This design comes from an exercise in tuning for small area on the open sky130 flow, not from production work.
Function was checked by simulation only, so behaviour that the tests miss may differ from the original.
The series may have gaps, and a smaller design here may also do less where the tests do not look.
Power is estimated from default activity; no workload was simulated.

==> design/flow/run.sh <==
#!/bin/bash
# synth_recipe.tcl (not shown) runs the flow's synth.tcl, then flattens the netlist and writes it again
# the make line also repeats each setting of config.mk as NAME=value (left out here)
make -C /OpenROAD-flow-scripts/flow DESIGN_CONFIG=/design/flow/config.mk WORK_HOME=/design/flow/orfs CLKGATE_MAP_FILE= SYNTH_SCRIPT=/design/flow/synth_recipe.tcl finish
==> design/flow/config.mk <==
export PLATFORM = sky130hd
export DESIGN_NAME = lcd
export DESIGN_NICKNAME = lcd
export VERILOG_FILES = /design/flow/design.v
export SDC_FILE = /design/flow/constraint.sdc
export NUM_CORES = 4
export LEC_CHECK = 0
export ABC_AREA = 1
export CAP_MARGIN = 20
export CORE_MARGIN = 2
export CORE_UTILIZATION = 70
export PLACE_DENSITY = 0.8
export SLEW_MARGIN = 20
==> design/flow/constraint.sdc <==
create_clock -name core_clock -period 10.0 [get_ports {clk}]
set_input_delay 2.0000 -clock core_clock [delete_from_list [all_inputs] [get_ports {clk}]]
set_output_delay 2.0000 -clock core_clock [all_outputs]
set_load 0.01 [all_outputs]
==> design/flow/design.v <==
module piano(clk, reset, song_sel, led, speakers, digit, mode, a, b, push);
  input clk;
  wire clk;
  input reset;
  wire reset;
  input song_sel;
  wire song_sel;
  output [6:0] led;
  wire [6:0] led;
  output speakers;
  reg speakers;
  output [3:0] digit;
  wire [3:0] digit;
  input mode;
  wire mode;
  input a;
  wire a;
  input b;
  wire b;
  input push;
  wire push;
  wire _0000_;
  wire _0001_;
  wire _0002_;
  wire _0003_;
  wire _0004_;
  wire _0005_;
  wire _0006_;
  wire _0007_;
  wire _0008_;
  wire _0009_;
  wire _0010_;
  wire _0011_;
  wire _0012_;
  wire _0013_;
  wire _0014_;
  wire _0015_;
  wire _0016_;
  wire _0017_;
  wire _0018_;
  wire _0019_;
  wire _0020_;
  wire _0021_;
  wire _0022_;
  wire _0023_;
  wire _0024_;
  wire _0025_;
  wire _0026_;
  wire _0027_;
  wire _0028_;
  wire _0029_;
  wire _0030_;
  wire _0031_;
  wire _0032_;
  wire _0033_;
  wire _0034_;
  wire _0035_;
  wire _0036_;
  wire _0037_;
  wire _0038_;
  wire _0039_;
  wire _0040_;
  wire _0041_;
  wire _0042_;
  wire _0043_;
  wire _0044_;
  wire _0045_;
  wire _0046_;
  wire _0047_;
  wire _0048_;
  wire _0049_;
  wire _0050_;
  wire _0051_;
  wire _0052_;
  wire _0053_;
  wire _0054_;
  wire _0055_;
  wire _0056_;
  wire _0057_;
  wire _0058_;
  wire _0059_;
  wire _0060_;
  wire _0061_;
  wire _0062_;
  wire _0063_;
  wire _0064_;
  wire _0065_;
  wire _0066_;
  wire _0067_;
  wire _0068_;
  wire _0069_;
  wire _0070_;
  wire _0071_;
  wire _0072_;
  wire _0073_;
  wire _0074_;
  wire _0075_;
  wire _0076_;
  wire _0077_;
  wire _0078_;
  wire _0079_;
  wire _0080_;
  wire _0081_;
  wire _0082_;
  wire _0083_;
  wire _0084_;
  wire _0085_;
  wire _0086_;
  wire _0087_;
  wire _0088_;
  wire _0089_;
  wire _0090_;
  wire _0091_;
  wire _0092_;
  wire _0093_;
  wire _0094_;
  wire _0095_;
  wire _0096_;
  wire _0097_;
  wire _0098_;
  wire _0099_;
  wire _0100_;
  wire _0101_;
  wire _0102_;
  wire _0103_;
  wire _0104_;
  wire _0105_;
  wire _0106_;
  wire _0107_;
  wire _0108_;
  wire _0109_;
  wire _0110_;
  wire _0111_;
  wire _0112_;
  wire _0113_;
  wire _0114_;
  wire _0115_;
  wire _0116_;
  wire _0117_;
  wire _0118_;
  wire _0119_;
  wire _0120_;
  wire _0121_;
  wire _0122_;
  wire _0123_;
  wire _0124_;
  wire _0125_;
  wire _0126_;
  wire _0127_;
  wire _0128_;
  wire _0129_;
  wire _0130_;
  wire _0131_;
  wire _0132_;
  wire _0133_;
  wire _0134_;
  wire _0135_;
  wire _0136_;
  wire _0137_;
  wire _0138_;
  wire _0139_;
  wire _0140_;
  wire _0141_;
  wire _0142_;
  wire _0143_;
  wire _0144_;
  wire _0145_;
  wire _0146_;
  wire _0147_;
  wire _0148_;
  wire _0149_;
  wire _0150_;
  wire _0151_;
  wire _0152_;
  wire _0153_;
  wire _0154_;
  wire _0155_;
  wire _0156_;
  wire _0157_;
  wire _0158_;
  wire _0159_;
  wire _0160_;
  wire _0161_;
  wire _0162_;
  wire _0163_;
  wire _0164_;
  wire _0165_;
  wire _0166_;
  wire _0167_;
  wire _0168_;
  wire _0169_;
  wire _0170_;
  wire _0171_;
  wire _0172_;
  wire _0173_;
  wire _0174_;
  wire _0175_;
  wire _0176_;
  wire _0177_;
  wire _0178_;
  wire _0179_;
  wire _0180_;
  wire _0181_;
  wire _0182_;
  wire _0183_;
  wire _0184_;
  wire _0185_;
  wire _0186_;
  wire _0187_;
  wire _0188_;
  wire _0189_;
  wire _0190_;
  wire _0191_;
  wire _0192_;
  wire _0193_;
  wire _0194_;
  wire _0195_;
  wire _0196_;
  wire _0197_;
  wire _0198_;
  wire _0199_;
  wire _0200_;
  wire _0201_;
  wire _0202_;
  wire _0203_;
  wire _0204_;
  wire _0205_;
  wire _0206_;
  wire _0207_;
  wire _0208_;
  wire _0209_;
  wire _0210_;
  wire _0211_;
  wire _0212_;
  wire _0213_;
  wire _0214_;
  wire _0215_;
  wire _0216_;
  wire _0217_;
  wire _0218_;
  wire _0219_;
  wire _0220_;
  wire _0221_;
  wire _0222_;
  wire _0223_;
  wire _0224_;
  wire _0225_;
  wire _0226_;
  wire _0227_;
  wire _0228_;
  wire _0229_;
  wire _0230_;
  wire _0231_;
  wire _0232_;
  wire _0233_;
  wire _0234_;
  wire _0235_;
  wire _0236_;
  wire _0237_;
  wire _0238_;
  wire _0239_;
  wire _0240_;
  wire _0241_;
  wire _0242_;
  wire _0243_;
  wire _0244_;
  wire _0245_;
  wire _0246_;
  wire _0247_;
  wire _0248_;
  wire _0249_;
  wire _0250_;
  wire _0251_;
  wire _0252_;
  wire _0253_;
  wire _0254_;
  wire _0255_;
  wire _0256_;
  wire _0257_;
  wire _0258_;
  wire _0259_;
  wire _0260_;
  wire _0261_;
  wire _0262_;
  wire _0263_;
  wire _0264_;
  wire _0265_;
  wire _0266_;
  wire _0267_;
  wire _0268_;
  wire _0269_;
  wire _0270_;
  wire _0271_;
  wire _0272_;
  wire _0273_;
  wire _0274_;
  wire _0275_;
  wire _0276_;
  wire _0277_;
  wire _0278_;
  wire _0279_;
  wire _0280_;
  wire _0281_;
  wire _0282_;
  wire _0283_;
  wire _0284_;
  wire _0285_;
  wire _0286_;
  wire _0287_;
  wire _0288_;
  wire _0289_;
  wire _0290_;
  wire _0291_;
  wire _0292_;
  wire _0293_;
  wire _0294_;
  wire _0295_;
  wire _0296_;
  wire _0297_;
  wire _0298_;
  wire _0299_;
  wire _0300_;
  wire _0301_;
  wire _0302_;
  wire _0303_;
  wire _0304_;
  wire _0305_;
  wire _0306_;
  wire _0307_;
  wire _0308_;
  wire _0309_;
  wire _0310_;
  wire _0311_;
  wire _0312_;
  wire _0313_;
  wire _0314_;
  wire _0315_;
  wire _0316_;
  wire _0317_;
  wire _0318_;
  wire _0319_;
  wire _0320_;
  wire _0321_;
  wire _0322_;
  wire _0323_;
  wire _0324_;
  wire _0325_;
  wire _0326_;
  wire _0327_;
  wire _0328_;
  wire _0329_;
  wire _0330_;
  wire _0331_;
  wire _0332_;
  wire _0333_;
  wire _0334_;
  wire _0335_;
  wire _0336_;
  wire _0337_;
  wire _0338_;
  wire _0339_;
  wire _0340_;
  wire _0341_;
  wire _0342_;
  wire _0343_;
  wire _0344_;
  wire _0345_;
  wire _0346_;
  wire _0347_;
  wire _0348_;
  wire _0349_;
  wire _0350_;
  wire _0351_;
  wire _0352_;
  wire _0353_;
  wire _0354_;
  wire _0355_;
  wire _0356_;
  wire _0357_;
  wire _0358_;
  wire _0359_;
  wire _0360_;
  wire _0361_;
  wire _0362_;
  wire _0363_;
  wire _0364_;
  wire _0365_;
  wire _0366_;
  wire _0367_;
  wire _0368_;
  wire _0369_;
  wire _0370_;
  wire _0371_;
  wire _0372_;
  wire _0373_;
  wire _0374_;
  wire _0375_;
  wire _0376_;
  wire _0377_;
  wire _0378_;
  wire _0379_;
  wire _0380_;
  wire _0381_;
  wire _0382_;
  wire _0383_;
  wire _0384_;
  wire _0385_;
  wire _0386_;
  wire _0387_;
  wire _0388_;
  wire _0389_;
  wire _0390_;
  wire _0391_;
  wire _0392_;
  wire _0393_;
  wire _0394_;
  wire _0395_;
  wire _0396_;
  wire _0397_;
  wire _0398_;
  wire _0399_;
  wire _0400_;
  wire _0401_;
  wire _0402_;
  wire _0403_;
  wire _0404_;
  wire _0405_;
  wire _0406_;
  wire _0407_;
  wire _0408_;
  wire _0409_;
  wire _0410_;
  wire _0411_;
  wire _0412_;
  wire _0413_;
  wire _0414_;
  wire _0415_;
  wire _0416_;
  wire _0417_;
  wire _0418_;
  wire _0419_;
  wire _0420_;
  wire _0421_;
  wire _0422_;
  wire _0423_;
  wire _0424_;
  wire _0425_;
  wire _0426_;
  wire _0427_;
  wire _0428_;
  wire _0429_;
  wire _0430_;
  wire _0431_;
  wire _0432_;
  wire _0433_;
  wire _0434_;
  wire _0435_;
  wire _0436_;
  wire _0437_;
  wire _0438_;
  wire _0439_;
  wire _0440_;
  wire _0441_;
  wire _0442_;
  wire _0443_;
  wire _0444_;
  wire _0445_;
  wire _0446_;
  wire _0447_;
  wire _0448_;
  wire _0449_;
  wire _0450_;
  wire _0451_;
  wire _0452_;
  wire _0453_;
  wire _0454_;
  wire _0455_;
  wire _0456_;
  wire _0457_;
  wire _0458_;
  wire _0459_;
  wire _0460_;
  wire _0461_;
  wire _0462_;
  wire _0463_;
  wire _0464_;
  wire _0465_;
  wire _0466_;
  wire _0467_;
  wire _0468_;
  wire _0469_;
  wire _0470_;
  wire _0471_;
  wire _0472_;
  wire _0473_;
  wire _0474_;
  wire _0475_;
  wire _0476_;
  wire _0477_;
  wire _0478_;
  wire _0479_;
  wire _0480_;
  wire _0481_;
  wire _0482_;
  wire _0483_;
  wire _0484_;
  wire _0485_;
  wire _0486_;
  wire _0487_;
  wire _0488_;
  wire _0489_;
  wire _0490_;
  wire _0491_;
  wire _0492_;
  wire _0493_;
  wire _0494_;
  wire _0495_;
  wire _0496_;
  wire _0497_;
  wire _0498_;
  wire _0499_;
  wire _0500_;
  wire _0501_;
  wire _0502_;
  wire _0503_;
  wire _0504_;
  wire _0505_;
  wire _0506_;
  wire _0507_;
  wire _0508_;
  wire _0509_;
  wire _0510_;
  wire _0511_;
  wire _0512_;
  wire _0513_;
  wire _0514_;
  wire _0515_;
  wire _0516_;
  wire _0517_;
  wire _0518_;
  wire _0519_;
  wire _0520_;
  wire _0521_;
  wire _0522_;
  wire _0523_;
  wire _0524_;
  wire _0525_;
  wire _0526_;
  wire _0527_;
  wire _0528_;
  wire _0529_;
  wire _0530_;
  wire _0531_;
  wire _0532_;
  wire _0533_;
  wire _0534_;
  wire _0535_;
  wire _0536_;
  wire _0537_;
  wire _0538_;
  wire _0539_;
  wire _0540_;
  wire _0541_;
  wire _0542_;
  wire _0543_;
  wire _0544_;
  wire _0545_;
  wire _0546_;
  wire _0547_;
  wire _0548_;
  wire _0549_;
  wire _0550_;
  wire _0551_;
  wire _0552_;
  wire _0553_;
  wire _0554_;
  wire _0555_;
  wire _0556_;
  wire _0557_;
  wire _0558_;
  wire _0559_;
  wire _0560_;
  wire _0561_;
  wire _0562_;
  wire _0563_;
  wire _0564_;
  wire _0565_;
  wire _0566_;
  wire _0567_;
  wire _0568_;
  wire _0569_;
  wire _0570_;
  wire _0571_;
  wire _0572_;
  wire _0573_;
  wire _0574_;
  wire _0575_;
  wire _0576_;
  wire _0577_;
  wire _0578_;
  wire _0579_;
  wire _0580_;
  wire _0581_;
  wire _0582_;
  wire _0583_;
  wire _0584_;
  wire _0585_;
  wire _0586_;
  wire _0587_;
  wire _0588_;
  wire _0589_;
  wire _0590_;
  wire _0591_;
  wire _0592_;
  wire _0593_;
  wire _0594_;
  wire _0595_;
  wire _0596_;
  wire _0597_;
  wire _0598_;
  wire _0599_;
  wire _0600_;
  wire _0601_;
  wire _0602_;
  wire _0603_;
  wire _0604_;
  wire _0605_;
  wire _0606_;
  wire _0607_;
  wire _0608_;
  wire _0609_;
  wire _0610_;
  wire _0611_;
  wire _0612_;
  wire _0613_;
  wire _0614_;
  wire _0615_;
  wire _0616_;
  wire _0617_;
  wire _0618_;
  wire _0619_;
  wire _0620_;
  wire _0621_;
  wire _0622_;
  wire _0623_;
  wire _0624_;
  wire _0625_;
  wire _0626_;
  wire _0627_;
  wire _0628_;
  wire _0629_;
  wire _0630_;
  wire _0631_;
  wire _0632_;
  wire _0633_;
  wire _0634_;
  wire _0635_;
  wire _0636_;
  wire _0637_;
  wire _0638_;
  wire _0639_;
  wire _0640_;
  wire _0641_;
  wire _0642_;
  wire _0643_;
  wire _0644_;
  wire _0645_;
  wire _0646_;
  wire _0647_;
  wire _0648_;
  wire _0649_;
  wire _0650_;
  wire _0651_;
  wire _0652_;
  wire _0653_;
  wire _0654_;
  wire _0655_;
  wire _0656_;
  wire _0657_;
  wire _0658_;
  wire _0659_;
  wire _0660_;
  wire _0661_;
  wire _0662_;
  wire _0663_;
  wire _0664_;
  wire _0665_;
  wire _0666_;
  wire _0667_;
  wire _0668_;
  wire _0669_;
  wire _0670_;
  wire _0671_;
  wire _0672_;
  wire _0673_;
  wire _0674_;
  wire _0675_;
  wire _0676_;
  wire _0677_;
  wire _0678_;
  wire _0679_;
  wire _0680_;
  wire _0681_;
  wire _0682_;
  wire _0683_;
  wire _0684_;
  wire _0685_;
  wire _0686_;
  wire _0687_;
  wire _0688_;
  wire _0689_;
  wire _0690_;
  wire _0691_;
  wire _0692_;
  wire _0693_;
  wire _0694_;
  wire _0695_;
  wire _0696_;
  wire _0697_;
  wire _0698_;
  wire _0699_;
  wire _0700_;
  wire _0701_;
  wire _0702_;
  wire _0703_;
  wire _0704_;
  wire _0705_;
  wire _0706_;
  wire _0707_;
  wire _0708_;
  wire _0709_;
  wire _0710_;
  wire _0711_;
  wire _0712_;
  wire _0713_;
  wire _0714_;
  wire _0715_;
  wire _0716_;
  wire _0717_;
  wire _0718_;
  wire _0719_;
  wire _0720_;
  wire _0721_;
  wire _0722_;
  wire _0723_;
  wire _0724_;
  wire _0725_;
  wire _0726_;
  wire _0727_;
  wire _0728_;
  wire _0729_;
  wire _0730_;
  wire _0731_;
  wire _0732_;
  wire _0733_;
  wire _0734_;
  wire _0735_;
  wire _0736_;
  wire _0737_;
  wire _0738_;
  wire _0739_;
  wire _0740_;
  wire _0741_;
  wire _0742_;
  wire _0743_;
  wire _0744_;
  wire _0745_;
  wire _0746_;
  wire _0747_;
  wire _0748_;
  wire _0749_;
  wire _0750_;
  wire _0751_;
  wire _0752_;
  wire _0753_;
  wire _0754_;
  wire _0755_;
  wire _0756_;
  wire _0757_;
  wire _0758_;
  wire _0759_;
  wire _0760_;
  wire _0761_;
  wire _0762_;
  wire _0763_;
  wire _0764_;
  wire _0765_;
  wire _0766_;
  wire _0767_;
  wire _0768_;
  wire _0769_;
  wire _0770_;
  wire _0771_;
  wire _0772_;
  wire _0773_;
  wire _0774_;
  wire _0775_;
  wire _0776_;
  wire _0777_;
  wire _0778_;
  wire _0779_;
  wire _0780_;
  wire _0781_;
  wire _0782_;
  wire _0783_;
  wire _0784_;
  wire _0785_;
  wire _0786_;
  wire _0787_;
  wire _0788_;
  wire _0789_;
  wire _0790_;
  wire _0791_;
  wire _0792_;
  wire _0793_;
  wire _0794_;
  wire _0795_;
  wire _0796_;
  wire _0797_;
  wire _0798_;
  wire _0799_;
  wire _0800_;
  wire _0801_;
  wire _0802_;
  wire _0803_;
  wire _0804_;
  wire _0805_;
  wire _0806_;
  wire _0807_;
  wire _0808_;
  wire _0809_;
  wire _0810_;
  wire _0811_;
  wire _0812_;
  wire _0813_;
  wire _0814_;
  wire _0815_;
  wire _0816_;
  wire _0817_;
  wire _0818_;
  wire _0819_;
  wire _0820_;
  wire _0821_;
  wire _0822_;
  wire _0823_;
  wire _0824_;
  wire _0825_;
  wire _0826_;
  wire _0827_;
  wire _0828_;
  wire _0829_;
  wire _0830_;
  wire _0831_;
  wire _0832_;
  wire _0833_;
  wire _0834_;
  wire _0835_;
  wire _0836_;
  wire _0837_;
  wire _0838_;
  wire _0839_;
  wire _0840_;
  wire _0841_;
  wire _0842_;
  wire _0843_;
  wire _0844_;
  wire _0845_;
  wire _0846_;
  wire _0847_;
  wire _0848_;
  wire _0849_;
  wire _0850_;
  wire _0851_;
  wire _0852_;
  wire _0853_;
  wire _0854_;
  wire _0855_;
  wire _0856_;
  wire _0857_;
  wire _0858_;
  wire _0859_;
  wire _0860_;
  wire _0861_;
  wire _0862_;
  wire _0863_;
  wire _0864_;
  wire _0865_;
  wire _0866_;
  wire _0867_;
  wire _0868_;
  wire _0869_;
  wire _0870_;
  wire _0871_;
  wire _0872_;
  wire _0873_;
  wire _0874_;
  wire _0875_;
  wire _0876_;
  wire _0877_;
  wire _0878_;
  wire _0879_;
  wire _0880_;
  wire _0881_;
  wire _0882_;
  wire _0883_;
  wire _0884_;
  wire _0885_;
  wire _0886_;
  wire _0887_;
  wire _0888_;
  wire _0889_;
  wire _0890_;
  wire _0891_;
  wire _0892_;
  wire _0893_;
  wire _0894_;
  wire _0895_;
  wire _0896_;
  wire _0897_;
  wire _0898_;
  wire _0899_;
  wire _0900_;
  wire _0901_;
  wire _0902_;
  wire _0903_;
  wire _0904_;
  wire _0905_;
  wire _0906_;
  wire _0907_;
  wire _0908_;
  wire _0909_;
  wire _0910_;
  wire _0911_;
  wire _0912_;
  wire _0913_;
  wire _0914_;
  wire _0915_;
  wire _0916_;
  wire _0917_;
  wire _0918_;
  wire _0919_;
  wire _0920_;
  wire _0921_;
  wire _0922_;
  wire _0923_;
  wire _0924_;
  wire _0925_;
  wire _0926_;
  wire _0927_;
  wire _0928_;
  wire _0929_;
  wire _0930_;
  wire _0931_;
  wire _0932_;
  wire _0933_;
  wire _0934_;
  wire _0935_;
  wire _0936_;
  wire _0937_;
  wire _0938_;
  wire _0939_;
  wire _0940_;
  wire _0941_;
  wire _0942_;
  wire _0943_;
  wire _0944_;
  wire _0945_;
  wire _0946_;
  wire _0947_;
  wire _0948_;
  wire _0949_;
  wire _0950_;
  wire _0951_;
  wire _0952_;
  wire _0953_;
  wire _0954_;
  wire _0955_;
  wire _0956_;
  wire _0957_;
  wire _0958_;
  wire _0959_;
  wire _0960_;
  wire _0961_;
  wire _0962_;
  wire _0963_;
  wire _0964_;
  wire _0965_;
  wire _0966_;
  wire _0967_;
  wire _0968_;
  wire _0969_;
  wire [11:0] _0970_;
  wire [11:0] _0971_;
  reg [10:0] Count11;
  reg \D.x0 ;
  reg \D.x1 ;
  reg \D.x2 ;
  reg \D.x3 ;
  reg FullSpkS;
  reg \R1.x0 ;
  reg \R1.x1 ;
  reg \R1.x2 ;
  reg \R1.x3 ;
  reg \R1.x4 ;
  reg \R1.x5 ;
  reg \R1.x6 ;
  reg \R1.x7 ;
  reg \R2.x0 ;
  reg \R2.x1 ;
  reg \R2.x2 ;
  reg \R2.x3 ;
  reg \R2.x4 ;
  reg \R2.x5 ;
  reg \R2.x6 ;
  reg \R2.x7 ;
  reg [9:0] cnt;
  reg dn;
  wire [3:0] flag4;
  reg ledv;
  wire [11:0] p;
  reg qa;
  reg qa_dly;
  reg qb;
  wire [31:0] s;
  wire [27:0] s_hi;
  reg st1;
  reg st2;
  reg tick_pre;
  reg up;
  assign _0201_ = 4'h8 >> { p[1], tick_pre };
  assign _0202_ = 4'h8 >> { _0201_, p[2] };
  assign _0203_ = 4'h1 >> { _0201_, p[2] };
  assign _0971_[2] = 4'h1 >> { _0203_, _0202_ };
  assign _0204_ = 4'h8 >> { _0202_, p[3] };
  assign _0205_ = 4'h8 >> { _0204_, p[4] };
  assign _0206_ = 4'h8 >> { _0205_, p[5] };
  assign _0207_ = 4'h8 >> { _0206_, p[6] };
  assign _0208_ = 4'h8 >> { _0207_, p[7] };
  assign _0209_ = 4'h1 >> { _0207_, p[7] };
  assign _0971_[7] = 4'h1 >> { _0209_, _0208_ };
  assign _0210_ = 4'h2 >> { flag4[0], s[1] };
  assign _0211_ = 4'h4 >> { flag4[0], s[1] };
  assign _0212_ = 4'h1 >> { _0211_, _0210_ };
  assign _0213_ = 4'h1 >> { flag4[0], dn };
  assign _0214_ = 4'h8 >> { flag4[0], dn };
  assign _0215_ = 4'h1 >> { _0214_, _0213_ };
  assign _0216_ = 4'h2 >> { _0215_, _0212_ };
  assign _0217_ = 4'h2 >> { _0216_, s[2] };
  assign _0218_ = 4'h4 >> { _0216_, s[2] };
  assign _0968_ = 4'h1 >> { _0218_, _0217_ };
  assign _0219_ = 4'h1 >> { _0215_, s[1] };
  assign _0220_ = 4'h8 >> { _0215_, s[1] };
  assign _0967_ = 4'he >> { _0220_, _0219_ };
  assign _0221_ = 4'h8 >> { cnt[0], cnt[1] };
  assign _0222_ = 4'h8 >> { _0221_, cnt[2] };
  assign _0223_ = 4'h8 >> { _0222_, cnt[3] };
  assign _0224_ = 4'h8 >> { _0223_, cnt[4] };
  assign _0225_ = 4'h8 >> { _0224_, cnt[5] };
  assign _0226_ = 4'h8 >> { _0225_, cnt[6] };
  assign _0227_ = 4'h4 >> { _0226_, cnt[7] };
  assign _0228_ = 4'h1 >> cnt[9:8];
  assign _0229_ = 4'h8 >> { _0228_, _0227_ };
  assign _0230_ = 4'h4 >> { _0229_, song_sel };
  assign _0231_ = 4'h4 >> { st2, song_sel };
  assign _0232_ = 4'h4 >> { cnt[7], cnt[8] };
  assign _0233_ = 4'h4 >> { cnt[0], cnt[1] };
  assign _0234_ = 4'h4 >> { cnt[2], cnt[3] };
  assign _0235_ = 4'h2 >> cnt[5:4];
  assign _0236_ = 4'h4 >> { cnt[6], cnt[9] };
  assign _0237_ = 4'h8 >> { _0236_, _0235_ };
  assign _0238_ = 4'h8 >> { _0234_, _0232_ };
  assign _0239_ = 4'h8 >> { _0238_, _0233_ };
  assign _0240_ = 4'h8 >> { _0239_, _0237_ };
  assign _0241_ = 4'h8 >> { st1, song_sel };
  assign _0242_ = 4'h4 >> { _0241_, _0240_ };
  assign _0243_ = 4'h1 >> { _0242_, _0231_ };
  assign _0244_ = 4'h1 >> { _0243_, _0230_ };
  assign _0245_ = 4'h8 >> { _0232_, _0226_ };
  assign _0246_ = 4'h8 >> { cnt[7], cnt[8] };
  assign _0247_ = 4'h8 >> { _0246_, _0226_ };
  assign _0248_ = 4'h2 >> { _0247_, cnt[8] };
  assign _0249_ = 4'h1 >> { _0248_, _0245_ };
  assign _0962_ = 4'h2 >> { _0249_, _0244_ };
  assign _0250_ = 4'h2 >> { _0226_, cnt[7] };
  assign _0251_ = 4'h1 >> { _0250_, _0227_ };
  assign _0961_ = 4'h2 >> { _0251_, _0244_ };
  assign _0252_ = 4'h1 >> { _0225_, cnt[6] };
  assign _0253_ = 4'h1 >> { _0243_, _0226_ };
  assign _0960_ = 4'h4 >> { _0253_, _0252_ };
  assign _0254_ = 4'h1 >> { _0224_, cnt[5] };
  assign _0255_ = 4'h1 >> { _0254_, _0225_ };
  assign _0959_ = 4'h8 >> { _0255_, _0244_ };
  assign _0256_ = 4'h1 >> { _0223_, cnt[4] };
  assign _0257_ = 4'h1 >> { _0256_, _0224_ };
  assign _0958_ = 4'h8 >> { _0257_, _0244_ };
  assign _0258_ = 4'h1 >> { _0222_, cnt[3] };
  assign _0259_ = 4'h1 >> { _0258_, _0223_ };
  assign _0957_ = 4'h8 >> { _0259_, _0244_ };
  assign _0260_ = 4'h1 >> { _0221_, cnt[2] };
  assign _0261_ = 4'h1 >> { _0260_, _0222_ };
  assign _0956_ = 4'h8 >> { _0261_, _0244_ };
  assign _0262_ = 4'h2 >> { cnt[0], cnt[1] };
  assign _0263_ = 4'h1 >> { _0262_, _0233_ };
  assign _0955_ = 4'h2 >> { _0263_, _0244_ };
  assign _0954_ = 4'h4 >> { _0244_, cnt[0] };
  assign _0264_ = 4'h8 >> { \R1.x5 , \R1.x6  };
  assign _0265_ = 4'h8 >> { _0264_, \R1.x7  };
  assign _0266_ = 4'h8 >> { _0265_, \R1.x4  };
  assign _0267_ = 4'h8 >> { _0266_, \R1.x3  };
  assign _0268_ = 4'h8 >> { _0267_, \R1.x2  };
  assign _0269_ = 4'h8 >> { _0268_, \R1.x1  };
  assign _0270_ = 4'h1 >> { _0268_, \R1.x1  };
  assign _0271_ = 4'h2 >> { _0269_, st1 };
  assign _0952_ = 4'h4 >> { _0271_, _0270_ };
  assign _0272_ = 4'h1 >> { _0267_, \R1.x2  };
  assign _0273_ = 4'h2 >> { _0268_, st1 };
  assign _0951_ = 4'h4 >> { _0273_, _0272_ };
  assign _0274_ = 4'h1 >> { _0266_, \R1.x3  };
  assign _0275_ = 4'h2 >> { _0267_, st1 };
  assign _0950_ = 4'h4 >> { _0275_, _0274_ };
  assign _0276_ = 4'h1 >> { _0265_, \R1.x4  };
  assign _0277_ = 4'h2 >> { _0266_, st1 };
  assign _0949_ = 4'h4 >> { _0277_, _0276_ };
  assign _0278_ = 4'h2 >> { \R1.x7 , \R1.x6  };
  assign _0279_ = 4'h4 >> { \R1.x7 , \R1.x6  };
  assign _0280_ = 4'h1 >> { _0279_, _0278_ };
  assign _0281_ = 4'h1 >> { _0280_, \R1.x5  };
  assign _0282_ = 4'h1 >> { \R1.x5 , \R1.x6  };
  assign _0283_ = 4'h2 >> { _0282_, st1 };
  assign _0284_ = 4'h4 >> { _0283_, _0265_ };
  assign _0948_ = 4'h4 >> { _0284_, _0281_ };
  assign _0947_ = 4'h2 >> { _0280_, st1 };
  assign _0946_ = 4'h4 >> { st1, \R1.x7  };
  assign _0285_ = 4'h8 >> { \R2.x7 , \R2.x6  };
  assign _0286_ = 4'h8 >> { _0285_, \R2.x5  };
  assign _0287_ = 4'h8 >> { _0286_, \R2.x4  };
  assign _0288_ = 4'h8 >> { _0287_, \R2.x3  };
  assign _0289_ = 4'h8 >> { _0288_, \R2.x2  };
  assign _0290_ = 4'h1 >> { _0289_, \R2.x1  };
  assign _0291_ = 4'h4 >> { st2, \R2.x0  };
  assign _0292_ = 4'h8 >> { _0289_, \R2.x1  };
  assign _0293_ = 4'h2 >> { _0292_, _0291_ };
  assign _0944_ = 4'h4 >> { _0293_, _0290_ };
  assign _0294_ = 4'h1 >> { _0288_, \R2.x2  };
  assign _0295_ = 4'h4 >> { _0291_, _0289_ };
  assign _0943_ = 4'h4 >> { _0295_, _0294_ };
  assign _0296_ = 4'h1 >> { _0287_, \R2.x3  };
  assign _0297_ = 4'h4 >> { _0291_, _0288_ };
  assign _0942_ = 4'h4 >> { _0297_, _0296_ };
  assign _0298_ = 4'h1 >> { _0286_, \R2.x4  };
  assign _0299_ = 4'h4 >> { _0291_, _0287_ };
  assign _0941_ = 4'h4 >> { _0299_, _0298_ };
  assign _0300_ = 4'h1 >> { _0285_, \R2.x5  };
  assign _0301_ = 4'h4 >> { _0291_, _0286_ };
  assign _0940_ = 4'h4 >> { _0301_, _0300_ };
  assign _0302_ = 4'h1 >> { \R2.x7 , \R2.x6  };
  assign _0303_ = 4'h4 >> { _0291_, _0285_ };
  assign _0939_ = 4'h4 >> { _0303_, _0302_ };
  assign _0938_ = 4'h4 >> { _0291_, \R2.x7  };
  assign _0304_ = 4'h2 >> { \R1.x6 , \R1.x2  };
  assign _0305_ = 4'h1 >> { \R1.x1 , \R1.x2  };
  assign _0306_ = 4'h8 >> { _0305_, \R1.x6  };
  assign _0307_ = 4'h1 >> { _0306_, _0304_ };
  assign _0308_ = 4'h2 >> { _0307_, \R1.x3  };
  assign _0309_ = 4'h1 >> { \R1.x5 , \R1.x1  };
  assign _0310_ = 4'h8 >> { \R1.x5 , \R1.x1  };
  assign _0311_ = 4'h1 >> { _0310_, _0309_ };
  assign _0312_ = 4'h4 >> { _0311_, \R1.x2  };
  assign _0313_ = 4'h2 >> { _0311_, \R1.x2  };
  assign _0314_ = 4'h1 >> { _0312_, \R1.x3  };
  assign _0315_ = 4'h4 >> { _0314_, _0313_ };
  assign _0316_ = 4'h2 >> { _0308_, \R1.x4  };
  assign _0317_ = 4'h4 >> { _0316_, _0315_ };
  assign _0318_ = 4'h1 >> { _0279_, \R1.x5  };
  assign _0319_ = 4'h1 >> { _0318_, \R1.x0  };
  assign _0320_ = 4'h4 >> { \R1.x3 , \R1.x2  };
  assign _0321_ = 4'h8 >> { _0320_, \R1.x1  };
  assign _0322_ = 4'h1 >> { _0321_, _0304_ };
  assign _0323_ = 4'h4 >> { _0322_, _0319_ };
  assign _0324_ = 4'h2 >> { _0323_, _0317_ };
  assign _0325_ = 4'h2 >> { \R1.x4 , \R1.x6  };
  assign _0326_ = 4'h2 >> { _0278_, \R1.x4  };
  assign _0327_ = 4'h1 >> { _0326_, _0325_ };
  assign _0328_ = 4'h8 >> { \R1.x7 , \R1.x3  };
  assign _0329_ = 4'h1 >> { _0281_, \R1.x3  };
  assign _0330_ = 4'h1 >> { _0329_, _0328_ };
  assign _0331_ = 4'h2 >> { _0330_, _0305_ };
  assign _0332_ = 4'h4 >> { \R1.x4 , \R1.x3  };
  assign _0333_ = 4'h1 >> { \R1.x4 , \R1.x7  };
  assign _0334_ = 4'h1 >> { \R1.x0 , \R1.x2  };
  assign _0335_ = 4'h8 >> { \R1.x0 , \R1.x2  };
  assign _0336_ = 4'h1 >> { _0335_, _0334_ };
  assign _0337_ = 4'h1 >> { _0336_, _0333_ };
  assign _0338_ = 4'h4 >> { \R1.x0 , \R1.x3  };
  assign _0339_ = 4'h4 >> { \R1.x1 , \R1.x3  };
  assign _0340_ = 4'h1 >> { _0339_, _0335_ };
  assign _0341_ = 4'h1 >> { _0340_, _0338_ };
  assign _0342_ = 4'h1 >> { _0341_, _0337_ };
  assign _0343_ = 4'h1 >> { _0332_, \R1.x5  };
  assign _0344_ = 4'h4 >> { _0343_, _0342_ };
  assign _0345_ = 4'h1 >> { _0344_, _0331_ };
  assign _0346_ = 4'h2 >> { _0345_, _0327_ };
  assign _0347_ = 4'h1 >> { \R1.x7 , \R1.x6  };
  assign _0348_ = 4'h1 >> { _0347_, \R1.x2  };
  assign _0349_ = 4'h4 >> { \R1.x7 , \R1.x3  };
  assign _0350_ = 4'h8 >> { _0349_, _0282_ };
  assign _0351_ = 4'h2 >> { _0350_, _0317_ };
  assign _0352_ = 4'h1 >> { _0351_, \R1.x2  };
  assign _0353_ = 4'h1 >> { _0350_, \R1.x1  };
  assign _0354_ = 4'h1 >> { _0353_, _0352_ };
  assign _0355_ = 4'h4 >> { \R1.x5 , \R1.x4  };
  assign _0356_ = 4'h1 >> { _0355_, _0264_ };
  assign _0357_ = 4'h1 >> { _0356_, \R1.x3  };
  assign _0358_ = 4'h1 >> { _0357_, _0354_ };
  assign _0359_ = 4'h2 >> { _0348_, \R1.x0  };
  assign _0360_ = 4'h4 >> { _0359_, _0358_ };
  assign _0361_ = 4'h8 >> { \R1.x0 , \R1.x1  };
  assign _0362_ = 4'h8 >> { _0361_, \R1.x6  };
  assign _0363_ = 4'h4 >> { _0305_, \R1.x6  };
  assign _0364_ = 4'h8 >> { _0334_, \R1.x3  };
  assign _0365_ = 4'h4 >> { _0364_, _0363_ };
  assign _0366_ = 4'h1 >> { _0365_, _0362_ };
  assign _0367_ = 4'h4 >> { _0355_, _0279_ };
  assign _0368_ = 4'h4 >> { _0367_, _0366_ };
  assign _0369_ = 4'h1 >> { _0368_, _0324_ };
  assign _0370_ = 4'h4 >> { _0369_, _0346_ };
  assign _0371_ = 4'h4 >> { _0370_, _0360_ };
  assign _0372_ = 4'h8 >> { _0371_, song_sel };
  assign _0373_ = 4'h1 >> { song_sel, \R2.x0  };
  assign _0374_ = 4'h1 >> { \R2.x3 , \R2.x2  };
  assign _0375_ = 4'h2 >> { \R2.x5 , \R2.x4  };
  assign _0376_ = 4'h4 >> { _0375_, _0374_ };
  assign _0377_ = 4'h8 >> { _0374_, \R2.x1  };
  assign _0378_ = 4'h1 >> { _0377_, _0376_ };
  assign _0379_ = 4'h4 >> { \R2.x4 , \R2.x2  };
  assign _0380_ = 4'h1 >> { _0379_, \R2.x1  };
  assign _0381_ = 4'h2 >> { _0380_, \R2.x5  };
  assign _0382_ = 4'h8 >> { \R2.x3 , \R2.x2  };
  assign _0383_ = 4'h4 >> { _0382_, \R2.x4  };
  assign _0384_ = 4'h2 >> { _0383_, _0378_ };
  assign _0385_ = 4'h4 >> { _0384_, _0381_ };
  assign _0386_ = 4'h2 >> { _0385_, _0373_ };
  assign _0936_ = 4'h1 >> { _0386_, _0372_ };
  assign _0387_ = 4'h8 >> { \R1.x5 , \R1.x4  };
  assign _0388_ = 4'h1 >> { \R1.x5 , \R1.x4  };
  assign _0389_ = 4'h1 >> { _0387_, \R1.x6  };
  assign _0390_ = 4'h4 >> { _0389_, _0388_ };
  assign _0391_ = 4'h8 >> { _0335_, _0325_ };
  assign _0392_ = 4'h1 >> { _0325_, \R1.x2  };
  assign _0393_ = 4'h8 >> { _0279_, \R1.x0  };
  assign _0394_ = 4'h1 >> { _0392_, _0391_ };
  assign _0395_ = 4'h4 >> { _0394_, _0393_ };
  assign _0396_ = 4'h4 >> { _0395_, _0390_ };
  assign _0397_ = 4'h1 >> { _0396_, \R1.x3  };
  assign _0398_ = 4'h4 >> { \R1.x4 , \R1.x2  };
  assign _0399_ = 4'h4 >> { \R1.x4 , \R1.x7  };
  assign _0400_ = 4'h1 >> { _0399_, \R1.x5  };
  assign _0401_ = 4'h1 >> { _0400_, \R1.x6  };
  assign _0402_ = 4'h2 >> { _0325_, \R1.x3  };
  assign _0403_ = 4'h4 >> { _0402_, _0398_ };
  assign _0404_ = 4'h4 >> { _0403_, _0401_ };
  assign _0405_ = 4'h1 >> { _0404_, _0397_ };
  assign _0406_ = 4'h1 >> { _0405_, \R1.x1  };
  assign _0407_ = 4'h1 >> { _0264_, \R1.x2  };
  assign _0408_ = 4'h2 >> { _0279_, \R1.x1  };
  assign _0409_ = 4'h8 >> { _0278_, \R1.x3  };
  assign _0410_ = 4'h1 >> { _0408_, _0393_ };
  assign _0411_ = 4'h4 >> { _0410_, _0409_ };
  assign _0412_ = 4'h4 >> { _0407_, \R1.x4  };
  assign _0413_ = 4'h4 >> { _0412_, _0411_ };
  assign _0414_ = 4'h1 >> { _0282_, _0264_ };
  assign _0415_ = 4'h4 >> { _0336_, \R1.x3  };
  assign _0416_ = 4'h2 >> { _0414_, _0408_ };
  assign _0417_ = 4'h8 >> { _0416_, _0415_ };
  assign _0418_ = 4'h2 >> { _0414_, \R1.x2  };
  assign _0419_ = 4'h2 >> { _0407_, \R1.x3  };
  assign _0420_ = 4'h4 >> { _0419_, _0418_ };
  assign _0421_ = 4'h4 >> { _0420_, _0395_ };
  assign _0422_ = 4'h4 >> { _0388_, \R1.x3  };
  assign _0423_ = 4'h8 >> { _0422_, _0307_ };
  assign _0424_ = 4'h1 >> { _0423_, _0421_ };
  assign _0425_ = 4'h1 >> { _0424_, \R1.x1  };
  assign _0426_ = 4'h4 >> { _0327_, \R1.x3  };
  assign _0427_ = 4'h1 >> { _0347_, \R1.x4  };
  assign _0428_ = 4'h2 >> { _0427_, _0400_ };
  assign _0429_ = 4'h1 >> { _0428_, _0426_ };
  assign _0430_ = 4'h1 >> { _0429_, \R1.x1  };
  assign _0431_ = 4'h1 >> { _0318_, _0280_ };
  assign _0432_ = 4'h4 >> { _0431_, _0327_ };
  assign _0433_ = 4'h4 >> { _0432_, _0329_ };
  assign _0434_ = 4'h1 >> { _0433_, _0430_ };
  assign _0435_ = 4'h8 >> { _0434_, _0305_ };
  assign _0436_ = 4'h2 >> { _0387_, \R1.x0  };
  assign _0437_ = 4'h2 >> { _0436_, _0435_ };
  assign _0438_ = 4'h1 >> { _0387_, \R1.x3  };
  assign _0439_ = 4'h2 >> { _0355_, \R1.x3  };
  assign _0440_ = 4'h1 >> { _0439_, \R1.x6  };
  assign _0441_ = 4'h8 >> { _0264_, \R1.x2  };
  assign _0442_ = 4'h2 >> { _0388_, \R1.x3  };
  assign _0443_ = 4'h4 >> { _0442_, _0441_ };
  assign _0444_ = 4'h2 >> { _0443_, \R1.x1  };
  assign _0445_ = 4'h1 >> { _0444_, _0440_ };
  assign _0446_ = 4'h1 >> { _0304_, _0281_ };
  assign _0447_ = 4'h1 >> { _0446_, _0445_ };
  assign _0448_ = 4'h1 >> { _0438_, \R1.x0  };
  assign _0449_ = 4'h4 >> { _0448_, _0447_ };
  assign _0450_ = 4'h1 >> { _0449_, _0437_ };
  assign _0451_ = 4'h1 >> { _0450_, _0425_ };
  assign _0452_ = 4'h1 >> { _0361_, \R1.x3  };
  assign _0453_ = 4'h4 >> { _0452_, _0371_ };
  assign _0454_ = 4'h1 >> { _0417_, _0413_ };
  assign _0455_ = 4'h4 >> { _0454_, _0406_ };
  assign _0456_ = 4'h4 >> { _0455_, _0451_ };
  assign _0457_ = 4'h4 >> { _0456_, _0453_ };
  assign _0458_ = 4'h2 >> { _0457_, song_sel };
  assign _0459_ = 4'h1 >> { _0379_, _0374_ };
  assign _0460_ = 4'h1 >> { _0459_, \R2.x1  };
  assign _0461_ = 4'h4 >> { \R2.x5 , \R2.x4  };
  assign _0462_ = 4'h1 >> { _0461_, _0382_ };
  assign _0463_ = 4'h2 >> { _0462_, \R2.x1  };
  assign _0464_ = 4'h8 >> { _0463_, _0378_ };
  assign _0465_ = 4'h4 >> { _0376_, \R2.x3  };
  assign _0466_ = 4'h2 >> { _0460_, _0373_ };
  assign _0467_ = 4'h4 >> { _0466_, _0465_ };
  assign _0468_ = 4'h4 >> { _0467_, _0464_ };
  assign _0935_ = 4'he >> { _0468_, _0458_ };
  assign _0469_ = 4'h8 >> { _0386_, _0375_ };
  assign _0470_ = 4'h2 >> { \R1.x5 , \R1.x2  };
  assign _0471_ = 4'h4 >> { _0470_, _0333_ };
  assign _0472_ = 4'h2 >> { _0471_, _0339_ };
  assign _0473_ = 4'h1 >> { _0472_, _0325_ };
  assign _0474_ = 4'h2 >> { _0330_, _0327_ };
  assign _0475_ = 4'h2 >> { _0474_, _0390_ };
  assign _0476_ = 4'h2 >> { _0475_, _0473_ };
  assign _0477_ = 4'h8 >> { _0326_, _0318_ };
  assign _0478_ = 4'h4 >> { _0339_, _0264_ };
  assign _0479_ = 4'h4 >> { _0478_, _0477_ };
  assign _0480_ = 4'h1 >> { _0479_, \R1.x2  };
  assign _0481_ = 4'h1 >> { _0480_, _0476_ };
  assign _0482_ = 4'h4 >> { _0445_, _0435_ };
  assign _0483_ = 4'h1 >> { _0482_, _0481_ };
  assign _0484_ = 4'h4 >> { _0390_, \R1.x2  };
  assign _0485_ = 4'h8 >> { _0484_, _0338_ };
  assign _0486_ = 4'h4 >> { _0485_, _0483_ };
  assign _0487_ = 4'h8 >> { _0355_, _0349_ };
  assign _0488_ = 4'h4 >> { _0487_, _0484_ };
  assign _0489_ = 4'h2 >> { _0488_, \R1.x0  };
  assign _0490_ = 4'h2 >> { _0489_, _0483_ };
  assign _0491_ = 4'h8 >> { _0278_, \R1.x1  };
  assign _0492_ = 4'h1 >> { _0491_, _0363_ };
  assign _0493_ = 4'h2 >> { _0492_, _0355_ };
  assign _0494_ = 4'h1 >> { _0493_, _0354_ };
  assign _0495_ = 4'h2 >> { _0494_, \R1.x0  };
  assign _0496_ = 4'h1 >> { _0473_, _0310_ };
  assign _0497_ = 4'h8 >> { _0496_, _0315_ };
  assign _0498_ = 4'h2 >> { _0434_, _0334_ };
  assign _0499_ = 4'h4 >> { _0278_, \R1.x0  };
  assign _0500_ = 4'h1 >> { _0499_, _0445_ };
  assign _0501_ = 4'h2 >> { _0500_, _0321_ };
  assign _0502_ = 4'h1 >> { _0501_, _0497_ };
  assign _0503_ = 4'h4 >> { _0502_, _0498_ };
  assign _0504_ = 4'h4 >> { _0503_, _0495_ };
  assign _0505_ = 4'h2 >> { _0278_, \R1.x5  };
  assign _0506_ = 4'h2 >> { _0505_, \R1.x3  };
  assign _0507_ = 4'h2 >> { _0387_, _0335_ };
  assign _0508_ = 4'h4 >> { _0507_, _0506_ };
  assign _0509_ = 4'h8 >> { _0508_, _0504_ };
  assign _0510_ = 4'h1 >> { _0486_, _0425_ };
  assign _0511_ = 4'h4 >> { _0510_, _0490_ };
  assign _0512_ = 4'h4 >> { _0511_, _0509_ };
  assign _0513_ = 4'h2 >> { _0512_, song_sel };
  assign _0514_ = 4'h1 >> { \R2.x5 , \R2.x1  };
  assign _0515_ = 4'h4 >> { _0514_, _0376_ };
  assign _0516_ = 4'h8 >> { _0285_, \R2.x1  };
  assign _0517_ = 4'h2 >> { _0516_, \R2.x4  };
  assign _0518_ = 4'h1 >> { _0463_, _0459_ };
  assign _0519_ = 4'h4 >> { _0518_, _0517_ };
  assign _0520_ = 4'h2 >> { _0515_, _0373_ };
  assign _0521_ = 4'h4 >> { _0520_, _0519_ };
  assign _0522_ = 4'h1 >> { _0521_, _0469_ };
  assign _0934_ = 4'hb >> { _0522_, _0513_ };
  assign _0523_ = 4'h8 >> { Count11[0], Count11[1] };
  assign _0524_ = 4'h8 >> { _0523_, Count11[2] };
  assign _0525_ = 4'h8 >> { _0524_, Count11[3] };
  assign _0526_ = 4'h8 >> { _0525_, Count11[4] };
  assign _0527_ = 4'h8 >> { _0526_, Count11[5] };
  assign _0528_ = 4'h8 >> { _0527_, Count11[6] };
  assign _0529_ = 4'h8 >> { _0528_, Count11[7] };
  assign _0530_ = 4'h8 >> { _0529_, Count11[8] };
  assign _0531_ = 4'h8 >> { _0530_, Count11[9] };
  assign _0532_ = 4'h1 >> { _0530_, Count11[9] };
  assign _0533_ = 4'h1 >> { _0532_, _0531_ };
  assign _0534_ = 4'h1 >> { mode, flag4[0] };
  assign _0535_ = 4'h2 >> { \D.x2 , \D.x3  };
  assign _0536_ = 4'h1 >> { \D.x0 , \D.x1  };
  assign _0537_ = 4'h4 >> { _0536_, _0535_ };
  assign _0538_ = 4'h8 >> { \D.x3 , \D.x1  };
  assign _0539_ = 4'h2 >> { _0538_, \D.x0  };
  assign _0540_ = 4'h2 >> { _0539_, \D.x2  };
  assign _0541_ = 4'h1 >> { \D.x2 , \D.x1  };
  assign _0542_ = 4'h1 >> { _0541_, _0540_ };
  assign _0543_ = 4'h2 >> { _0542_, mode };
  assign _0544_ = 4'h8 >> { \D.x0 , \D.x2  };
  assign _0545_ = 4'h1 >> { \D.x3 , \D.x1  };
  assign _0546_ = 4'h4 >> { _0545_, \D.x0  };
  assign _0547_ = 4'h4 >> { _0546_, \D.x2  };
  assign _0548_ = 4'h1 >> { _0547_, _0544_ };
  assign _0549_ = 4'h1 >> { \D.x0 , \D.x2  };
  assign _0550_ = 4'h2 >> { _0536_, \D.x3  };
  assign _0551_ = 4'h4 >> { _0550_, _0549_ };
  assign _0552_ = 4'h2 >> { _0551_, _0548_ };
  assign _0553_ = 4'h4 >> { _0552_, _0537_ };
  assign _0554_ = 4'h2 >> { _0553_, _0543_ };
  assign _0555_ = 4'h8 >> { _0538_, \D.x0  };
  assign _0556_ = 4'h4 >> { \D.x2 , \D.x3  };
  assign _0557_ = 4'h1 >> { _0556_, _0555_ };
  assign _0558_ = 4'h8 >> { _0557_, mode };
  assign _0559_ = 4'h1 >> { _0558_, _0554_ };
  assign _0560_ = 4'h1 >> { _0559_, _0537_ };
  assign _0561_ = 4'h1 >> { _0560_, _0534_ };
  assign _0562_ = 4'h1 >> { _0545_, _0540_ };
  assign _0563_ = 4'h1 >> { _0562_, _0546_ };
  assign _0564_ = 4'h2 >> { _0563_, mode };
  assign _0565_ = 4'h1 >> { mode, s[1] };
  assign _0566_ = 4'h1 >> { _0565_, _0564_ };
  assign _0567_ = 4'h2 >> { mode, s[3] };
  assign _0568_ = 4'h1 >> { _0567_, _0554_ };
  assign _0569_ = 4'h1 >> { s[5], mode };
  assign _0570_ = 4'h1 >> { _0569_, _0558_ };
  assign _0571_ = 4'h2 >> { \D.x0 , \D.x3  };
  assign _0572_ = 4'h2 >> { _0571_, _0543_ };
  assign _0573_ = 4'h2 >> { mode, s[6] };
  assign _0574_ = 4'h1 >> { _0573_, _0572_ };
  assign _0575_ = 4'h4 >> { s[7], mode };
  assign _0576_ = 4'h2 >> { _0571_, \D.x1  };
  assign _0577_ = 4'h1 >> { _0557_, _0544_ };
  assign _0578_ = 4'h2 >> { _0577_, _0576_ };
  assign _0579_ = 4'h8 >> { _0549_, \D.x3  };
  assign _0580_ = 4'h1 >> { _0579_, _0578_ };
  assign _0581_ = 4'h8 >> { \D.x3 , mode };
  assign _0582_ = 4'h4 >> { _0581_, _0541_ };
  assign _0583_ = 4'h8 >> { _0582_, _0580_ };
  assign _0584_ = 4'h1 >> { _0583_, _0575_ };
  assign _0585_ = 4'h4 >> { _0584_, _0574_ };
  assign _0586_ = 4'h1 >> { _0585_, _0570_ };
  assign _0587_ = 4'h8 >> { _0586_, _0568_ };
  assign _0588_ = 4'h2 >> { _0584_, _0570_ };
  assign _0589_ = 4'h4 >> { _0584_, _0570_ };
  assign _0590_ = 4'h1 >> { _0589_, _0588_ };
  assign _0591_ = 4'h8 >> { _0590_, _0574_ };
  assign _0592_ = 4'h8 >> { _0584_, _0570_ };
  assign _0593_ = 4'h1 >> { _0592_, _0574_ };
  assign _0594_ = 4'h4 >> { _0544_, \D.x1  };
  assign _0595_ = 4'h1 >> { _0594_, _0537_ };
  assign _0596_ = 4'h1 >> { _0595_, _0556_ };
  assign _0597_ = 4'h1 >> { _0596_, _0555_ };
  assign _0598_ = 4'h8 >> { _0594_, mode };
  assign _0599_ = 4'h1 >> { _0598_, _0554_ };
  assign _0600_ = 4'h2 >> { _0599_, _0597_ };
  assign _0601_ = 4'h4 >> { s[4], mode };
  assign _0602_ = 4'h1 >> { _0601_, _0600_ };
  assign _0603_ = 4'h2 >> { _0584_, _0574_ };
  assign _0604_ = 4'h1 >> { _0603_, _0602_ };
  assign _0605_ = 4'h8 >> { _0604_, _0586_ };
  assign _0606_ = 4'h1 >> { _0593_, _0591_ };
  assign _0607_ = 4'h4 >> { _0606_, _0605_ };
  assign _0608_ = 4'h1 >> { _0607_, _0587_ };
  assign _0609_ = 4'h8 >> { _0604_, _0568_ };
  assign _0610_ = 4'h1 >> { _0609_, _0608_ };
  assign _0611_ = 4'h1 >> { mode, s[2] };
  assign _0612_ = 4'h2 >> { _0594_, mode };
  assign _0613_ = 4'h8 >> { _0612_, _0597_ };
  assign _0614_ = 4'h1 >> { _0613_, _0611_ };
  assign _0615_ = 4'h8 >> { _0614_, _0610_ };
  assign _0616_ = 4'h4 >> { _0602_, _0588_ };
  assign _0617_ = 4'h4 >> { _0616_, _0584_ };
  assign _0618_ = 4'h1 >> { _0617_, _0593_ };
  assign _0619_ = 4'h2 >> { _0602_, _0570_ };
  assign _0620_ = 4'h2 >> { _0619_, _0618_ };
  assign _0621_ = 4'h4 >> { _0620_, _0568_ };
  assign _0622_ = 4'h2 >> { _0617_, _0568_ };
  assign _0623_ = 4'h8 >> { _0602_, _0574_ };
  assign _0624_ = 4'h1 >> { _0623_, _0586_ };
  assign _0625_ = 4'h2 >> { _0624_, _0622_ };
  assign _0626_ = 4'h1 >> { _0625_, _0621_ };
  assign _0627_ = 4'h1 >> { _0626_, _0614_ };
  assign _0628_ = 4'h1 >> { _0627_, _0615_ };
  assign _0629_ = 4'h1 >> { _0628_, _0566_ };
  assign _0630_ = 4'h8 >> { _0574_, _0570_ };
  assign _0631_ = 4'h1 >> { _0630_, _0589_ };
  assign _0632_ = 4'h2 >> { _0631_, _0602_ };
  assign _0633_ = 4'h1 >> { _0574_, _0570_ };
  assign _0634_ = 4'h1 >> { _0633_, _0630_ };
  assign _0635_ = 4'h1 >> { _0634_, _0592_ };
  assign _0636_ = 4'h1 >> { _0635_, _0589_ };
  assign _0637_ = 4'h1 >> { _0636_, _0632_ };
  assign _0638_ = 4'h1 >> { _0602_, _0574_ };
  assign _0639_ = 4'h2 >> { _0638_, _0586_ };
  assign _0640_ = 4'h8 >> { _0639_, _0568_ };
  assign _0641_ = 4'h2 >> { _0640_, _0637_ };
  assign _0642_ = 4'h4 >> { _0633_, _0602_ };
  assign _0643_ = 4'h1 >> { _0642_, _0630_ };
  assign _0644_ = 4'h1 >> { _0643_, _0584_ };
  assign _0645_ = 4'h8 >> { _0602_, _0592_ };
  assign _0646_ = 4'h1 >> { _0645_, _0644_ };
  assign _0647_ = 4'h2 >> { _0637_, _0602_ };
  assign _0648_ = 4'h8 >> { _0647_, _0646_ };
  assign _0649_ = 4'h8 >> { _0648_, _0568_ };
  assign _0650_ = 4'h1 >> { _0649_, _0641_ };
  assign _0651_ = 4'h1 >> { _0650_, _0614_ };
  assign _0652_ = 4'h2 >> { _0623_, _0570_ };
  assign _0653_ = 4'h4 >> { _0652_, _0638_ };
  assign _0654_ = 4'h1 >> { _0653_, _0589_ };
  assign _0655_ = 4'h2 >> { _0654_, _0568_ };
  assign _0656_ = 4'h1 >> { _0604_, _0570_ };
  assign _0657_ = 4'h1 >> { _0656_, _0619_ };
  assign _0658_ = 4'h4 >> { _0657_, _0568_ };
  assign _0659_ = 4'h1 >> { _0658_, _0655_ };
  assign _0660_ = 4'h2 >> { _0659_, _0614_ };
  assign _0661_ = 4'h1 >> { _0660_, _0651_ };
  assign _0662_ = 4'h2 >> { _0661_, _0566_ };
  assign _0663_ = 4'h1 >> { _0662_, _0629_ };
  assign _0664_ = 4'h8 >> { _0663_, _0561_ };
  assign _0665_ = 4'h8 >> { _0623_, _0588_ };
  assign _0666_ = 4'h1 >> { _0642_, _0589_ };
  assign _0667_ = 4'h4 >> { _0666_, _0665_ };
  assign _0668_ = 4'h8 >> { _0604_, _0590_ };
  assign _0669_ = 4'h2 >> { _0668_, _0622_ };
  assign _0670_ = 4'h2 >> { _0634_, _0604_ };
  assign _0671_ = 4'h2 >> { _0670_, _0618_ };
  assign _0672_ = 4'h8 >> { _0671_, _0667_ };
  assign _0673_ = 4'h2 >> { _0672_, _0568_ };
  assign _0674_ = 4'h1 >> { _0673_, _0669_ };
  assign _0675_ = 4'h2 >> { _0674_, _0667_ };
  assign _0676_ = 4'h1 >> { _0605_, _0568_ };
  assign _0677_ = 4'h8 >> { _0589_, _0574_ };
  assign _0678_ = 4'h2 >> { _0677_, _0616_ };
  assign _0679_ = 4'h2 >> { _0678_, _0676_ };
  assign _0680_ = 4'h1 >> { _0679_, _0675_ };
  assign _0681_ = 4'h8 >> { _0680_, _0614_ };
  assign _0682_ = 4'h4 >> { _0619_, _0593_ };
  assign _0683_ = 4'h1 >> { _0603_, _0585_ };
  assign _0684_ = 4'h8 >> { _0683_, _0602_ };
  assign _0685_ = 4'h4 >> { _0684_, _0592_ };
  assign _0686_ = 4'h1 >> { _0685_, _0682_ };
  assign _0687_ = 4'h4 >> { _0686_, _0568_ };
  assign _0688_ = 4'h2 >> { _0630_, _0584_ };
  assign _0689_ = 4'h1 >> { _0688_, _0602_ };
  assign _0690_ = 4'h2 >> { _0689_, _0568_ };
  assign _0691_ = 4'h4 >> { _0690_, _0648_ };
  assign _0692_ = 4'h1 >> { _0687_, _0614_ };
  assign _0693_ = 4'h4 >> { _0692_, _0691_ };
  assign _0694_ = 4'h1 >> { _0693_, _0681_ };
  assign _0695_ = 4'h1 >> { _0694_, _0566_ };
  assign _0696_ = 4'h4 >> { _0623_, _0589_ };
  assign _0697_ = 4'h1 >> { _0616_, _0591_ };
  assign _0698_ = 4'h1 >> { _0697_, _0696_ };
  assign _0699_ = 4'h1 >> { _0698_, _0665_ };
  assign _0700_ = 4'h2 >> { _0699_, _0568_ };
  assign _0701_ = 4'h4 >> { _0672_, _0568_ };
  assign _0702_ = 4'h1 >> { _0701_, _0700_ };
  assign _0703_ = 4'h1 >> { _0702_, _0614_ };
  assign _0704_ = 4'h1 >> { _0684_, _0674_ };
  assign _0705_ = 4'h1 >> { _0668_, _0568_ };
  assign _0706_ = 4'h1 >> { _0705_, _0704_ };
  assign _0707_ = 4'h1 >> { _0706_, _0617_ };
  assign _0708_ = 4'h2 >> { _0707_, _0614_ };
  assign _0709_ = 4'h1 >> { _0708_, _0703_ };
  assign _0710_ = 4'h2 >> { _0709_, _0566_ };
  assign _0711_ = 4'h1 >> { _0710_, _0695_ };
  assign _0712_ = 4'h4 >> { _0711_, _0561_ };
  assign _0009_ = 4'h8 >> { _0531_, Count11[10] };
  assign _0713_ = 4'h1 >> s[29:28];
  assign _0714_ = 4'h1 >> s[23:22];
  assign _0715_ = 4'h1 >> s[17:16];
  assign _0716_ = 4'h1 >> s[13:12];
  assign _0717_ = 4'h1 >> s[19:18];
  assign _0718_ = 4'h1 >> s[15:14];
  assign _0719_ = 4'h1 >> s[11:10];
  assign _0720_ = 4'h1 >> s[21:20];
  assign _0721_ = 4'h1 >> s[27:26];
  assign _0722_ = 4'h1 >> s[25:24];
  assign _0723_ = 4'h1 >> s[9:8];
  assign _0724_ = 4'h1 >> s[31:30];
  assign _0725_ = 4'h8 >> { _0724_, _0713_ };
  assign _0726_ = 4'h8 >> { _0715_, _0714_ };
  assign _0727_ = 4'h8 >> { _0717_, _0716_ };
  assign _0728_ = 4'h8 >> { _0719_, _0718_ };
  assign _0729_ = 4'h8 >> { _0721_, _0720_ };
  assign _0730_ = 4'h8 >> { _0723_, _0722_ };
  assign _0731_ = 4'h8 >> { _0730_, _0729_ };
  assign _0732_ = 4'h8 >> { _0728_, _0727_ };
  assign _0733_ = 4'h8 >> { _0726_, _0725_ };
  assign _0734_ = 4'h8 >> { _0733_, _0732_ };
  assign _0735_ = 4'h8 >> { _0734_, _0731_ };
  assign _0736_ = 4'h1 >> { _0735_, mode };
  assign _0737_ = 4'h2 >> { _0736_, _0009_ };
  assign _0738_ = 4'h4 >> { _0737_, _0664_ };
  assign _0739_ = 4'h4 >> { _0738_, _0712_ };
  assign _0933_ = 4'he >> { _0739_, _0533_ };
  assign _0740_ = 4'h1 >> { _0529_, Count11[8] };
  assign _0741_ = 4'h1 >> { _0740_, _0530_ };
  assign _0742_ = 4'h4 >> { _0663_, _0561_ };
  assign _0743_ = 4'h2 >> { _0688_, _0602_ };
  assign _0744_ = 4'h1 >> { _0743_, _0668_ };
  assign _0745_ = 4'h1 >> { _0744_, _0568_ };
  assign _0746_ = 4'h2 >> { _0686_, _0568_ };
  assign _0747_ = 4'h1 >> { _0746_, _0745_ };
  assign _0748_ = 4'h2 >> { _0747_, _0614_ };
  assign _0749_ = 4'h4 >> { _0680_, _0614_ };
  assign _0750_ = 4'h1 >> { _0749_, _0748_ };
  assign _0751_ = 4'h2 >> { _0750_, _0566_ };
  assign _0752_ = 4'h1 >> { _0709_, _0566_ };
  assign _0753_ = 4'h1 >> { _0752_, _0751_ };
  assign _0754_ = 4'h8 >> { _0753_, _0561_ };
  assign _0755_ = 4'h2 >> { _0742_, _0737_ };
  assign _0756_ = 4'h4 >> { _0755_, _0754_ };
  assign _0932_ = 4'he >> { _0756_, _0741_ };
  assign _0757_ = 4'h1 >> { _0528_, Count11[7] };
  assign _0758_ = 4'h1 >> { _0757_, _0529_ };
  assign _0759_ = 4'h2 >> { _0620_, _0568_ };
  assign _0760_ = 4'h1 >> { _0639_, _0568_ };
  assign _0761_ = 4'h1 >> { _0760_, _0759_ };
  assign _0762_ = 4'h2 >> { _0761_, _0614_ };
  assign _0763_ = 4'h1 >> { _0614_, _0610_ };
  assign _0764_ = 4'h1 >> { _0763_, _0762_ };
  assign _0765_ = 4'h2 >> { _0764_, _0566_ };
  assign _0766_ = 4'h4 >> { _0661_, _0566_ };
  assign _0767_ = 4'h1 >> { _0766_, _0765_ };
  assign _0768_ = 4'h2 >> { _0767_, _0561_ };
  assign _0769_ = 4'h4 >> { _0753_, _0561_ };
  assign _0770_ = 4'h2 >> { _0768_, _0737_ };
  assign _0771_ = 4'h4 >> { _0770_, _0769_ };
  assign _0931_ = 4'he >> { _0771_, _0758_ };
  assign _0772_ = 4'h1 >> { _0527_, Count11[6] };
  assign _0773_ = 4'h1 >> { _0772_, _0528_ };
  assign _0774_ = 4'h1 >> { _0767_, _0561_ };
  assign _0775_ = 4'h4 >> { _0654_, _0568_ };
  assign _0776_ = 4'h8 >> { _0638_, _0584_ };
  assign _0777_ = 4'h1 >> { _0603_, _0568_ };
  assign _0778_ = 4'h4 >> { _0777_, _0776_ };
  assign _0779_ = 4'h1 >> { _0778_, _0775_ };
  assign _0780_ = 4'h1 >> { _0779_, _0591_ };
  assign _0781_ = 4'h1 >> { _0780_, _0673_ };
  assign _0782_ = 4'h2 >> { _0781_, _0614_ };
  assign _0783_ = 4'h4 >> { _0707_, _0614_ };
  assign _0784_ = 4'h1 >> { _0783_, _0782_ };
  assign _0785_ = 4'h2 >> { _0784_, _0566_ };
  assign _0786_ = 4'h4 >> { _0750_, _0566_ };
  assign _0787_ = 4'h1 >> { _0786_, _0785_ };
  assign _0788_ = 4'h2 >> { _0787_, _0561_ };
  assign _0789_ = 4'h2 >> { _0774_, _0737_ };
  assign _0790_ = 4'h4 >> { _0789_, _0788_ };
  assign _0930_ = 4'he >> { _0790_, _0773_ };
  assign _0791_ = 4'h1 >> { _0526_, Count11[5] };
  assign _0792_ = 4'h1 >> { _0791_, _0527_ };
  assign _0793_ = 4'h8 >> { _0635_, _0602_ };
  assign _0794_ = 4'h2 >> { _0793_, _0705_ };
  assign _0795_ = 4'h2 >> { _0637_, _0568_ };
  assign _0796_ = 4'h1 >> { _0795_, _0794_ };
  assign _0797_ = 4'h2 >> { _0796_, _0614_ };
  assign _0798_ = 4'h4 >> { _0659_, _0614_ };
  assign _0799_ = 4'h1 >> { _0798_, _0797_ };
  assign _0800_ = 4'h2 >> { _0799_, _0566_ };
  assign _0801_ = 4'h1 >> { _0764_, _0566_ };
  assign _0802_ = 4'h1 >> { _0801_, _0800_ };
  assign _0803_ = 4'h2 >> { _0802_, _0561_ };
  assign _0804_ = 4'h1 >> { _0787_, _0561_ };
  assign _0805_ = 4'h2 >> { _0803_, _0737_ };
  assign _0806_ = 4'h4 >> { _0805_, _0804_ };
  assign _0929_ = 4'he >> { _0806_, _0792_ };
  assign _0807_ = 4'h1 >> { _0525_, Count11[4] };
  assign _0808_ = 4'h1 >> { _0807_, _0526_ };
  assign _0809_ = 4'h1 >> { _0802_, _0561_ };
  assign _0810_ = 4'h1 >> { _0747_, _0614_ };
  assign _0811_ = 4'h1 >> { _0698_, _0568_ };
  assign _0812_ = 4'h2 >> { _0605_, _0568_ };
  assign _0813_ = 4'h4 >> { _0812_, _0678_ };
  assign _0814_ = 4'h1 >> { _0813_, _0811_ };
  assign _0815_ = 4'h8 >> { _0814_, _0614_ };
  assign _0816_ = 4'h1 >> { _0815_, _0810_ };
  assign _0817_ = 4'h2 >> { _0816_, _0566_ };
  assign _0818_ = 4'h4 >> { _0784_, _0566_ };
  assign _0819_ = 4'h1 >> { _0818_, _0817_ };
  assign _0820_ = 4'h8 >> { _0819_, _0561_ };
  assign _0821_ = 4'h2 >> { _0809_, _0737_ };
  assign _0822_ = 4'h4 >> { _0821_, _0820_ };
  assign _0928_ = 4'he >> { _0822_, _0808_ };
  assign _0823_ = 4'h1 >> { _0524_, Count11[3] };
  assign _0824_ = 4'h1 >> { _0823_, _0525_ };
  assign _0825_ = 4'h2 >> { _0607_, _0568_ };
  assign _0826_ = 4'h1 >> { _0825_, _0778_ };
  assign _0827_ = 4'h2 >> { _0826_, _0614_ };
  assign _0828_ = 4'h1 >> { _0761_, _0614_ };
  assign _0829_ = 4'h1 >> { _0828_, _0827_ };
  assign _0830_ = 4'h2 >> { _0829_, _0566_ };
  assign _0831_ = 4'h1 >> { _0799_, _0566_ };
  assign _0832_ = 4'h1 >> { _0831_, _0830_ };
  assign _0833_ = 4'h2 >> { _0832_, _0561_ };
  assign _0834_ = 4'h4 >> { _0819_, _0561_ };
  assign _0835_ = 4'h2 >> { _0833_, _0737_ };
  assign _0836_ = 4'h4 >> { _0835_, _0834_ };
  assign _0927_ = 4'he >> { _0836_, _0824_ };
  assign _0837_ = 4'h1 >> { _0523_, Count11[2] };
  assign _0838_ = 4'h1 >> { _0837_, _0524_ };
  assign _0839_ = 4'h1 >> { _0832_, _0561_ };
  assign _0840_ = 4'h4 >> { _0816_, _0566_ };
  assign _0841_ = 4'h4 >> { _0781_, _0614_ };
  assign _0842_ = 4'h2 >> { _0683_, _0652_ };
  assign _0843_ = 4'h2 >> { _0842_, _0676_ };
  assign _0844_ = 4'h2 >> { _0669_, _0614_ };
  assign _0845_ = 4'h4 >> { _0844_, _0843_ };
  assign _0846_ = 4'h1 >> { _0845_, _0841_ };
  assign _0847_ = 4'h8 >> { _0846_, _0566_ };
  assign _0848_ = 4'h1 >> { _0847_, _0840_ };
  assign _0849_ = 4'h2 >> { _0848_, _0561_ };
  assign _0850_ = 4'h2 >> { _0839_, _0737_ };
  assign _0851_ = 4'h4 >> { _0850_, _0849_ };
  assign _0926_ = 4'he >> { _0851_, _0838_ };
  assign _0852_ = 4'h1 >> { Count11[0], Count11[1] };
  assign _0853_ = 4'h1 >> { _0852_, _0523_ };
  assign _0854_ = 4'h2 >> { _0657_, _0568_ };
  assign _0855_ = 4'h1 >> { _0632_, _0568_ };
  assign _0856_ = 4'h4 >> { _0855_, _0670_ };
  assign _0857_ = 4'h1 >> { _0856_, _0854_ };
  assign _0858_ = 4'h2 >> { _0857_, _0614_ };
  assign _0859_ = 4'h1 >> { _0796_, _0614_ };
  assign _0860_ = 4'h1 >> { _0859_, _0858_ };
  assign _0861_ = 4'h2 >> { _0860_, _0566_ };
  assign _0862_ = 4'h1 >> { _0829_, _0566_ };
  assign _0863_ = 4'h1 >> { _0862_, _0861_ };
  assign _0864_ = 4'h2 >> { _0863_, _0561_ };
  assign _0865_ = 4'h1 >> { _0848_, _0561_ };
  assign _0866_ = 4'h2 >> { _0864_, _0737_ };
  assign _0867_ = 4'h4 >> { _0866_, _0865_ };
  assign _0925_ = 4'he >> { _0867_, _0853_ };
  assign _0868_ = 4'h4 >> { _0646_, _0568_ };
  assign _0869_ = 4'h8 >> { _0744_, _0568_ };
  assign _0870_ = 4'h1 >> { _0869_, _0868_ };
  assign _0871_ = 4'h2 >> { _0870_, _0614_ };
  assign _0872_ = 4'h1 >> { _0814_, _0614_ };
  assign _0873_ = 4'h1 >> { _0872_, _0871_ };
  assign _0874_ = 4'h2 >> { _0873_, _0566_ };
  assign _0875_ = 4'h4 >> { _0846_, _0566_ };
  assign _0876_ = 4'h1 >> { _0875_, _0874_ };
  assign _0877_ = 4'h2 >> { _0876_, _0561_ };
  assign _0878_ = 4'h1 >> { _0863_, _0561_ };
  assign _0879_ = 4'h2 >> { _0878_, _0737_ };
  assign _0880_ = 4'h4 >> { _0879_, _0877_ };
  assign _0923_ = 4'hd >> { _0880_, Count11[0] };
  assign _0881_ = 4'h1 >> { _0210_, s[2] };
  assign _0882_ = 4'h8 >> { _0210_, s[2] };
  assign _0883_ = 4'h1 >> { _0881_, mode };
  assign _0884_ = 4'h4 >> { _0883_, _0882_ };
  assign _0885_ = 4'h1 >> { _0576_, _0535_ };
  assign _0886_ = 4'h8 >> { _0885_, mode };
  assign digit[2] = 4'he >> { _0886_, _0884_ };
  assign _0887_ = 4'h1 >> { _0212_, mode };
  assign _0888_ = 4'h2 >> { _0563_, _0548_ };
  assign _0889_ = 4'h1 >> { _0888_, _0594_ };
  assign _0890_ = 4'h8 >> { _0889_, mode };
  assign digit[1] = 4'he >> { _0890_, _0887_ };
  assign _0891_ = 4'h8 >> { _0552_, mode };
  assign digit[0] = 4'h1 >> { _0891_, _0534_ };
  assign _0892_ = 4'h8 >> { _0552_, ledv };
  assign led[5] = 4'h8 >> { _0892_, _0557_ };
  assign _0893_ = 4'h2 >> { _0580_, _0548_ };
  assign _0894_ = 4'h1 >> { _0893_, _0594_ };
  assign led[4] = 4'h2 >> { _0894_, ledv };
  assign led[3] = 4'h4 >> { _0892_, _0889_ };
  assign led[2] = 4'h2 >> { _0580_, ledv };
  assign led[1] = 4'h4 >> { _0892_, _0885_ };
  assign _0895_ = 4'h2 >> { \D.x2 , ledv };
  assign led[0] = 4'h4 >> { _0895_, _0545_ };
  assign _0896_ = 4'h1 >> { b, a };
  assign _0897_ = 4'h8 >> { b, a };
  assign _0007_ = 4'h1 >> { _0897_, _0896_ };
  assign _0898_ = 4'h8 >> { _0208_, p[8] };
  assign _0899_ = 4'h8 >> { _0898_, p[9] };
  assign _0900_ = 4'h8 >> { _0899_, p[10] };
  assign _0008_ = 4'hb >> { _0900_, p[11] };
  assign _0901_ = 4'h1 >> { _0204_, p[4] };
  assign _0971_[4] = 4'h1 >> { _0901_, _0205_ };
  assign _0902_ = 4'h1 >> { _0898_, p[9] };
  assign _0971_[9] = 4'h1 >> { _0902_, _0899_ };
  assign _0002_ = 4'h2 >> { _0008_, song_sel };
  assign _0003_ = 4'h1 >> { _0008_, song_sel };
  assign _0903_ = 4'h1 >> { _0208_, p[8] };
  assign _0971_[8] = 4'h1 >> { _0903_, _0898_ };
  assign _0904_ = 4'h1 >> { _0202_, p[3] };
  assign _0971_[3] = 4'h1 >> { _0904_, _0204_ };
  assign _0905_ = 4'h1 >> { p[1], tick_pre };
  assign _0971_[1] = 4'h1 >> { _0905_, _0201_ };
  assign _0906_ = 4'h1 >> { _0206_, p[6] };
  assign _0971_[6] = 4'h1 >> { _0906_, _0207_ };
  assign _0907_ = 4'h2 >> { _0900_, p[11] };
  assign _0971_[11] = 4'hd >> { _0907_, _0008_ };
  assign _0908_ = 4'h1 >> { _0899_, p[10] };
  assign _0971_[10] = 4'h1 >> { _0908_, _0900_ };
  assign _0909_ = 4'h1 >> { _0216_, s[2] };
  assign _0910_ = 4'h2 >> { _0909_, dn };
  assign _0911_ = 4'h1 >> { _0217_, dn };
  assign _0912_ = 4'h1 >> { _0911_, _0910_ };
  assign _0913_ = 4'h2 >> { _0912_, s[3] };
  assign _0914_ = 4'h4 >> { _0912_, s[3] };
  assign _0969_ = 4'h1 >> { _0914_, _0913_ };
  assign _0965_ = 4'h7 >> { _0240_, st1 };
  assign _0964_ = 4'h7 >> { _0229_, st2 };
  assign _0915_ = 4'h2 >> { FullSpkS, tick_pre };
  assign _0001_ = 4'h8 >> { _0915_, _0009_ };
  assign _0916_ = 4'h1 >> { _0247_, cnt[9] };
  assign _0917_ = 4'h8 >> { _0247_, cnt[9] };
  assign _0918_ = 4'h1 >> { _0917_, _0916_ };
  assign _0963_ = 4'h8 >> { _0918_, _0244_ };
  assign _0919_ = 4'h1 >> { _0269_, \R1.x0  };
  assign _0920_ = 4'h8 >> { _0361_, _0268_ };
  assign _0921_ = 4'h2 >> { _0920_, st1 };
  assign _0953_ = 4'h4 >> { _0921_, _0919_ };
  assign _0012_ = 4'h1 >> { _0920_, _0240_ };
  assign _0013_ = 4'h2 >> { _0012_, st1 };
  assign _0004_ = 4'h2 >> { _0013_, _0002_ };
  assign _0945_ = 4'h2 >> { _0293_, st2 };
  assign _0014_ = 4'h4 >> { _0304_, \R1.x0  };
  assign _0015_ = 4'h8 >> { _0014_, _0317_ };
  assign _0016_ = 4'h2 >> { _0015_, song_sel };
  assign _0017_ = 4'h8 >> { _0016_, _0504_ };
  assign _0937_ = 4'he >> { _0017_, _0521_ };
  assign _0006_ = 4'h8 >> { _0964_, _0003_ };
  assign _0018_ = 4'h8 >> { st2, \R2.x0  };
  assign _0005_ = 4'h2 >> { _0018_, _0006_ };
  assign _0019_ = 4'h1 >> { _0531_, Count11[10] };
  assign _0020_ = 4'h1 >> { _0019_, _0009_ };
  assign _0021_ = 4'h8 >> { _0711_, _0561_ };
  assign _0022_ = 4'h2 >> { _0628_, _0566_ };
  assign _0023_ = 4'h2 >> { _0650_, _0614_ };
  assign _0024_ = 4'h1 >> { _0759_, _0704_ };
  assign _0025_ = 4'h1 >> { _0024_, _0652_ };
  assign _0026_ = 4'h1 >> { _0775_, _0614_ };
  assign _0027_ = 4'h4 >> { _0026_, _0025_ };
  assign _0028_ = 4'h1 >> { _0027_, _0023_ };
  assign _0029_ = 4'h1 >> { _0028_, _0566_ };
  assign _0030_ = 4'h1 >> { _0022_, _0561_ };
  assign _0031_ = 4'h4 >> { _0030_, _0029_ };
  assign _0032_ = 4'h2 >> { _0031_, _0737_ };
  assign _0033_ = 4'h4 >> { _0032_, _0021_ };
  assign _0924_ = 4'he >> { _0033_, _0020_ };
  assign _0000_ = 4'he >> { up, dn };
  assign _0034_ = 4'h2 >> { _0881_, s[3] };
  assign _0035_ = 4'h4 >> { _0881_, s[3] };
  assign _0036_ = 4'h1 >> { _0035_, _0034_ };
  assign _0037_ = 4'h1 >> { _0036_, s[1] };
  assign _0038_ = 4'h8 >> { _0036_, s[1] };
  assign _0039_ = 4'h1 >> { _0037_, mode };
  assign digit[3] = 4'h4 >> { _0039_, _0038_ };
  assign _0040_ = 4'h8 >> { _0557_, \D.x1  };
  assign _0041_ = 4'h1 >> { _0040_, _0549_ };
  assign led[6] = 4'h2 >> { _0041_, ledv };
  assign _0042_ = 4'h4 >> { s[29], dn };
  assign _0043_ = 4'h1 >> { _0042_, _0713_ };
  assign _0044_ = 4'h1 >> { s[28], dn };
  assign _0045_ = 4'h4 >> { s[27], dn };
  assign _0046_ = 4'h1 >> { _0045_, _0721_ };
  assign _0047_ = 4'h1 >> { s[26], dn };
  assign _0048_ = 4'h4 >> { s[25], dn };
  assign _0049_ = 4'h1 >> { _0048_, _0722_ };
  assign _0050_ = 4'h1 >> { s[24], dn };
  assign _0051_ = 4'h4 >> { s[23], dn };
  assign _0052_ = 4'h1 >> { _0051_, _0714_ };
  assign _0053_ = 4'h1 >> { s[22], dn };
  assign _0054_ = 4'h4 >> { s[21], dn };
  assign _0055_ = 4'h1 >> { _0054_, _0720_ };
  assign _0056_ = 4'h1 >> { s[20], dn };
  assign _0057_ = 4'h4 >> { s[19], dn };
  assign _0058_ = 4'h1 >> { _0057_, _0717_ };
  assign _0059_ = 4'h1 >> { s[18], dn };
  assign _0060_ = 4'h4 >> { s[17], dn };
  assign _0061_ = 4'h1 >> { _0060_, _0715_ };
  assign _0062_ = 4'h1 >> { s[16], dn };
  assign _0063_ = 4'h4 >> { s[15], dn };
  assign _0064_ = 4'h1 >> { _0063_, _0718_ };
  assign _0065_ = 4'h1 >> { s[14], dn };
  assign _0066_ = 4'h4 >> { s[13], dn };
  assign _0067_ = 4'h1 >> { _0066_, _0716_ };
  assign _0068_ = 4'h1 >> { s[12], dn };
  assign _0069_ = 4'h4 >> { s[11], dn };
  assign _0070_ = 4'h1 >> { _0069_, _0719_ };
  assign _0071_ = 4'h1 >> { s[8], dn };
  assign _0072_ = 4'h2 >> { s[4], dn };
  assign _0073_ = 4'h4 >> { s[4], dn };
  assign _0074_ = 4'h1 >> { _0073_, _0072_ };
  assign _0075_ = 4'h4 >> { _0911_, s[3] };
  assign _0076_ = 4'h8 >> { _0910_, s[3] };
  assign _0077_ = 4'h2 >> { _0075_, _0000_ };
  assign _0078_ = 4'h4 >> { _0077_, _0076_ };
  assign _0079_ = 4'h4 >> { _0078_, _0074_ };
  assign _0080_ = 4'h4 >> { s[4], s[5] };
  assign _0081_ = 4'h2 >> { s[4], s[5] };
  assign _0082_ = 4'h1 >> { _0081_, _0080_ };
  assign _0083_ = 4'h8 >> { _0082_, _0079_ };
  assign _0084_ = 4'h4 >> { s[6], dn };
  assign _0085_ = 4'h2 >> { _0084_, s[7] };
  assign _0086_ = 4'h2 >> { s[6], dn };
  assign _0087_ = 4'h1 >> { _0086_, s[7] };
  assign _0088_ = 4'h1 >> { _0087_, _0085_ };
  assign _0089_ = 4'h8 >> { _0088_, _0083_ };
  assign _0090_ = 4'h4 >> { _0089_, _0071_ };
  assign _0091_ = 4'h4 >> { s[9], dn };
  assign _0092_ = 4'h1 >> { _0091_, _0723_ };
  assign _0093_ = 4'h2 >> { _0092_, _0090_ };
  assign _0094_ = 4'h1 >> { s[10], dn };
  assign _0095_ = 4'h2 >> { _0094_, _0093_ };
  assign _0096_ = 4'h4 >> { _0095_, _0070_ };
  assign _0097_ = 4'h4 >> { _0096_, _0068_ };
  assign _0098_ = 4'h4 >> { _0097_, _0067_ };
  assign _0099_ = 4'h4 >> { _0098_, _0065_ };
  assign _0100_ = 4'h4 >> { _0099_, _0064_ };
  assign _0101_ = 4'h4 >> { _0100_, _0062_ };
  assign _0102_ = 4'h4 >> { _0101_, _0061_ };
  assign _0103_ = 4'h4 >> { _0102_, _0059_ };
  assign _0104_ = 4'h4 >> { _0103_, _0058_ };
  assign _0105_ = 4'h4 >> { _0104_, _0056_ };
  assign _0106_ = 4'h4 >> { _0105_, _0055_ };
  assign _0107_ = 4'h4 >> { _0106_, _0053_ };
  assign _0108_ = 4'h4 >> { _0107_, _0052_ };
  assign _0109_ = 4'h4 >> { _0108_, _0050_ };
  assign _0110_ = 4'h4 >> { _0109_, _0049_ };
  assign _0111_ = 4'h4 >> { _0110_, _0047_ };
  assign _0112_ = 4'h4 >> { _0111_, _0046_ };
  assign _0113_ = 4'h4 >> { _0112_, _0044_ };
  assign _0114_ = 4'h4 >> { _0113_, _0043_ };
  assign _0115_ = 4'h2 >> { s[30], dn };
  assign _0116_ = 4'h4 >> { s[30], dn };
  assign _0117_ = 4'h1 >> { _0116_, _0115_ };
  assign _0118_ = 4'h2 >> { _0117_, _0114_ };
  assign _0119_ = 4'h2 >> { _0118_, s[31] };
  assign _0120_ = 4'h4 >> { _0118_, s[31] };
  assign s_hi[27] = 4'he >> { _0120_, _0119_ };
  assign _0121_ = 4'h2 >> { _0114_, s[30] };
  assign _0122_ = 4'h4 >> { _0114_, s[30] };
  assign s_hi[26] = 4'he >> { _0122_, _0121_ };
  assign _0123_ = 4'h8 >> { s[28], dn };
  assign _0124_ = 4'h2 >> { _0123_, _0113_ };
  assign _0125_ = 4'h2 >> { _0124_, s[29] };
  assign _0126_ = 4'h4 >> { _0124_, s[29] };
  assign s_hi[25] = 4'he >> { _0126_, _0125_ };
  assign _0127_ = 4'h1 >> { _0112_, s[28] };
  assign _0128_ = 4'h8 >> { _0112_, s[28] };
  assign s_hi[24] = 4'h1 >> { _0128_, _0127_ };
  assign _0129_ = 4'h8 >> { s[26], dn };
  assign _0130_ = 4'h2 >> { _0129_, _0111_ };
  assign _0131_ = 4'h2 >> { _0130_, s[27] };
  assign _0132_ = 4'h4 >> { _0130_, s[27] };
  assign s_hi[23] = 4'he >> { _0132_, _0131_ };
  assign _0133_ = 4'h2 >> { _0110_, s[26] };
  assign _0134_ = 4'h4 >> { _0110_, s[26] };
  assign s_hi[22] = 4'he >> { _0134_, _0133_ };
  assign _0135_ = 4'h8 >> { s[24], dn };
  assign _0136_ = 4'h2 >> { _0135_, _0109_ };
  assign _0137_ = 4'h2 >> { _0136_, s[25] };
  assign _0138_ = 4'h4 >> { _0136_, s[25] };
  assign s_hi[21] = 4'he >> { _0138_, _0137_ };
  assign _0139_ = 4'h1 >> { _0108_, s[24] };
  assign _0140_ = 4'h8 >> { _0108_, s[24] };
  assign s_hi[20] = 4'h1 >> { _0140_, _0139_ };
  assign _0141_ = 4'h8 >> { s[22], dn };
  assign _0142_ = 4'h2 >> { _0141_, _0107_ };
  assign _0143_ = 4'h2 >> { _0142_, s[23] };
  assign _0144_ = 4'h4 >> { _0142_, s[23] };
  assign s_hi[19] = 4'he >> { _0144_, _0143_ };
  assign _0145_ = 4'h2 >> { _0106_, s[22] };
  assign _0146_ = 4'h4 >> { _0106_, s[22] };
  assign s_hi[18] = 4'he >> { _0146_, _0145_ };
  assign _0147_ = 4'h8 >> { s[20], dn };
  assign _0148_ = 4'h2 >> { _0147_, _0105_ };
  assign _0149_ = 4'h2 >> { _0148_, s[21] };
  assign _0150_ = 4'h4 >> { _0148_, s[21] };
  assign s_hi[17] = 4'he >> { _0150_, _0149_ };
  assign _0151_ = 4'h1 >> { _0104_, s[20] };
  assign _0152_ = 4'h8 >> { _0104_, s[20] };
  assign s_hi[16] = 4'h1 >> { _0152_, _0151_ };
  assign _0153_ = 4'h8 >> { s[18], dn };
  assign _0154_ = 4'h2 >> { _0153_, _0103_ };
  assign _0155_ = 4'h2 >> { _0154_, s[19] };
  assign _0156_ = 4'h4 >> { _0154_, s[19] };
  assign s_hi[15] = 4'he >> { _0156_, _0155_ };
  assign _0157_ = 4'h1 >> { _0102_, s[18] };
  assign _0158_ = 4'h8 >> { _0102_, s[18] };
  assign s_hi[14] = 4'h1 >> { _0158_, _0157_ };
  assign _0159_ = 4'h8 >> { s[16], dn };
  assign _0160_ = 4'h2 >> { _0159_, _0101_ };
  assign _0161_ = 4'h2 >> { _0160_, s[17] };
  assign _0162_ = 4'h4 >> { _0160_, s[17] };
  assign s_hi[13] = 4'he >> { _0162_, _0161_ };
  assign _0163_ = 4'h1 >> { _0100_, s[16] };
  assign _0164_ = 4'h8 >> { _0100_, s[16] };
  assign s_hi[12] = 4'h1 >> { _0164_, _0163_ };
  assign _0165_ = 4'h8 >> { s[14], dn };
  assign _0166_ = 4'h2 >> { _0165_, _0099_ };
  assign _0167_ = 4'h2 >> { _0166_, s[15] };
  assign _0168_ = 4'h4 >> { _0166_, s[15] };
  assign s_hi[11] = 4'he >> { _0168_, _0167_ };
  assign _0169_ = 4'h2 >> { _0098_, s[14] };
  assign _0170_ = 4'h4 >> { _0098_, s[14] };
  assign s_hi[10] = 4'he >> { _0170_, _0169_ };
  assign _0171_ = 4'h8 >> { s[12], dn };
  assign _0172_ = 4'h2 >> { _0171_, _0097_ };
  assign _0173_ = 4'h2 >> { _0172_, s[13] };
  assign _0174_ = 4'h4 >> { _0172_, s[13] };
  assign s_hi[9] = 4'he >> { _0174_, _0173_ };
  assign _0175_ = 4'h2 >> { _0096_, s[12] };
  assign _0176_ = 4'h4 >> { _0096_, s[12] };
  assign s_hi[8] = 4'he >> { _0176_, _0175_ };
  assign _0177_ = 4'h8 >> { s[10], dn };
  assign _0178_ = 4'h2 >> { _0177_, _0095_ };
  assign _0179_ = 4'h2 >> { _0178_, s[11] };
  assign _0180_ = 4'h4 >> { _0178_, s[11] };
  assign s_hi[7] = 4'he >> { _0180_, _0179_ };
  assign _0181_ = 4'h1 >> { _0093_, s[10] };
  assign _0182_ = 4'h8 >> { _0093_, s[10] };
  assign s_hi[6] = 4'h1 >> { _0182_, _0181_ };
  assign _0183_ = 4'h8 >> { s[8], dn };
  assign _0184_ = 4'h2 >> { _0183_, _0090_ };
  assign _0185_ = 4'h2 >> { _0184_, s[9] };
  assign _0186_ = 4'h4 >> { _0184_, s[9] };
  assign s_hi[5] = 4'he >> { _0186_, _0185_ };
  assign _0187_ = 4'h1 >> { _0089_, s[8] };
  assign _0188_ = 4'h8 >> { _0089_, s[8] };
  assign s_hi[4] = 4'h1 >> { _0188_, _0187_ };
  assign _0189_ = 4'h1 >> { _0086_, _0084_ };
  assign _0190_ = 4'h2 >> { _0189_, _0083_ };
  assign _0191_ = 4'h2 >> { _0190_, s[7] };
  assign _0192_ = 4'h4 >> { _0190_, s[7] };
  assign s_hi[3] = 4'he >> { _0192_, _0191_ };
  assign _0193_ = 4'h2 >> { _0083_, s[6] };
  assign _0194_ = 4'h4 >> { _0083_, s[6] };
  assign s_hi[2] = 4'he >> { _0194_, _0193_ };
  assign _0195_ = 4'h1 >> { _0079_, s[5] };
  assign _0196_ = 4'h8 >> { _0079_, s[5] };
  assign s_hi[1] = 4'h1 >> { _0196_, _0195_ };
  assign _0197_ = 4'h1 >> { _0078_, s[4] };
  assign _0198_ = 4'h8 >> { _0078_, s[4] };
  assign s_hi[0] = 4'h1 >> { _0198_, _0197_ };
  assign _0199_ = 4'h1 >> { _0205_, p[5] };
  assign _0971_[5] = 4'h1 >> { _0199_, _0206_ };
  assign _0200_ = 4'h2 >> { qa_dly, qa };
  assign _0011_ = 4'h8 >> { _0200_, qb };
  assign _0010_ = 4'h4 >> { _0200_, qb };
  assign _0970_[0] = 2'h1 >> tick_pre;
  assign _0966_ = 2'h1 >> flag4[0];
  assign _0922_ = 2'h1 >> speakers;
  always @(posedge clk)
    if (reset) tick_pre <= 1'h0;
    else tick_pre <= _0970_[0];
  reg \p_reg[1] ;
  always @(posedge clk)
    if (reset) \p_reg[1]  <= 1'h0;
    else \p_reg[1]  <= _0971_[1];
  assign p[1] = \p_reg[1] ;
  reg \p_reg[2] ;
  always @(posedge clk)
    if (reset) \p_reg[2]  <= 1'h0;
    else \p_reg[2]  <= _0971_[2];
  assign p[2] = \p_reg[2] ;
  reg \p_reg[3] ;
  always @(posedge clk)
    if (reset) \p_reg[3]  <= 1'h0;
    else \p_reg[3]  <= _0971_[3];
  assign p[3] = \p_reg[3] ;
  reg \p_reg[4] ;
  always @(posedge clk)
    if (reset) \p_reg[4]  <= 1'h0;
    else \p_reg[4]  <= _0971_[4];
  assign p[4] = \p_reg[4] ;
  reg \p_reg[5] ;
  always @(posedge clk)
    if (reset) \p_reg[5]  <= 1'h0;
    else \p_reg[5]  <= _0971_[5];
  assign p[5] = \p_reg[5] ;
  reg \p_reg[6] ;
  always @(posedge clk)
    if (reset) \p_reg[6]  <= 1'h0;
    else \p_reg[6]  <= _0971_[6];
  assign p[6] = \p_reg[6] ;
  reg \p_reg[7] ;
  always @(posedge clk)
    if (reset) \p_reg[7]  <= 1'h0;
    else \p_reg[7]  <= _0971_[7];
  assign p[7] = \p_reg[7] ;
  reg \p_reg[8] ;
  always @(posedge clk)
    if (reset) \p_reg[8]  <= 1'h0;
    else \p_reg[8]  <= _0971_[8];
  assign p[8] = \p_reg[8] ;
  reg \p_reg[9] ;
  always @(posedge clk)
    if (reset) \p_reg[9]  <= 1'h0;
    else \p_reg[9]  <= _0971_[9];
  assign p[9] = \p_reg[9] ;
  reg \p_reg[10] ;
  always @(posedge clk)
    if (reset) \p_reg[10]  <= 1'h0;
    else \p_reg[10]  <= _0971_[10];
  assign p[10] = \p_reg[10] ;
  reg \p_reg[11] ;
  always @(posedge clk)
    if (reset) \p_reg[11]  <= 1'h0;
    else \p_reg[11]  <= _0971_[11];
  assign p[11] = \p_reg[11] ;
  always @(posedge clk)
    if (reset) dn <= 1'h0;
    else dn <= _0011_;
  always @(posedge clk)
    if (reset) up <= 1'h0;
    else up <= _0010_;
  always @(posedge clk)
    if (reset) qa_dly <= 1'h0;
    else qa_dly <= qa;
  always @(posedge clk)
    if (reset) qb <= 1'h0;
    else if (_0007_) qb <= b;
  always @(posedge clk)
    if (reset) qa <= 1'h0;
    else if (!_0007_) qa <= a;
  reg \s_reg[4] ;
  always @(posedge clk)
    if (reset) \s_reg[4]  <= 1'h0;
    else \s_reg[4]  <= s_hi[0];
  assign s[4] = \s_reg[4] ;
  reg \s_reg[5] ;
  always @(posedge clk)
    if (reset) \s_reg[5]  <= 1'h0;
    else \s_reg[5]  <= s_hi[1];
  assign s[5] = \s_reg[5] ;
  reg \s_reg[6] ;
  always @(posedge clk)
    if (reset) \s_reg[6]  <= 1'h0;
    else \s_reg[6]  <= s_hi[2];
  assign s[6] = \s_reg[6] ;
  reg \s_reg[7] ;
  always @(posedge clk)
    if (reset) \s_reg[7]  <= 1'h0;
    else \s_reg[7]  <= s_hi[3];
  assign s[7] = \s_reg[7] ;
  reg \s_reg[8] ;
  always @(posedge clk)
    if (reset) \s_reg[8]  <= 1'h0;
    else \s_reg[8]  <= s_hi[4];
  assign s[8] = \s_reg[8] ;
  reg \s_reg[9] ;
  always @(posedge clk)
    if (reset) \s_reg[9]  <= 1'h0;
    else \s_reg[9]  <= s_hi[5];
  assign s[9] = \s_reg[9] ;
  reg \s_reg[10] ;
  always @(posedge clk)
    if (reset) \s_reg[10]  <= 1'h0;
    else \s_reg[10]  <= s_hi[6];
  assign s[10] = \s_reg[10] ;
  reg \s_reg[11] ;
  always @(posedge clk)
    if (reset) \s_reg[11]  <= 1'h0;
    else \s_reg[11]  <= s_hi[7];
  assign s[11] = \s_reg[11] ;
  reg \s_reg[12] ;
  always @(posedge clk)
    if (reset) \s_reg[12]  <= 1'h0;
    else \s_reg[12]  <= s_hi[8];
  assign s[12] = \s_reg[12] ;
  reg \s_reg[13] ;
  always @(posedge clk)
    if (reset) \s_reg[13]  <= 1'h0;
    else \s_reg[13]  <= s_hi[9];
  assign s[13] = \s_reg[13] ;
  reg \s_reg[14] ;
  always @(posedge clk)
    if (reset) \s_reg[14]  <= 1'h0;
    else \s_reg[14]  <= s_hi[10];
  assign s[14] = \s_reg[14] ;
  reg \s_reg[15] ;
  always @(posedge clk)
    if (reset) \s_reg[15]  <= 1'h0;
    else \s_reg[15]  <= s_hi[11];
  assign s[15] = \s_reg[15] ;
  reg \s_reg[16] ;
  always @(posedge clk)
    if (reset) \s_reg[16]  <= 1'h0;
    else \s_reg[16]  <= s_hi[12];
  assign s[16] = \s_reg[16] ;
  reg \s_reg[17] ;
  always @(posedge clk)
    if (reset) \s_reg[17]  <= 1'h0;
    else \s_reg[17]  <= s_hi[13];
  assign s[17] = \s_reg[17] ;
  reg \s_reg[18] ;
  always @(posedge clk)
    if (reset) \s_reg[18]  <= 1'h0;
    else \s_reg[18]  <= s_hi[14];
  assign s[18] = \s_reg[18] ;
  reg \s_reg[19] ;
  always @(posedge clk)
    if (reset) \s_reg[19]  <= 1'h0;
    else \s_reg[19]  <= s_hi[15];
  assign s[19] = \s_reg[19] ;
  reg \s_reg[20] ;
  always @(posedge clk)
    if (reset) \s_reg[20]  <= 1'h0;
    else \s_reg[20]  <= s_hi[16];
  assign s[20] = \s_reg[20] ;
  reg \s_reg[21] ;
  always @(posedge clk)
    if (reset) \s_reg[21]  <= 1'h0;
    else \s_reg[21]  <= s_hi[17];
  assign s[21] = \s_reg[21] ;
  reg \s_reg[22] ;
  always @(posedge clk)
    if (reset) \s_reg[22]  <= 1'h0;
    else \s_reg[22]  <= s_hi[18];
  assign s[22] = \s_reg[22] ;
  reg \s_reg[23] ;
  always @(posedge clk)
    if (reset) \s_reg[23]  <= 1'h0;
    else \s_reg[23]  <= s_hi[19];
  assign s[23] = \s_reg[23] ;
  reg \s_reg[24] ;
  always @(posedge clk)
    if (reset) \s_reg[24]  <= 1'h0;
    else \s_reg[24]  <= s_hi[20];
  assign s[24] = \s_reg[24] ;
  reg \s_reg[25] ;
  always @(posedge clk)
    if (reset) \s_reg[25]  <= 1'h0;
    else \s_reg[25]  <= s_hi[21];
  assign s[25] = \s_reg[25] ;
  reg \s_reg[26] ;
  always @(posedge clk)
    if (reset) \s_reg[26]  <= 1'h0;
    else \s_reg[26]  <= s_hi[22];
  assign s[26] = \s_reg[26] ;
  reg \s_reg[27] ;
  always @(posedge clk)
    if (reset) \s_reg[27]  <= 1'h0;
    else \s_reg[27]  <= s_hi[23];
  assign s[27] = \s_reg[27] ;
  reg \s_reg[28] ;
  always @(posedge clk)
    if (reset) \s_reg[28]  <= 1'h0;
    else \s_reg[28]  <= s_hi[24];
  assign s[28] = \s_reg[28] ;
  reg \s_reg[29] ;
  always @(posedge clk)
    if (reset) \s_reg[29]  <= 1'h0;
    else \s_reg[29]  <= s_hi[25];
  assign s[29] = \s_reg[29] ;
  reg \s_reg[30] ;
  always @(posedge clk)
    if (reset) \s_reg[30]  <= 1'h0;
    else \s_reg[30]  <= s_hi[26];
  assign s[30] = \s_reg[30] ;
  reg \s_reg[31] ;
  always @(posedge clk)
    if (reset) \s_reg[31]  <= 1'h0;
    else \s_reg[31]  <= s_hi[27];
  assign s[31] = \s_reg[31] ;
  reg \flag4_reg[0] ;
  always @(posedge clk)
    if (reset) \flag4_reg[0]  <= 1'h0;
    else if (_0000_) \flag4_reg[0]  <= _0966_;
  assign flag4[0] = \flag4_reg[0] ;
  reg \s_reg[1] ;
  always @(posedge clk)
    if (reset) \s_reg[1]  <= 1'h0;
    else if (_0000_) \s_reg[1]  <= _0967_;
  assign s[1] = \s_reg[1] ;
  reg \s_reg[2] ;
  always @(posedge clk)
    if (reset) \s_reg[2]  <= 1'h0;
    else if (_0000_) \s_reg[2]  <= _0968_;
  assign s[2] = \s_reg[2] ;
  reg \s_reg[3] ;
  always @(posedge clk)
    if (reset) \s_reg[3]  <= 1'h0;
    else if (_0000_) \s_reg[3]  <= _0969_;
  assign s[3] = \s_reg[3] ;
  always @(posedge clk)
    if (reset) \D.x3  <= 1'h0;
    else if (!_0008_) \D.x3  <= _0934_;
  always @(posedge clk)
    if (reset) \D.x2  <= 1'h0;
    else if (!_0008_) \D.x2  <= _0935_;
  always @(posedge clk)
    if (reset) \D.x1  <= 1'h1;
    else if (!_0008_) \D.x1  <= _0936_;
  always @(posedge clk)
    if (reset) \D.x0  <= 1'h0;
    else if (!_0008_) \D.x0  <= _0937_;
  always @(posedge clk)
    if (reset) \R2.x0  <= 1'h1;
    else if (_0006_) \R2.x0  <= _0945_;
  always @(posedge clk)
    if (reset) \R2.x7  <= 1'h0;
    else if (_0005_) \R2.x7  <= _0938_;
  always @(posedge clk)
    if (reset) \R2.x6  <= 1'h0;
    else if (_0005_) \R2.x6  <= _0939_;
  always @(posedge clk)
    if (reset) \R2.x5  <= 1'h0;
    else if (_0005_) \R2.x5  <= _0940_;
  always @(posedge clk)
    if (reset) \R2.x4  <= 1'h0;
    else if (_0005_) \R2.x4  <= _0941_;
  always @(posedge clk)
    if (reset) \R2.x3  <= 1'h0;
    else if (_0005_) \R2.x3  <= _0942_;
  always @(posedge clk)
    if (reset) \R2.x2  <= 1'h0;
    else if (_0005_) \R2.x2  <= _0943_;
  always @(posedge clk)
    if (reset) \R2.x1  <= 1'h0;
    else if (_0005_) \R2.x1  <= _0944_;
  always @(posedge clk)
    if (reset) \R1.x7  <= 1'h1;
    else if (_0004_) \R1.x7  <= _0946_;
  always @(posedge clk)
    if (reset) \R1.x6  <= 1'h1;
    else if (_0004_) \R1.x6  <= _0947_;
  always @(posedge clk)
    if (reset) \R1.x5  <= 1'h1;
    else if (_0004_) \R1.x5  <= _0948_;
  always @(posedge clk)
    if (reset) \R1.x4  <= 1'h1;
    else if (_0004_) \R1.x4  <= _0949_;
  always @(posedge clk)
    if (reset) \R1.x3  <= 1'h1;
    else if (_0004_) \R1.x3  <= _0950_;
  always @(posedge clk)
    if (reset) \R1.x2  <= 1'h1;
    else if (_0004_) \R1.x2  <= _0951_;
  always @(posedge clk)
    if (reset) \R1.x1  <= 1'h1;
    else if (_0004_) \R1.x1  <= _0952_;
  always @(posedge clk)
    if (reset) \R1.x0  <= 1'h1;
    else if (_0004_) \R1.x0  <= _0953_;
  always @(posedge clk)
    if (reset) cnt[0] <= 1'h0;
    else if (!_0008_) cnt[0] <= _0954_;
  always @(posedge clk)
    if (reset) cnt[1] <= 1'h0;
    else if (!_0008_) cnt[1] <= _0955_;
  always @(posedge clk)
    if (reset) cnt[2] <= 1'h0;
    else if (!_0008_) cnt[2] <= _0956_;
  always @(posedge clk)
    if (reset) cnt[3] <= 1'h0;
    else if (!_0008_) cnt[3] <= _0957_;
  always @(posedge clk)
    if (reset) cnt[4] <= 1'h0;
    else if (!_0008_) cnt[4] <= _0958_;
  always @(posedge clk)
    if (reset) cnt[5] <= 1'h0;
    else if (!_0008_) cnt[5] <= _0959_;
  always @(posedge clk)
    if (reset) cnt[6] <= 1'h0;
    else if (!_0008_) cnt[6] <= _0960_;
  always @(posedge clk)
    if (reset) cnt[7] <= 1'h0;
    else if (!_0008_) cnt[7] <= _0961_;
  always @(posedge clk)
    if (reset) cnt[8] <= 1'h0;
    else if (!_0008_) cnt[8] <= _0962_;
  always @(posedge clk)
    if (reset) cnt[9] <= 1'h0;
    else if (!_0008_) cnt[9] <= _0963_;
  always @(posedge clk)
    if (reset) ledv <= 1'h0;
    else if (!_0008_) ledv <= 1'h1;
  always @(posedge clk)
    if (reset) st2 <= 1'h0;
    else if (_0003_) st2 <= _0964_;
  always @(posedge clk)
    if (reset) st1 <= 1'h0;
    else if (_0002_) st1 <= _0965_;
  always @(posedge clk)
    if (reset) speakers <= 1'h0;
    else if (_0001_) speakers <= _0922_;
  always @(posedge clk)
    if (reset) FullSpkS <= 1'h0;
    else if (tick_pre) FullSpkS <= _0009_;
  always @(posedge clk)
    if (reset) Count11[0] <= 1'h0;
    else if (tick_pre) Count11[0] <= _0923_;
  always @(posedge clk)
    if (reset) Count11[1] <= 1'h0;
    else if (tick_pre) Count11[1] <= _0925_;
  always @(posedge clk)
    if (reset) Count11[2] <= 1'h0;
    else if (tick_pre) Count11[2] <= _0926_;
  always @(posedge clk)
    if (reset) Count11[3] <= 1'h0;
    else if (tick_pre) Count11[3] <= _0927_;
  always @(posedge clk)
    if (reset) Count11[4] <= 1'h0;
    else if (tick_pre) Count11[4] <= _0928_;
  always @(posedge clk)
    if (reset) Count11[5] <= 1'h0;
    else if (tick_pre) Count11[5] <= _0929_;
  always @(posedge clk)
    if (reset) Count11[6] <= 1'h0;
    else if (tick_pre) Count11[6] <= _0930_;
  always @(posedge clk)
    if (reset) Count11[7] <= 1'h0;
    else if (tick_pre) Count11[7] <= _0931_;
  always @(posedge clk)
    if (reset) Count11[8] <= 1'h0;
    else if (tick_pre) Count11[8] <= _0932_;
  always @(posedge clk)
    if (reset) Count11[9] <= 1'h0;
    else if (tick_pre) Count11[9] <= _0933_;
  always @(posedge clk)
    if (reset) Count11[10] <= 1'h0;
    else if (tick_pre) Count11[10] <= _0924_;
  assign _0971_[0] = _0970_[0];
  assign _0970_[11:1] = p[11:1];
  assign s[0] = flag4[0];
  assign p[0] = tick_pre;
endmodule
module VGA(clk, rst2, hsync, vsync, vga_r, vga_g, vga_b, a, b);
  input clk;
  wire clk;
  input rst2;
  wire rst2;
  output hsync;
  reg hsync;
  output vsync;
  reg vsync;
  output vga_r;
  wire vga_r;
  output vga_g;
  wire vga_g;
  output vga_b;
  reg vga_b;
  input a;
  wire a;
  input b;
  wire b;
  wire _0000_;
  wire _0001_;
  wire _0002_;
  wire _0003_;
  wire _0004_;
  wire [10:0] _0005_;
  wire [31:0] _0006_;
  wire [9:0] _0007_;
  wire _0008_;
  wire _0009_;
  wire _0010_;
  wire _0011_;
  wire _0012_;
  wire _0013_;
  wire _0014_;
  wire _0015_;
  wire _0016_;
  wire _0017_;
  wire _0018_;
  wire _0019_;
  wire _0020_;
  wire _0021_;
  wire _0022_;
  wire _0023_;
  wire _0024_;
  wire _0025_;
  wire _0026_;
  wire _0027_;
  wire _0028_;
  wire _0029_;
  wire _0030_;
  wire _0031_;
  wire _0032_;
  wire _0033_;
  wire _0034_;
  wire _0035_;
  wire _0036_;
  wire _0037_;
  wire _0038_;
  wire _0039_;
  wire _0040_;
  wire _0041_;
  wire _0042_;
  wire _0043_;
  wire _0044_;
  wire _0045_;
  wire _0046_;
  wire _0047_;
  wire _0048_;
  wire _0049_;
  wire _0050_;
  wire _0051_;
  wire _0052_;
  wire _0053_;
  wire _0054_;
  wire _0055_;
  wire _0056_;
  wire _0057_;
  wire _0058_;
  wire _0059_;
  wire _0060_;
  wire _0061_;
  wire _0062_;
  wire _0063_;
  wire _0064_;
  wire _0065_;
  wire _0066_;
  wire _0067_;
  wire _0068_;
  wire _0069_;
  wire _0070_;
  wire _0071_;
  wire _0072_;
  wire _0073_;
  wire _0074_;
  wire _0075_;
  wire _0076_;
  wire _0077_;
  wire _0078_;
  wire _0079_;
  wire _0080_;
  wire _0081_;
  wire _0082_;
  wire _0083_;
  wire _0084_;
  wire _0085_;
  wire _0086_;
  wire _0087_;
  wire _0088_;
  wire _0089_;
  wire _0090_;
  wire _0091_;
  wire _0092_;
  wire _0093_;
  wire _0094_;
  wire _0095_;
  wire _0096_;
  wire _0097_;
  wire _0098_;
  wire _0099_;
  wire _0100_;
  wire _0101_;
  wire _0102_;
  wire _0103_;
  wire _0104_;
  wire _0105_;
  wire _0106_;
  wire _0107_;
  wire _0108_;
  wire _0109_;
  wire _0110_;
  wire _0111_;
  wire _0112_;
  wire _0113_;
  wire _0114_;
  wire _0115_;
  wire _0116_;
  wire _0117_;
  wire _0118_;
  wire _0119_;
  wire _0120_;
  wire _0121_;
  wire _0122_;
  wire _0123_;
  wire _0124_;
  wire _0125_;
  wire _0126_;
  wire _0127_;
  wire _0128_;
  wire _0129_;
  wire _0130_;
  wire _0131_;
  wire _0132_;
  wire _0133_;
  wire _0134_;
  wire _0135_;
  wire _0136_;
  wire _0137_;
  wire _0138_;
  wire _0139_;
  wire _0140_;
  wire _0141_;
  wire _0142_;
  wire _0143_;
  wire _0144_;
  wire _0145_;
  wire _0146_;
  wire _0147_;
  wire _0148_;
  wire _0149_;
  wire _0150_;
  wire _0151_;
  wire _0152_;
  wire _0153_;
  wire _0154_;
  wire _0155_;
  wire _0156_;
  wire _0157_;
  wire _0158_;
  wire _0159_;
  wire _0160_;
  wire _0161_;
  wire _0162_;
  wire _0163_;
  wire _0164_;
  wire _0165_;
  wire _0166_;
  wire _0167_;
  wire _0168_;
  wire _0169_;
  wire _0170_;
  wire _0171_;
  wire _0172_;
  wire _0173_;
  wire _0174_;
  wire _0175_;
  wire _0176_;
  wire _0177_;
  wire _0178_;
  wire _0179_;
  wire _0180_;
  wire _0181_;
  wire _0182_;
  wire _0183_;
  wire _0184_;
  wire _0185_;
  wire _0186_;
  wire _0187_;
  wire _0188_;
  wire _0189_;
  wire _0190_;
  wire _0191_;
  wire _0192_;
  wire _0193_;
  wire _0194_;
  wire _0195_;
  wire _0196_;
  wire _0197_;
  wire _0198_;
  wire _0199_;
  wire _0200_;
  wire _0201_;
  wire _0202_;
  wire _0203_;
  wire _0204_;
  wire _0205_;
  wire _0206_;
  wire _0207_;
  wire _0208_;
  wire _0209_;
  wire _0210_;
  wire _0211_;
  wire _0212_;
  wire _0213_;
  wire _0214_;
  wire _0215_;
  wire _0216_;
  wire _0217_;
  wire _0218_;
  wire _0219_;
  wire _0220_;
  wire _0221_;
  wire _0222_;
  wire _0223_;
  wire _0224_;
  wire _0225_;
  wire _0226_;
  wire _0227_;
  wire _0228_;
  wire _0229_;
  wire _0230_;
  wire _0231_;
  wire _0232_;
  wire _0233_;
  wire _0234_;
  wire _0235_;
  wire _0236_;
  wire _0237_;
  wire _0238_;
  wire _0239_;
  wire _0240_;
  wire _0241_;
  wire _0242_;
  wire _0243_;
  wire _0244_;
  wire _0245_;
  wire _0246_;
  wire _0247_;
  wire _0248_;
  wire _0249_;
  wire _0250_;
  wire _0251_;
  wire _0252_;
  wire _0253_;
  wire _0254_;
  wire _0255_;
  wire _0256_;
  wire _0257_;
  wire _0258_;
  wire _0259_;
  wire _0260_;
  wire _0261_;
  wire _0262_;
  wire _0263_;
  wire _0264_;
  wire _0265_;
  wire _0266_;
  wire _0267_;
  wire _0268_;
  wire _0269_;
  wire _0270_;
  wire _0271_;
  wire _0272_;
  wire _0273_;
  wire _0274_;
  wire _0275_;
  wire _0276_;
  wire _0277_;
  wire _0278_;
  wire _0279_;
  wire _0280_;
  wire _0281_;
  wire _0282_;
  wire _0283_;
  wire _0284_;
  wire _0285_;
  wire _0286_;
  wire _0287_;
  wire _0288_;
  wire _0289_;
  wire _0290_;
  wire _0291_;
  wire _0292_;
  wire _0293_;
  wire _0294_;
  wire _0295_;
  wire _0296_;
  wire _0297_;
  wire _0298_;
  wire _0299_;
  wire _0300_;
  wire _0301_;
  wire _0302_;
  wire _0303_;
  wire _0304_;
  wire _0305_;
  wire _0306_;
  wire _0307_;
  wire _0308_;
  wire _0309_;
  wire _0310_;
  wire _0311_;
  wire _0312_;
  wire _0313_;
  wire _0314_;
  wire _0315_;
  wire _0316_;
  wire _0317_;
  wire _0318_;
  wire _0319_;
  wire _0320_;
  wire _0321_;
  wire _0322_;
  wire _0323_;
  wire _0324_;
  wire _0325_;
  wire _0326_;
  wire _0327_;
  wire _0328_;
  wire _0329_;
  wire _0330_;
  wire _0331_;
  wire _0332_;
  wire _0333_;
  wire _0334_;
  wire _0335_;
  wire _0336_;
  wire _0337_;
  wire _0338_;
  wire _0339_;
  wire _0340_;
  wire _0341_;
  wire _0342_;
  wire _0343_;
  wire _0344_;
  wire _0345_;
  wire _0346_;
  wire _0347_;
  wire _0348_;
  wire _0349_;
  wire _0350_;
  wire _0351_;
  wire _0352_;
  wire _0353_;
  wire _0354_;
  wire _0355_;
  wire _0356_;
  wire _0357_;
  wire _0358_;
  wire _0359_;
  wire _0360_;
  wire _0361_;
  wire _0362_;
  wire _0363_;
  wire _0364_;
  wire _0365_;
  wire _0366_;
  wire _0367_;
  wire _0368_;
  wire _0369_;
  wire _0370_;
  wire _0371_;
  wire _0372_;
  wire _0373_;
  wire _0374_;
  wire _0375_;
  wire _0376_;
  wire _0377_;
  wire _0378_;
  wire _0379_;
  wire _0380_;
  wire _0381_;
  wire _0382_;
  wire _0383_;
  wire _0384_;
  wire _0385_;
  wire _0386_;
  wire _0387_;
  wire _0388_;
  wire _0389_;
  wire _0390_;
  wire _0391_;
  wire _0392_;
  wire _0393_;
  wire _0394_;
  wire _0395_;
  wire _0396_;
  wire _0397_;
  wire _0398_;
  wire _0399_;
  wire _0400_;
  wire _0401_;
  wire _0402_;
  wire _0403_;
  wire _0404_;
  wire _0405_;
  wire _0406_;
  wire _0407_;
  wire _0408_;
  wire _0409_;
  wire _0410_;
  wire _0411_;
  wire _0412_;
  wire _0413_;
  wire _0414_;
  wire _0415_;
  wire _0416_;
  wire _0417_;
  wire _0418_;
  wire _0419_;
  wire _0420_;
  wire _0421_;
  wire _0422_;
  wire _0423_;
  wire _0424_;
  wire _0425_;
  wire _0426_;
  wire _0427_;
  wire _0428_;
  wire _0429_;
  wire _0430_;
  wire _0431_;
  wire _0432_;
  wire _0433_;
  wire _0434_;
  wire _0435_;
  wire _0436_;
  wire _0437_;
  wire _0438_;
  wire _0439_;
  wire _0440_;
  wire _0441_;
  wire _0442_;
  wire _0443_;
  wire _0444_;
  wire _0445_;
  wire _0446_;
  wire _0447_;
  wire _0448_;
  wire _0449_;
  wire _0450_;
  wire _0451_;
  wire _0452_;
  wire _0453_;
  wire _0454_;
  wire _0455_;
  wire _0456_;
  wire _0457_;
  wire _0458_;
  wire _0459_;
  wire _0460_;
  wire _0461_;
  wire _0462_;
  wire _0463_;
  wire _0464_;
  wire _0465_;
  wire _0466_;
  wire _0467_;
  wire _0468_;
  wire _0469_;
  wire _0470_;
  wire _0471_;
  wire _0472_;
  wire _0473_;
  wire _0474_;
  wire _0475_;
  wire _0476_;
  wire _0477_;
  wire _0478_;
  wire _0479_;
  wire _0480_;
  wire _0481_;
  wire _0482_;
  wire _0483_;
  wire _0484_;
  wire _0485_;
  wire _0486_;
  wire _0487_;
  wire _0488_;
  wire _0489_;
  wire _0490_;
  wire _0491_;
  wire _0492_;
  wire _0493_;
  wire _0494_;
  wire _0495_;
  wire _0496_;
  wire _0497_;
  wire _0498_;
  wire _0499_;
  wire _0500_;
  wire _0501_;
  wire _0502_;
  wire _0503_;
  wire _0504_;
  wire _0505_;
  wire _0506_;
  wire _0507_;
  wire _0508_;
  wire _0509_;
  wire _0510_;
  wire _0511_;
  wire _0512_;
  wire _0513_;
  wire _0514_;
  wire _0515_;
  wire _0516_;
  wire _0517_;
  wire _0518_;
  wire _0519_;
  wire _0520_;
  wire _0521_;
  wire _0522_;
  wire _0523_;
  wire _0524_;
  wire _0525_;
  wire _0526_;
  wire _0527_;
  wire _0528_;
  wire _0529_;
  wire _0530_;
  wire _0531_;
  reg \P.x0 ;
  reg \P.x1 ;
  reg \P.x10 ;
  reg \P.x2 ;
  reg \P.x3 ;
  reg \P.x4 ;
  reg \P.x5 ;
  reg \P.x6 ;
  reg \P.x7 ;
  reg \P.x8 ;
  reg \P.x9 ;
  reg \Y.x0 ;
  reg \Y.x1 ;
  reg \Y.x2 ;
  reg \Y.x3 ;
  reg \Y.x4 ;
  reg \Y.x5 ;
  reg \Y.x6 ;
  reg \Y.x7 ;
  reg \Y.x8 ;
  reg \Y.x9 ;
  reg dn;
  reg qa;
  reg qa_dly;
  reg qb;
  reg up;
  reg [31:0] xl;
  wire [26:0] xl_hi;
  assign _0013_ = 4'h8 >> { \P.x9 , \P.x10  };
  assign _0014_ = 4'h8 >> { _0013_, \P.x8  };
  assign _0015_ = 4'h8 >> { _0014_, \P.x7  };
  assign _0016_ = 4'h8 >> { _0015_, \P.x0  };
  assign _0017_ = 4'h8 >> { \P.x5 , \P.x4  };
  assign _0018_ = 4'h8 >> { _0017_, \P.x3  };
  assign _0019_ = 4'h8 >> { \P.x6 , \P.x7  };
  assign _0020_ = 4'h8 >> { _0019_, _0014_ };
  assign _0021_ = 4'h8 >> { _0020_, _0018_ };
  assign _0022_ = 4'h8 >> { _0021_, \P.x2  };
  assign _0023_ = 4'h8 >> { _0022_, \P.x1  };
  assign _0024_ = 4'h1 >> { _0022_, \P.x1  };
  assign _0025_ = 4'h1 >> { _0023_, _0016_ };
  assign _0005_[9] = 4'h4 >> { _0025_, _0024_ };
  assign _0026_ = 4'h1 >> { _0021_, \P.x2  };
  assign _0027_ = 4'h1 >> { _0022_, _0016_ };
  assign _0005_[8] = 4'h4 >> { _0027_, _0026_ };
  assign _0028_ = 4'h8 >> { _0020_, _0017_ };
  assign _0029_ = 4'h1 >> { _0028_, \P.x3  };
  assign _0030_ = 4'h1 >> { _0021_, _0016_ };
  assign _0005_[7] = 4'h4 >> { _0030_, _0029_ };
  assign _0031_ = 4'h8 >> { _0020_, \P.x5  };
  assign _0032_ = 4'h1 >> { _0031_, \P.x4  };
  assign _0033_ = 4'h1 >> { _0028_, _0016_ };
  assign _0005_[6] = 4'h4 >> { _0033_, _0032_ };
  assign _0034_ = 4'h1 >> { _0020_, \P.x5  };
  assign _0035_ = 4'h1 >> { _0031_, _0016_ };
  assign _0005_[5] = 4'h4 >> { _0035_, _0034_ };
  assign _0036_ = 4'h1 >> { _0015_, \P.x6  };
  assign _0037_ = 4'h1 >> { _0036_, _0020_ };
  assign _0005_[4] = 4'h4 >> { _0037_, _0016_ };
  assign _0038_ = 4'h1 >> { _0014_, \P.x7  };
  assign _0005_[3] = 4'h1 >> { _0038_, _0015_ };
  assign _0039_ = 4'h1 >> { _0013_, \P.x8  };
  assign _0005_[2] = 4'h1 >> { _0039_, _0014_ };
  assign _0040_ = 4'h1 >> { \P.x9 , \P.x10  };
  assign _0005_[1] = 4'h1 >> { _0040_, _0013_ };
  assign _0041_ = 4'h8 >> { \Y.x6 , \Y.x5  };
  assign _0042_ = 4'h8 >> { \Y.x0 , \Y.x9  };
  assign _0043_ = 4'h8 >> { _0042_, \Y.x2  };
  assign _0044_ = 4'h8 >> { _0043_, _0041_ };
  assign _0045_ = 4'h8 >> { \Y.x3 , \Y.x4  };
  assign _0046_ = 4'h8 >> { \Y.x9 , \Y.x8  };
  assign _0047_ = 4'h8 >> { _0046_, \Y.x7  };
  assign _0048_ = 4'h8 >> { _0047_, _0041_ };
  assign _0049_ = 4'h8 >> { _0048_, _0045_ };
  assign _0050_ = 4'h8 >> { _0049_, \Y.x2  };
  assign _0051_ = 4'h1 >> { _0050_, \Y.x1  };
  assign _0052_ = 4'h8 >> { _0050_, \Y.x1  };
  assign _0053_ = 4'h1 >> { _0051_, _0044_ };
  assign _0007_[8] = 4'h4 >> { _0053_, _0052_ };
  assign _0054_ = 4'h1 >> { _0049_, \Y.x2  };
  assign _0055_ = 4'h1 >> { _0050_, _0044_ };
  assign _0007_[7] = 4'h4 >> { _0055_, _0054_ };
  assign _0056_ = 4'h8 >> { _0048_, \Y.x4  };
  assign _0057_ = 4'h1 >> { _0056_, \Y.x3  };
  assign _0058_ = 4'h1 >> { _0049_, _0044_ };
  assign _0007_[6] = 4'h4 >> { _0058_, _0057_ };
  assign _0059_ = 4'h1 >> { _0048_, \Y.x4  };
  assign _0060_ = 4'h1 >> { _0056_, _0044_ };
  assign _0007_[5] = 4'h4 >> { _0060_, _0059_ };
  assign _0061_ = 4'h8 >> { _0047_, \Y.x6  };
  assign _0062_ = 4'h1 >> { _0061_, \Y.x5  };
  assign _0063_ = 4'h1 >> { _0048_, _0044_ };
  assign _0007_[4] = 4'h4 >> { _0063_, _0062_ };
  assign _0064_ = 4'h1 >> { _0047_, \Y.x6  };
  assign _0065_ = 4'h1 >> { _0061_, _0044_ };
  assign _0007_[3] = 4'h4 >> { _0065_, _0064_ };
  assign _0066_ = 4'h1 >> { _0046_, \Y.x7  };
  assign _0067_ = 4'h1 >> { _0066_, _0047_ };
  assign _0007_[2] = 4'h4 >> { _0067_, _0044_ };
  assign _0068_ = 4'h1 >> { \Y.x9 , \Y.x8  };
  assign _0069_ = 4'h1 >> { _0068_, _0046_ };
  assign _0007_[1] = 4'h4 >> { _0069_, _0044_ };
  assign _0070_ = 4'h4 >> { dn, xl[0] };
  assign _0071_ = 4'h4 >> { _0070_, xl[1] };
  assign _0072_ = 4'h1 >> { _0071_, xl[2] };
  assign _0073_ = 4'h2 >> { dn, xl[0] };
  assign _0074_ = 4'h8 >> { _0073_, xl[1] };
  assign _0075_ = 4'h2 >> { _0074_, xl[2] };
  assign _0076_ = 4'h1 >> { _0075_, _0072_ };
  assign _0077_ = 4'h2 >> { _0076_, xl[3] };
  assign _0078_ = 4'h4 >> { _0076_, xl[3] };
  assign _0006_[3] = 4'h1 >> { _0078_, _0077_ };
  assign _0079_ = 4'h1 >> { _0074_, _0071_ };
  assign _0080_ = 4'h1 >> { _0079_, xl[2] };
  assign _0081_ = 4'h4 >> { _0075_, _0071_ };
  assign _0006_[2] = 4'he >> { _0081_, _0080_ };
  assign _0082_ = 4'h1 >> { _0073_, _0070_ };
  assign _0083_ = 4'h1 >> { _0082_, xl[1] };
  assign _0084_ = 4'h8 >> { _0082_, xl[1] };
  assign _0006_[1] = 4'he >> { _0084_, _0083_ };
  assign _0085_ = 4'h1 >> { b, a };
  assign _0086_ = 4'h8 >> { b, a };
  assign _0012_ = 4'h1 >> { _0086_, _0085_ };
  assign _0087_ = 4'h8 >> { \Y.x7 , \Y.x8  };
  assign _0088_ = 4'h1 >> { \Y.x7 , \Y.x8  };
  assign _0089_ = 4'h1 >> { _0088_, _0087_ };
  assign _0090_ = 4'h1 >> { \Y.x6 , \Y.x5  };
  assign _0091_ = 4'h1 >> { \Y.x0 , \Y.x4  };
  assign _0092_ = 4'h4 >> { _0091_, \Y.x3  };
  assign _0093_ = 4'h1 >> { \Y.x2 , \Y.x1  };
  assign _0094_ = 4'h8 >> { _0093_, _0092_ };
  assign _0095_ = 4'h4 >> { _0090_, \Y.x9  };
  assign _0096_ = 4'h4 >> { _0095_, _0089_ };
  assign _0008_ = 4'h8 >> { _0096_, _0094_ };
  assign _0004_ = 4'hb >> { _0008_, \Y.x8  };
  assign _0097_ = 4'h1 >> { \P.x6 , \P.x7  };
  assign _0098_ = 4'h4 >> { _0097_, \P.x5  };
  assign _0099_ = 4'h1 >> { \P.x6 , \P.x4  };
  assign _0100_ = 4'h4 >> { _0099_, \P.x2  };
  assign _0101_ = 4'h4 >> { _0040_, \P.x8  };
  assign _0102_ = 4'h1 >> { \P.x3 , \P.x1  };
  assign _0103_ = 4'h4 >> { _0102_, \P.x0  };
  assign _0104_ = 4'h8 >> { _0103_, _0101_ };
  assign _0105_ = 4'h8 >> { _0100_, _0098_ };
  assign _0001_ = 4'h7 >> { _0105_, _0104_ };
  assign _0106_ = 4'h1 >> { _0023_, \P.x0  };
  assign _0005_[10] = 4'h1 >> { _0106_, _0016_ };
  assign _0107_ = 4'h1 >> { _0052_, \Y.x0  };
  assign _0007_[9] = 4'h1 >> { _0107_, _0044_ };
  assign _0009_ = 4'he >> { up, dn };
  assign _0108_ = 4'h4 >> { \P.x5 , \P.x4  };
  assign _0109_ = 4'h8 >> { \P.x9 , \P.x8  };
  assign _0110_ = 4'h8 >> { _0109_, _0108_ };
  assign _0111_ = 4'h1 >> { \P.x9 , \P.x8  };
  assign _0112_ = 4'h4 >> { _0111_, \P.x2  };
  assign _0113_ = 4'h2 >> { _0040_, \P.x8  };
  assign _0114_ = 4'h1 >> { _0099_, \P.x5  };
  assign _0115_ = 4'h4 >> { _0114_, _0113_ };
  assign _0116_ = 4'h1 >> { _0112_, _0110_ };
  assign _0117_ = 4'h4 >> { _0116_, _0115_ };
  assign _0118_ = 4'h2 >> { _0117_, \P.x7  };
  assign _0119_ = 4'h8 >> { _0017_, \P.x6  };
  assign _0120_ = 4'h8 >> { _0119_, _0104_ };
  assign _0121_ = 4'h8 >> { _0120_, _0118_ };
  assign _0010_ = 4'hd >> { _0121_, _0001_ };
  assign _0011_ = 4'he >> { _0044_, _0016_ };
  assign _0122_ = 4'h8 >> { dn, xl[3] };
  assign _0123_ = 4'h1 >> { dn, xl[3] };
  assign _0124_ = 4'h1 >> { _0123_, _0122_ };
  assign _0125_ = 4'h1 >> { _0124_, _0076_ };
  assign _0126_ = 4'h4 >> { _0125_, xl[4] };
  assign _0127_ = 4'h2 >> { _0125_, xl[4] };
  assign _0006_[4] = 4'he >> { _0127_, _0126_ };
  assign _0128_ = 4'h1 >> xl[24:23];
  assign _0129_ = 4'h1 >> xl[20:19];
  assign _0130_ = 4'h4 >> { xl[7], \P.x3  };
  assign _0131_ = 4'h2 >> { xl[7], \P.x3  };
  assign _0132_ = 4'h1 >> { _0131_, _0130_ };
  assign _0133_ = 4'h4 >> { xl[5], \P.x5  };
  assign _0134_ = 4'h4 >> { _0133_, xl[6] };
  assign _0135_ = 4'h1 >> { xl[6], \P.x4  };
  assign _0136_ = 4'h8 >> { xl[6], \P.x4  };
  assign _0137_ = 4'h1 >> { _0136_, _0135_ };
  assign _0138_ = 4'h2 >> { _0134_, _0132_ };
  assign _0139_ = 4'h8 >> { _0138_, _0137_ };
  assign _0140_ = 4'h1 >> xl[18:17];
  assign _0141_ = 4'h4 >> { xl[9], \P.x1  };
  assign _0142_ = 4'h2 >> { xl[10], \P.x0  };
  assign _0143_ = 4'h4 >> { _0142_, _0141_ };
  assign _0144_ = 4'h2 >> { xl[8], \P.x2  };
  assign _0145_ = 4'h4 >> { _0144_, _0130_ };
  assign _0146_ = 4'h1 >> { xl[22], xl[26] };
  assign _0147_ = 4'h4 >> { _0146_, xl[27] };
  assign _0148_ = 4'h4 >> { _0147_, xl[28] };
  assign _0149_ = 4'h4 >> { xl[10], \P.x0  };
  assign _0150_ = 4'h1 >> { xl[12], xl[14] };
  assign _0151_ = 4'h2 >> { \P.x6 , xl[4] };
  assign _0152_ = 4'h4 >> { \P.x6 , xl[4] };
  assign _0153_ = 4'h1 >> { _0152_, _0151_ };
  assign _0154_ = 4'h4 >> { xl[2], \P.x8  };
  assign _0155_ = 4'h2 >> { xl[3], \P.x7  };
  assign _0156_ = 4'h4 >> { _0155_, _0154_ };
  assign _0157_ = 4'h4 >> { xl[3], \P.x7  };
  assign _0158_ = 4'h2 >> { xl[2], \P.x8  };
  assign _0159_ = 4'h1 >> { _0158_, _0155_ };
  assign _0160_ = 4'h4 >> { \P.x9 , xl[1] };
  assign _0161_ = 4'h2 >> { \P.x9 , xl[1] };
  assign _0162_ = 4'h4 >> { \P.x10 , xl[0] };
  assign _0163_ = 4'h4 >> { _0162_, _0161_ };
  assign _0164_ = 4'h1 >> { _0163_, _0160_ };
  assign _0165_ = 4'h1 >> { _0159_, _0157_ };
  assign _0166_ = 4'h4 >> { _0165_, _0164_ };
  assign _0167_ = 4'h1 >> { _0166_, _0156_ };
  assign _0168_ = 4'h1 >> { _0167_, _0153_ };
  assign _0169_ = 4'h4 >> { xl[8], \P.x2  };
  assign _0170_ = 4'h8 >> { _0169_, _0130_ };
  assign _0171_ = 4'h2 >> { xl[9], \P.x1  };
  assign _0172_ = 4'h1 >> { _0171_, _0141_ };
  assign _0173_ = 4'h1 >> { _0172_, _0170_ };
  assign _0174_ = 4'h8 >> { _0133_, xl[6] };
  assign _0175_ = 4'h1 >> { _0174_, _0132_ };
  assign _0176_ = 4'h1 >> { _0169_, _0130_ };
  assign _0177_ = 4'h1 >> { _0144_, _0142_ };
  assign _0178_ = 4'h4 >> { _0177_, _0171_ };
  assign _0179_ = 4'h4 >> { _0178_, _0176_ };
  assign _0180_ = 4'h2 >> { _0088_, _0041_ };
  assign _0181_ = 4'h2 >> { xl[5], \P.x5  };
  assign _0182_ = 4'h1 >> { _0181_, _0137_ };
  assign _0183_ = 4'h4 >> { _0157_, _0152_ };
  assign _0184_ = 4'h8 >> { _0183_, _0154_ };
  assign _0185_ = 4'h8 >> { _0184_, _0164_ };
  assign _0186_ = 4'h1 >> { _0185_, _0151_ };
  assign _0187_ = 4'h1 >> { _0186_, _0182_ };
  assign _0188_ = 4'h2 >> { \P.x10 , xl[0] };
  assign _0189_ = 4'h4 >> { _0188_, _0160_ };
  assign _0190_ = 4'h1 >> { _0161_, _0154_ };
  assign _0191_ = 4'h4 >> { _0190_, _0189_ };
  assign _0192_ = 4'h4 >> { _0159_, _0152_ };
  assign _0193_ = 4'h4 >> { _0192_, _0191_ };
  assign _0194_ = 4'h1 >> { _0151_, _0133_ };
  assign _0195_ = 4'h4 >> { _0194_, _0181_ };
  assign _0196_ = 4'h4 >> { _0195_, _0183_ };
  assign _0197_ = 4'h4 >> { _0196_, _0193_ };
  assign _0198_ = 4'h1 >> { _0197_, _0187_ };
  assign _0199_ = 4'h1 >> { xl[29], xl[31] };
  assign _0200_ = 4'h1 >> { xl[25], xl[30] };
  assign _0201_ = 4'h1 >> { xl[15], xl[21] };
  assign _0202_ = 4'h1 >> { xl[13], xl[16] };
  assign _0203_ = 4'h1 >> { \Y.x2 , xl[11] };
  assign _0204_ = 4'h8 >> { _0203_, _0202_ };
  assign _0205_ = 4'h8 >> { _0201_, _0200_ };
  assign _0206_ = 4'h8 >> { _0199_, _0128_ };
  assign _0207_ = 4'h8 >> { _0140_, _0129_ };
  assign _0208_ = 4'h4 >> { _0150_, _0149_ };
  assign _0209_ = 4'h8 >> { _0208_, _0207_ };
  assign _0210_ = 4'h8 >> { _0206_, _0205_ };
  assign _0211_ = 4'h8 >> { _0204_, _0092_ };
  assign _0212_ = 4'h1 >> { _0145_, _0143_ };
  assign _0213_ = 4'h4 >> { _0212_, _0180_ };
  assign _0214_ = 4'h8 >> { _0211_, _0210_ };
  assign _0215_ = 4'h8 >> { _0209_, _0148_ };
  assign _0216_ = 4'h1 >> { _0175_, _0173_ };
  assign _0217_ = 4'h8 >> { _0216_, _0215_ };
  assign _0218_ = 4'h8 >> { _0214_, _0213_ };
  assign _0219_ = 4'h1 >> { _0179_, _0139_ };
  assign _0220_ = 4'h8 >> { _0219_, _0218_ };
  assign _0221_ = 4'h8 >> { _0220_, _0217_ };
  assign _0222_ = 4'h4 >> { _0221_, _0168_ };
  assign _0223_ = 4'h4 >> { _0222_, _0198_ };
  assign _0224_ = 4'h4 >> { _0094_, _0048_ };
  assign _0225_ = 4'h8 >> { _0045_, \Y.x5  };
  assign _0226_ = 4'h4 >> { _0225_, _0064_ };
  assign _0227_ = 4'h2 >> { _0226_, _0093_ };
  assign _0228_ = 4'h2 >> { _0227_, \Y.x0  };
  assign _0229_ = 4'h2 >> { _0090_, _0045_ };
  assign _0230_ = 4'h8 >> { \Y.x4 , \Y.x5  };
  assign _0231_ = 4'h1 >> { _0087_, \Y.x6  };
  assign _0232_ = 4'h2 >> { _0231_, _0230_ };
  assign _0233_ = 4'h1 >> { _0232_, \Y.x3  };
  assign _0234_ = 4'h1 >> { _0113_, _0101_ };
  assign _0235_ = 4'h2 >> { \P.x5 , \P.x4  };
  assign _0236_ = 4'h4 >> { _0235_, \P.x3  };
  assign _0237_ = 4'h1 >> { _0236_, _0113_ };
  assign _0238_ = 4'h4 >> { _0113_, _0108_ };
  assign _0239_ = 4'h2 >> { _0237_, _0097_ };
  assign _0240_ = 4'h4 >> { _0239_, _0238_ };
  assign _0241_ = 4'h4 >> { _0240_, _0234_ };
  assign _0242_ = 4'h2 >> { \P.x6 , \P.x7  };
  assign _0243_ = 4'h8 >> { _0242_, _0017_ };
  assign _0244_ = 4'h4 >> { _0019_, \P.x9  };
  assign _0245_ = 4'h8 >> { _0244_, _0235_ };
  assign _0246_ = 4'h1 >> { _0245_, _0243_ };
  assign _0247_ = 4'h1 >> { _0246_, \P.x8  };
  assign _0248_ = 4'h1 >> { _0247_, _0241_ };
  assign _0249_ = 4'h2 >> { _0248_, _0102_ };
  assign _0250_ = 4'h1 >> { \P.x5 , \P.x4  };
  assign _0251_ = 4'h4 >> { _0250_, \P.x3  };
  assign _0252_ = 4'h4 >> { _0251_, _0005_[2] };
  assign _0253_ = 4'h4 >> { _0252_, _0005_[3] };
  assign _0254_ = 4'h8 >> { _0253_, _0037_ };
  assign _0255_ = 4'h4 >> { _0090_, \Y.x4  };
  assign _0256_ = 4'h8 >> { _0255_, _0066_ };
  assign _0257_ = 4'h1 >> { _0111_, _0109_ };
  assign _0258_ = 4'h8 >> { _0257_, _0236_ };
  assign _0259_ = 4'h1 >> { _0258_, _0110_ };
  assign _0260_ = 4'h2 >> { _0259_, _0019_ };
  assign _0261_ = 4'h2 >> { _0111_, \P.x7  };
  assign _0262_ = 4'h2 >> { _0261_, _0119_ };
  assign _0263_ = 4'h8 >> { _0262_, _0005_[2] };
  assign _0264_ = 4'h2 >> { \P.x8 , \P.x5  };
  assign _0265_ = 4'h2 >> { _0040_, \P.x3  };
  assign _0266_ = 4'h2 >> { _0265_, _0264_ };
  assign _0267_ = 4'h4 >> { \P.x8 , \P.x5  };
  assign _0268_ = 4'h8 >> { _0267_, \P.x3  };
  assign _0269_ = 4'h1 >> { _0268_, _0266_ };
  assign _0270_ = 4'h8 >> { _0099_, \P.x7  };
  assign _0271_ = 4'h4 >> { _0270_, _0269_ };
  assign _0272_ = 4'h1 >> { _0263_, _0240_ };
  assign _0273_ = 4'h1 >> { _0271_, _0260_ };
  assign _0274_ = 4'h8 >> { _0273_, _0272_ };
  assign _0275_ = 4'h2 >> { _0274_, \P.x2  };
  assign _0276_ = 4'h1 >> { _0256_, _0254_ };
  assign _0277_ = 4'h4 >> { _0276_, _0275_ };
  assign _0278_ = 4'h2 >> { \P.x1 , \Y.x9  };
  assign _0279_ = 4'h8 >> { _0278_, \Y.x7  };
  assign _0280_ = 4'h8 >> { _0279_, _0230_ };
  assign _0281_ = 4'h1 >> { _0280_, _0277_ };
  assign _0282_ = 4'h1 >> { _0281_, _0249_ };
  assign _0283_ = 4'h2 >> { _0282_, _0233_ };
  assign _0284_ = 4'h4 >> { \P.x8 , \P.x7  };
  assign _0285_ = 4'h8 >> { _0284_, \P.x6  };
  assign _0286_ = 4'h8 >> { _0285_, _0235_ };
  assign _0287_ = 4'h8 >> { _0243_, _0113_ };
  assign _0288_ = 4'h4 >> { _0040_, \P.x7  };
  assign _0289_ = 4'h2 >> { _0288_, \P.x6  };
  assign _0290_ = 4'h1 >> { _0289_, _0113_ };
  assign _0291_ = 4'h1 >> { _0290_, _0233_ };
  assign _0292_ = 4'h4 >> { \P.x9 , \P.x4  };
  assign _0293_ = 4'h8 >> { _0292_, _0264_ };
  assign _0294_ = 4'h8 >> { _0235_, _0101_ };
  assign _0295_ = 4'h2 >> { _0293_, _0019_ };
  assign _0296_ = 4'h4 >> { _0295_, _0294_ };
  assign _0297_ = 4'h4 >> { _0251_, _0101_ };
  assign _0298_ = 4'h1 >> { _0297_, \P.x6  };
  assign _0299_ = 4'h8 >> { _0111_, _0017_ };
  assign _0300_ = 4'h8 >> { _0235_, _0013_ };
  assign _0301_ = 4'h1 >> { _0299_, \P.x7  };
  assign _0302_ = 4'h4 >> { _0301_, _0300_ };
  assign _0303_ = 4'h1 >> { _0298_, _0296_ };
  assign _0304_ = 4'h4 >> { _0303_, _0302_ };
  assign _0305_ = 4'h4 >> { _0304_, _0291_ };
  assign _0306_ = 4'h1 >> { _0286_, \P.x2  };
  assign _0307_ = 4'h4 >> { _0306_, _0287_ };
  assign _0308_ = 4'h4 >> { _0307_, _0305_ };
  assign _0309_ = 4'h2 >> { _0308_, \P.x1  };
  assign _0310_ = 4'h8 >> { _0257_, _0097_ };
  assign _0311_ = 4'h2 >> { _0039_, _0019_ };
  assign _0312_ = 4'h1 >> { _0311_, _0310_ };
  assign _0313_ = 4'h8 >> { _0267_, _0013_ };
  assign _0314_ = 4'h1 >> { _0313_, _0264_ };
  assign _0315_ = 4'h8 >> { _0250_, _0113_ };
  assign _0316_ = 4'h2 >> { _0315_, _0314_ };
  assign _0317_ = 4'h1 >> { _0292_, _0111_ };
  assign _0318_ = 4'h2 >> { _0317_, _0097_ };
  assign _0319_ = 4'h1 >> { _0318_, \P.x7  };
  assign _0320_ = 4'h4 >> { _0319_, _0316_ };
  assign _0321_ = 4'h1 >> { _0320_, _0118_ };
  assign _0322_ = 4'h8 >> { _0312_, \P.x2  };
  assign _0323_ = 4'h4 >> { _0322_, _0321_ };
  assign _0324_ = 4'h1 >> { _0323_, \P.x1  };
  assign _0325_ = 4'h2 >> { \P.x9 , \P.x8  };
  assign _0326_ = 4'h8 >> { _0325_, _0243_ };
  assign _0327_ = 4'h2 >> { _0312_, _0108_ };
  assign _0328_ = 4'h1 >> { _0326_, \P.x3  };
  assign _0329_ = 4'h4 >> { _0328_, _0327_ };
  assign _0330_ = 4'h2 >> { _0314_, _0019_ };
  assign _0331_ = 4'h1 >> { _0013_, \P.x3  };
  assign _0332_ = 4'h1 >> { _0331_, \P.x4  };
  assign _0333_ = 4'h2 >> { _0332_, _0289_ };
  assign _0334_ = 4'h1 >> { _0330_, _0018_ };
  assign _0335_ = 4'h4 >> { _0334_, _0333_ };
  assign _0336_ = 4'h1 >> { _0335_, _0329_ };
  assign _0337_ = 4'h4 >> { _0336_, _0324_ };
  assign _0338_ = 4'h1 >> { _0233_, _0100_ };
  assign _0339_ = 4'h4 >> { _0329_, _0286_ };
  assign _0340_ = 4'h1 >> { _0318_, _0019_ };
  assign _0341_ = 4'h4 >> { _0264_, _0013_ };
  assign _0342_ = 4'h1 >> { _0341_, _0267_ };
  assign _0343_ = 4'h1 >> { _0342_, _0340_ };
  assign _0344_ = 4'h8 >> { _0040_, \P.x6  };
  assign _0345_ = 4'h2 >> { _0344_, _0250_ };
  assign _0346_ = 4'h8 >> { _0345_, _0118_ };
  assign _0347_ = 4'h1 >> { _0346_, _0343_ };
  assign _0348_ = 4'h1 >> { _0347_, \P.x2  };
  assign _0349_ = 4'h1 >> { _0113_, \P.x2  };
  assign _0350_ = 4'h2 >> { _0349_, _0262_ };
  assign _0351_ = 4'h2 >> { _0350_, \P.x3  };
  assign _0352_ = 4'h4 >> { _0351_, _0323_ };
  assign _0353_ = 4'h4 >> { _0352_, _0348_ };
  assign _0354_ = 4'h1 >> { _0339_, _0338_ };
  assign _0355_ = 4'h4 >> { _0354_, _0353_ };
  assign _0356_ = 4'h8 >> { \P.x3 , \P.x4  };
  assign _0357_ = 4'h4 >> { _0356_, _0098_ };
  assign _0358_ = 4'h8 >> { _0356_, _0111_ };
  assign _0359_ = 4'h2 >> { _0358_, \P.x2  };
  assign _0360_ = 4'h1 >> { _0357_, \P.x1  };
  assign _0361_ = 4'h4 >> { _0360_, _0359_ };
  assign _0362_ = 4'h1 >> { \P.x0 , \Y.x1  };
  assign _0363_ = 4'h8 >> { _0362_, \Y.x2  };
  assign _0364_ = 4'h4 >> { _0363_, _0229_ };
  assign _0365_ = 4'h4 >> { _0364_, _0361_ };
  assign _0366_ = 4'h4 >> { _0365_, _0309_ };
  assign _0367_ = 4'h4 >> { _0366_, _0337_ };
  assign _0368_ = 4'h4 >> { _0367_, _0355_ };
  assign _0369_ = 4'h4 >> { _0368_, _0283_ };
  assign _0370_ = 4'h1 >> { _0224_, _0016_ };
  assign _0371_ = 4'h4 >> { _0370_, _0228_ };
  assign _0372_ = 4'h4 >> { _0371_, _0223_ };
  assign _0002_ = 4'hb >> { _0372_, _0369_ };
  assign _0373_ = 4'h8 >> { xl[22], xl[26] };
  assign _0374_ = 4'h8 >> { _0373_, xl[27] };
  assign _0375_ = 4'h8 >> { _0374_, xl[28] };
  assign _0376_ = 4'h1 >> { _0375_, _0148_ };
  assign _0377_ = 4'h8 >> xl[20:19];
  assign _0378_ = 4'h1 >> { _0377_, _0129_ };
  assign _0379_ = 4'h1 >> { xl[12], xl[13] };
  assign _0380_ = 4'h8 >> { xl[12], xl[13] };
  assign _0381_ = 4'h1 >> { _0380_, _0379_ };
  assign _0382_ = 4'h2 >> { _0122_, xl[4] };
  assign _0383_ = 4'h1 >> { _0123_, xl[4] };
  assign _0384_ = 4'h1 >> { _0383_, _0382_ };
  assign _0385_ = 4'h4 >> { _0384_, _0076_ };
  assign _0386_ = 4'h2 >> { _0385_, _0009_ };
  assign _0387_ = 4'h2 >> { dn, xl[5] };
  assign _0388_ = 4'h8 >> { _0387_, xl[6] };
  assign _0389_ = 4'h8 >> { _0388_, xl[7] };
  assign _0390_ = 4'h8 >> { _0389_, xl[8] };
  assign _0391_ = 4'h4 >> { dn, xl[5] };
  assign _0392_ = 4'h4 >> { _0391_, xl[6] };
  assign _0393_ = 4'h4 >> { _0392_, xl[7] };
  assign _0394_ = 4'h4 >> { _0393_, xl[8] };
  assign _0395_ = 4'h1 >> { _0394_, _0390_ };
  assign _0396_ = 4'h2 >> { _0395_, _0386_ };
  assign _0397_ = 4'h2 >> { dn, xl[9] };
  assign _0398_ = 4'h8 >> { _0397_, xl[10] };
  assign _0399_ = 4'h8 >> { _0398_, xl[11] };
  assign _0400_ = 4'h8 >> { _0399_, xl[12] };
  assign _0401_ = 4'h4 >> { dn, xl[9] };
  assign _0402_ = 4'h4 >> { _0401_, xl[10] };
  assign _0403_ = 4'h4 >> { _0402_, xl[11] };
  assign _0404_ = 4'h4 >> { _0403_, xl[12] };
  assign _0405_ = 4'h1 >> { _0404_, _0400_ };
  assign _0406_ = 4'h2 >> { _0405_, _0396_ };
  assign _0407_ = 4'h4 >> { _0406_, _0381_ };
  assign _0408_ = 4'h8 >> { xl[12], xl[14] };
  assign _0409_ = 4'h8 >> { _0408_, xl[15] };
  assign _0410_ = 4'h8 >> { _0409_, xl[16] };
  assign _0411_ = 4'h4 >> { _0150_, xl[15] };
  assign _0412_ = 4'h4 >> { _0411_, xl[16] };
  assign _0413_ = 4'h1 >> { _0412_, _0410_ };
  assign _0414_ = 4'h2 >> { _0413_, _0407_ };
  assign _0415_ = 4'h4 >> { xl[17], dn };
  assign _0416_ = 4'h8 >> { _0415_, xl[18] };
  assign _0417_ = 4'h8 >> { _0416_, xl[19] };
  assign _0418_ = 4'h8 >> { _0140_, dn };
  assign _0419_ = 4'h4 >> { _0418_, xl[19] };
  assign _0420_ = 4'h1 >> { _0419_, _0417_ };
  assign _0421_ = 4'h2 >> { _0420_, _0414_ };
  assign _0422_ = 4'h4 >> { _0421_, _0378_ };
  assign _0423_ = 4'h4 >> { xl[21], dn };
  assign _0424_ = 4'h2 >> { _0423_, xl[22] };
  assign _0425_ = 4'h2 >> { xl[21], dn };
  assign _0426_ = 4'h1 >> { _0425_, xl[22] };
  assign _0427_ = 4'h1 >> { _0426_, _0424_ };
  assign _0428_ = 4'h8 >> { _0427_, _0422_ };
  assign _0429_ = 4'h4 >> { xl[23], dn };
  assign _0430_ = 4'h8 >> { _0429_, xl[24] };
  assign _0431_ = 4'h8 >> { _0430_, xl[25] };
  assign _0432_ = 4'h8 >> { _0128_, dn };
  assign _0433_ = 4'h4 >> { _0432_, xl[25] };
  assign _0434_ = 4'h1 >> { _0433_, _0431_ };
  assign _0435_ = 4'h2 >> { _0434_, _0428_ };
  assign _0436_ = 4'h4 >> { _0435_, _0376_ };
  assign _0437_ = 4'h8 >> { xl[22], xl[29] };
  assign _0438_ = 4'h2 >> { _0437_, xl[30] };
  assign _0439_ = 4'h1 >> { xl[22], xl[29] };
  assign _0440_ = 4'h1 >> { _0439_, xl[30] };
  assign _0441_ = 4'h1 >> { _0440_, _0438_ };
  assign _0442_ = 4'h8 >> { _0441_, _0436_ };
  assign _0443_ = 4'h1 >> { _0442_, xl[31] };
  assign _0444_ = 4'h8 >> { _0442_, xl[31] };
  assign xl_hi[26] = 4'h1 >> { _0444_, _0443_ };
  assign _0445_ = 4'h1 >> { _0439_, _0437_ };
  assign _0446_ = 4'h2 >> { _0445_, _0436_ };
  assign _0447_ = 4'h4 >> { _0446_, xl[30] };
  assign _0448_ = 4'h2 >> { _0446_, xl[30] };
  assign xl_hi[25] = 4'he >> { _0448_, _0447_ };
  assign _0449_ = 4'h2 >> { _0436_, xl[29] };
  assign _0450_ = 4'h4 >> { _0436_, xl[29] };
  assign xl_hi[24] = 4'he >> { _0450_, _0449_ };
  assign _0451_ = 4'h1 >> { _0374_, _0147_ };
  assign _0452_ = 4'h2 >> { _0451_, _0435_ };
  assign _0453_ = 4'h1 >> { _0452_, xl[28] };
  assign _0454_ = 4'h8 >> { _0452_, xl[28] };
  assign xl_hi[23] = 4'h1 >> { _0454_, _0453_ };
  assign _0455_ = 4'h1 >> { _0373_, _0146_ };
  assign _0456_ = 4'h2 >> { _0455_, _0435_ };
  assign _0457_ = 4'h4 >> { _0456_, xl[27] };
  assign _0458_ = 4'h2 >> { _0456_, xl[27] };
  assign xl_hi[22] = 4'he >> { _0458_, _0457_ };
  assign _0459_ = 4'h2 >> { _0435_, xl[26] };
  assign _0460_ = 4'h4 >> { _0435_, xl[26] };
  assign xl_hi[21] = 4'he >> { _0460_, _0459_ };
  assign _0461_ = 4'h1 >> { _0432_, _0430_ };
  assign _0462_ = 4'h2 >> { _0461_, _0428_ };
  assign _0463_ = 4'h2 >> { _0462_, xl[25] };
  assign _0464_ = 4'h4 >> { _0462_, xl[25] };
  assign xl_hi[20] = 4'he >> { _0464_, _0463_ };
  assign _0465_ = 4'h2 >> { xl[23], dn };
  assign _0466_ = 4'h1 >> { _0465_, _0429_ };
  assign _0467_ = 4'h2 >> { _0466_, _0428_ };
  assign _0468_ = 4'h4 >> { _0467_, xl[24] };
  assign _0469_ = 4'h2 >> { _0467_, xl[24] };
  assign xl_hi[19] = 4'he >> { _0469_, _0468_ };
  assign _0470_ = 4'h1 >> { _0428_, xl[23] };
  assign _0471_ = 4'h8 >> { _0428_, xl[23] };
  assign xl_hi[18] = 4'h1 >> { _0471_, _0470_ };
  assign _0472_ = 4'h1 >> { _0425_, _0423_ };
  assign _0473_ = 4'h2 >> { _0472_, _0422_ };
  assign _0474_ = 4'h4 >> { _0473_, xl[22] };
  assign _0475_ = 4'h2 >> { _0473_, xl[22] };
  assign xl_hi[17] = 4'he >> { _0475_, _0474_ };
  assign _0476_ = 4'h1 >> { _0422_, xl[21] };
  assign _0477_ = 4'h8 >> { _0422_, xl[21] };
  assign xl_hi[16] = 4'h1 >> { _0477_, _0476_ };
  assign _0478_ = 4'h1 >> { _0421_, xl[20] };
  assign _0479_ = 4'h8 >> { _0421_, xl[20] };
  assign xl_hi[15] = 4'h1 >> { _0479_, _0478_ };
  assign _0480_ = 4'h1 >> { _0418_, _0416_ };
  assign _0481_ = 4'h2 >> { _0480_, _0414_ };
  assign _0482_ = 4'h2 >> { _0481_, xl[19] };
  assign _0483_ = 4'h4 >> { _0481_, xl[19] };
  assign xl_hi[14] = 4'he >> { _0483_, _0482_ };
  assign _0484_ = 4'h2 >> { xl[17], dn };
  assign _0485_ = 4'h1 >> { _0484_, _0415_ };
  assign _0486_ = 4'h2 >> { _0485_, _0414_ };
  assign _0487_ = 4'h8 >> { _0486_, xl[18] };
  assign _0488_ = 4'h1 >> { _0486_, xl[18] };
  assign xl_hi[13] = 4'h1 >> { _0488_, _0487_ };
  assign _0489_ = 4'h2 >> { _0414_, xl[17] };
  assign _0490_ = 4'h4 >> { _0414_, xl[17] };
  assign xl_hi[12] = 4'he >> { _0490_, _0489_ };
  assign _0491_ = 4'h1 >> { _0411_, _0409_ };
  assign _0492_ = 4'h2 >> { _0491_, _0407_ };
  assign _0493_ = 4'h1 >> { _0492_, xl[16] };
  assign _0494_ = 4'h8 >> { _0492_, xl[16] };
  assign xl_hi[11] = 4'h1 >> { _0494_, _0493_ };
  assign _0495_ = 4'h1 >> { _0408_, _0150_ };
  assign _0496_ = 4'h2 >> { _0495_, _0407_ };
  assign _0497_ = 4'h4 >> { _0496_, xl[15] };
  assign _0498_ = 4'h2 >> { _0496_, xl[15] };
  assign xl_hi[10] = 4'he >> { _0498_, _0497_ };
  assign _0499_ = 4'h2 >> { _0407_, xl[14] };
  assign _0500_ = 4'h4 >> { _0407_, xl[14] };
  assign xl_hi[9] = 4'he >> { _0500_, _0499_ };
  assign _0501_ = 4'h1 >> { _0406_, xl[13] };
  assign _0502_ = 4'h8 >> { _0406_, xl[13] };
  assign xl_hi[8] = 4'h1 >> { _0502_, _0501_ };
  assign _0503_ = 4'h1 >> { _0403_, _0399_ };
  assign _0504_ = 4'h2 >> { _0503_, _0396_ };
  assign _0505_ = 4'h2 >> { _0504_, xl[12] };
  assign _0506_ = 4'h4 >> { _0504_, xl[12] };
  assign xl_hi[7] = 4'he >> { _0506_, _0505_ };
  assign _0507_ = 4'h1 >> { _0402_, _0398_ };
  assign _0508_ = 4'h2 >> { _0507_, _0396_ };
  assign _0509_ = 4'h1 >> { _0508_, xl[11] };
  assign _0510_ = 4'h8 >> { _0508_, xl[11] };
  assign xl_hi[6] = 4'h1 >> { _0510_, _0509_ };
  assign _0511_ = 4'h1 >> { _0401_, _0397_ };
  assign _0512_ = 4'h2 >> { _0511_, _0396_ };
  assign _0513_ = 4'h4 >> { _0512_, xl[10] };
  assign _0514_ = 4'h2 >> { _0512_, xl[10] };
  assign xl_hi[5] = 4'he >> { _0514_, _0513_ };
  assign _0515_ = 4'h1 >> { _0396_, xl[9] };
  assign _0516_ = 4'h8 >> { _0396_, xl[9] };
  assign xl_hi[4] = 4'h1 >> { _0516_, _0515_ };
  assign _0517_ = 4'h1 >> { _0393_, _0389_ };
  assign _0518_ = 4'h2 >> { _0517_, _0386_ };
  assign _0519_ = 4'h2 >> { _0518_, xl[8] };
  assign _0520_ = 4'h4 >> { _0518_, xl[8] };
  assign xl_hi[3] = 4'he >> { _0520_, _0519_ };
  assign _0521_ = 4'h1 >> { _0392_, _0388_ };
  assign _0522_ = 4'h2 >> { _0521_, _0386_ };
  assign _0523_ = 4'h1 >> { _0522_, xl[7] };
  assign _0524_ = 4'h8 >> { _0522_, xl[7] };
  assign xl_hi[2] = 4'h1 >> { _0524_, _0523_ };
  assign _0525_ = 4'h1 >> { _0391_, _0387_ };
  assign _0526_ = 4'h2 >> { _0525_, _0386_ };
  assign _0527_ = 4'h4 >> { _0526_, xl[6] };
  assign _0528_ = 4'h2 >> { _0526_, xl[6] };
  assign xl_hi[1] = 4'he >> { _0528_, _0527_ };
  assign _0529_ = 4'h2 >> { _0386_, xl[5] };
  assign _0530_ = 4'h4 >> { _0386_, xl[5] };
  assign xl_hi[0] = 4'he >> { _0530_, _0529_ };
  assign _0531_ = 4'h2 >> { qa_dly, qa };
  assign _0000_ = 4'h8 >> { _0531_, qb };
  assign _0003_ = 4'h4 >> { _0531_, qb };
  assign _0005_[0] = 2'h1 >> \P.x10 ;
  assign _0007_[0] = 2'h1 >> \Y.x9 ;
  assign _0006_[0] = 2'h1 >> xl[0];
  always @(posedge clk, negedge rst2)
    if (!rst2) \Y.x9  <= 1'h0;
    else if (_0011_) \Y.x9  <= _0007_[0];
  always @(posedge clk, negedge rst2)
    if (!rst2) \Y.x8  <= 1'h0;
    else if (_0011_) \Y.x8  <= _0007_[1];
  always @(posedge clk, negedge rst2)
    if (!rst2) \Y.x7  <= 1'h0;
    else if (_0011_) \Y.x7  <= _0007_[2];
  always @(posedge clk, negedge rst2)
    if (!rst2) \Y.x6  <= 1'h0;
    else if (_0011_) \Y.x6  <= _0007_[3];
  always @(posedge clk, negedge rst2)
    if (!rst2) \Y.x5  <= 1'h0;
    else if (_0011_) \Y.x5  <= _0007_[4];
  always @(posedge clk, negedge rst2)
    if (!rst2) \Y.x4  <= 1'h0;
    else if (_0011_) \Y.x4  <= _0007_[5];
  always @(posedge clk, negedge rst2)
    if (!rst2) \Y.x3  <= 1'h0;
    else if (_0011_) \Y.x3  <= _0007_[6];
  always @(posedge clk, negedge rst2)
    if (!rst2) \Y.x2  <= 1'h0;
    else if (_0011_) \Y.x2  <= _0007_[7];
  always @(posedge clk, negedge rst2)
    if (!rst2) \Y.x1  <= 1'h0;
    else if (_0011_) \Y.x1  <= _0007_[8];
  always @(posedge clk, negedge rst2)
    if (!rst2) \Y.x0  <= 1'h0;
    else if (_0011_) \Y.x0  <= _0007_[9];
  always @(posedge clk, negedge rst2)
    if (!rst2) hsync <= 1'h1;
    else if (_0010_) hsync <= _0001_;
  always @(posedge clk, negedge rst2)
    if (!rst2) qb <= 1'h0;
    else if (_0012_) qb <= b;
  always @(posedge clk, negedge rst2)
    if (!rst2) qa <= 1'h0;
    else if (!_0012_) qa <= a;
  always @(posedge clk, negedge rst2)
    if (!rst2) xl[5] <= 1'h0;
    else xl[5] <= xl_hi[0];
  always @(posedge clk, negedge rst2)
    if (!rst2) xl[6] <= 1'h1;
    else xl[6] <= xl_hi[1];
  always @(posedge clk, negedge rst2)
    if (!rst2) xl[7] <= 1'h1;
    else xl[7] <= xl_hi[2];
  always @(posedge clk, negedge rst2)
    if (!rst2) xl[8] <= 1'h0;
    else xl[8] <= xl_hi[3];
  always @(posedge clk, negedge rst2)
    if (!rst2) xl[9] <= 1'h0;
    else xl[9] <= xl_hi[4];
  always @(posedge clk, negedge rst2)
    if (!rst2) xl[10] <= 1'h0;
    else xl[10] <= xl_hi[5];
  always @(posedge clk, negedge rst2)
    if (!rst2) xl[11] <= 1'h0;
    else xl[11] <= xl_hi[6];
  always @(posedge clk, negedge rst2)
    if (!rst2) xl[12] <= 1'h0;
    else xl[12] <= xl_hi[7];
  always @(posedge clk, negedge rst2)
    if (!rst2) xl[13] <= 1'h0;
    else xl[13] <= xl_hi[8];
  always @(posedge clk, negedge rst2)
    if (!rst2) xl[14] <= 1'h0;
    else xl[14] <= xl_hi[9];
  always @(posedge clk, negedge rst2)
    if (!rst2) xl[15] <= 1'h0;
    else xl[15] <= xl_hi[10];
  always @(posedge clk, negedge rst2)
    if (!rst2) xl[16] <= 1'h0;
    else xl[16] <= xl_hi[11];
  always @(posedge clk, negedge rst2)
    if (!rst2) xl[17] <= 1'h0;
    else xl[17] <= xl_hi[12];
  always @(posedge clk, negedge rst2)
    if (!rst2) xl[18] <= 1'h0;
    else xl[18] <= xl_hi[13];
  always @(posedge clk, negedge rst2)
    if (!rst2) xl[19] <= 1'h0;
    else xl[19] <= xl_hi[14];
  always @(posedge clk, negedge rst2)
    if (!rst2) xl[20] <= 1'h0;
    else xl[20] <= xl_hi[15];
  always @(posedge clk, negedge rst2)
    if (!rst2) xl[21] <= 1'h0;
    else xl[21] <= xl_hi[16];
  always @(posedge clk, negedge rst2)
    if (!rst2) xl[22] <= 1'h0;
    else xl[22] <= xl_hi[17];
  always @(posedge clk, negedge rst2)
    if (!rst2) xl[23] <= 1'h0;
    else xl[23] <= xl_hi[18];
  always @(posedge clk, negedge rst2)
    if (!rst2) xl[24] <= 1'h0;
    else xl[24] <= xl_hi[19];
  always @(posedge clk, negedge rst2)
    if (!rst2) xl[25] <= 1'h0;
    else xl[25] <= xl_hi[20];
  always @(posedge clk, negedge rst2)
    if (!rst2) xl[26] <= 1'h0;
    else xl[26] <= xl_hi[21];
  always @(posedge clk, negedge rst2)
    if (!rst2) xl[27] <= 1'h0;
    else xl[27] <= xl_hi[22];
  always @(posedge clk, negedge rst2)
    if (!rst2) xl[28] <= 1'h0;
    else xl[28] <= xl_hi[23];
  always @(posedge clk, negedge rst2)
    if (!rst2) xl[29] <= 1'h0;
    else xl[29] <= xl_hi[24];
  always @(posedge clk, negedge rst2)
    if (!rst2) xl[30] <= 1'h0;
    else xl[30] <= xl_hi[25];
  always @(posedge clk, negedge rst2)
    if (!rst2) xl[31] <= 1'h0;
    else xl[31] <= xl_hi[26];
  always @(posedge clk, negedge rst2)
    if (!rst2) xl[0] <= 1'h0;
    else if (_0009_) xl[0] <= _0006_[0];
  always @(posedge clk, negedge rst2)
    if (!rst2) xl[1] <= 1'h0;
    else if (_0009_) xl[1] <= _0006_[1];
  always @(posedge clk, negedge rst2)
    if (!rst2) xl[2] <= 1'h0;
    else if (_0009_) xl[2] <= _0006_[2];
  always @(posedge clk, negedge rst2)
    if (!rst2) xl[3] <= 1'h1;
    else if (_0009_) xl[3] <= _0006_[3];
  always @(posedge clk, negedge rst2)
    if (!rst2) xl[4] <= 1'h0;
    else if (_0009_) xl[4] <= _0006_[4];
  always @(posedge clk, negedge rst2)
    if (!rst2) vsync <= 1'h1;
    else if (_0008_) vsync <= _0004_;
  always @(posedge clk)
    vga_b <= _0002_;
  always @(posedge clk, negedge rst2)
    if (!rst2) qa_dly <= 1'h0;
    else qa_dly <= qa;
  always @(posedge clk, negedge rst2)
    if (!rst2) up <= 1'h0;
    else up <= _0003_;
  always @(posedge clk, negedge rst2)
    if (!rst2) dn <= 1'h0;
    else dn <= _0000_;
  always @(posedge clk, negedge rst2)
    if (!rst2) \P.x10  <= 1'h0;
    else \P.x10  <= _0005_[0];
  always @(posedge clk, negedge rst2)
    if (!rst2) \P.x9  <= 1'h0;
    else \P.x9  <= _0005_[1];
  always @(posedge clk, negedge rst2)
    if (!rst2) \P.x8  <= 1'h0;
    else \P.x8  <= _0005_[2];
  always @(posedge clk, negedge rst2)
    if (!rst2) \P.x7  <= 1'h0;
    else \P.x7  <= _0005_[3];
  always @(posedge clk, negedge rst2)
    if (!rst2) \P.x6  <= 1'h0;
    else \P.x6  <= _0005_[4];
  always @(posedge clk, negedge rst2)
    if (!rst2) \P.x5  <= 1'h0;
    else \P.x5  <= _0005_[5];
  always @(posedge clk, negedge rst2)
    if (!rst2) \P.x4  <= 1'h0;
    else \P.x4  <= _0005_[6];
  always @(posedge clk, negedge rst2)
    if (!rst2) \P.x3  <= 1'h0;
    else \P.x3  <= _0005_[7];
  always @(posedge clk, negedge rst2)
    if (!rst2) \P.x2  <= 1'h0;
    else \P.x2  <= _0005_[8];
  always @(posedge clk, negedge rst2)
    if (!rst2) \P.x1  <= 1'h0;
    else \P.x1  <= _0005_[9];
  always @(posedge clk, negedge rst2)
    if (!rst2) \P.x0  <= 1'h0;
    else \P.x0  <= _0005_[10];
  assign _0006_[31:5] = xl_hi;
  assign vga_g = vga_b;
  assign vga_r = vga_b;
endmodule
module lcd(clk, LCD_E, reset, rst2, mode, a, b, push, LCD_RS, LCD_RW, SF_D, chg, cal, sw_3, hsync, vsync, vga_r, vga_g, vga_b, song_sel, led
, speakers);
  input clk;
  wire clk;
  output LCD_E;
  reg LCD_E;
  input reset;
  wire reset;
  input rst2;
  wire rst2;
  input mode;
  wire mode;
  input a;
  wire a;
  input b;
  wire b;
  input push;
  wire push;
  output LCD_RS;
  reg LCD_RS;
  output LCD_RW;
  wire LCD_RW;
  output [11:8] SF_D;
  reg [11:8] SF_D;
  input chg;
  wire chg;
  input cal;
  wire cal;
  input sw_3;
  wire sw_3;
  output hsync;
  wire hsync;
  output vsync;
  wire vsync;
  output vga_r;
  wire vga_r;
  output vga_g;
  wire vga_g;
  output vga_b;
  wire vga_b;
  input song_sel;
  wire song_sel;
  output [6:0] led;
  wire [6:0] led;
  output speakers;
  wire speakers;
  wire _000_;
  wire _001_;
  wire _002_;
  wire _003_;
  wire _004_;
  wire _005_;
  wire _006_;
  wire _007_;
  wire _008_;
  wire _009_;
  wire _010_;
  wire _011_;
  wire _012_;
  wire _013_;
  wire _014_;
  wire _015_;
  wire _016_;
  wire _017_;
  wire _018_;
  wire _019_;
  wire _020_;
  wire _021_;
  wire _022_;
  wire _023_;
  wire _024_;
  wire _025_;
  wire _026_;
  wire _027_;
  wire _028_;
  wire _029_;
  wire _030_;
  wire _031_;
  wire _032_;
  wire _033_;
  wire _034_;
  wire _035_;
  wire _036_;
  wire _037_;
  wire _038_;
  wire _039_;
  wire _040_;
  wire _041_;
  wire _042_;
  wire _043_;
  wire _044_;
  wire _045_;
  wire _046_;
  wire _047_;
  wire _048_;
  wire _049_;
  wire _050_;
  wire _051_;
  wire _052_;
  wire _053_;
  wire _054_;
  wire _055_;
  wire _056_;
  wire _057_;
  wire _058_;
  wire _059_;
  wire _060_;
  wire _061_;
  wire _062_;
  wire _063_;
  wire _064_;
  wire _065_;
  wire _066_;
  wire _067_;
  wire _068_;
  wire _069_;
  wire _070_;
  wire _071_;
  wire _072_;
  wire _073_;
  wire _074_;
  wire _075_;
  wire _076_;
  wire _077_;
  wire _078_;
  wire _079_;
  wire _080_;
  wire _081_;
  wire _082_;
  wire _083_;
  wire _084_;
  wire _085_;
  wire _086_;
  wire _087_;
  wire _088_;
  wire _089_;
  wire _090_;
  wire _091_;
  wire _092_;
  wire _093_;
  wire _094_;
  wire _095_;
  wire _096_;
  wire _097_;
  wire _098_;
  wire _099_;
  wire _100_;
  wire _101_;
  wire _102_;
  wire _103_;
  wire _104_;
  wire _105_;
  wire _106_;
  wire _107_;
  wire _108_;
  wire _109_;
  wire _110_;
  wire _111_;
  wire _112_;
  wire _113_;
  wire _114_;
  wire _115_;
  wire _116_;
  wire _117_;
  wire _118_;
  wire _119_;
  wire _120_;
  wire _121_;
  wire _122_;
  wire _123_;
  wire _124_;
  wire _125_;
  wire _126_;
  wire _127_;
  wire _128_;
  wire _129_;
  wire _130_;
  wire _131_;
  wire _132_;
  wire _133_;
  wire _134_;
  wire _135_;
  wire _136_;
  wire _137_;
  wire _138_;
  wire _139_;
  wire _140_;
  wire _141_;
  wire _142_;
  wire _143_;
  wire _144_;
  wire _145_;
  wire _146_;
  wire _147_;
  wire _148_;
  wire _149_;
  wire _150_;
  wire _151_;
  wire _152_;
  wire _153_;
  wire _154_;
  wire _155_;
  wire _156_;
  wire _157_;
  wire _158_;
  wire _159_;
  wire _160_;
  wire _161_;
  wire _162_;
  wire _163_;
  wire _164_;
  wire _165_;
  wire _166_;
  wire _167_;
  wire _168_;
  wire _169_;
  wire _170_;
  wire _171_;
  wire _172_;
  wire _173_;
  wire _174_;
  wire _175_;
  wire _176_;
  wire _177_;
  wire _178_;
  wire _179_;
  wire _180_;
  wire _181_;
  wire _182_;
  wire _183_;
  wire _184_;
  wire _185_;
  wire _186_;
  wire _187_;
  wire _188_;
  wire _189_;
  wire _190_;
  wire _191_;
  wire _192_;
  wire _193_;
  wire _194_;
  wire _195_;
  wire _196_;
  wire _197_;
  wire _198_;
  wire _199_;
  wire _200_;
  wire _201_;
  wire _202_;
  wire _203_;
  wire _204_;
  wire _205_;
  wire _206_;
  wire _207_;
  wire _208_;
  wire _209_;
  wire _210_;
  wire _211_;
  wire _212_;
  wire _213_;
  wire _214_;
  wire _215_;
  wire _216_;
  wire _217_;
  wire _218_;
  wire _219_;
  wire _220_;
  wire _221_;
  wire _222_;
  wire _223_;
  wire _224_;
  wire _225_;
  wire _226_;
  wire _227_;
  wire _228_;
  wire _229_;
  wire _230_;
  wire _231_;
  wire _232_;
  wire _233_;
  wire _234_;
  wire _235_;
  wire _236_;
  wire _237_;
  wire _238_;
  wire _239_;
  wire _240_;
  wire _241_;
  wire _242_;
  wire _243_;
  wire _244_;
  wire _245_;
  wire _246_;
  wire _247_;
  wire _248_;
  wire _249_;
  wire _250_;
  wire _251_;
  wire _252_;
  wire _253_;
  wire _254_;
  wire _255_;
  wire _256_;
  wire _257_;
  wire _258_;
  wire _259_;
  wire _260_;
  wire _261_;
  wire _262_;
  wire _263_;
  wire _264_;
  wire _265_;
  wire _266_;
  wire _267_;
  wire _268_;
  wire _269_;
  wire _270_;
  wire _271_;
  wire _272_;
  wire _273_;
  wire _274_;
  wire _275_;
  wire _276_;
  wire _277_;
  wire _278_;
  wire _279_;
  wire _280_;
  wire _281_;
  wire _282_;
  wire _283_;
  wire _284_;
  wire _285_;
  wire [5:0] _286_;
  wire [5:0] _287_;
  wire G;
  reg \N.x0 ;
  reg \N.x1 ;
  reg \N.x10 ;
  reg \N.x11 ;
  reg \N.x12 ;
  reg \N.x13 ;
  reg \N.x14 ;
  reg \N.x2 ;
  reg \N.x3 ;
  reg \N.x4 ;
  reg \N.x5 ;
  reg \N.x6 ;
  reg \N.x7 ;
  reg \N.x8 ;
  reg \N.x9 ;
  wire [3:0] digit;
  wire [7:0] f;
  wire [5:0] k;
  assign _240_ = 4'h8 >> { \N.x8 , \N.x7  };
  assign _241_ = 4'h1 >> { \N.x6 , \N.x5  };
  assign _242_ = 4'h8 >> { _241_, _240_ };
  assign _243_ = 4'h8 >> { \N.x4 , \N.x9  };
  assign _244_ = 4'h8 >> { _243_, _242_ };
  assign _275_ = 4'hd >> { _244_, \N.x10  };
  assign _245_ = 4'h8 >> { \N.x8 , \N.x9  };
  assign _246_ = 4'h4 >> { _245_, _275_ };
  assign _247_ = 4'h8 >> { \N.x10 , \N.x9  };
  assign _248_ = 4'h1 >> { _247_, \N.x8  };
  assign _277_ = 4'h1 >> { _248_, _246_ };
  assign _249_ = 4'h1 >> { \N.x10 , \N.x9  };
  assign _250_ = 4'h1 >> { _249_, _247_ };
  assign _276_ = 4'he >> { _250_, _244_ };
  assign _251_ = 4'h8 >> { _247_, _240_ };
  assign _252_ = 4'h8 >> { _251_, \N.x6  };
  assign _253_ = 4'h1 >> { _251_, \N.x6  };
  assign _279_ = 4'h1 >> { _253_, _252_ };
  assign _254_ = 4'h1 >> { f[2], f[3] };
  assign _255_ = 4'h4 >> { _254_, \N.x3  };
  assign _256_ = 4'h1 >> f[1:0];
  assign _257_ = 4'h8 >> { _256_, _255_ };
  assign _258_ = 4'h4 >> f[1:0];
  assign _259_ = 4'h2 >> { f[3], \N.x3  };
  assign _260_ = 4'h8 >> { _258_, f[2] };
  assign _261_ = 4'h8 >> { _260_, _259_ };
  assign _005_ = 4'h1 >> { _261_, _257_ };
  assign _006_ = 4'h2 >> { \N.x0 , k[5] };
  assign _007_ = 4'h4 >> { k[3], k[4] };
  assign _008_ = 4'h8 >> { _007_, _006_ };
  assign _009_ = 4'h2 >> { _008_, k[2] };
  assign _010_ = 4'h1 >> { f[7], f[5] };
  assign _011_ = 4'h1 >> { k[4], k[5] };
  assign _012_ = 4'h1 >> { \N.x1 , k[3] };
  assign _013_ = 4'h8 >> { _012_, \N.x0  };
  assign _014_ = 4'h8 >> { _013_, _011_ };
  assign _015_ = 4'h1 >> { _014_, k[2] };
  assign _016_ = 4'h4 >> { _010_, f[6] };
  assign _017_ = 4'h4 >> { _016_, _009_ };
  assign _018_ = 4'h4 >> { _017_, _015_ };
  assign _019_ = 4'h4 >> { _018_, _005_ };
  assign _020_ = 4'h2 >> f[1:0];
  assign _021_ = 4'h8 >> { \N.x2 , \N.x1  };
  assign _022_ = 4'h8 >> { _021_, k[2] };
  assign _023_ = 4'h8 >> { _022_, k[3] };
  assign _024_ = 4'h8 >> { _023_, k[4] };
  assign _025_ = 4'h4 >> { _024_, k[5] };
  assign _026_ = 4'h1 >> { f[5], f[6] };
  assign _027_ = 4'h2 >> { \N.x0 , f[7] };
  assign _028_ = 4'h8 >> { _027_, _026_ };
  assign _029_ = 4'h8 >> { _028_, _020_ };
  assign _030_ = 4'h8 >> { _029_, _255_ };
  assign _031_ = 4'h8 >> { _030_, _025_ };
  assign _032_ = 4'h1 >> { _031_, _019_ };
  assign _033_ = 4'h8 >> f[1:0];
  assign _034_ = 4'h8 >> { _033_, f[2] };
  assign _035_ = 4'h1 >> { k[2], f[6] };
  assign _036_ = 4'h8 >> { \N.x2 , \N.x3  };
  assign _037_ = 4'h8 >> { _036_, _035_ };
  assign _038_ = 4'h2 >> { f[3], \N.x1  };
  assign _039_ = 4'h8 >> { _038_, _010_ };
  assign _040_ = 4'h8 >> { _039_, _008_ };
  assign _041_ = 4'h8 >> { _037_, _034_ };
  assign _042_ = 4'h8 >> { _041_, _040_ };
  assign _043_ = 4'h2 >> { _042_, _032_ };
  assign _044_ = 4'h8 >> { _043_, SF_D[10] };
  assign _045_ = 4'h2 >> { \N.x8 , \N.x3  };
  assign _046_ = 4'h1 >> { \N.x2 , \N.x1  };
  assign _287_[1] = 4'h1 >> { _046_, _021_ };
  assign _047_ = 4'h1 >> { \N.x3 , \N.x4  };
  assign _048_ = 4'h2 >> { _045_, \N.x0  };
  assign _049_ = 4'h4 >> { _048_, _047_ };
  assign _050_ = 4'h4 >> { _049_, _287_[1] };
  assign _051_ = 4'h2 >> { \N.x0 , \N.x3  };
  assign _052_ = 4'h8 >> { _051_, _287_[1] };
  assign _000_ = 4'h8 >> { \N.x0 , \N.x2  };
  assign _053_ = 4'h8 >> { _000_, _241_ };
  assign _054_ = 4'h2 >> { _247_, \N.x14  };
  assign _055_ = 4'h8 >> { \N.x7 , \N.x4  };
  assign _056_ = 4'h4 >> { _055_, _249_ };
  assign _057_ = 4'h4 >> { _056_, _054_ };
  assign _058_ = 4'h2 >> { _057_, _053_ };
  assign _059_ = 4'h4 >> { \N.x10 , \N.x9  };
  assign _060_ = 4'h2 >> { \N.x11 , \N.x3  };
  assign _061_ = 4'h8 >> { _060_, \N.x12  };
  assign _062_ = 4'h8 >> { _061_, _059_ };
  assign _063_ = 4'h2 >> { _062_, _240_ };
  assign _064_ = 4'h8 >> { _250_, \N.x4  };
  assign _065_ = 4'h8 >> { _064_, _245_ };
  assign _066_ = 4'h1 >> { \N.x11 , \N.x8  };
  assign _067_ = 4'h2 >> { _066_, \N.x4  };
  assign _068_ = 4'h4 >> { _249_, \N.x7  };
  assign _069_ = 4'h4 >> { _068_, _067_ };
  assign _070_ = 4'h1 >> { _069_, \N.x3  };
  assign _071_ = 4'h4 >> { _055_, \N.x10  };
  assign _072_ = 4'h1 >> { \N.x8 , \N.x7  };
  assign _073_ = 4'h4 >> { _072_, _064_ };
  assign _074_ = 4'h2 >> { \N.x4 , \N.x10  };
  assign _075_ = 4'h1 >> { _074_, \N.x8  };
  assign _076_ = 4'h4 >> { \N.x8 , \N.x4  };
  assign _077_ = 4'h1 >> { _076_, \N.x9  };
  assign _078_ = 4'h4 >> { _077_, _075_ };
  assign _079_ = 4'h1 >> { _078_, _071_ };
  assign _080_ = 4'h4 >> { _079_, _073_ };
  assign _081_ = 4'h1 >> { _080_, _070_ };
  assign _082_ = 4'h2 >> { _063_, _058_ };
  assign _083_ = 4'h4 >> { _082_, _065_ };
  assign _084_ = 4'h4 >> { _083_, _081_ };
  assign _085_ = 4'h1 >> { _052_, _050_ };
  assign _086_ = 4'h4 >> { _085_, _084_ };
  assign _087_ = 4'h1 >> { _086_, _043_ };
  assign _272_ = 4'he >> { _087_, _044_ };
  assign _088_ = 4'h4 >> { _043_, SF_D[9] };
  assign _089_ = 4'h8 >> { \N.x3 , \N.x9  };
  assign _090_ = 4'h8 >> { _089_, \N.x0  };
  assign _091_ = 4'h4 >> { \N.x0 , \N.x5  };
  assign _092_ = 4'h1 >> { \N.x3 , \N.x1  };
  assign _093_ = 4'h4 >> { _092_, _091_ };
  assign _094_ = 4'h1 >> { _093_, _090_ };
  assign _095_ = 4'h1 >> { _094_, \N.x2  };
  assign _096_ = 4'h1 >> { _021_, k[2] };
  assign _287_[2] = 4'h1 >> { _096_, _022_ };
  assign _097_ = 4'h8 >> { _287_[2], \N.x2  };
  assign _098_ = 4'h8 >> { _097_, _094_ };
  assign _099_ = 4'h4 >> { \N.x7 , \N.x4  };
  assign _100_ = 4'h1 >> { _099_, \N.x3  };
  assign _101_ = 4'h1 >> { _059_, \N.x8  };
  assign _102_ = 4'h8 >> { _059_, \N.x8  };
  assign _103_ = 4'h2 >> { _101_, \N.x4  };
  assign _104_ = 4'h4 >> { _103_, _102_ };
  assign _105_ = 4'h1 >> { _104_, _100_ };
  assign _106_ = 4'h1 >> { _105_, _065_ };
  assign _107_ = 4'h8 >> { _074_, \N.x13  };
  assign _108_ = 4'h2 >> { _107_, \N.x3  };
  assign _109_ = 4'h1 >> { \N.x13 , \N.x12  };
  assign _110_ = 4'h2 >> { _109_, \N.x11  };
  assign _111_ = 4'h1 >> { _110_, \N.x9  };
  assign _112_ = 4'h1 >> { _111_, _249_ };
  assign _113_ = 4'h1 >> { _112_, _108_ };
  assign _114_ = 4'h2 >> { _113_, _240_ };
  assign _115_ = 4'h4 >> { _072_, \N.x10  };
  assign _116_ = 4'h8 >> { _089_, \N.x7  };
  assign _117_ = 4'h2 >> { _115_, _053_ };
  assign _118_ = 4'h4 >> { _117_, _116_ };
  assign _119_ = 4'h4 >> { _118_, _106_ };
  assign _120_ = 4'h4 >> { _119_, _114_ };
  assign _121_ = 4'h1 >> { _095_, _005_ };
  assign _122_ = 4'h4 >> { _121_, _098_ };
  assign _123_ = 4'h4 >> { _122_, _043_ };
  assign _124_ = 4'h4 >> { _123_, _120_ };
  assign _271_ = 4'h1 >> { _124_, _088_ };
  assign _125_ = 4'h8 >> { _043_, SF_D[8] };
  assign _126_ = 4'h1 >> { f[2], f[0] };
  assign _127_ = 4'h1 >> { _076_, _069_ };
  assign _128_ = 4'h8 >> { _111_, \N.x14  };
  assign _129_ = 4'h2 >> { _128_, \N.x7  };
  assign _130_ = 4'h2 >> { _129_, \N.x10  };
  assign _131_ = 4'h1 >> { _130_, _127_ };
  assign _132_ = 4'h2 >> { _075_, \N.x9  };
  assign _133_ = 4'h1 >> { _132_, \N.x7  };
  assign _134_ = 4'h4 >> { _249_, \N.x4  };
  assign _135_ = 4'h1 >> { _134_, _076_ };
  assign _136_ = 4'h4 >> { _135_, _133_ };
  assign _137_ = 4'h2 >> { _136_, _053_ };
  assign _138_ = 4'h4 >> { _137_, _131_ };
  assign _139_ = 4'h2 >> { \N.x2 , \N.x10  };
  assign _140_ = 4'h8 >> { _139_, \N.x0  };
  assign _141_ = 4'h1 >> { _140_, _021_ };
  assign _142_ = 4'h4 >> { _141_, _138_ };
  assign _143_ = 4'h1 >> { _142_, _126_ };
  assign _144_ = 4'h4 >> { _101_, \N.x4  };
  assign _145_ = 4'h1 >> { _072_, \N.x10  };
  assign _146_ = 4'h4 >> { \N.x14 , \N.x8  };
  assign _147_ = 4'h8 >> { _146_, _145_ };
  assign _148_ = 4'h1 >> { _147_, _144_ };
  assign _149_ = 4'h8 >> { _146_, \N.x4  };
  assign _150_ = 4'h2 >> { _149_, \N.x7  };
  assign _151_ = 4'h1 >> { _150_, \N.x9  };
  assign _152_ = 4'h1 >> { _151_, _148_ };
  assign _153_ = 4'h8 >> { _151_, _148_ };
  assign _154_ = 4'h1 >> { _153_, _246_ };
  assign _155_ = 4'h2 >> { _154_, _127_ };
  assign _156_ = 4'h1 >> { _155_, _152_ };
  assign _157_ = 4'h2 >> { _156_, _241_ };
  assign _158_ = 4'h4 >> { \N.x0 , \N.x3  };
  assign _159_ = 4'h1 >> { \N.x2 , \N.x6  };
  assign _160_ = 4'h2 >> { _159_, _158_ };
  assign _161_ = 4'h4 >> { _160_, _157_ };
  assign _162_ = 4'h1 >> { _161_, _143_ };
  assign _163_ = 4'h1 >> { _162_, _032_ };
  assign _270_ = 4'he >> { _163_, _125_ };
  assign _164_ = 4'h8 >> { _034_, f[3] };
  assign _165_ = 4'h8 >> { _164_, \N.x3  };
  assign _166_ = 4'h8 >> { _254_, \N.x3  };
  assign _167_ = 4'h8 >> { f[7], f[5] };
  assign _168_ = 4'h8 >> { _167_, f[6] };
  assign _169_ = 4'h8 >> { _168_, _166_ };
  assign _170_ = 4'h8 >> { _097_, _014_ };
  assign _171_ = 4'h8 >> { _169_, _020_ };
  assign _002_ = 4'h4 >> { _171_, _170_ };
  assign _172_ = 4'h1 >> { _002_, _165_ };
  assign _173_ = 4'h2 >> { _172_, f[5] };
  assign _174_ = 4'h8 >> { _173_, f[6] };
  assign _175_ = 4'h1 >> { _173_, f[6] };
  assign _268_ = 4'h1 >> { _175_, _174_ };
  assign _176_ = 4'h1 >> { _023_, k[4] };
  assign _287_[4] = 4'h1 >> { _176_, _024_ };
  assign _177_ = 4'h4 >> { _172_, f[5] };
  assign _267_ = 4'h1 >> { _177_, _173_ };
  assign _178_ = 4'h1 >> { _022_, k[3] };
  assign _287_[3] = 4'h1 >> { _178_, _023_ };
  assign _179_ = 4'h8 >> { _252_, \N.x5  };
  assign _180_ = 4'h1 >> { \N.x4 , \N.x6  };
  assign _181_ = 4'h2 >> { _180_, _251_ };
  assign _182_ = 4'h1 >> { _181_, \N.x5  };
  assign _280_ = 4'h1 >> { _182_, _179_ };
  assign _183_ = 4'h1 >> { _164_, \N.x3  };
  assign _266_ = 4'h2 >> { _183_, _172_ };
  assign _184_ = 4'h1 >> { _034_, f[3] };
  assign _265_ = 4'h1 >> { _184_, _164_ };
  assign _185_ = 4'h1 >> { _033_, f[2] };
  assign _264_ = 4'h1 >> { _185_, _034_ };
  assign _186_ = 4'h2 >> { k[2], k[4] };
  assign _187_ = 4'h4 >> { \N.x1 , k[3] };
  assign _188_ = 4'h4 >> { _187_, \N.x2  };
  assign _189_ = 4'h8 >> { _186_, _006_ };
  assign _190_ = 4'h8 >> { _189_, _188_ };
  assign _191_ = 4'h8 >> { _190_, _168_ };
  assign _004_ = 4'h8 >> { _191_, _257_ };
  assign _192_ = 4'h1 >> { _033_, _256_ };
  assign _263_ = 4'h4 >> { _192_, _002_ };
  assign _193_ = 4'h2 >> { _024_, k[5] };
  assign _287_[5] = 4'he >> { _193_, _025_ };
  assign _194_ = 4'h8 >> { _134_, _242_ };
  assign _284_ = 4'h8 >> { _194_, digit[2] };
  assign _195_ = 4'h8 >> { _166_, _033_ };
  assign _196_ = 4'h8 >> { f[2], \N.x3  };
  assign _197_ = 4'h1 >> { _196_, _254_ };
  assign _198_ = 4'h2 >> { _259_, _256_ };
  assign _199_ = 4'h4 >> { _198_, _197_ };
  assign _200_ = 4'h1 >> { _199_, _195_ };
  assign _201_ = 4'h2 >> { _200_, _018_ };
  assign _202_ = 4'h4 >> { f[3], \N.x3  };
  assign _203_ = 4'h2 >> { _202_, _020_ };
  assign _204_ = 4'h8 >> { _203_, _197_ };
  assign _205_ = 4'h8 >> { _204_, _018_ };
  assign _206_ = 4'h1 >> { _031_, LCD_E };
  assign _207_ = 4'h4 >> { _206_, _205_ };
  assign _274_ = 4'h1 >> { _207_, _201_ };
  assign _001_ = 4'h8 >> { _018_, _257_ };
  assign _208_ = 4'h8 >> { _043_, SF_D[11] };
  assign _209_ = 4'h4 >> { \N.x0 , \N.x7  };
  assign _210_ = 4'h1 >> { _209_, \N.x2  };
  assign _211_ = 4'h8 >> { \N.x11 , \N.x10  };
  assign _212_ = 4'h8 >> { _211_, _109_ };
  assign _213_ = 4'h2 >> { _212_, _240_ };
  assign _214_ = 4'h4 >> { _076_, \N.x9  };
  assign _215_ = 4'h1 >> { _214_, _145_ };
  assign _216_ = 4'h4 >> { _215_, _104_ };
  assign _217_ = 4'h2 >> { _213_, _058_ };
  assign _218_ = 4'h4 >> { _217_, _216_ };
  assign _219_ = 4'h1 >> { _218_, _210_ };
  assign _220_ = 4'h2 >> { _219_, \N.x3  };
  assign _221_ = 4'h8 >> { _179_, \N.x4  };
  assign _222_ = 4'h2 >> { _194_, \N.x2  };
  assign _223_ = 4'h2 >> { _222_, _158_ };
  assign _224_ = 4'h4 >> { _223_, _221_ };
  assign _225_ = 4'h1 >> { _224_, _220_ };
  assign _226_ = 4'h1 >> { _225_, _043_ };
  assign _273_ = 4'he >> { _226_, _208_ };
  assign _227_ = 4'h8 >> { _258_, \N.x0  };
  assign _228_ = 4'h8 >> { _227_, _169_ };
  assign _229_ = 4'h1 >> { _228_, _004_ };
  assign _003_ = 4'hb >> { _229_, reset };
  assign _230_ = 4'h8 >> { _229_, f[7] };
  assign _231_ = 4'h1 >> { _230_, _174_ };
  assign _232_ = 4'h8 >> { _174_, f[7] };
  assign _269_ = 4'h1 >> { _232_, _231_ };
  assign _285_ = 4'h8 >> { _194_, digit[3] };
  assign _233_ = 4'h1 >> { _246_, \N.x7  };
  assign _234_ = 4'h8 >> { _246_, \N.x7  };
  assign _278_ = 4'h1 >> { _234_, _233_ };
  assign _235_ = 4'h1 >> { _179_, \N.x4  };
  assign _281_ = 4'h1 >> { _235_, _221_ };
  assign _283_ = 4'h8 >> { _194_, digit[1] };
  assign _236_ = 4'h2 >> { _194_, song_sel };
  assign _237_ = 4'h4 >> { _194_, digit[0] };
  assign _282_ = 4'h1 >> { _237_, _236_ };
  assign _238_ = 4'h8 >> { _167_, _037_ };
  assign _239_ = 4'h8 >> { _238_, _014_ };
  assign G = 4'h8 >> { _239_, _204_ };
  assign _286_[0] = 2'h1 >> \N.x2 ;
  assign _262_ = 2'h1 >> f[0];
  always @(posedge clk)
    if (reset) \N.x14  <= 1'h1;
    else if (G) \N.x14  <= _282_;
  always @(posedge clk)
    if (reset) \N.x13  <= 1'h1;
    else if (G) \N.x13  <= _283_;
  always @(posedge clk)
    if (reset) \N.x12  <= 1'h1;
    else if (G) \N.x12  <= _284_;
  always @(posedge clk)
    if (reset) \N.x11  <= 1'h1;
    else if (G) \N.x11  <= _285_;
  always @(posedge clk)
    if (reset) \N.x10  <= 1'h0;
    else if (G) \N.x10  <= _275_;
  always @(posedge clk)
    if (reset) \N.x9  <= 1'h0;
    else if (G) \N.x9  <= _276_;
  always @(posedge clk)
    if (reset) \N.x8  <= 1'h0;
    else if (G) \N.x8  <= _277_;
  always @(posedge clk)
    if (reset) \N.x7  <= 1'h0;
    else if (G) \N.x7  <= _278_;
  always @(posedge clk)
    if (reset) \N.x6  <= 1'h0;
    else if (G) \N.x6  <= _279_;
  always @(posedge clk)
    if (reset) \N.x5  <= 1'h0;
    else if (G) \N.x5  <= _280_;
  always @(posedge clk)
    if (reset) \N.x4  <= 1'h1;
    else if (G) \N.x4  <= _281_;
  always @(posedge clk)
    if (reset) SF_D[8] <= 1'h0;
    else SF_D[8] <= _270_;
  always @(posedge clk)
    if (reset) SF_D[9] <= 1'h0;
    else SF_D[9] <= _271_;
  always @(posedge clk)
    if (reset) SF_D[10] <= 1'h0;
    else SF_D[10] <= _272_;
  always @(posedge clk)
    if (reset) SF_D[11] <= 1'h0;
    else SF_D[11] <= _273_;
  always @(posedge clk)
    if (reset) \N.x0  <= 1'h0;
    else if (_004_) \N.x0  <= 1'h1;
  always @(posedge clk)
    if (_003_) \N.x2  <= 1'h0;
    else if (_002_) \N.x2  <= _286_[0];
  always @(posedge clk)
    if (_003_) \N.x1  <= 1'h0;
    else if (_002_) \N.x1  <= _287_[1];
  reg \k_reg[2] ;
  always @(posedge clk)
    if (_003_) \k_reg[2]  <= 1'h0;
    else if (_002_) \k_reg[2]  <= _287_[2];
  assign k[2] = \k_reg[2] ;
  reg \k_reg[3] ;
  always @(posedge clk)
    if (_003_) \k_reg[3]  <= 1'h0;
    else if (_002_) \k_reg[3]  <= _287_[3];
  assign k[3] = \k_reg[3] ;
  reg \k_reg[4] ;
  always @(posedge clk)
    if (_003_) \k_reg[4]  <= 1'h0;
    else if (_002_) \k_reg[4]  <= _287_[4];
  assign k[4] = \k_reg[4] ;
  reg \k_reg[5] ;
  always @(posedge clk)
    if (_003_) \k_reg[5]  <= 1'h0;
    else if (_002_) \k_reg[5]  <= _287_[5];
  assign k[5] = \k_reg[5] ;
  reg \f_reg[0] ;
  always @(posedge clk)
    if (_003_) \f_reg[0]  <= 1'h0;
    else \f_reg[0]  <= _262_;
  assign f[0] = \f_reg[0] ;
  reg \f_reg[1] ;
  always @(posedge clk)
    if (_003_) \f_reg[1]  <= 1'h0;
    else \f_reg[1]  <= _263_;
  assign f[1] = \f_reg[1] ;
  reg \f_reg[2] ;
  always @(posedge clk)
    if (_003_) \f_reg[2]  <= 1'h0;
    else \f_reg[2]  <= _264_;
  assign f[2] = \f_reg[2] ;
  reg \f_reg[3] ;
  always @(posedge clk)
    if (_003_) \f_reg[3]  <= 1'h0;
    else \f_reg[3]  <= _265_;
  assign f[3] = \f_reg[3] ;
  always @(posedge clk)
    if (_003_) \N.x3  <= 1'h0;
    else \N.x3  <= _266_;
  reg \f_reg[5] ;
  always @(posedge clk)
    if (_003_) \f_reg[5]  <= 1'h0;
    else \f_reg[5]  <= _267_;
  assign f[5] = \f_reg[5] ;
  reg \f_reg[6] ;
  always @(posedge clk)
    if (_003_) \f_reg[6]  <= 1'h0;
    else \f_reg[6]  <= _268_;
  assign f[6] = \f_reg[6] ;
  reg \f_reg[7] ;
  always @(posedge clk)
    if (reset) \f_reg[7]  <= 1'h1;
    else \f_reg[7]  <= _269_;
  assign f[7] = \f_reg[7] ;
  always @(posedge clk)
    if (reset) LCD_RS <= 1'h0;
    else if (_001_) LCD_RS <= _000_;
  always @(posedge clk)
    if (reset) LCD_E <= 1'h0;
    else LCD_E <= _274_;
  VGA U2 (
    .a(a),
    .b(b),
    .clk(clk),
    .hsync(hsync),
    .rst2(rst2),
    .vga_b(vga_b),
    .vga_g(vga_g),
    .vga_r(vga_r),
    .vsync(vsync)
  );
  piano U3 (
    .a(a),
    .b(b),
    .clk(clk),
    .digit(digit),
    .led(led),
    .mode(mode),
    .push(push),
    .reset(reset),
    .song_sel(song_sel),
    .speakers(speakers)
  );
  assign _287_[0] = _286_[0];
  assign _286_[5:1] = { k[5:2], \N.x1  };
  assign k[1:0] = { \N.x1 , \N.x2  };
  assign f[4] = \N.x3 ;
  assign LCD_RW = 1'h0;
endmodule
==> impl_results.md, run 1 <==
- Clkbuf count: 21
- Hold path startpoint: U2.qa$_DFFE_PN0N_
- Flops & latches, synth: 188
- Min-Delay Path Class: reg -> reg
- Fraction of registers with async set/reset: 0.319
- Post-layout nets: 1907
- Worst r2r path cells: 22
- Cell with the most instances after synthesis: nand2_1
- Sequential Area: 0.00407 mm2
- Commonest non-fill, non-tap cell in the layout: nand2_1
- Hpwl dp: 21800 um
- Total design power: 0.00172 W
- Reg clk slew, reported paths: 0.07 ns
- Worst setup path start: mode
- P per Cell Area: ~130 mW/mm2
- Adder-Cell Fraction of Synth Area: 0.0900
- Max FO, Critical Path: 14
- Cell variety after synth: 70
- Yosys top cell by area: dfxtp_1
- Starting Density: 0.709
- Synth Area in Compound Gates: 0.207
- Routed met1 length: roughly 13000 um
- Row count: a little under 50
- Maximum clock frequency: 200 MHz
- Final Cell Area: 0.0136 mm2
- Chip Width: roughly 140 um
- Post-synthesis mux area share: 0.000792
- Setup slack, reg-to-reg: roughly 5.7 ns
- CP endpoint kind: flip-flop
- Max layer used: met4
- RSZ-0062 raised after global routing: false
- RD Place Congestion: 0.960
- Status: no timing/DRC/antenna violations
- Main combinational cell family by area after synthesis: simple AND/OR/NAND/NOR gates
- Pins over their slew limit: 0
- Vias in the first global route: 11.6k
- Sequential power: 0.000833 W
- Critical path depth: 19
- M1 GR Usage: 0.428
- Final Hold Viols: 0
- Post-CTS sizing: 0
- CP Data Arrival Time: between 5 and 6 ns
- Core ar.: between 0.015 and 0.02 mm2
- R2r startpoint: U3.tick_pre$_SDFF_PP0_
- Inst Count DP: slightly above 2k
- I/O Pins: 31
- Setup WS post-layout: 5.00 ns
- Fin Hold WS: 0.410 ns
- Simple-gate share of the synthesized area: 0.255
- Post-synthesis area per instance: 6.98 um2
- Fin util: 0.760
- GR Util met3: 0.0568
- Fin Setup TNS: 0 ns
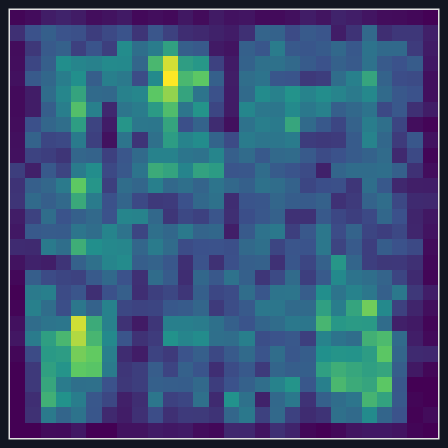
Figure 1: run 1, wire density map.
The die is cut into 28 by 28 equal tiles; dark purple is low, yellow is high, scaled to the fullest tile. Values are wire area over tile area, all layers added.
9.7% of the tiles are over half the peak. The fullest tile reaches 0.93. The mean over all tiles is 0.27.

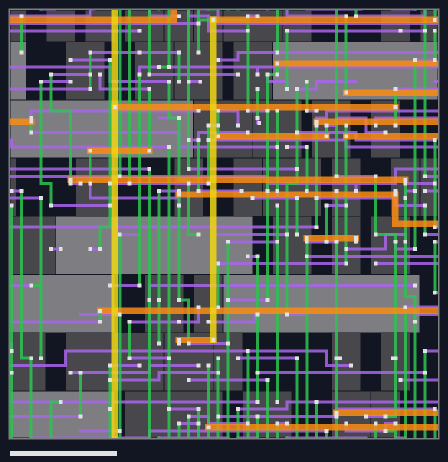
Figure 2: run 1, layout detail.
Scale bar: 5 um. Window x 94 to 114, y 25 to 45 um. Cells in gray, sequential cells in the stronger gray; small squares are vias.
Key: yellow = metal 4; purple = metal 1; orange = metal 3; green = metal 2
Most frequent: dfrtp_1 (6), inv_1 (6), nor2_1 (6). Sequential cells in the window: 6. 43 logic cells have their middle in the window.

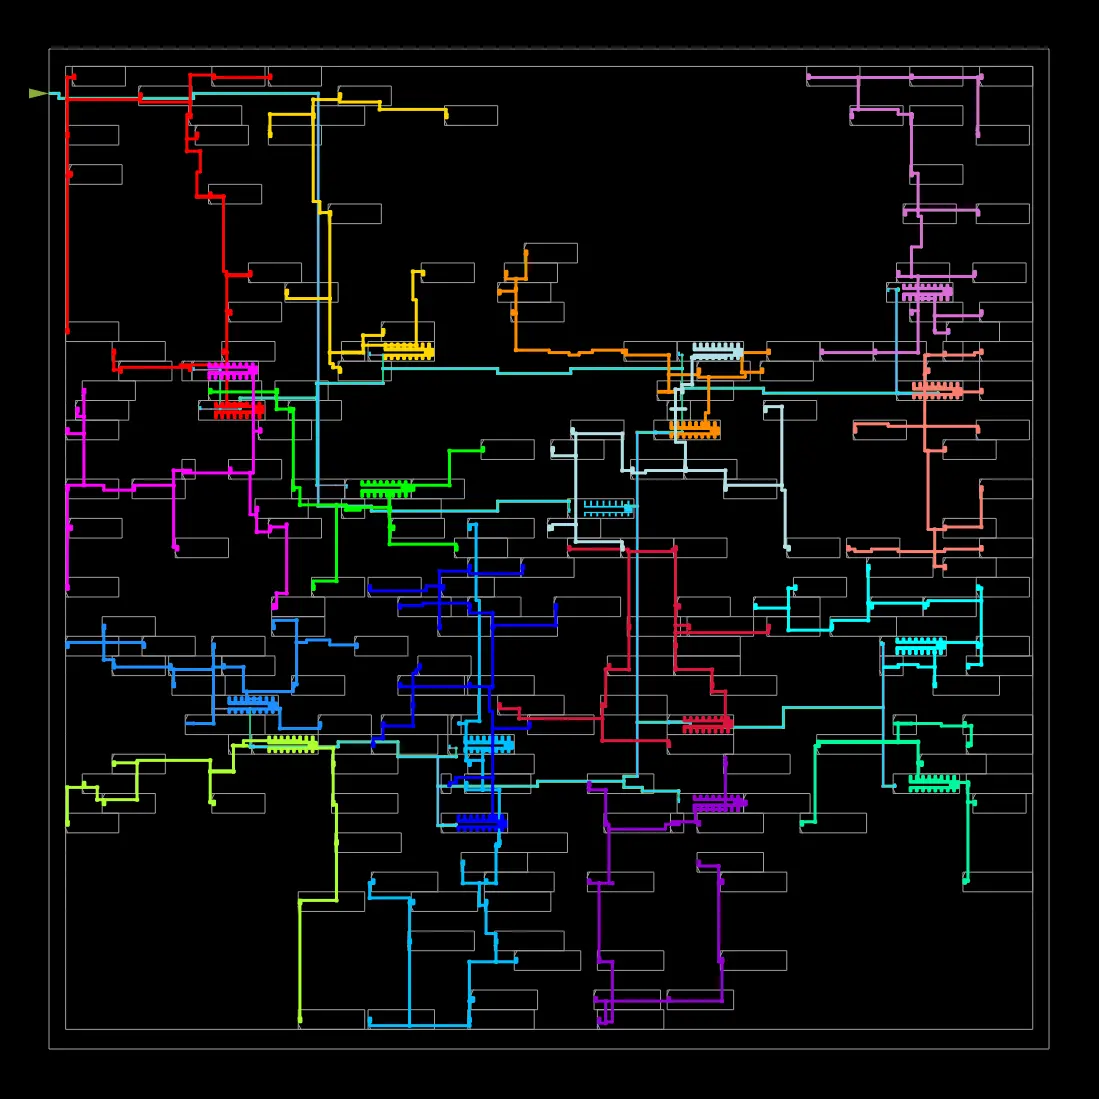
Figure 3: run 1, the clock tree on the layout.
CTS H-tree lvls: 4
clock sinks: 188
Inserted Clock Buffers: 17
Seq cells: 188

==> run 2: changes to the inputs <==
--- a/design/flow/config.mk
+++ b/design/flow/config.mk
@@ -9,5 +9,7 @@
 export CAP_MARGIN = 20
 export CORE_MARGIN = 2
-export CORE_UTILIZATION = 70
-export PLACE_DENSITY = 0.8
+export CORE_UTILIZATION = 88
+export CTS_BUF_LIST = sky130_fd_sc_hd__clkbuf_8
+export CTS_CLUSTER_SIZE = 10
+export PLACE_DENSITY = 0.95
 export SLEW_MARGIN = 20
==> impl_results.md, run 2 <==
- Status: did not finish
- Stopped at: global placement without I/O
- Tool error message: [ERROR GPL-0301] Utilization 105.062 % exceeds 100%.
- YS warnings: 3
- Main synth FF type: dfxtp_1
- Row count: 43 (-12%)
- Post-synthesis area per instance: 6.98 um2 (unchanged)
- Largest cells by area after synthesis: dfxtp_1 (20%), dfrtp_1 (11%), ha_1 (9.0%)
- Fraction of registers with async set/reset: 0.319 (unchanged)
- Synth Area in Compound Gates: 0.207 (unchanged)
- Syn nets: roughly 1.9k
- Yosys top cell by area: dfxtp_1
- Cell Area, Synth: 0.0126 mm2
- Adder-Cell Fraction of Synth Area: 0.0900 (unchanged)
- Cell variety after synth: 70 (unchanged)
- Post-synthesis mux area share: 0.000792 (unchanged)
- Synth Area in XOR/XNOR: 0.0291
- Cell with the most instances after synthesis: nand2_1
- Simple-gate share of the synthesized area: 0.255 (unchanged)
- Chip Width: 124 um (-11%)
- Synth cell count leaders: nand2_1 (301), inv_1 (232), nor2_1 (191)
- Cells after synthesis: 1811
- Starting Density: 0.908 (+0.199)
- Main combinational cell family by area after synthesis: simple AND/OR/NAND/NOR gates
- Post-synth top area share: 0.203
- Post-synth EDFFs: 0
- Register area share after synthesis: 0.322
- Flops & latches, synth: 188 (unchanged)
- Height of the die: 124 um
## Run 3: large edit since run 2, in outline
design/flow/design.v: 4566 -> 4676 lines; modules unchanged: 0
  piano: edited, 2426 -> 2486 lines
  VGA: edited, 1347 -> 1382 lines
  lcd: edited, 793 -> 808 lines
--- a/design/flow/config.mk
+++ b/design/flow/config.mk
@@ -9,7 +9,8 @@
 export CAP_MARGIN = 20
 export CORE_MARGIN = 2
-export CORE_UTILIZATION = 88
-export CTS_BUF_LIST = sky130_fd_sc_hd__clkbuf_8
-export CTS_CLUSTER_SIZE = 10
-export PLACE_DENSITY = 0.95
+export CORE_UTILIZATION = 70
+export CTS_BUF_LIST = sky130_fd_sc_hd__clkbuf_16
+export CTS_CLUSTER_DIAMETER = 100
+export CTS_CLUSTER_SIZE = 30
+export PLACE_DENSITY = 0.8
 export SLEW_MARGIN = 20
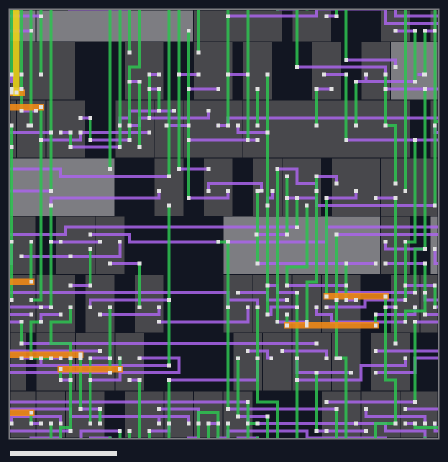
Figure 4: run 3, layout detail.
Scale bar: 5 um. Window x 94 to 114, y 25 to 45 um. Cells in gray, sequential cells in the stronger gray; small squares are vias.
Key: green = metal 2; yellow = metal 4; purple = metal 1; orange = metal 3
Most frequent: nand2_1 (15), a21oi_1 (9), inv_1 (6). Sequential cells in the window: 3. 56 logic cells have their middle in the window. Netlist names of flops here include `U3.s_reg` (3).

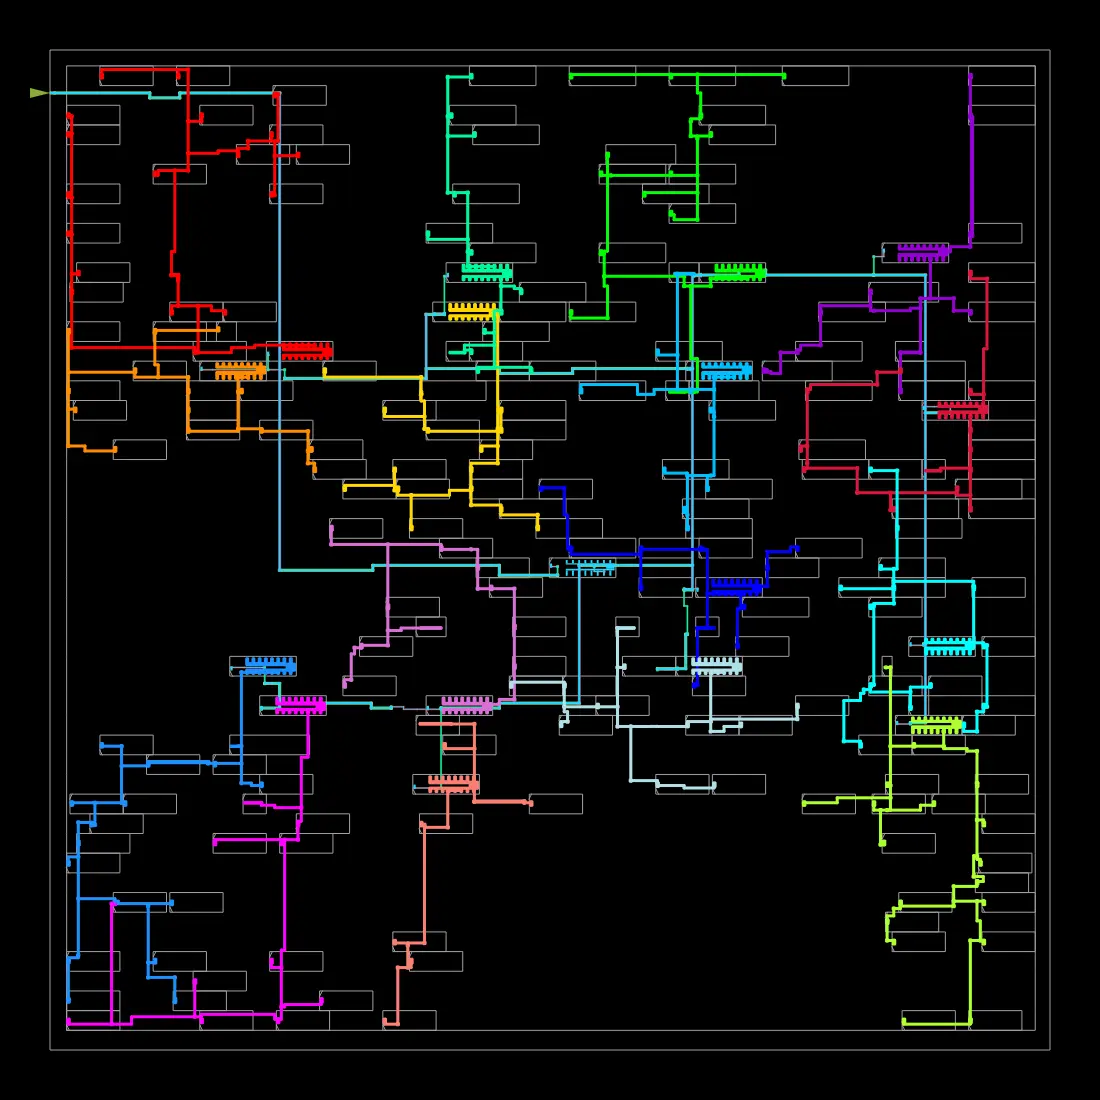
Figure 5: run 3, the clock tree on the layout.
Seq cells: 187
Root Buffer Master: clkbuf_16
clock sinks: 187

==> impl_results.md, run 3 <==
- Yosys top cell by area: dfxtp_1
- Slowest cell on crit path: clkdlybuf4s50_1
- Starting Density: 0.707 (-0.201)
- Synth cell count leaders: nand2_1 (342), inv_1 (255), nor2_1 (231)
- Post-synth EDFFs: 0 (unchanged)
- Multi-input gates: 1338
- Chip Width: 138 um (+12%)
- Synth Area in XOR/XNOR: 0.0285 (-0.000605)
- Final Setup Violations: 0
- Min-Delay Path Class: reg -> reg
- Simple-gate share of the synthesized area: 0.287 (+0.0317)
- Slew HR: 0.413
- Status: no timing/DRC/antenna violations
- Clock buffer depth: 2
- Cell variety after synth: 69 (-1.4%)
- Cts hold-fix bufs: 0
- Post-synthesis area per instance: 6.82 um2 (-2.3%)
- Post-place setup slack: 4.79 ns
- Synth Area in Compound Gates: 0.190 (-0.0172)
- Main combinational cell family by area after synthesis: simple AND/OR/NAND/NOR gates
- Gate power share: 0.136
- Sequential Area: 0.00404 mm2
- Fraction of registers with async set/reset: 0.316 (-0.00364)
- Power in the clock group: around 0.0007 W
- Flops & latches, synth: 187 (-0.53%)
- Cells after synthesis: 1848 (+2.0%)
- Worst setup path start: mode
- Post-synth top area share: 0.203 (+0.000623)
- Met2 Routed Length: 14700 um
- Main synth FF type: dfxtp_1
- Row count: 49 (+14%)
- Post-synthesis mux area share: 0.000794 (+0.00000244)
- Core ar.: 0.0178 mm2
- Cell Area, Synth: 0.0126 mm2 (-0.31%)
- Height of the die: 138 um (+12%)
- Register area share after synthesis: 0.321 (-0.00109)
- Total design power: 0.00176 W
- Area-dominant class: multi-input combinational cells
- YS warnings: 3 (unchanged)
- Syn nets: 1934 (+1.1%)
- Largest cells by area after synthesis: dfxtp_1 (20%), dfrtp_1 (11%), nand2_1 (10%)
- Number of flip-flops in the largest register: 32
- Cell with the most instances after synthesis: nand2_1
- Comb power: 0.000240 W
- Adder-Cell Fraction of Synth Area: 0.0750 (-0.0150)
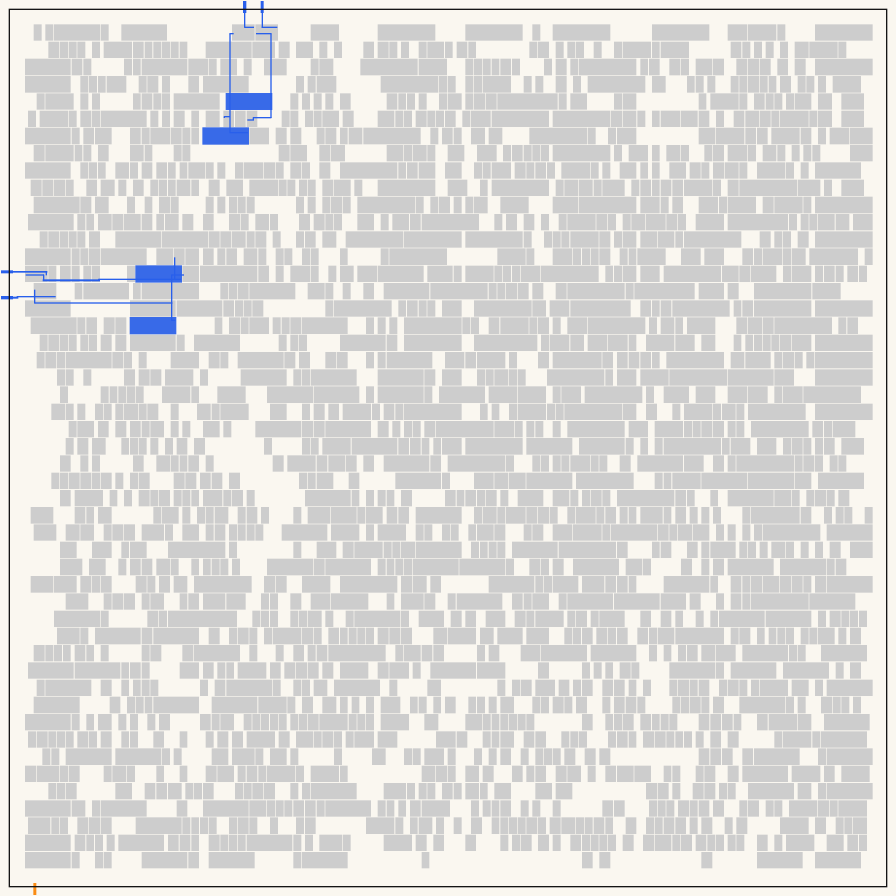
Figure 6: run 3, port wiring.
Key: blue = `SF_D` [direction output, edge 2 west, 2 north, end cells 4, buffers 4, wire 123 um]; orange = `push` [direction input, edge south, end cells 0, buffers 0]
I/O Pins: 31
IO Port Bufs: 25

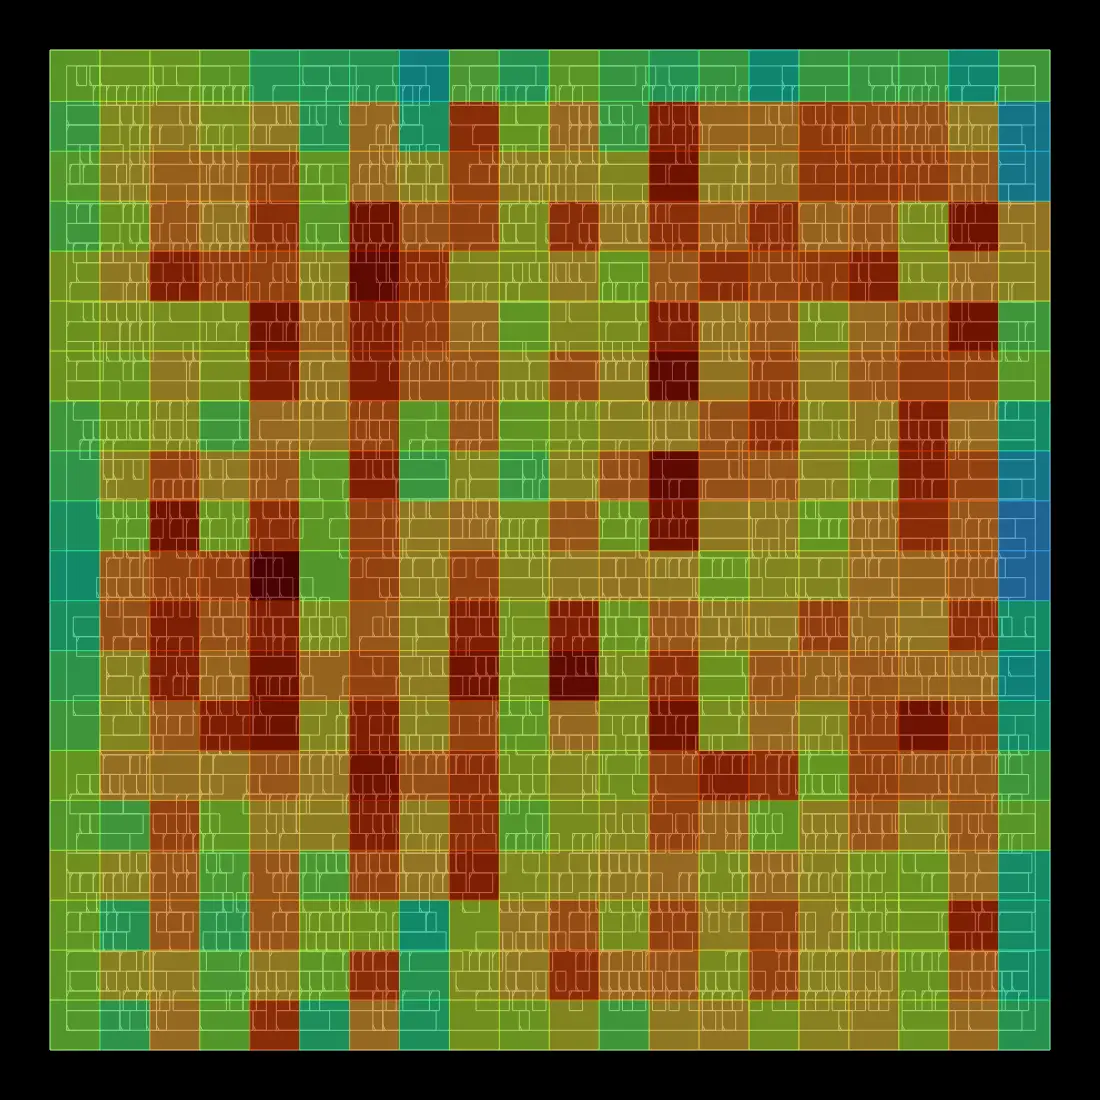
Figure 7: run 3, congestion heat map.
met2 GRT Util: 0.552
routed len/inst: 15.0 um

Figure 8. Wire density map (run 3).
The die is cut into 28 by 28 equal tiles; dark purple is low, yellow is high, scaled to the fullest tile. Values are wire area over tile area, all layers added.
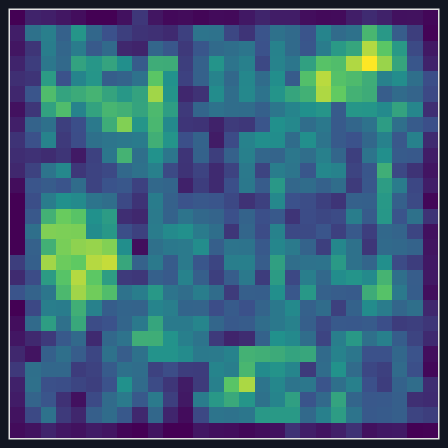

==> run 4: changes to the inputs <==
--- a/design/flow/config.mk
+++ b/design/flow/config.mk
@@ -10,7 +10,6 @@
 export CORE_MARGIN = 2
 export CORE_UTILIZATION = 70
-export CTS_BUF_LIST = sky130_fd_sc_hd__clkbuf_16
-export CTS_CLUSTER_DIAMETER = 100
-export CTS_CLUSTER_SIZE = 30
+export CTS_BUF_LIST = sky130_fd_sc_hd__clkbuf_8
+export CTS_CLUSTER_SIZE = 10
 export PLACE_DENSITY = 0.8
 export SLEW_MARGIN = 20
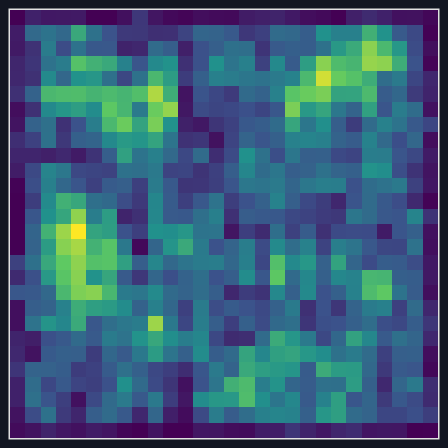
Figure 9: run 4, wire density map.
The die is cut into 28 by 28 equal tiles; dark purple is low, yellow is high, scaled to the fullest tile. Values are wire area over tile area, all layers added.
The mean over all tiles is 0.27. 18% of the tiles are over half the peak. 2.6% of the tiles are nearly empty. The fullest tile reaches 0.81.
vias: 12.5k
routed len/inst: 14.7 um
GR Util All Layers: 0.321
routed wire length: 30800 um

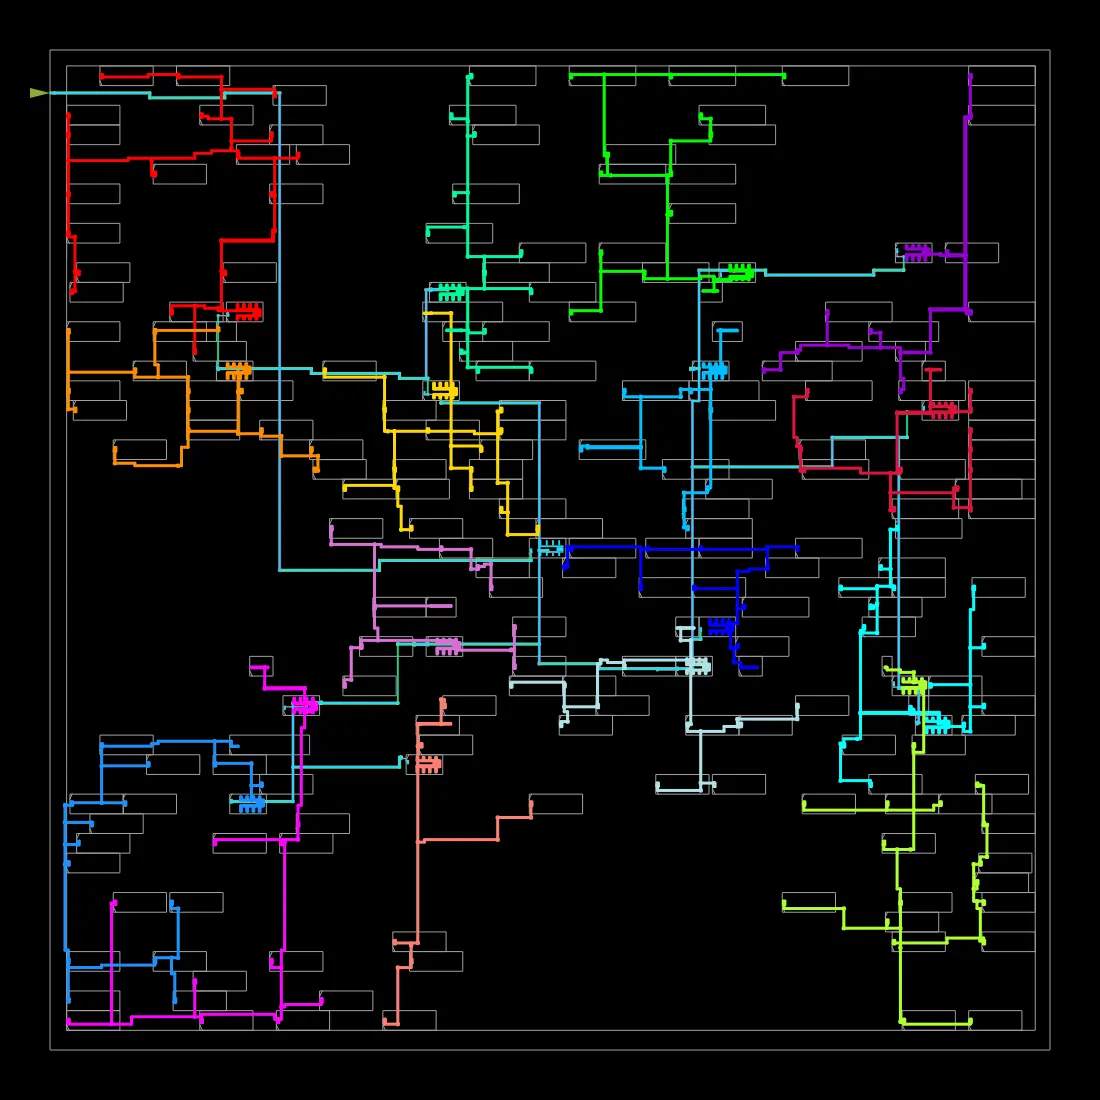
Figure 10: run 4, the clock tree on the layout.
Root Buffer Master: clkbuf_8

==> impl_results.md, run 4 <==
- Status: no timing/DRC/antenna violations
- Main combinational cell family by area after synthesis: simple AND/OR/NAND/NOR gates
- # DRC: 0
- Total design power: 0.00160 W (-9.1%)
- Flops & latches, synth: 187 (unchanged)
- Synth cell count leaders: nand2_1 (342), inv_1 (255), nor2_1 (231)
- Height of the die: 138 um (unchanged)
- Sequential Area: 0.00404 mm2 (unchanged)
- Syn nets: 1934 (unchanged)
- Yosys top cell by area: dfxtp_1
- Worst setup path start: mode
- Fraction of layout cells with a size suffix above 1: 0.0616
- Cell with the most instances after synthesis: nand2_1
- Seq cells: 187 (unchanged)
- Row count: 49 (unchanged)
- Slew HR: 0.422 (+0.00897)
- Cells after synthesis: 1848 (unchanged)
- Cell variety after synth: 69 (unchanged)
- Multi-input gates: 1338 (unchanged)
- Switching fraction of total power: 0.311
- Cts hold-fix bufs: 0 (unchanged)
- Postcts setup bufs: 0
- Met2 Routed Length: 14300 um (-2.7%)
- Clock buffer depth: 2 (unchanged)
- CP Data Arrival Time: between 5 and 6 ns
- Simple-gate share of the synthesized area: 0.287 (unchanged)
- Synth Area in Compound Gates: 0.190 (unchanged)
- CP Class: in -> reg
- Largest cells by area after synthesis: dfxtp_1 (20%), dfrtp_1 (11%), nand2_1 (10%)
- Main synth FF type: dfxtp_1
- Post-place setup slack: 4.79 ns (unchanged)
- Post-synth top area share: 0.203 (unchanged)
- Core ar.: 0.0178 mm2 (unchanged)
- Post-synth EDFFs: 0 (unchanged)
- Non-clk bufs: 30
- Post-synthesis mux area share: 0.000794 (unchanged)
- Slowest cell on crit path: clkdlybuf4s50_1
- Post-synthesis area per instance: 6.82 um2 (unchanged)
- Area-dominant class: multi-input combinational cells
- Chip Width: 138 um (unchanged)
- Min-Delay Path Class: reg -> reg
- CTS tree: yes
- Cell Area, Synth: 0.0126 mm2 (unchanged)
- Power in the clock group: 0.000534 W (-23%)
- YS warnings: 3 (unchanged)
- I/O Pins: 31 (unchanged)
- Fraction of registers with async set/reset: 0.316 (unchanged)
- Number of flip-flops in the largest register: 32 (unchanged)
- Starting Density: 0.707 (unchanged)
- Synth Area in XOR/XNOR: 0.0285 (unchanged)
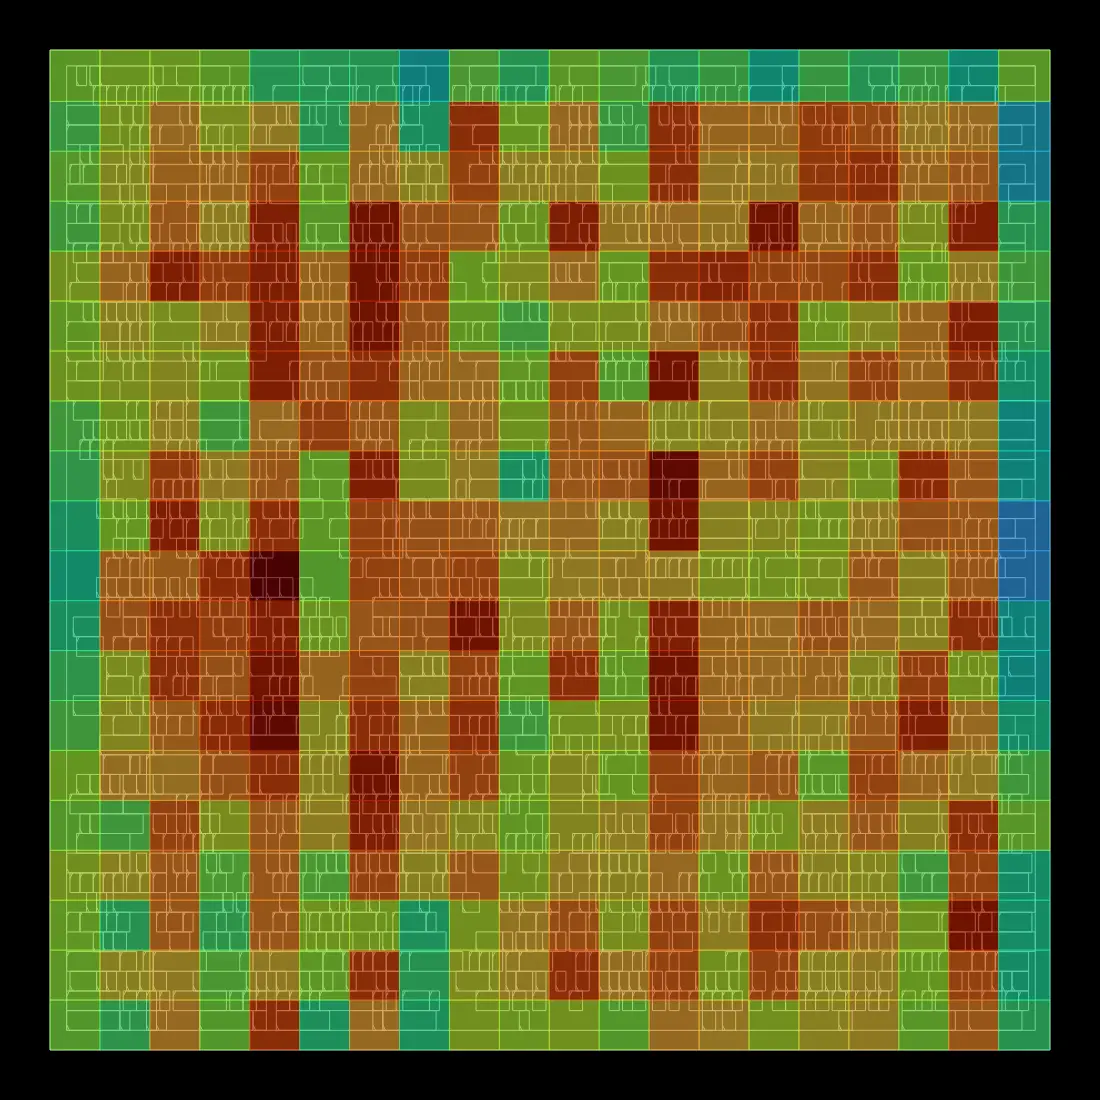
Figure 11: run 4, congestion heat map.
busiest layer in global routing: met2
met2 GRT Util: 0.544
M1 GR Usage: 0.421
fin util: 0.752

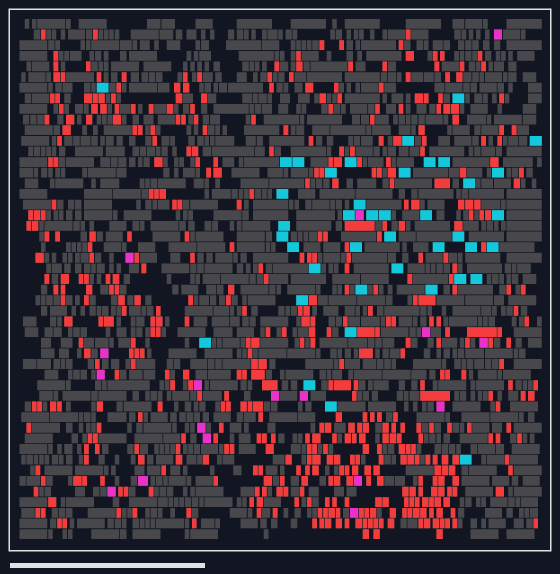
Figure 12: run 4, gate-type map.
Scale bar: 50 um.
Key: cyan = xor and xnor cells [cells 41]; red = nand cells [cells 488, where widely spread]; magenta = and/or cells [cells 17]

Figure 13. Layout detail (run 4).
Scale bar: 5 um. Window x 94 to 114, y 25 to 45 um. Cells in gray, sequential cells in the stronger gray; small squares are vias.
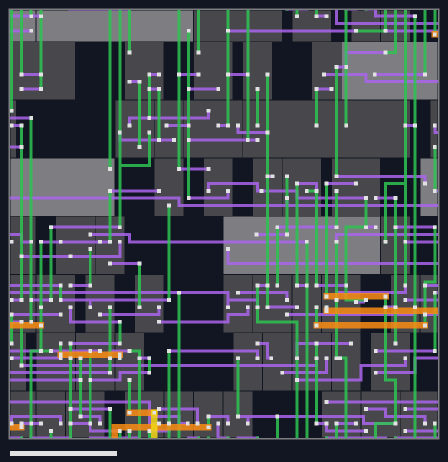

==> run 5: too many edits to list; what changed since run 4 <==
design/flow/design.v: 4676 -> 4627 lines; modules unchanged: 0
  piano: edited, 2486 -> 2432 lines
  VGA: edited, 1382 -> 1398 lines
  lcd: edited, 808 -> 797 lines
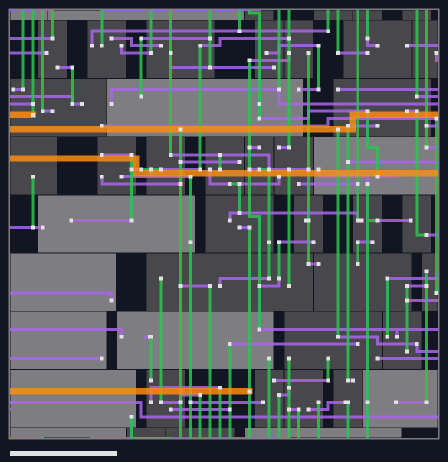
Figure 14: run 5, layout detail.
Scale bar: 5 um. Window x 93 to 113, y 24 to 44 um. Cells in gray, sequential cells in the stronger gray; small squares are vias.
Key: green = metal 2; orange = metal 3; purple = metal 1
33 logic cells have their middle in the window. Sequential cells in the window: 7. Most frequent: inv_1 (7), dfxtp_1 (5). Netlist names of flops here include `U2.xl` (2), `U3.s_reg` (2), `k_reg` (2).

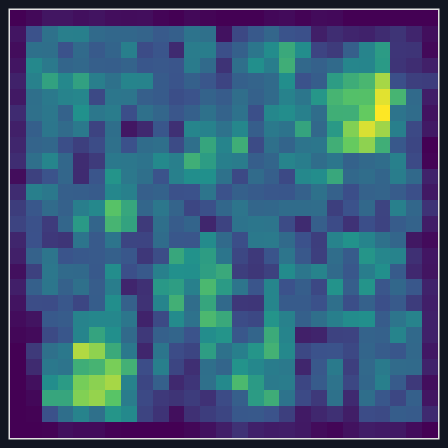
Figure 15: run 5, wire density map.
The die is cut into 27 by 27 equal tiles; dark purple is low, yellow is high, scaled to the fullest tile. Values are wire area over tile area, all layers added.
12% of the tiles are over half the peak. The mean over all tiles is 0.27. The emptiest ninth of the die: south-east.
vias: 12.1k
routed wire length: 31300 um

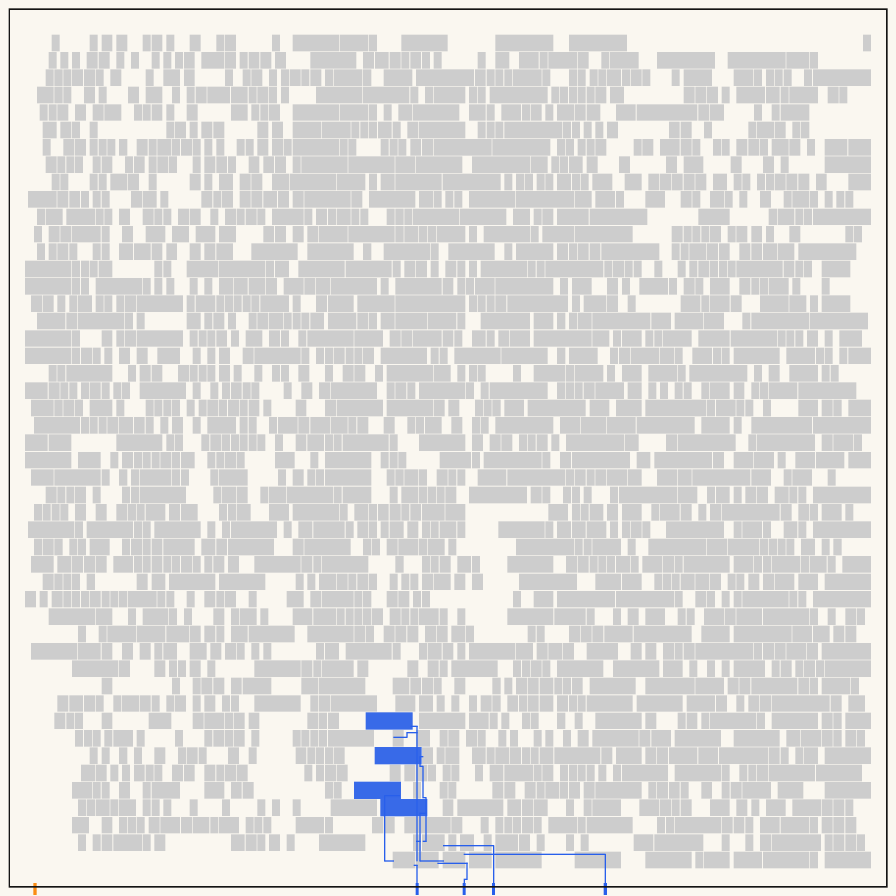
Figure 16: run 5, port wiring.
Key: orange = `push` [direction input, edge south, end cells 0, buffers 0]; blue = `SF_D` [direction output, edge south, end cells 4, buffers 4, wire 120 um]

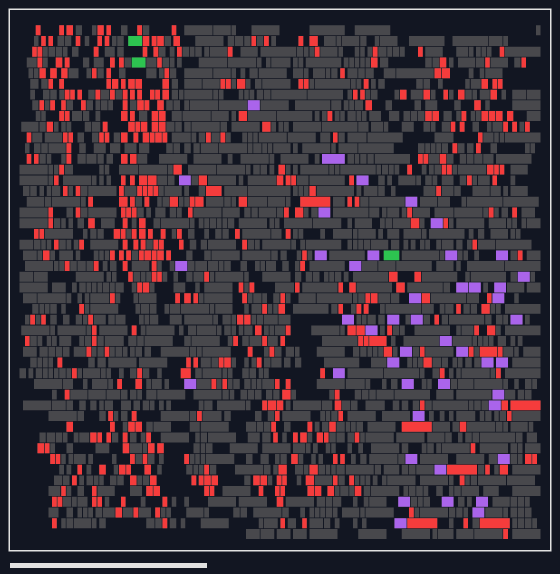
Figure 17: run 5, gate-type map.
Scale bar: 50 um.
Key: purple = xor and xnor cells [cells 45]; red = nand cells [cells 438, where widely spread]; green = mux cells [cells 3]
multi-input gate share of total cell area: 0.527
commonest non-fill, non-tap cell in the layout: inv_1

==> impl_results.md, run 5 <==
- Syn nets: 1877 (-2.9%)
- Post-synthesis area per instance: 6.90 um2 (+1.1%)
- Power in the clock group: 0.000494 W (-7.5%)
- Main combinational cell family by area after synthesis: simple AND/OR/NAND/NOR gates
- Cell Area, Synth: 0.0124 mm2 (-1.7%)
- Flops & latches, synth: 188 (+0.53%)
- Total design power: 0.00157 W (-1.7%)
- Postcts setup bufs: 0 (unchanged)
- YS warnings: 3 (unchanged)
- Cell with the most instances after synthesis: inv_1
- Post-place setup slack: 4.78 ns (-0.00904 ns)
- Status: no timing/DRC/antenna violations
- Post-synthesis mux area share: 0.00252 (+0.00173)
- CTS tree: yes
- Area-dominant class: multi-input combinational cells
- Met2 GRT Util: 0.572 (+0.0273)
- Row count: 48 (-2.0%)
- Non-clk bufs: 33 (+10%)
- Core ar.: 0.0173 mm2 (-3.1%)
- CP Class: reg -> reg
- M1 GR Usage: 0.426 (+0.00506)
- Fraction of registers with async set/reset: 0.314 (-0.00168)
- Starting Density: 0.717 (+0.0101)
- Height of the die: 137 um (-0.81%)
- Routed len/inst: 15.3 um (+4.2%)
- Cell variety after synth: 72 (+4.3%)
- Number of flip-flops in the largest register: 32 (unchanged)
- Synth cell count leaders: inv_1 (307), nand2_1 (296), nor2_1 (200)
- Sequential Area: 0.00406 mm2 (+0.50%)
- Post-synth EDFFs: 0 (unchanged)
- Multi-input gates: 1246 (-6.9%)

port drivers added, routing unchanged:
The results above use ideal ports. As a check the final layouts listed here were re-extracted and re-timed, cells and wires unchanged.
Step 1 assumes that a clkbuf_16 drives the clock port and a buf_2 every other input.
Step 2, shift: input delay + t, output delay - t, t = (earliest + latest rising clock arrival at the registers) / 2. This alone moves slack from input paths to output paths.
a / b / c = ideal ports / drivers / drivers and shift; a / b = the first two.
run	t (ns)	setup WS [ns]	worst setup path after step 2	worst register clock-pin slew, ns	worst slew at a driven data input, ns
run 1	0.483	4.997 / 5.021 / 4.538	input to register	0.07 / 0.07	0.03
run 3	0.490	5.174 / 5.194 / 4.704	input to register	0.08 / 0.08	0.03
run 4	0.534	5.200 / 5.179 / 4.683	input to register	0.12 / 0.12	0.03
run 5	0.524	4.656 / 4.656 / 4.656	register to register	0.10 / 0.10	0.04
After both steps every run listed still meets setup and hold. The setup slack of run 4, which loses most, moves by -0.021 ns with the drivers and by -0.517 ns with both steps.
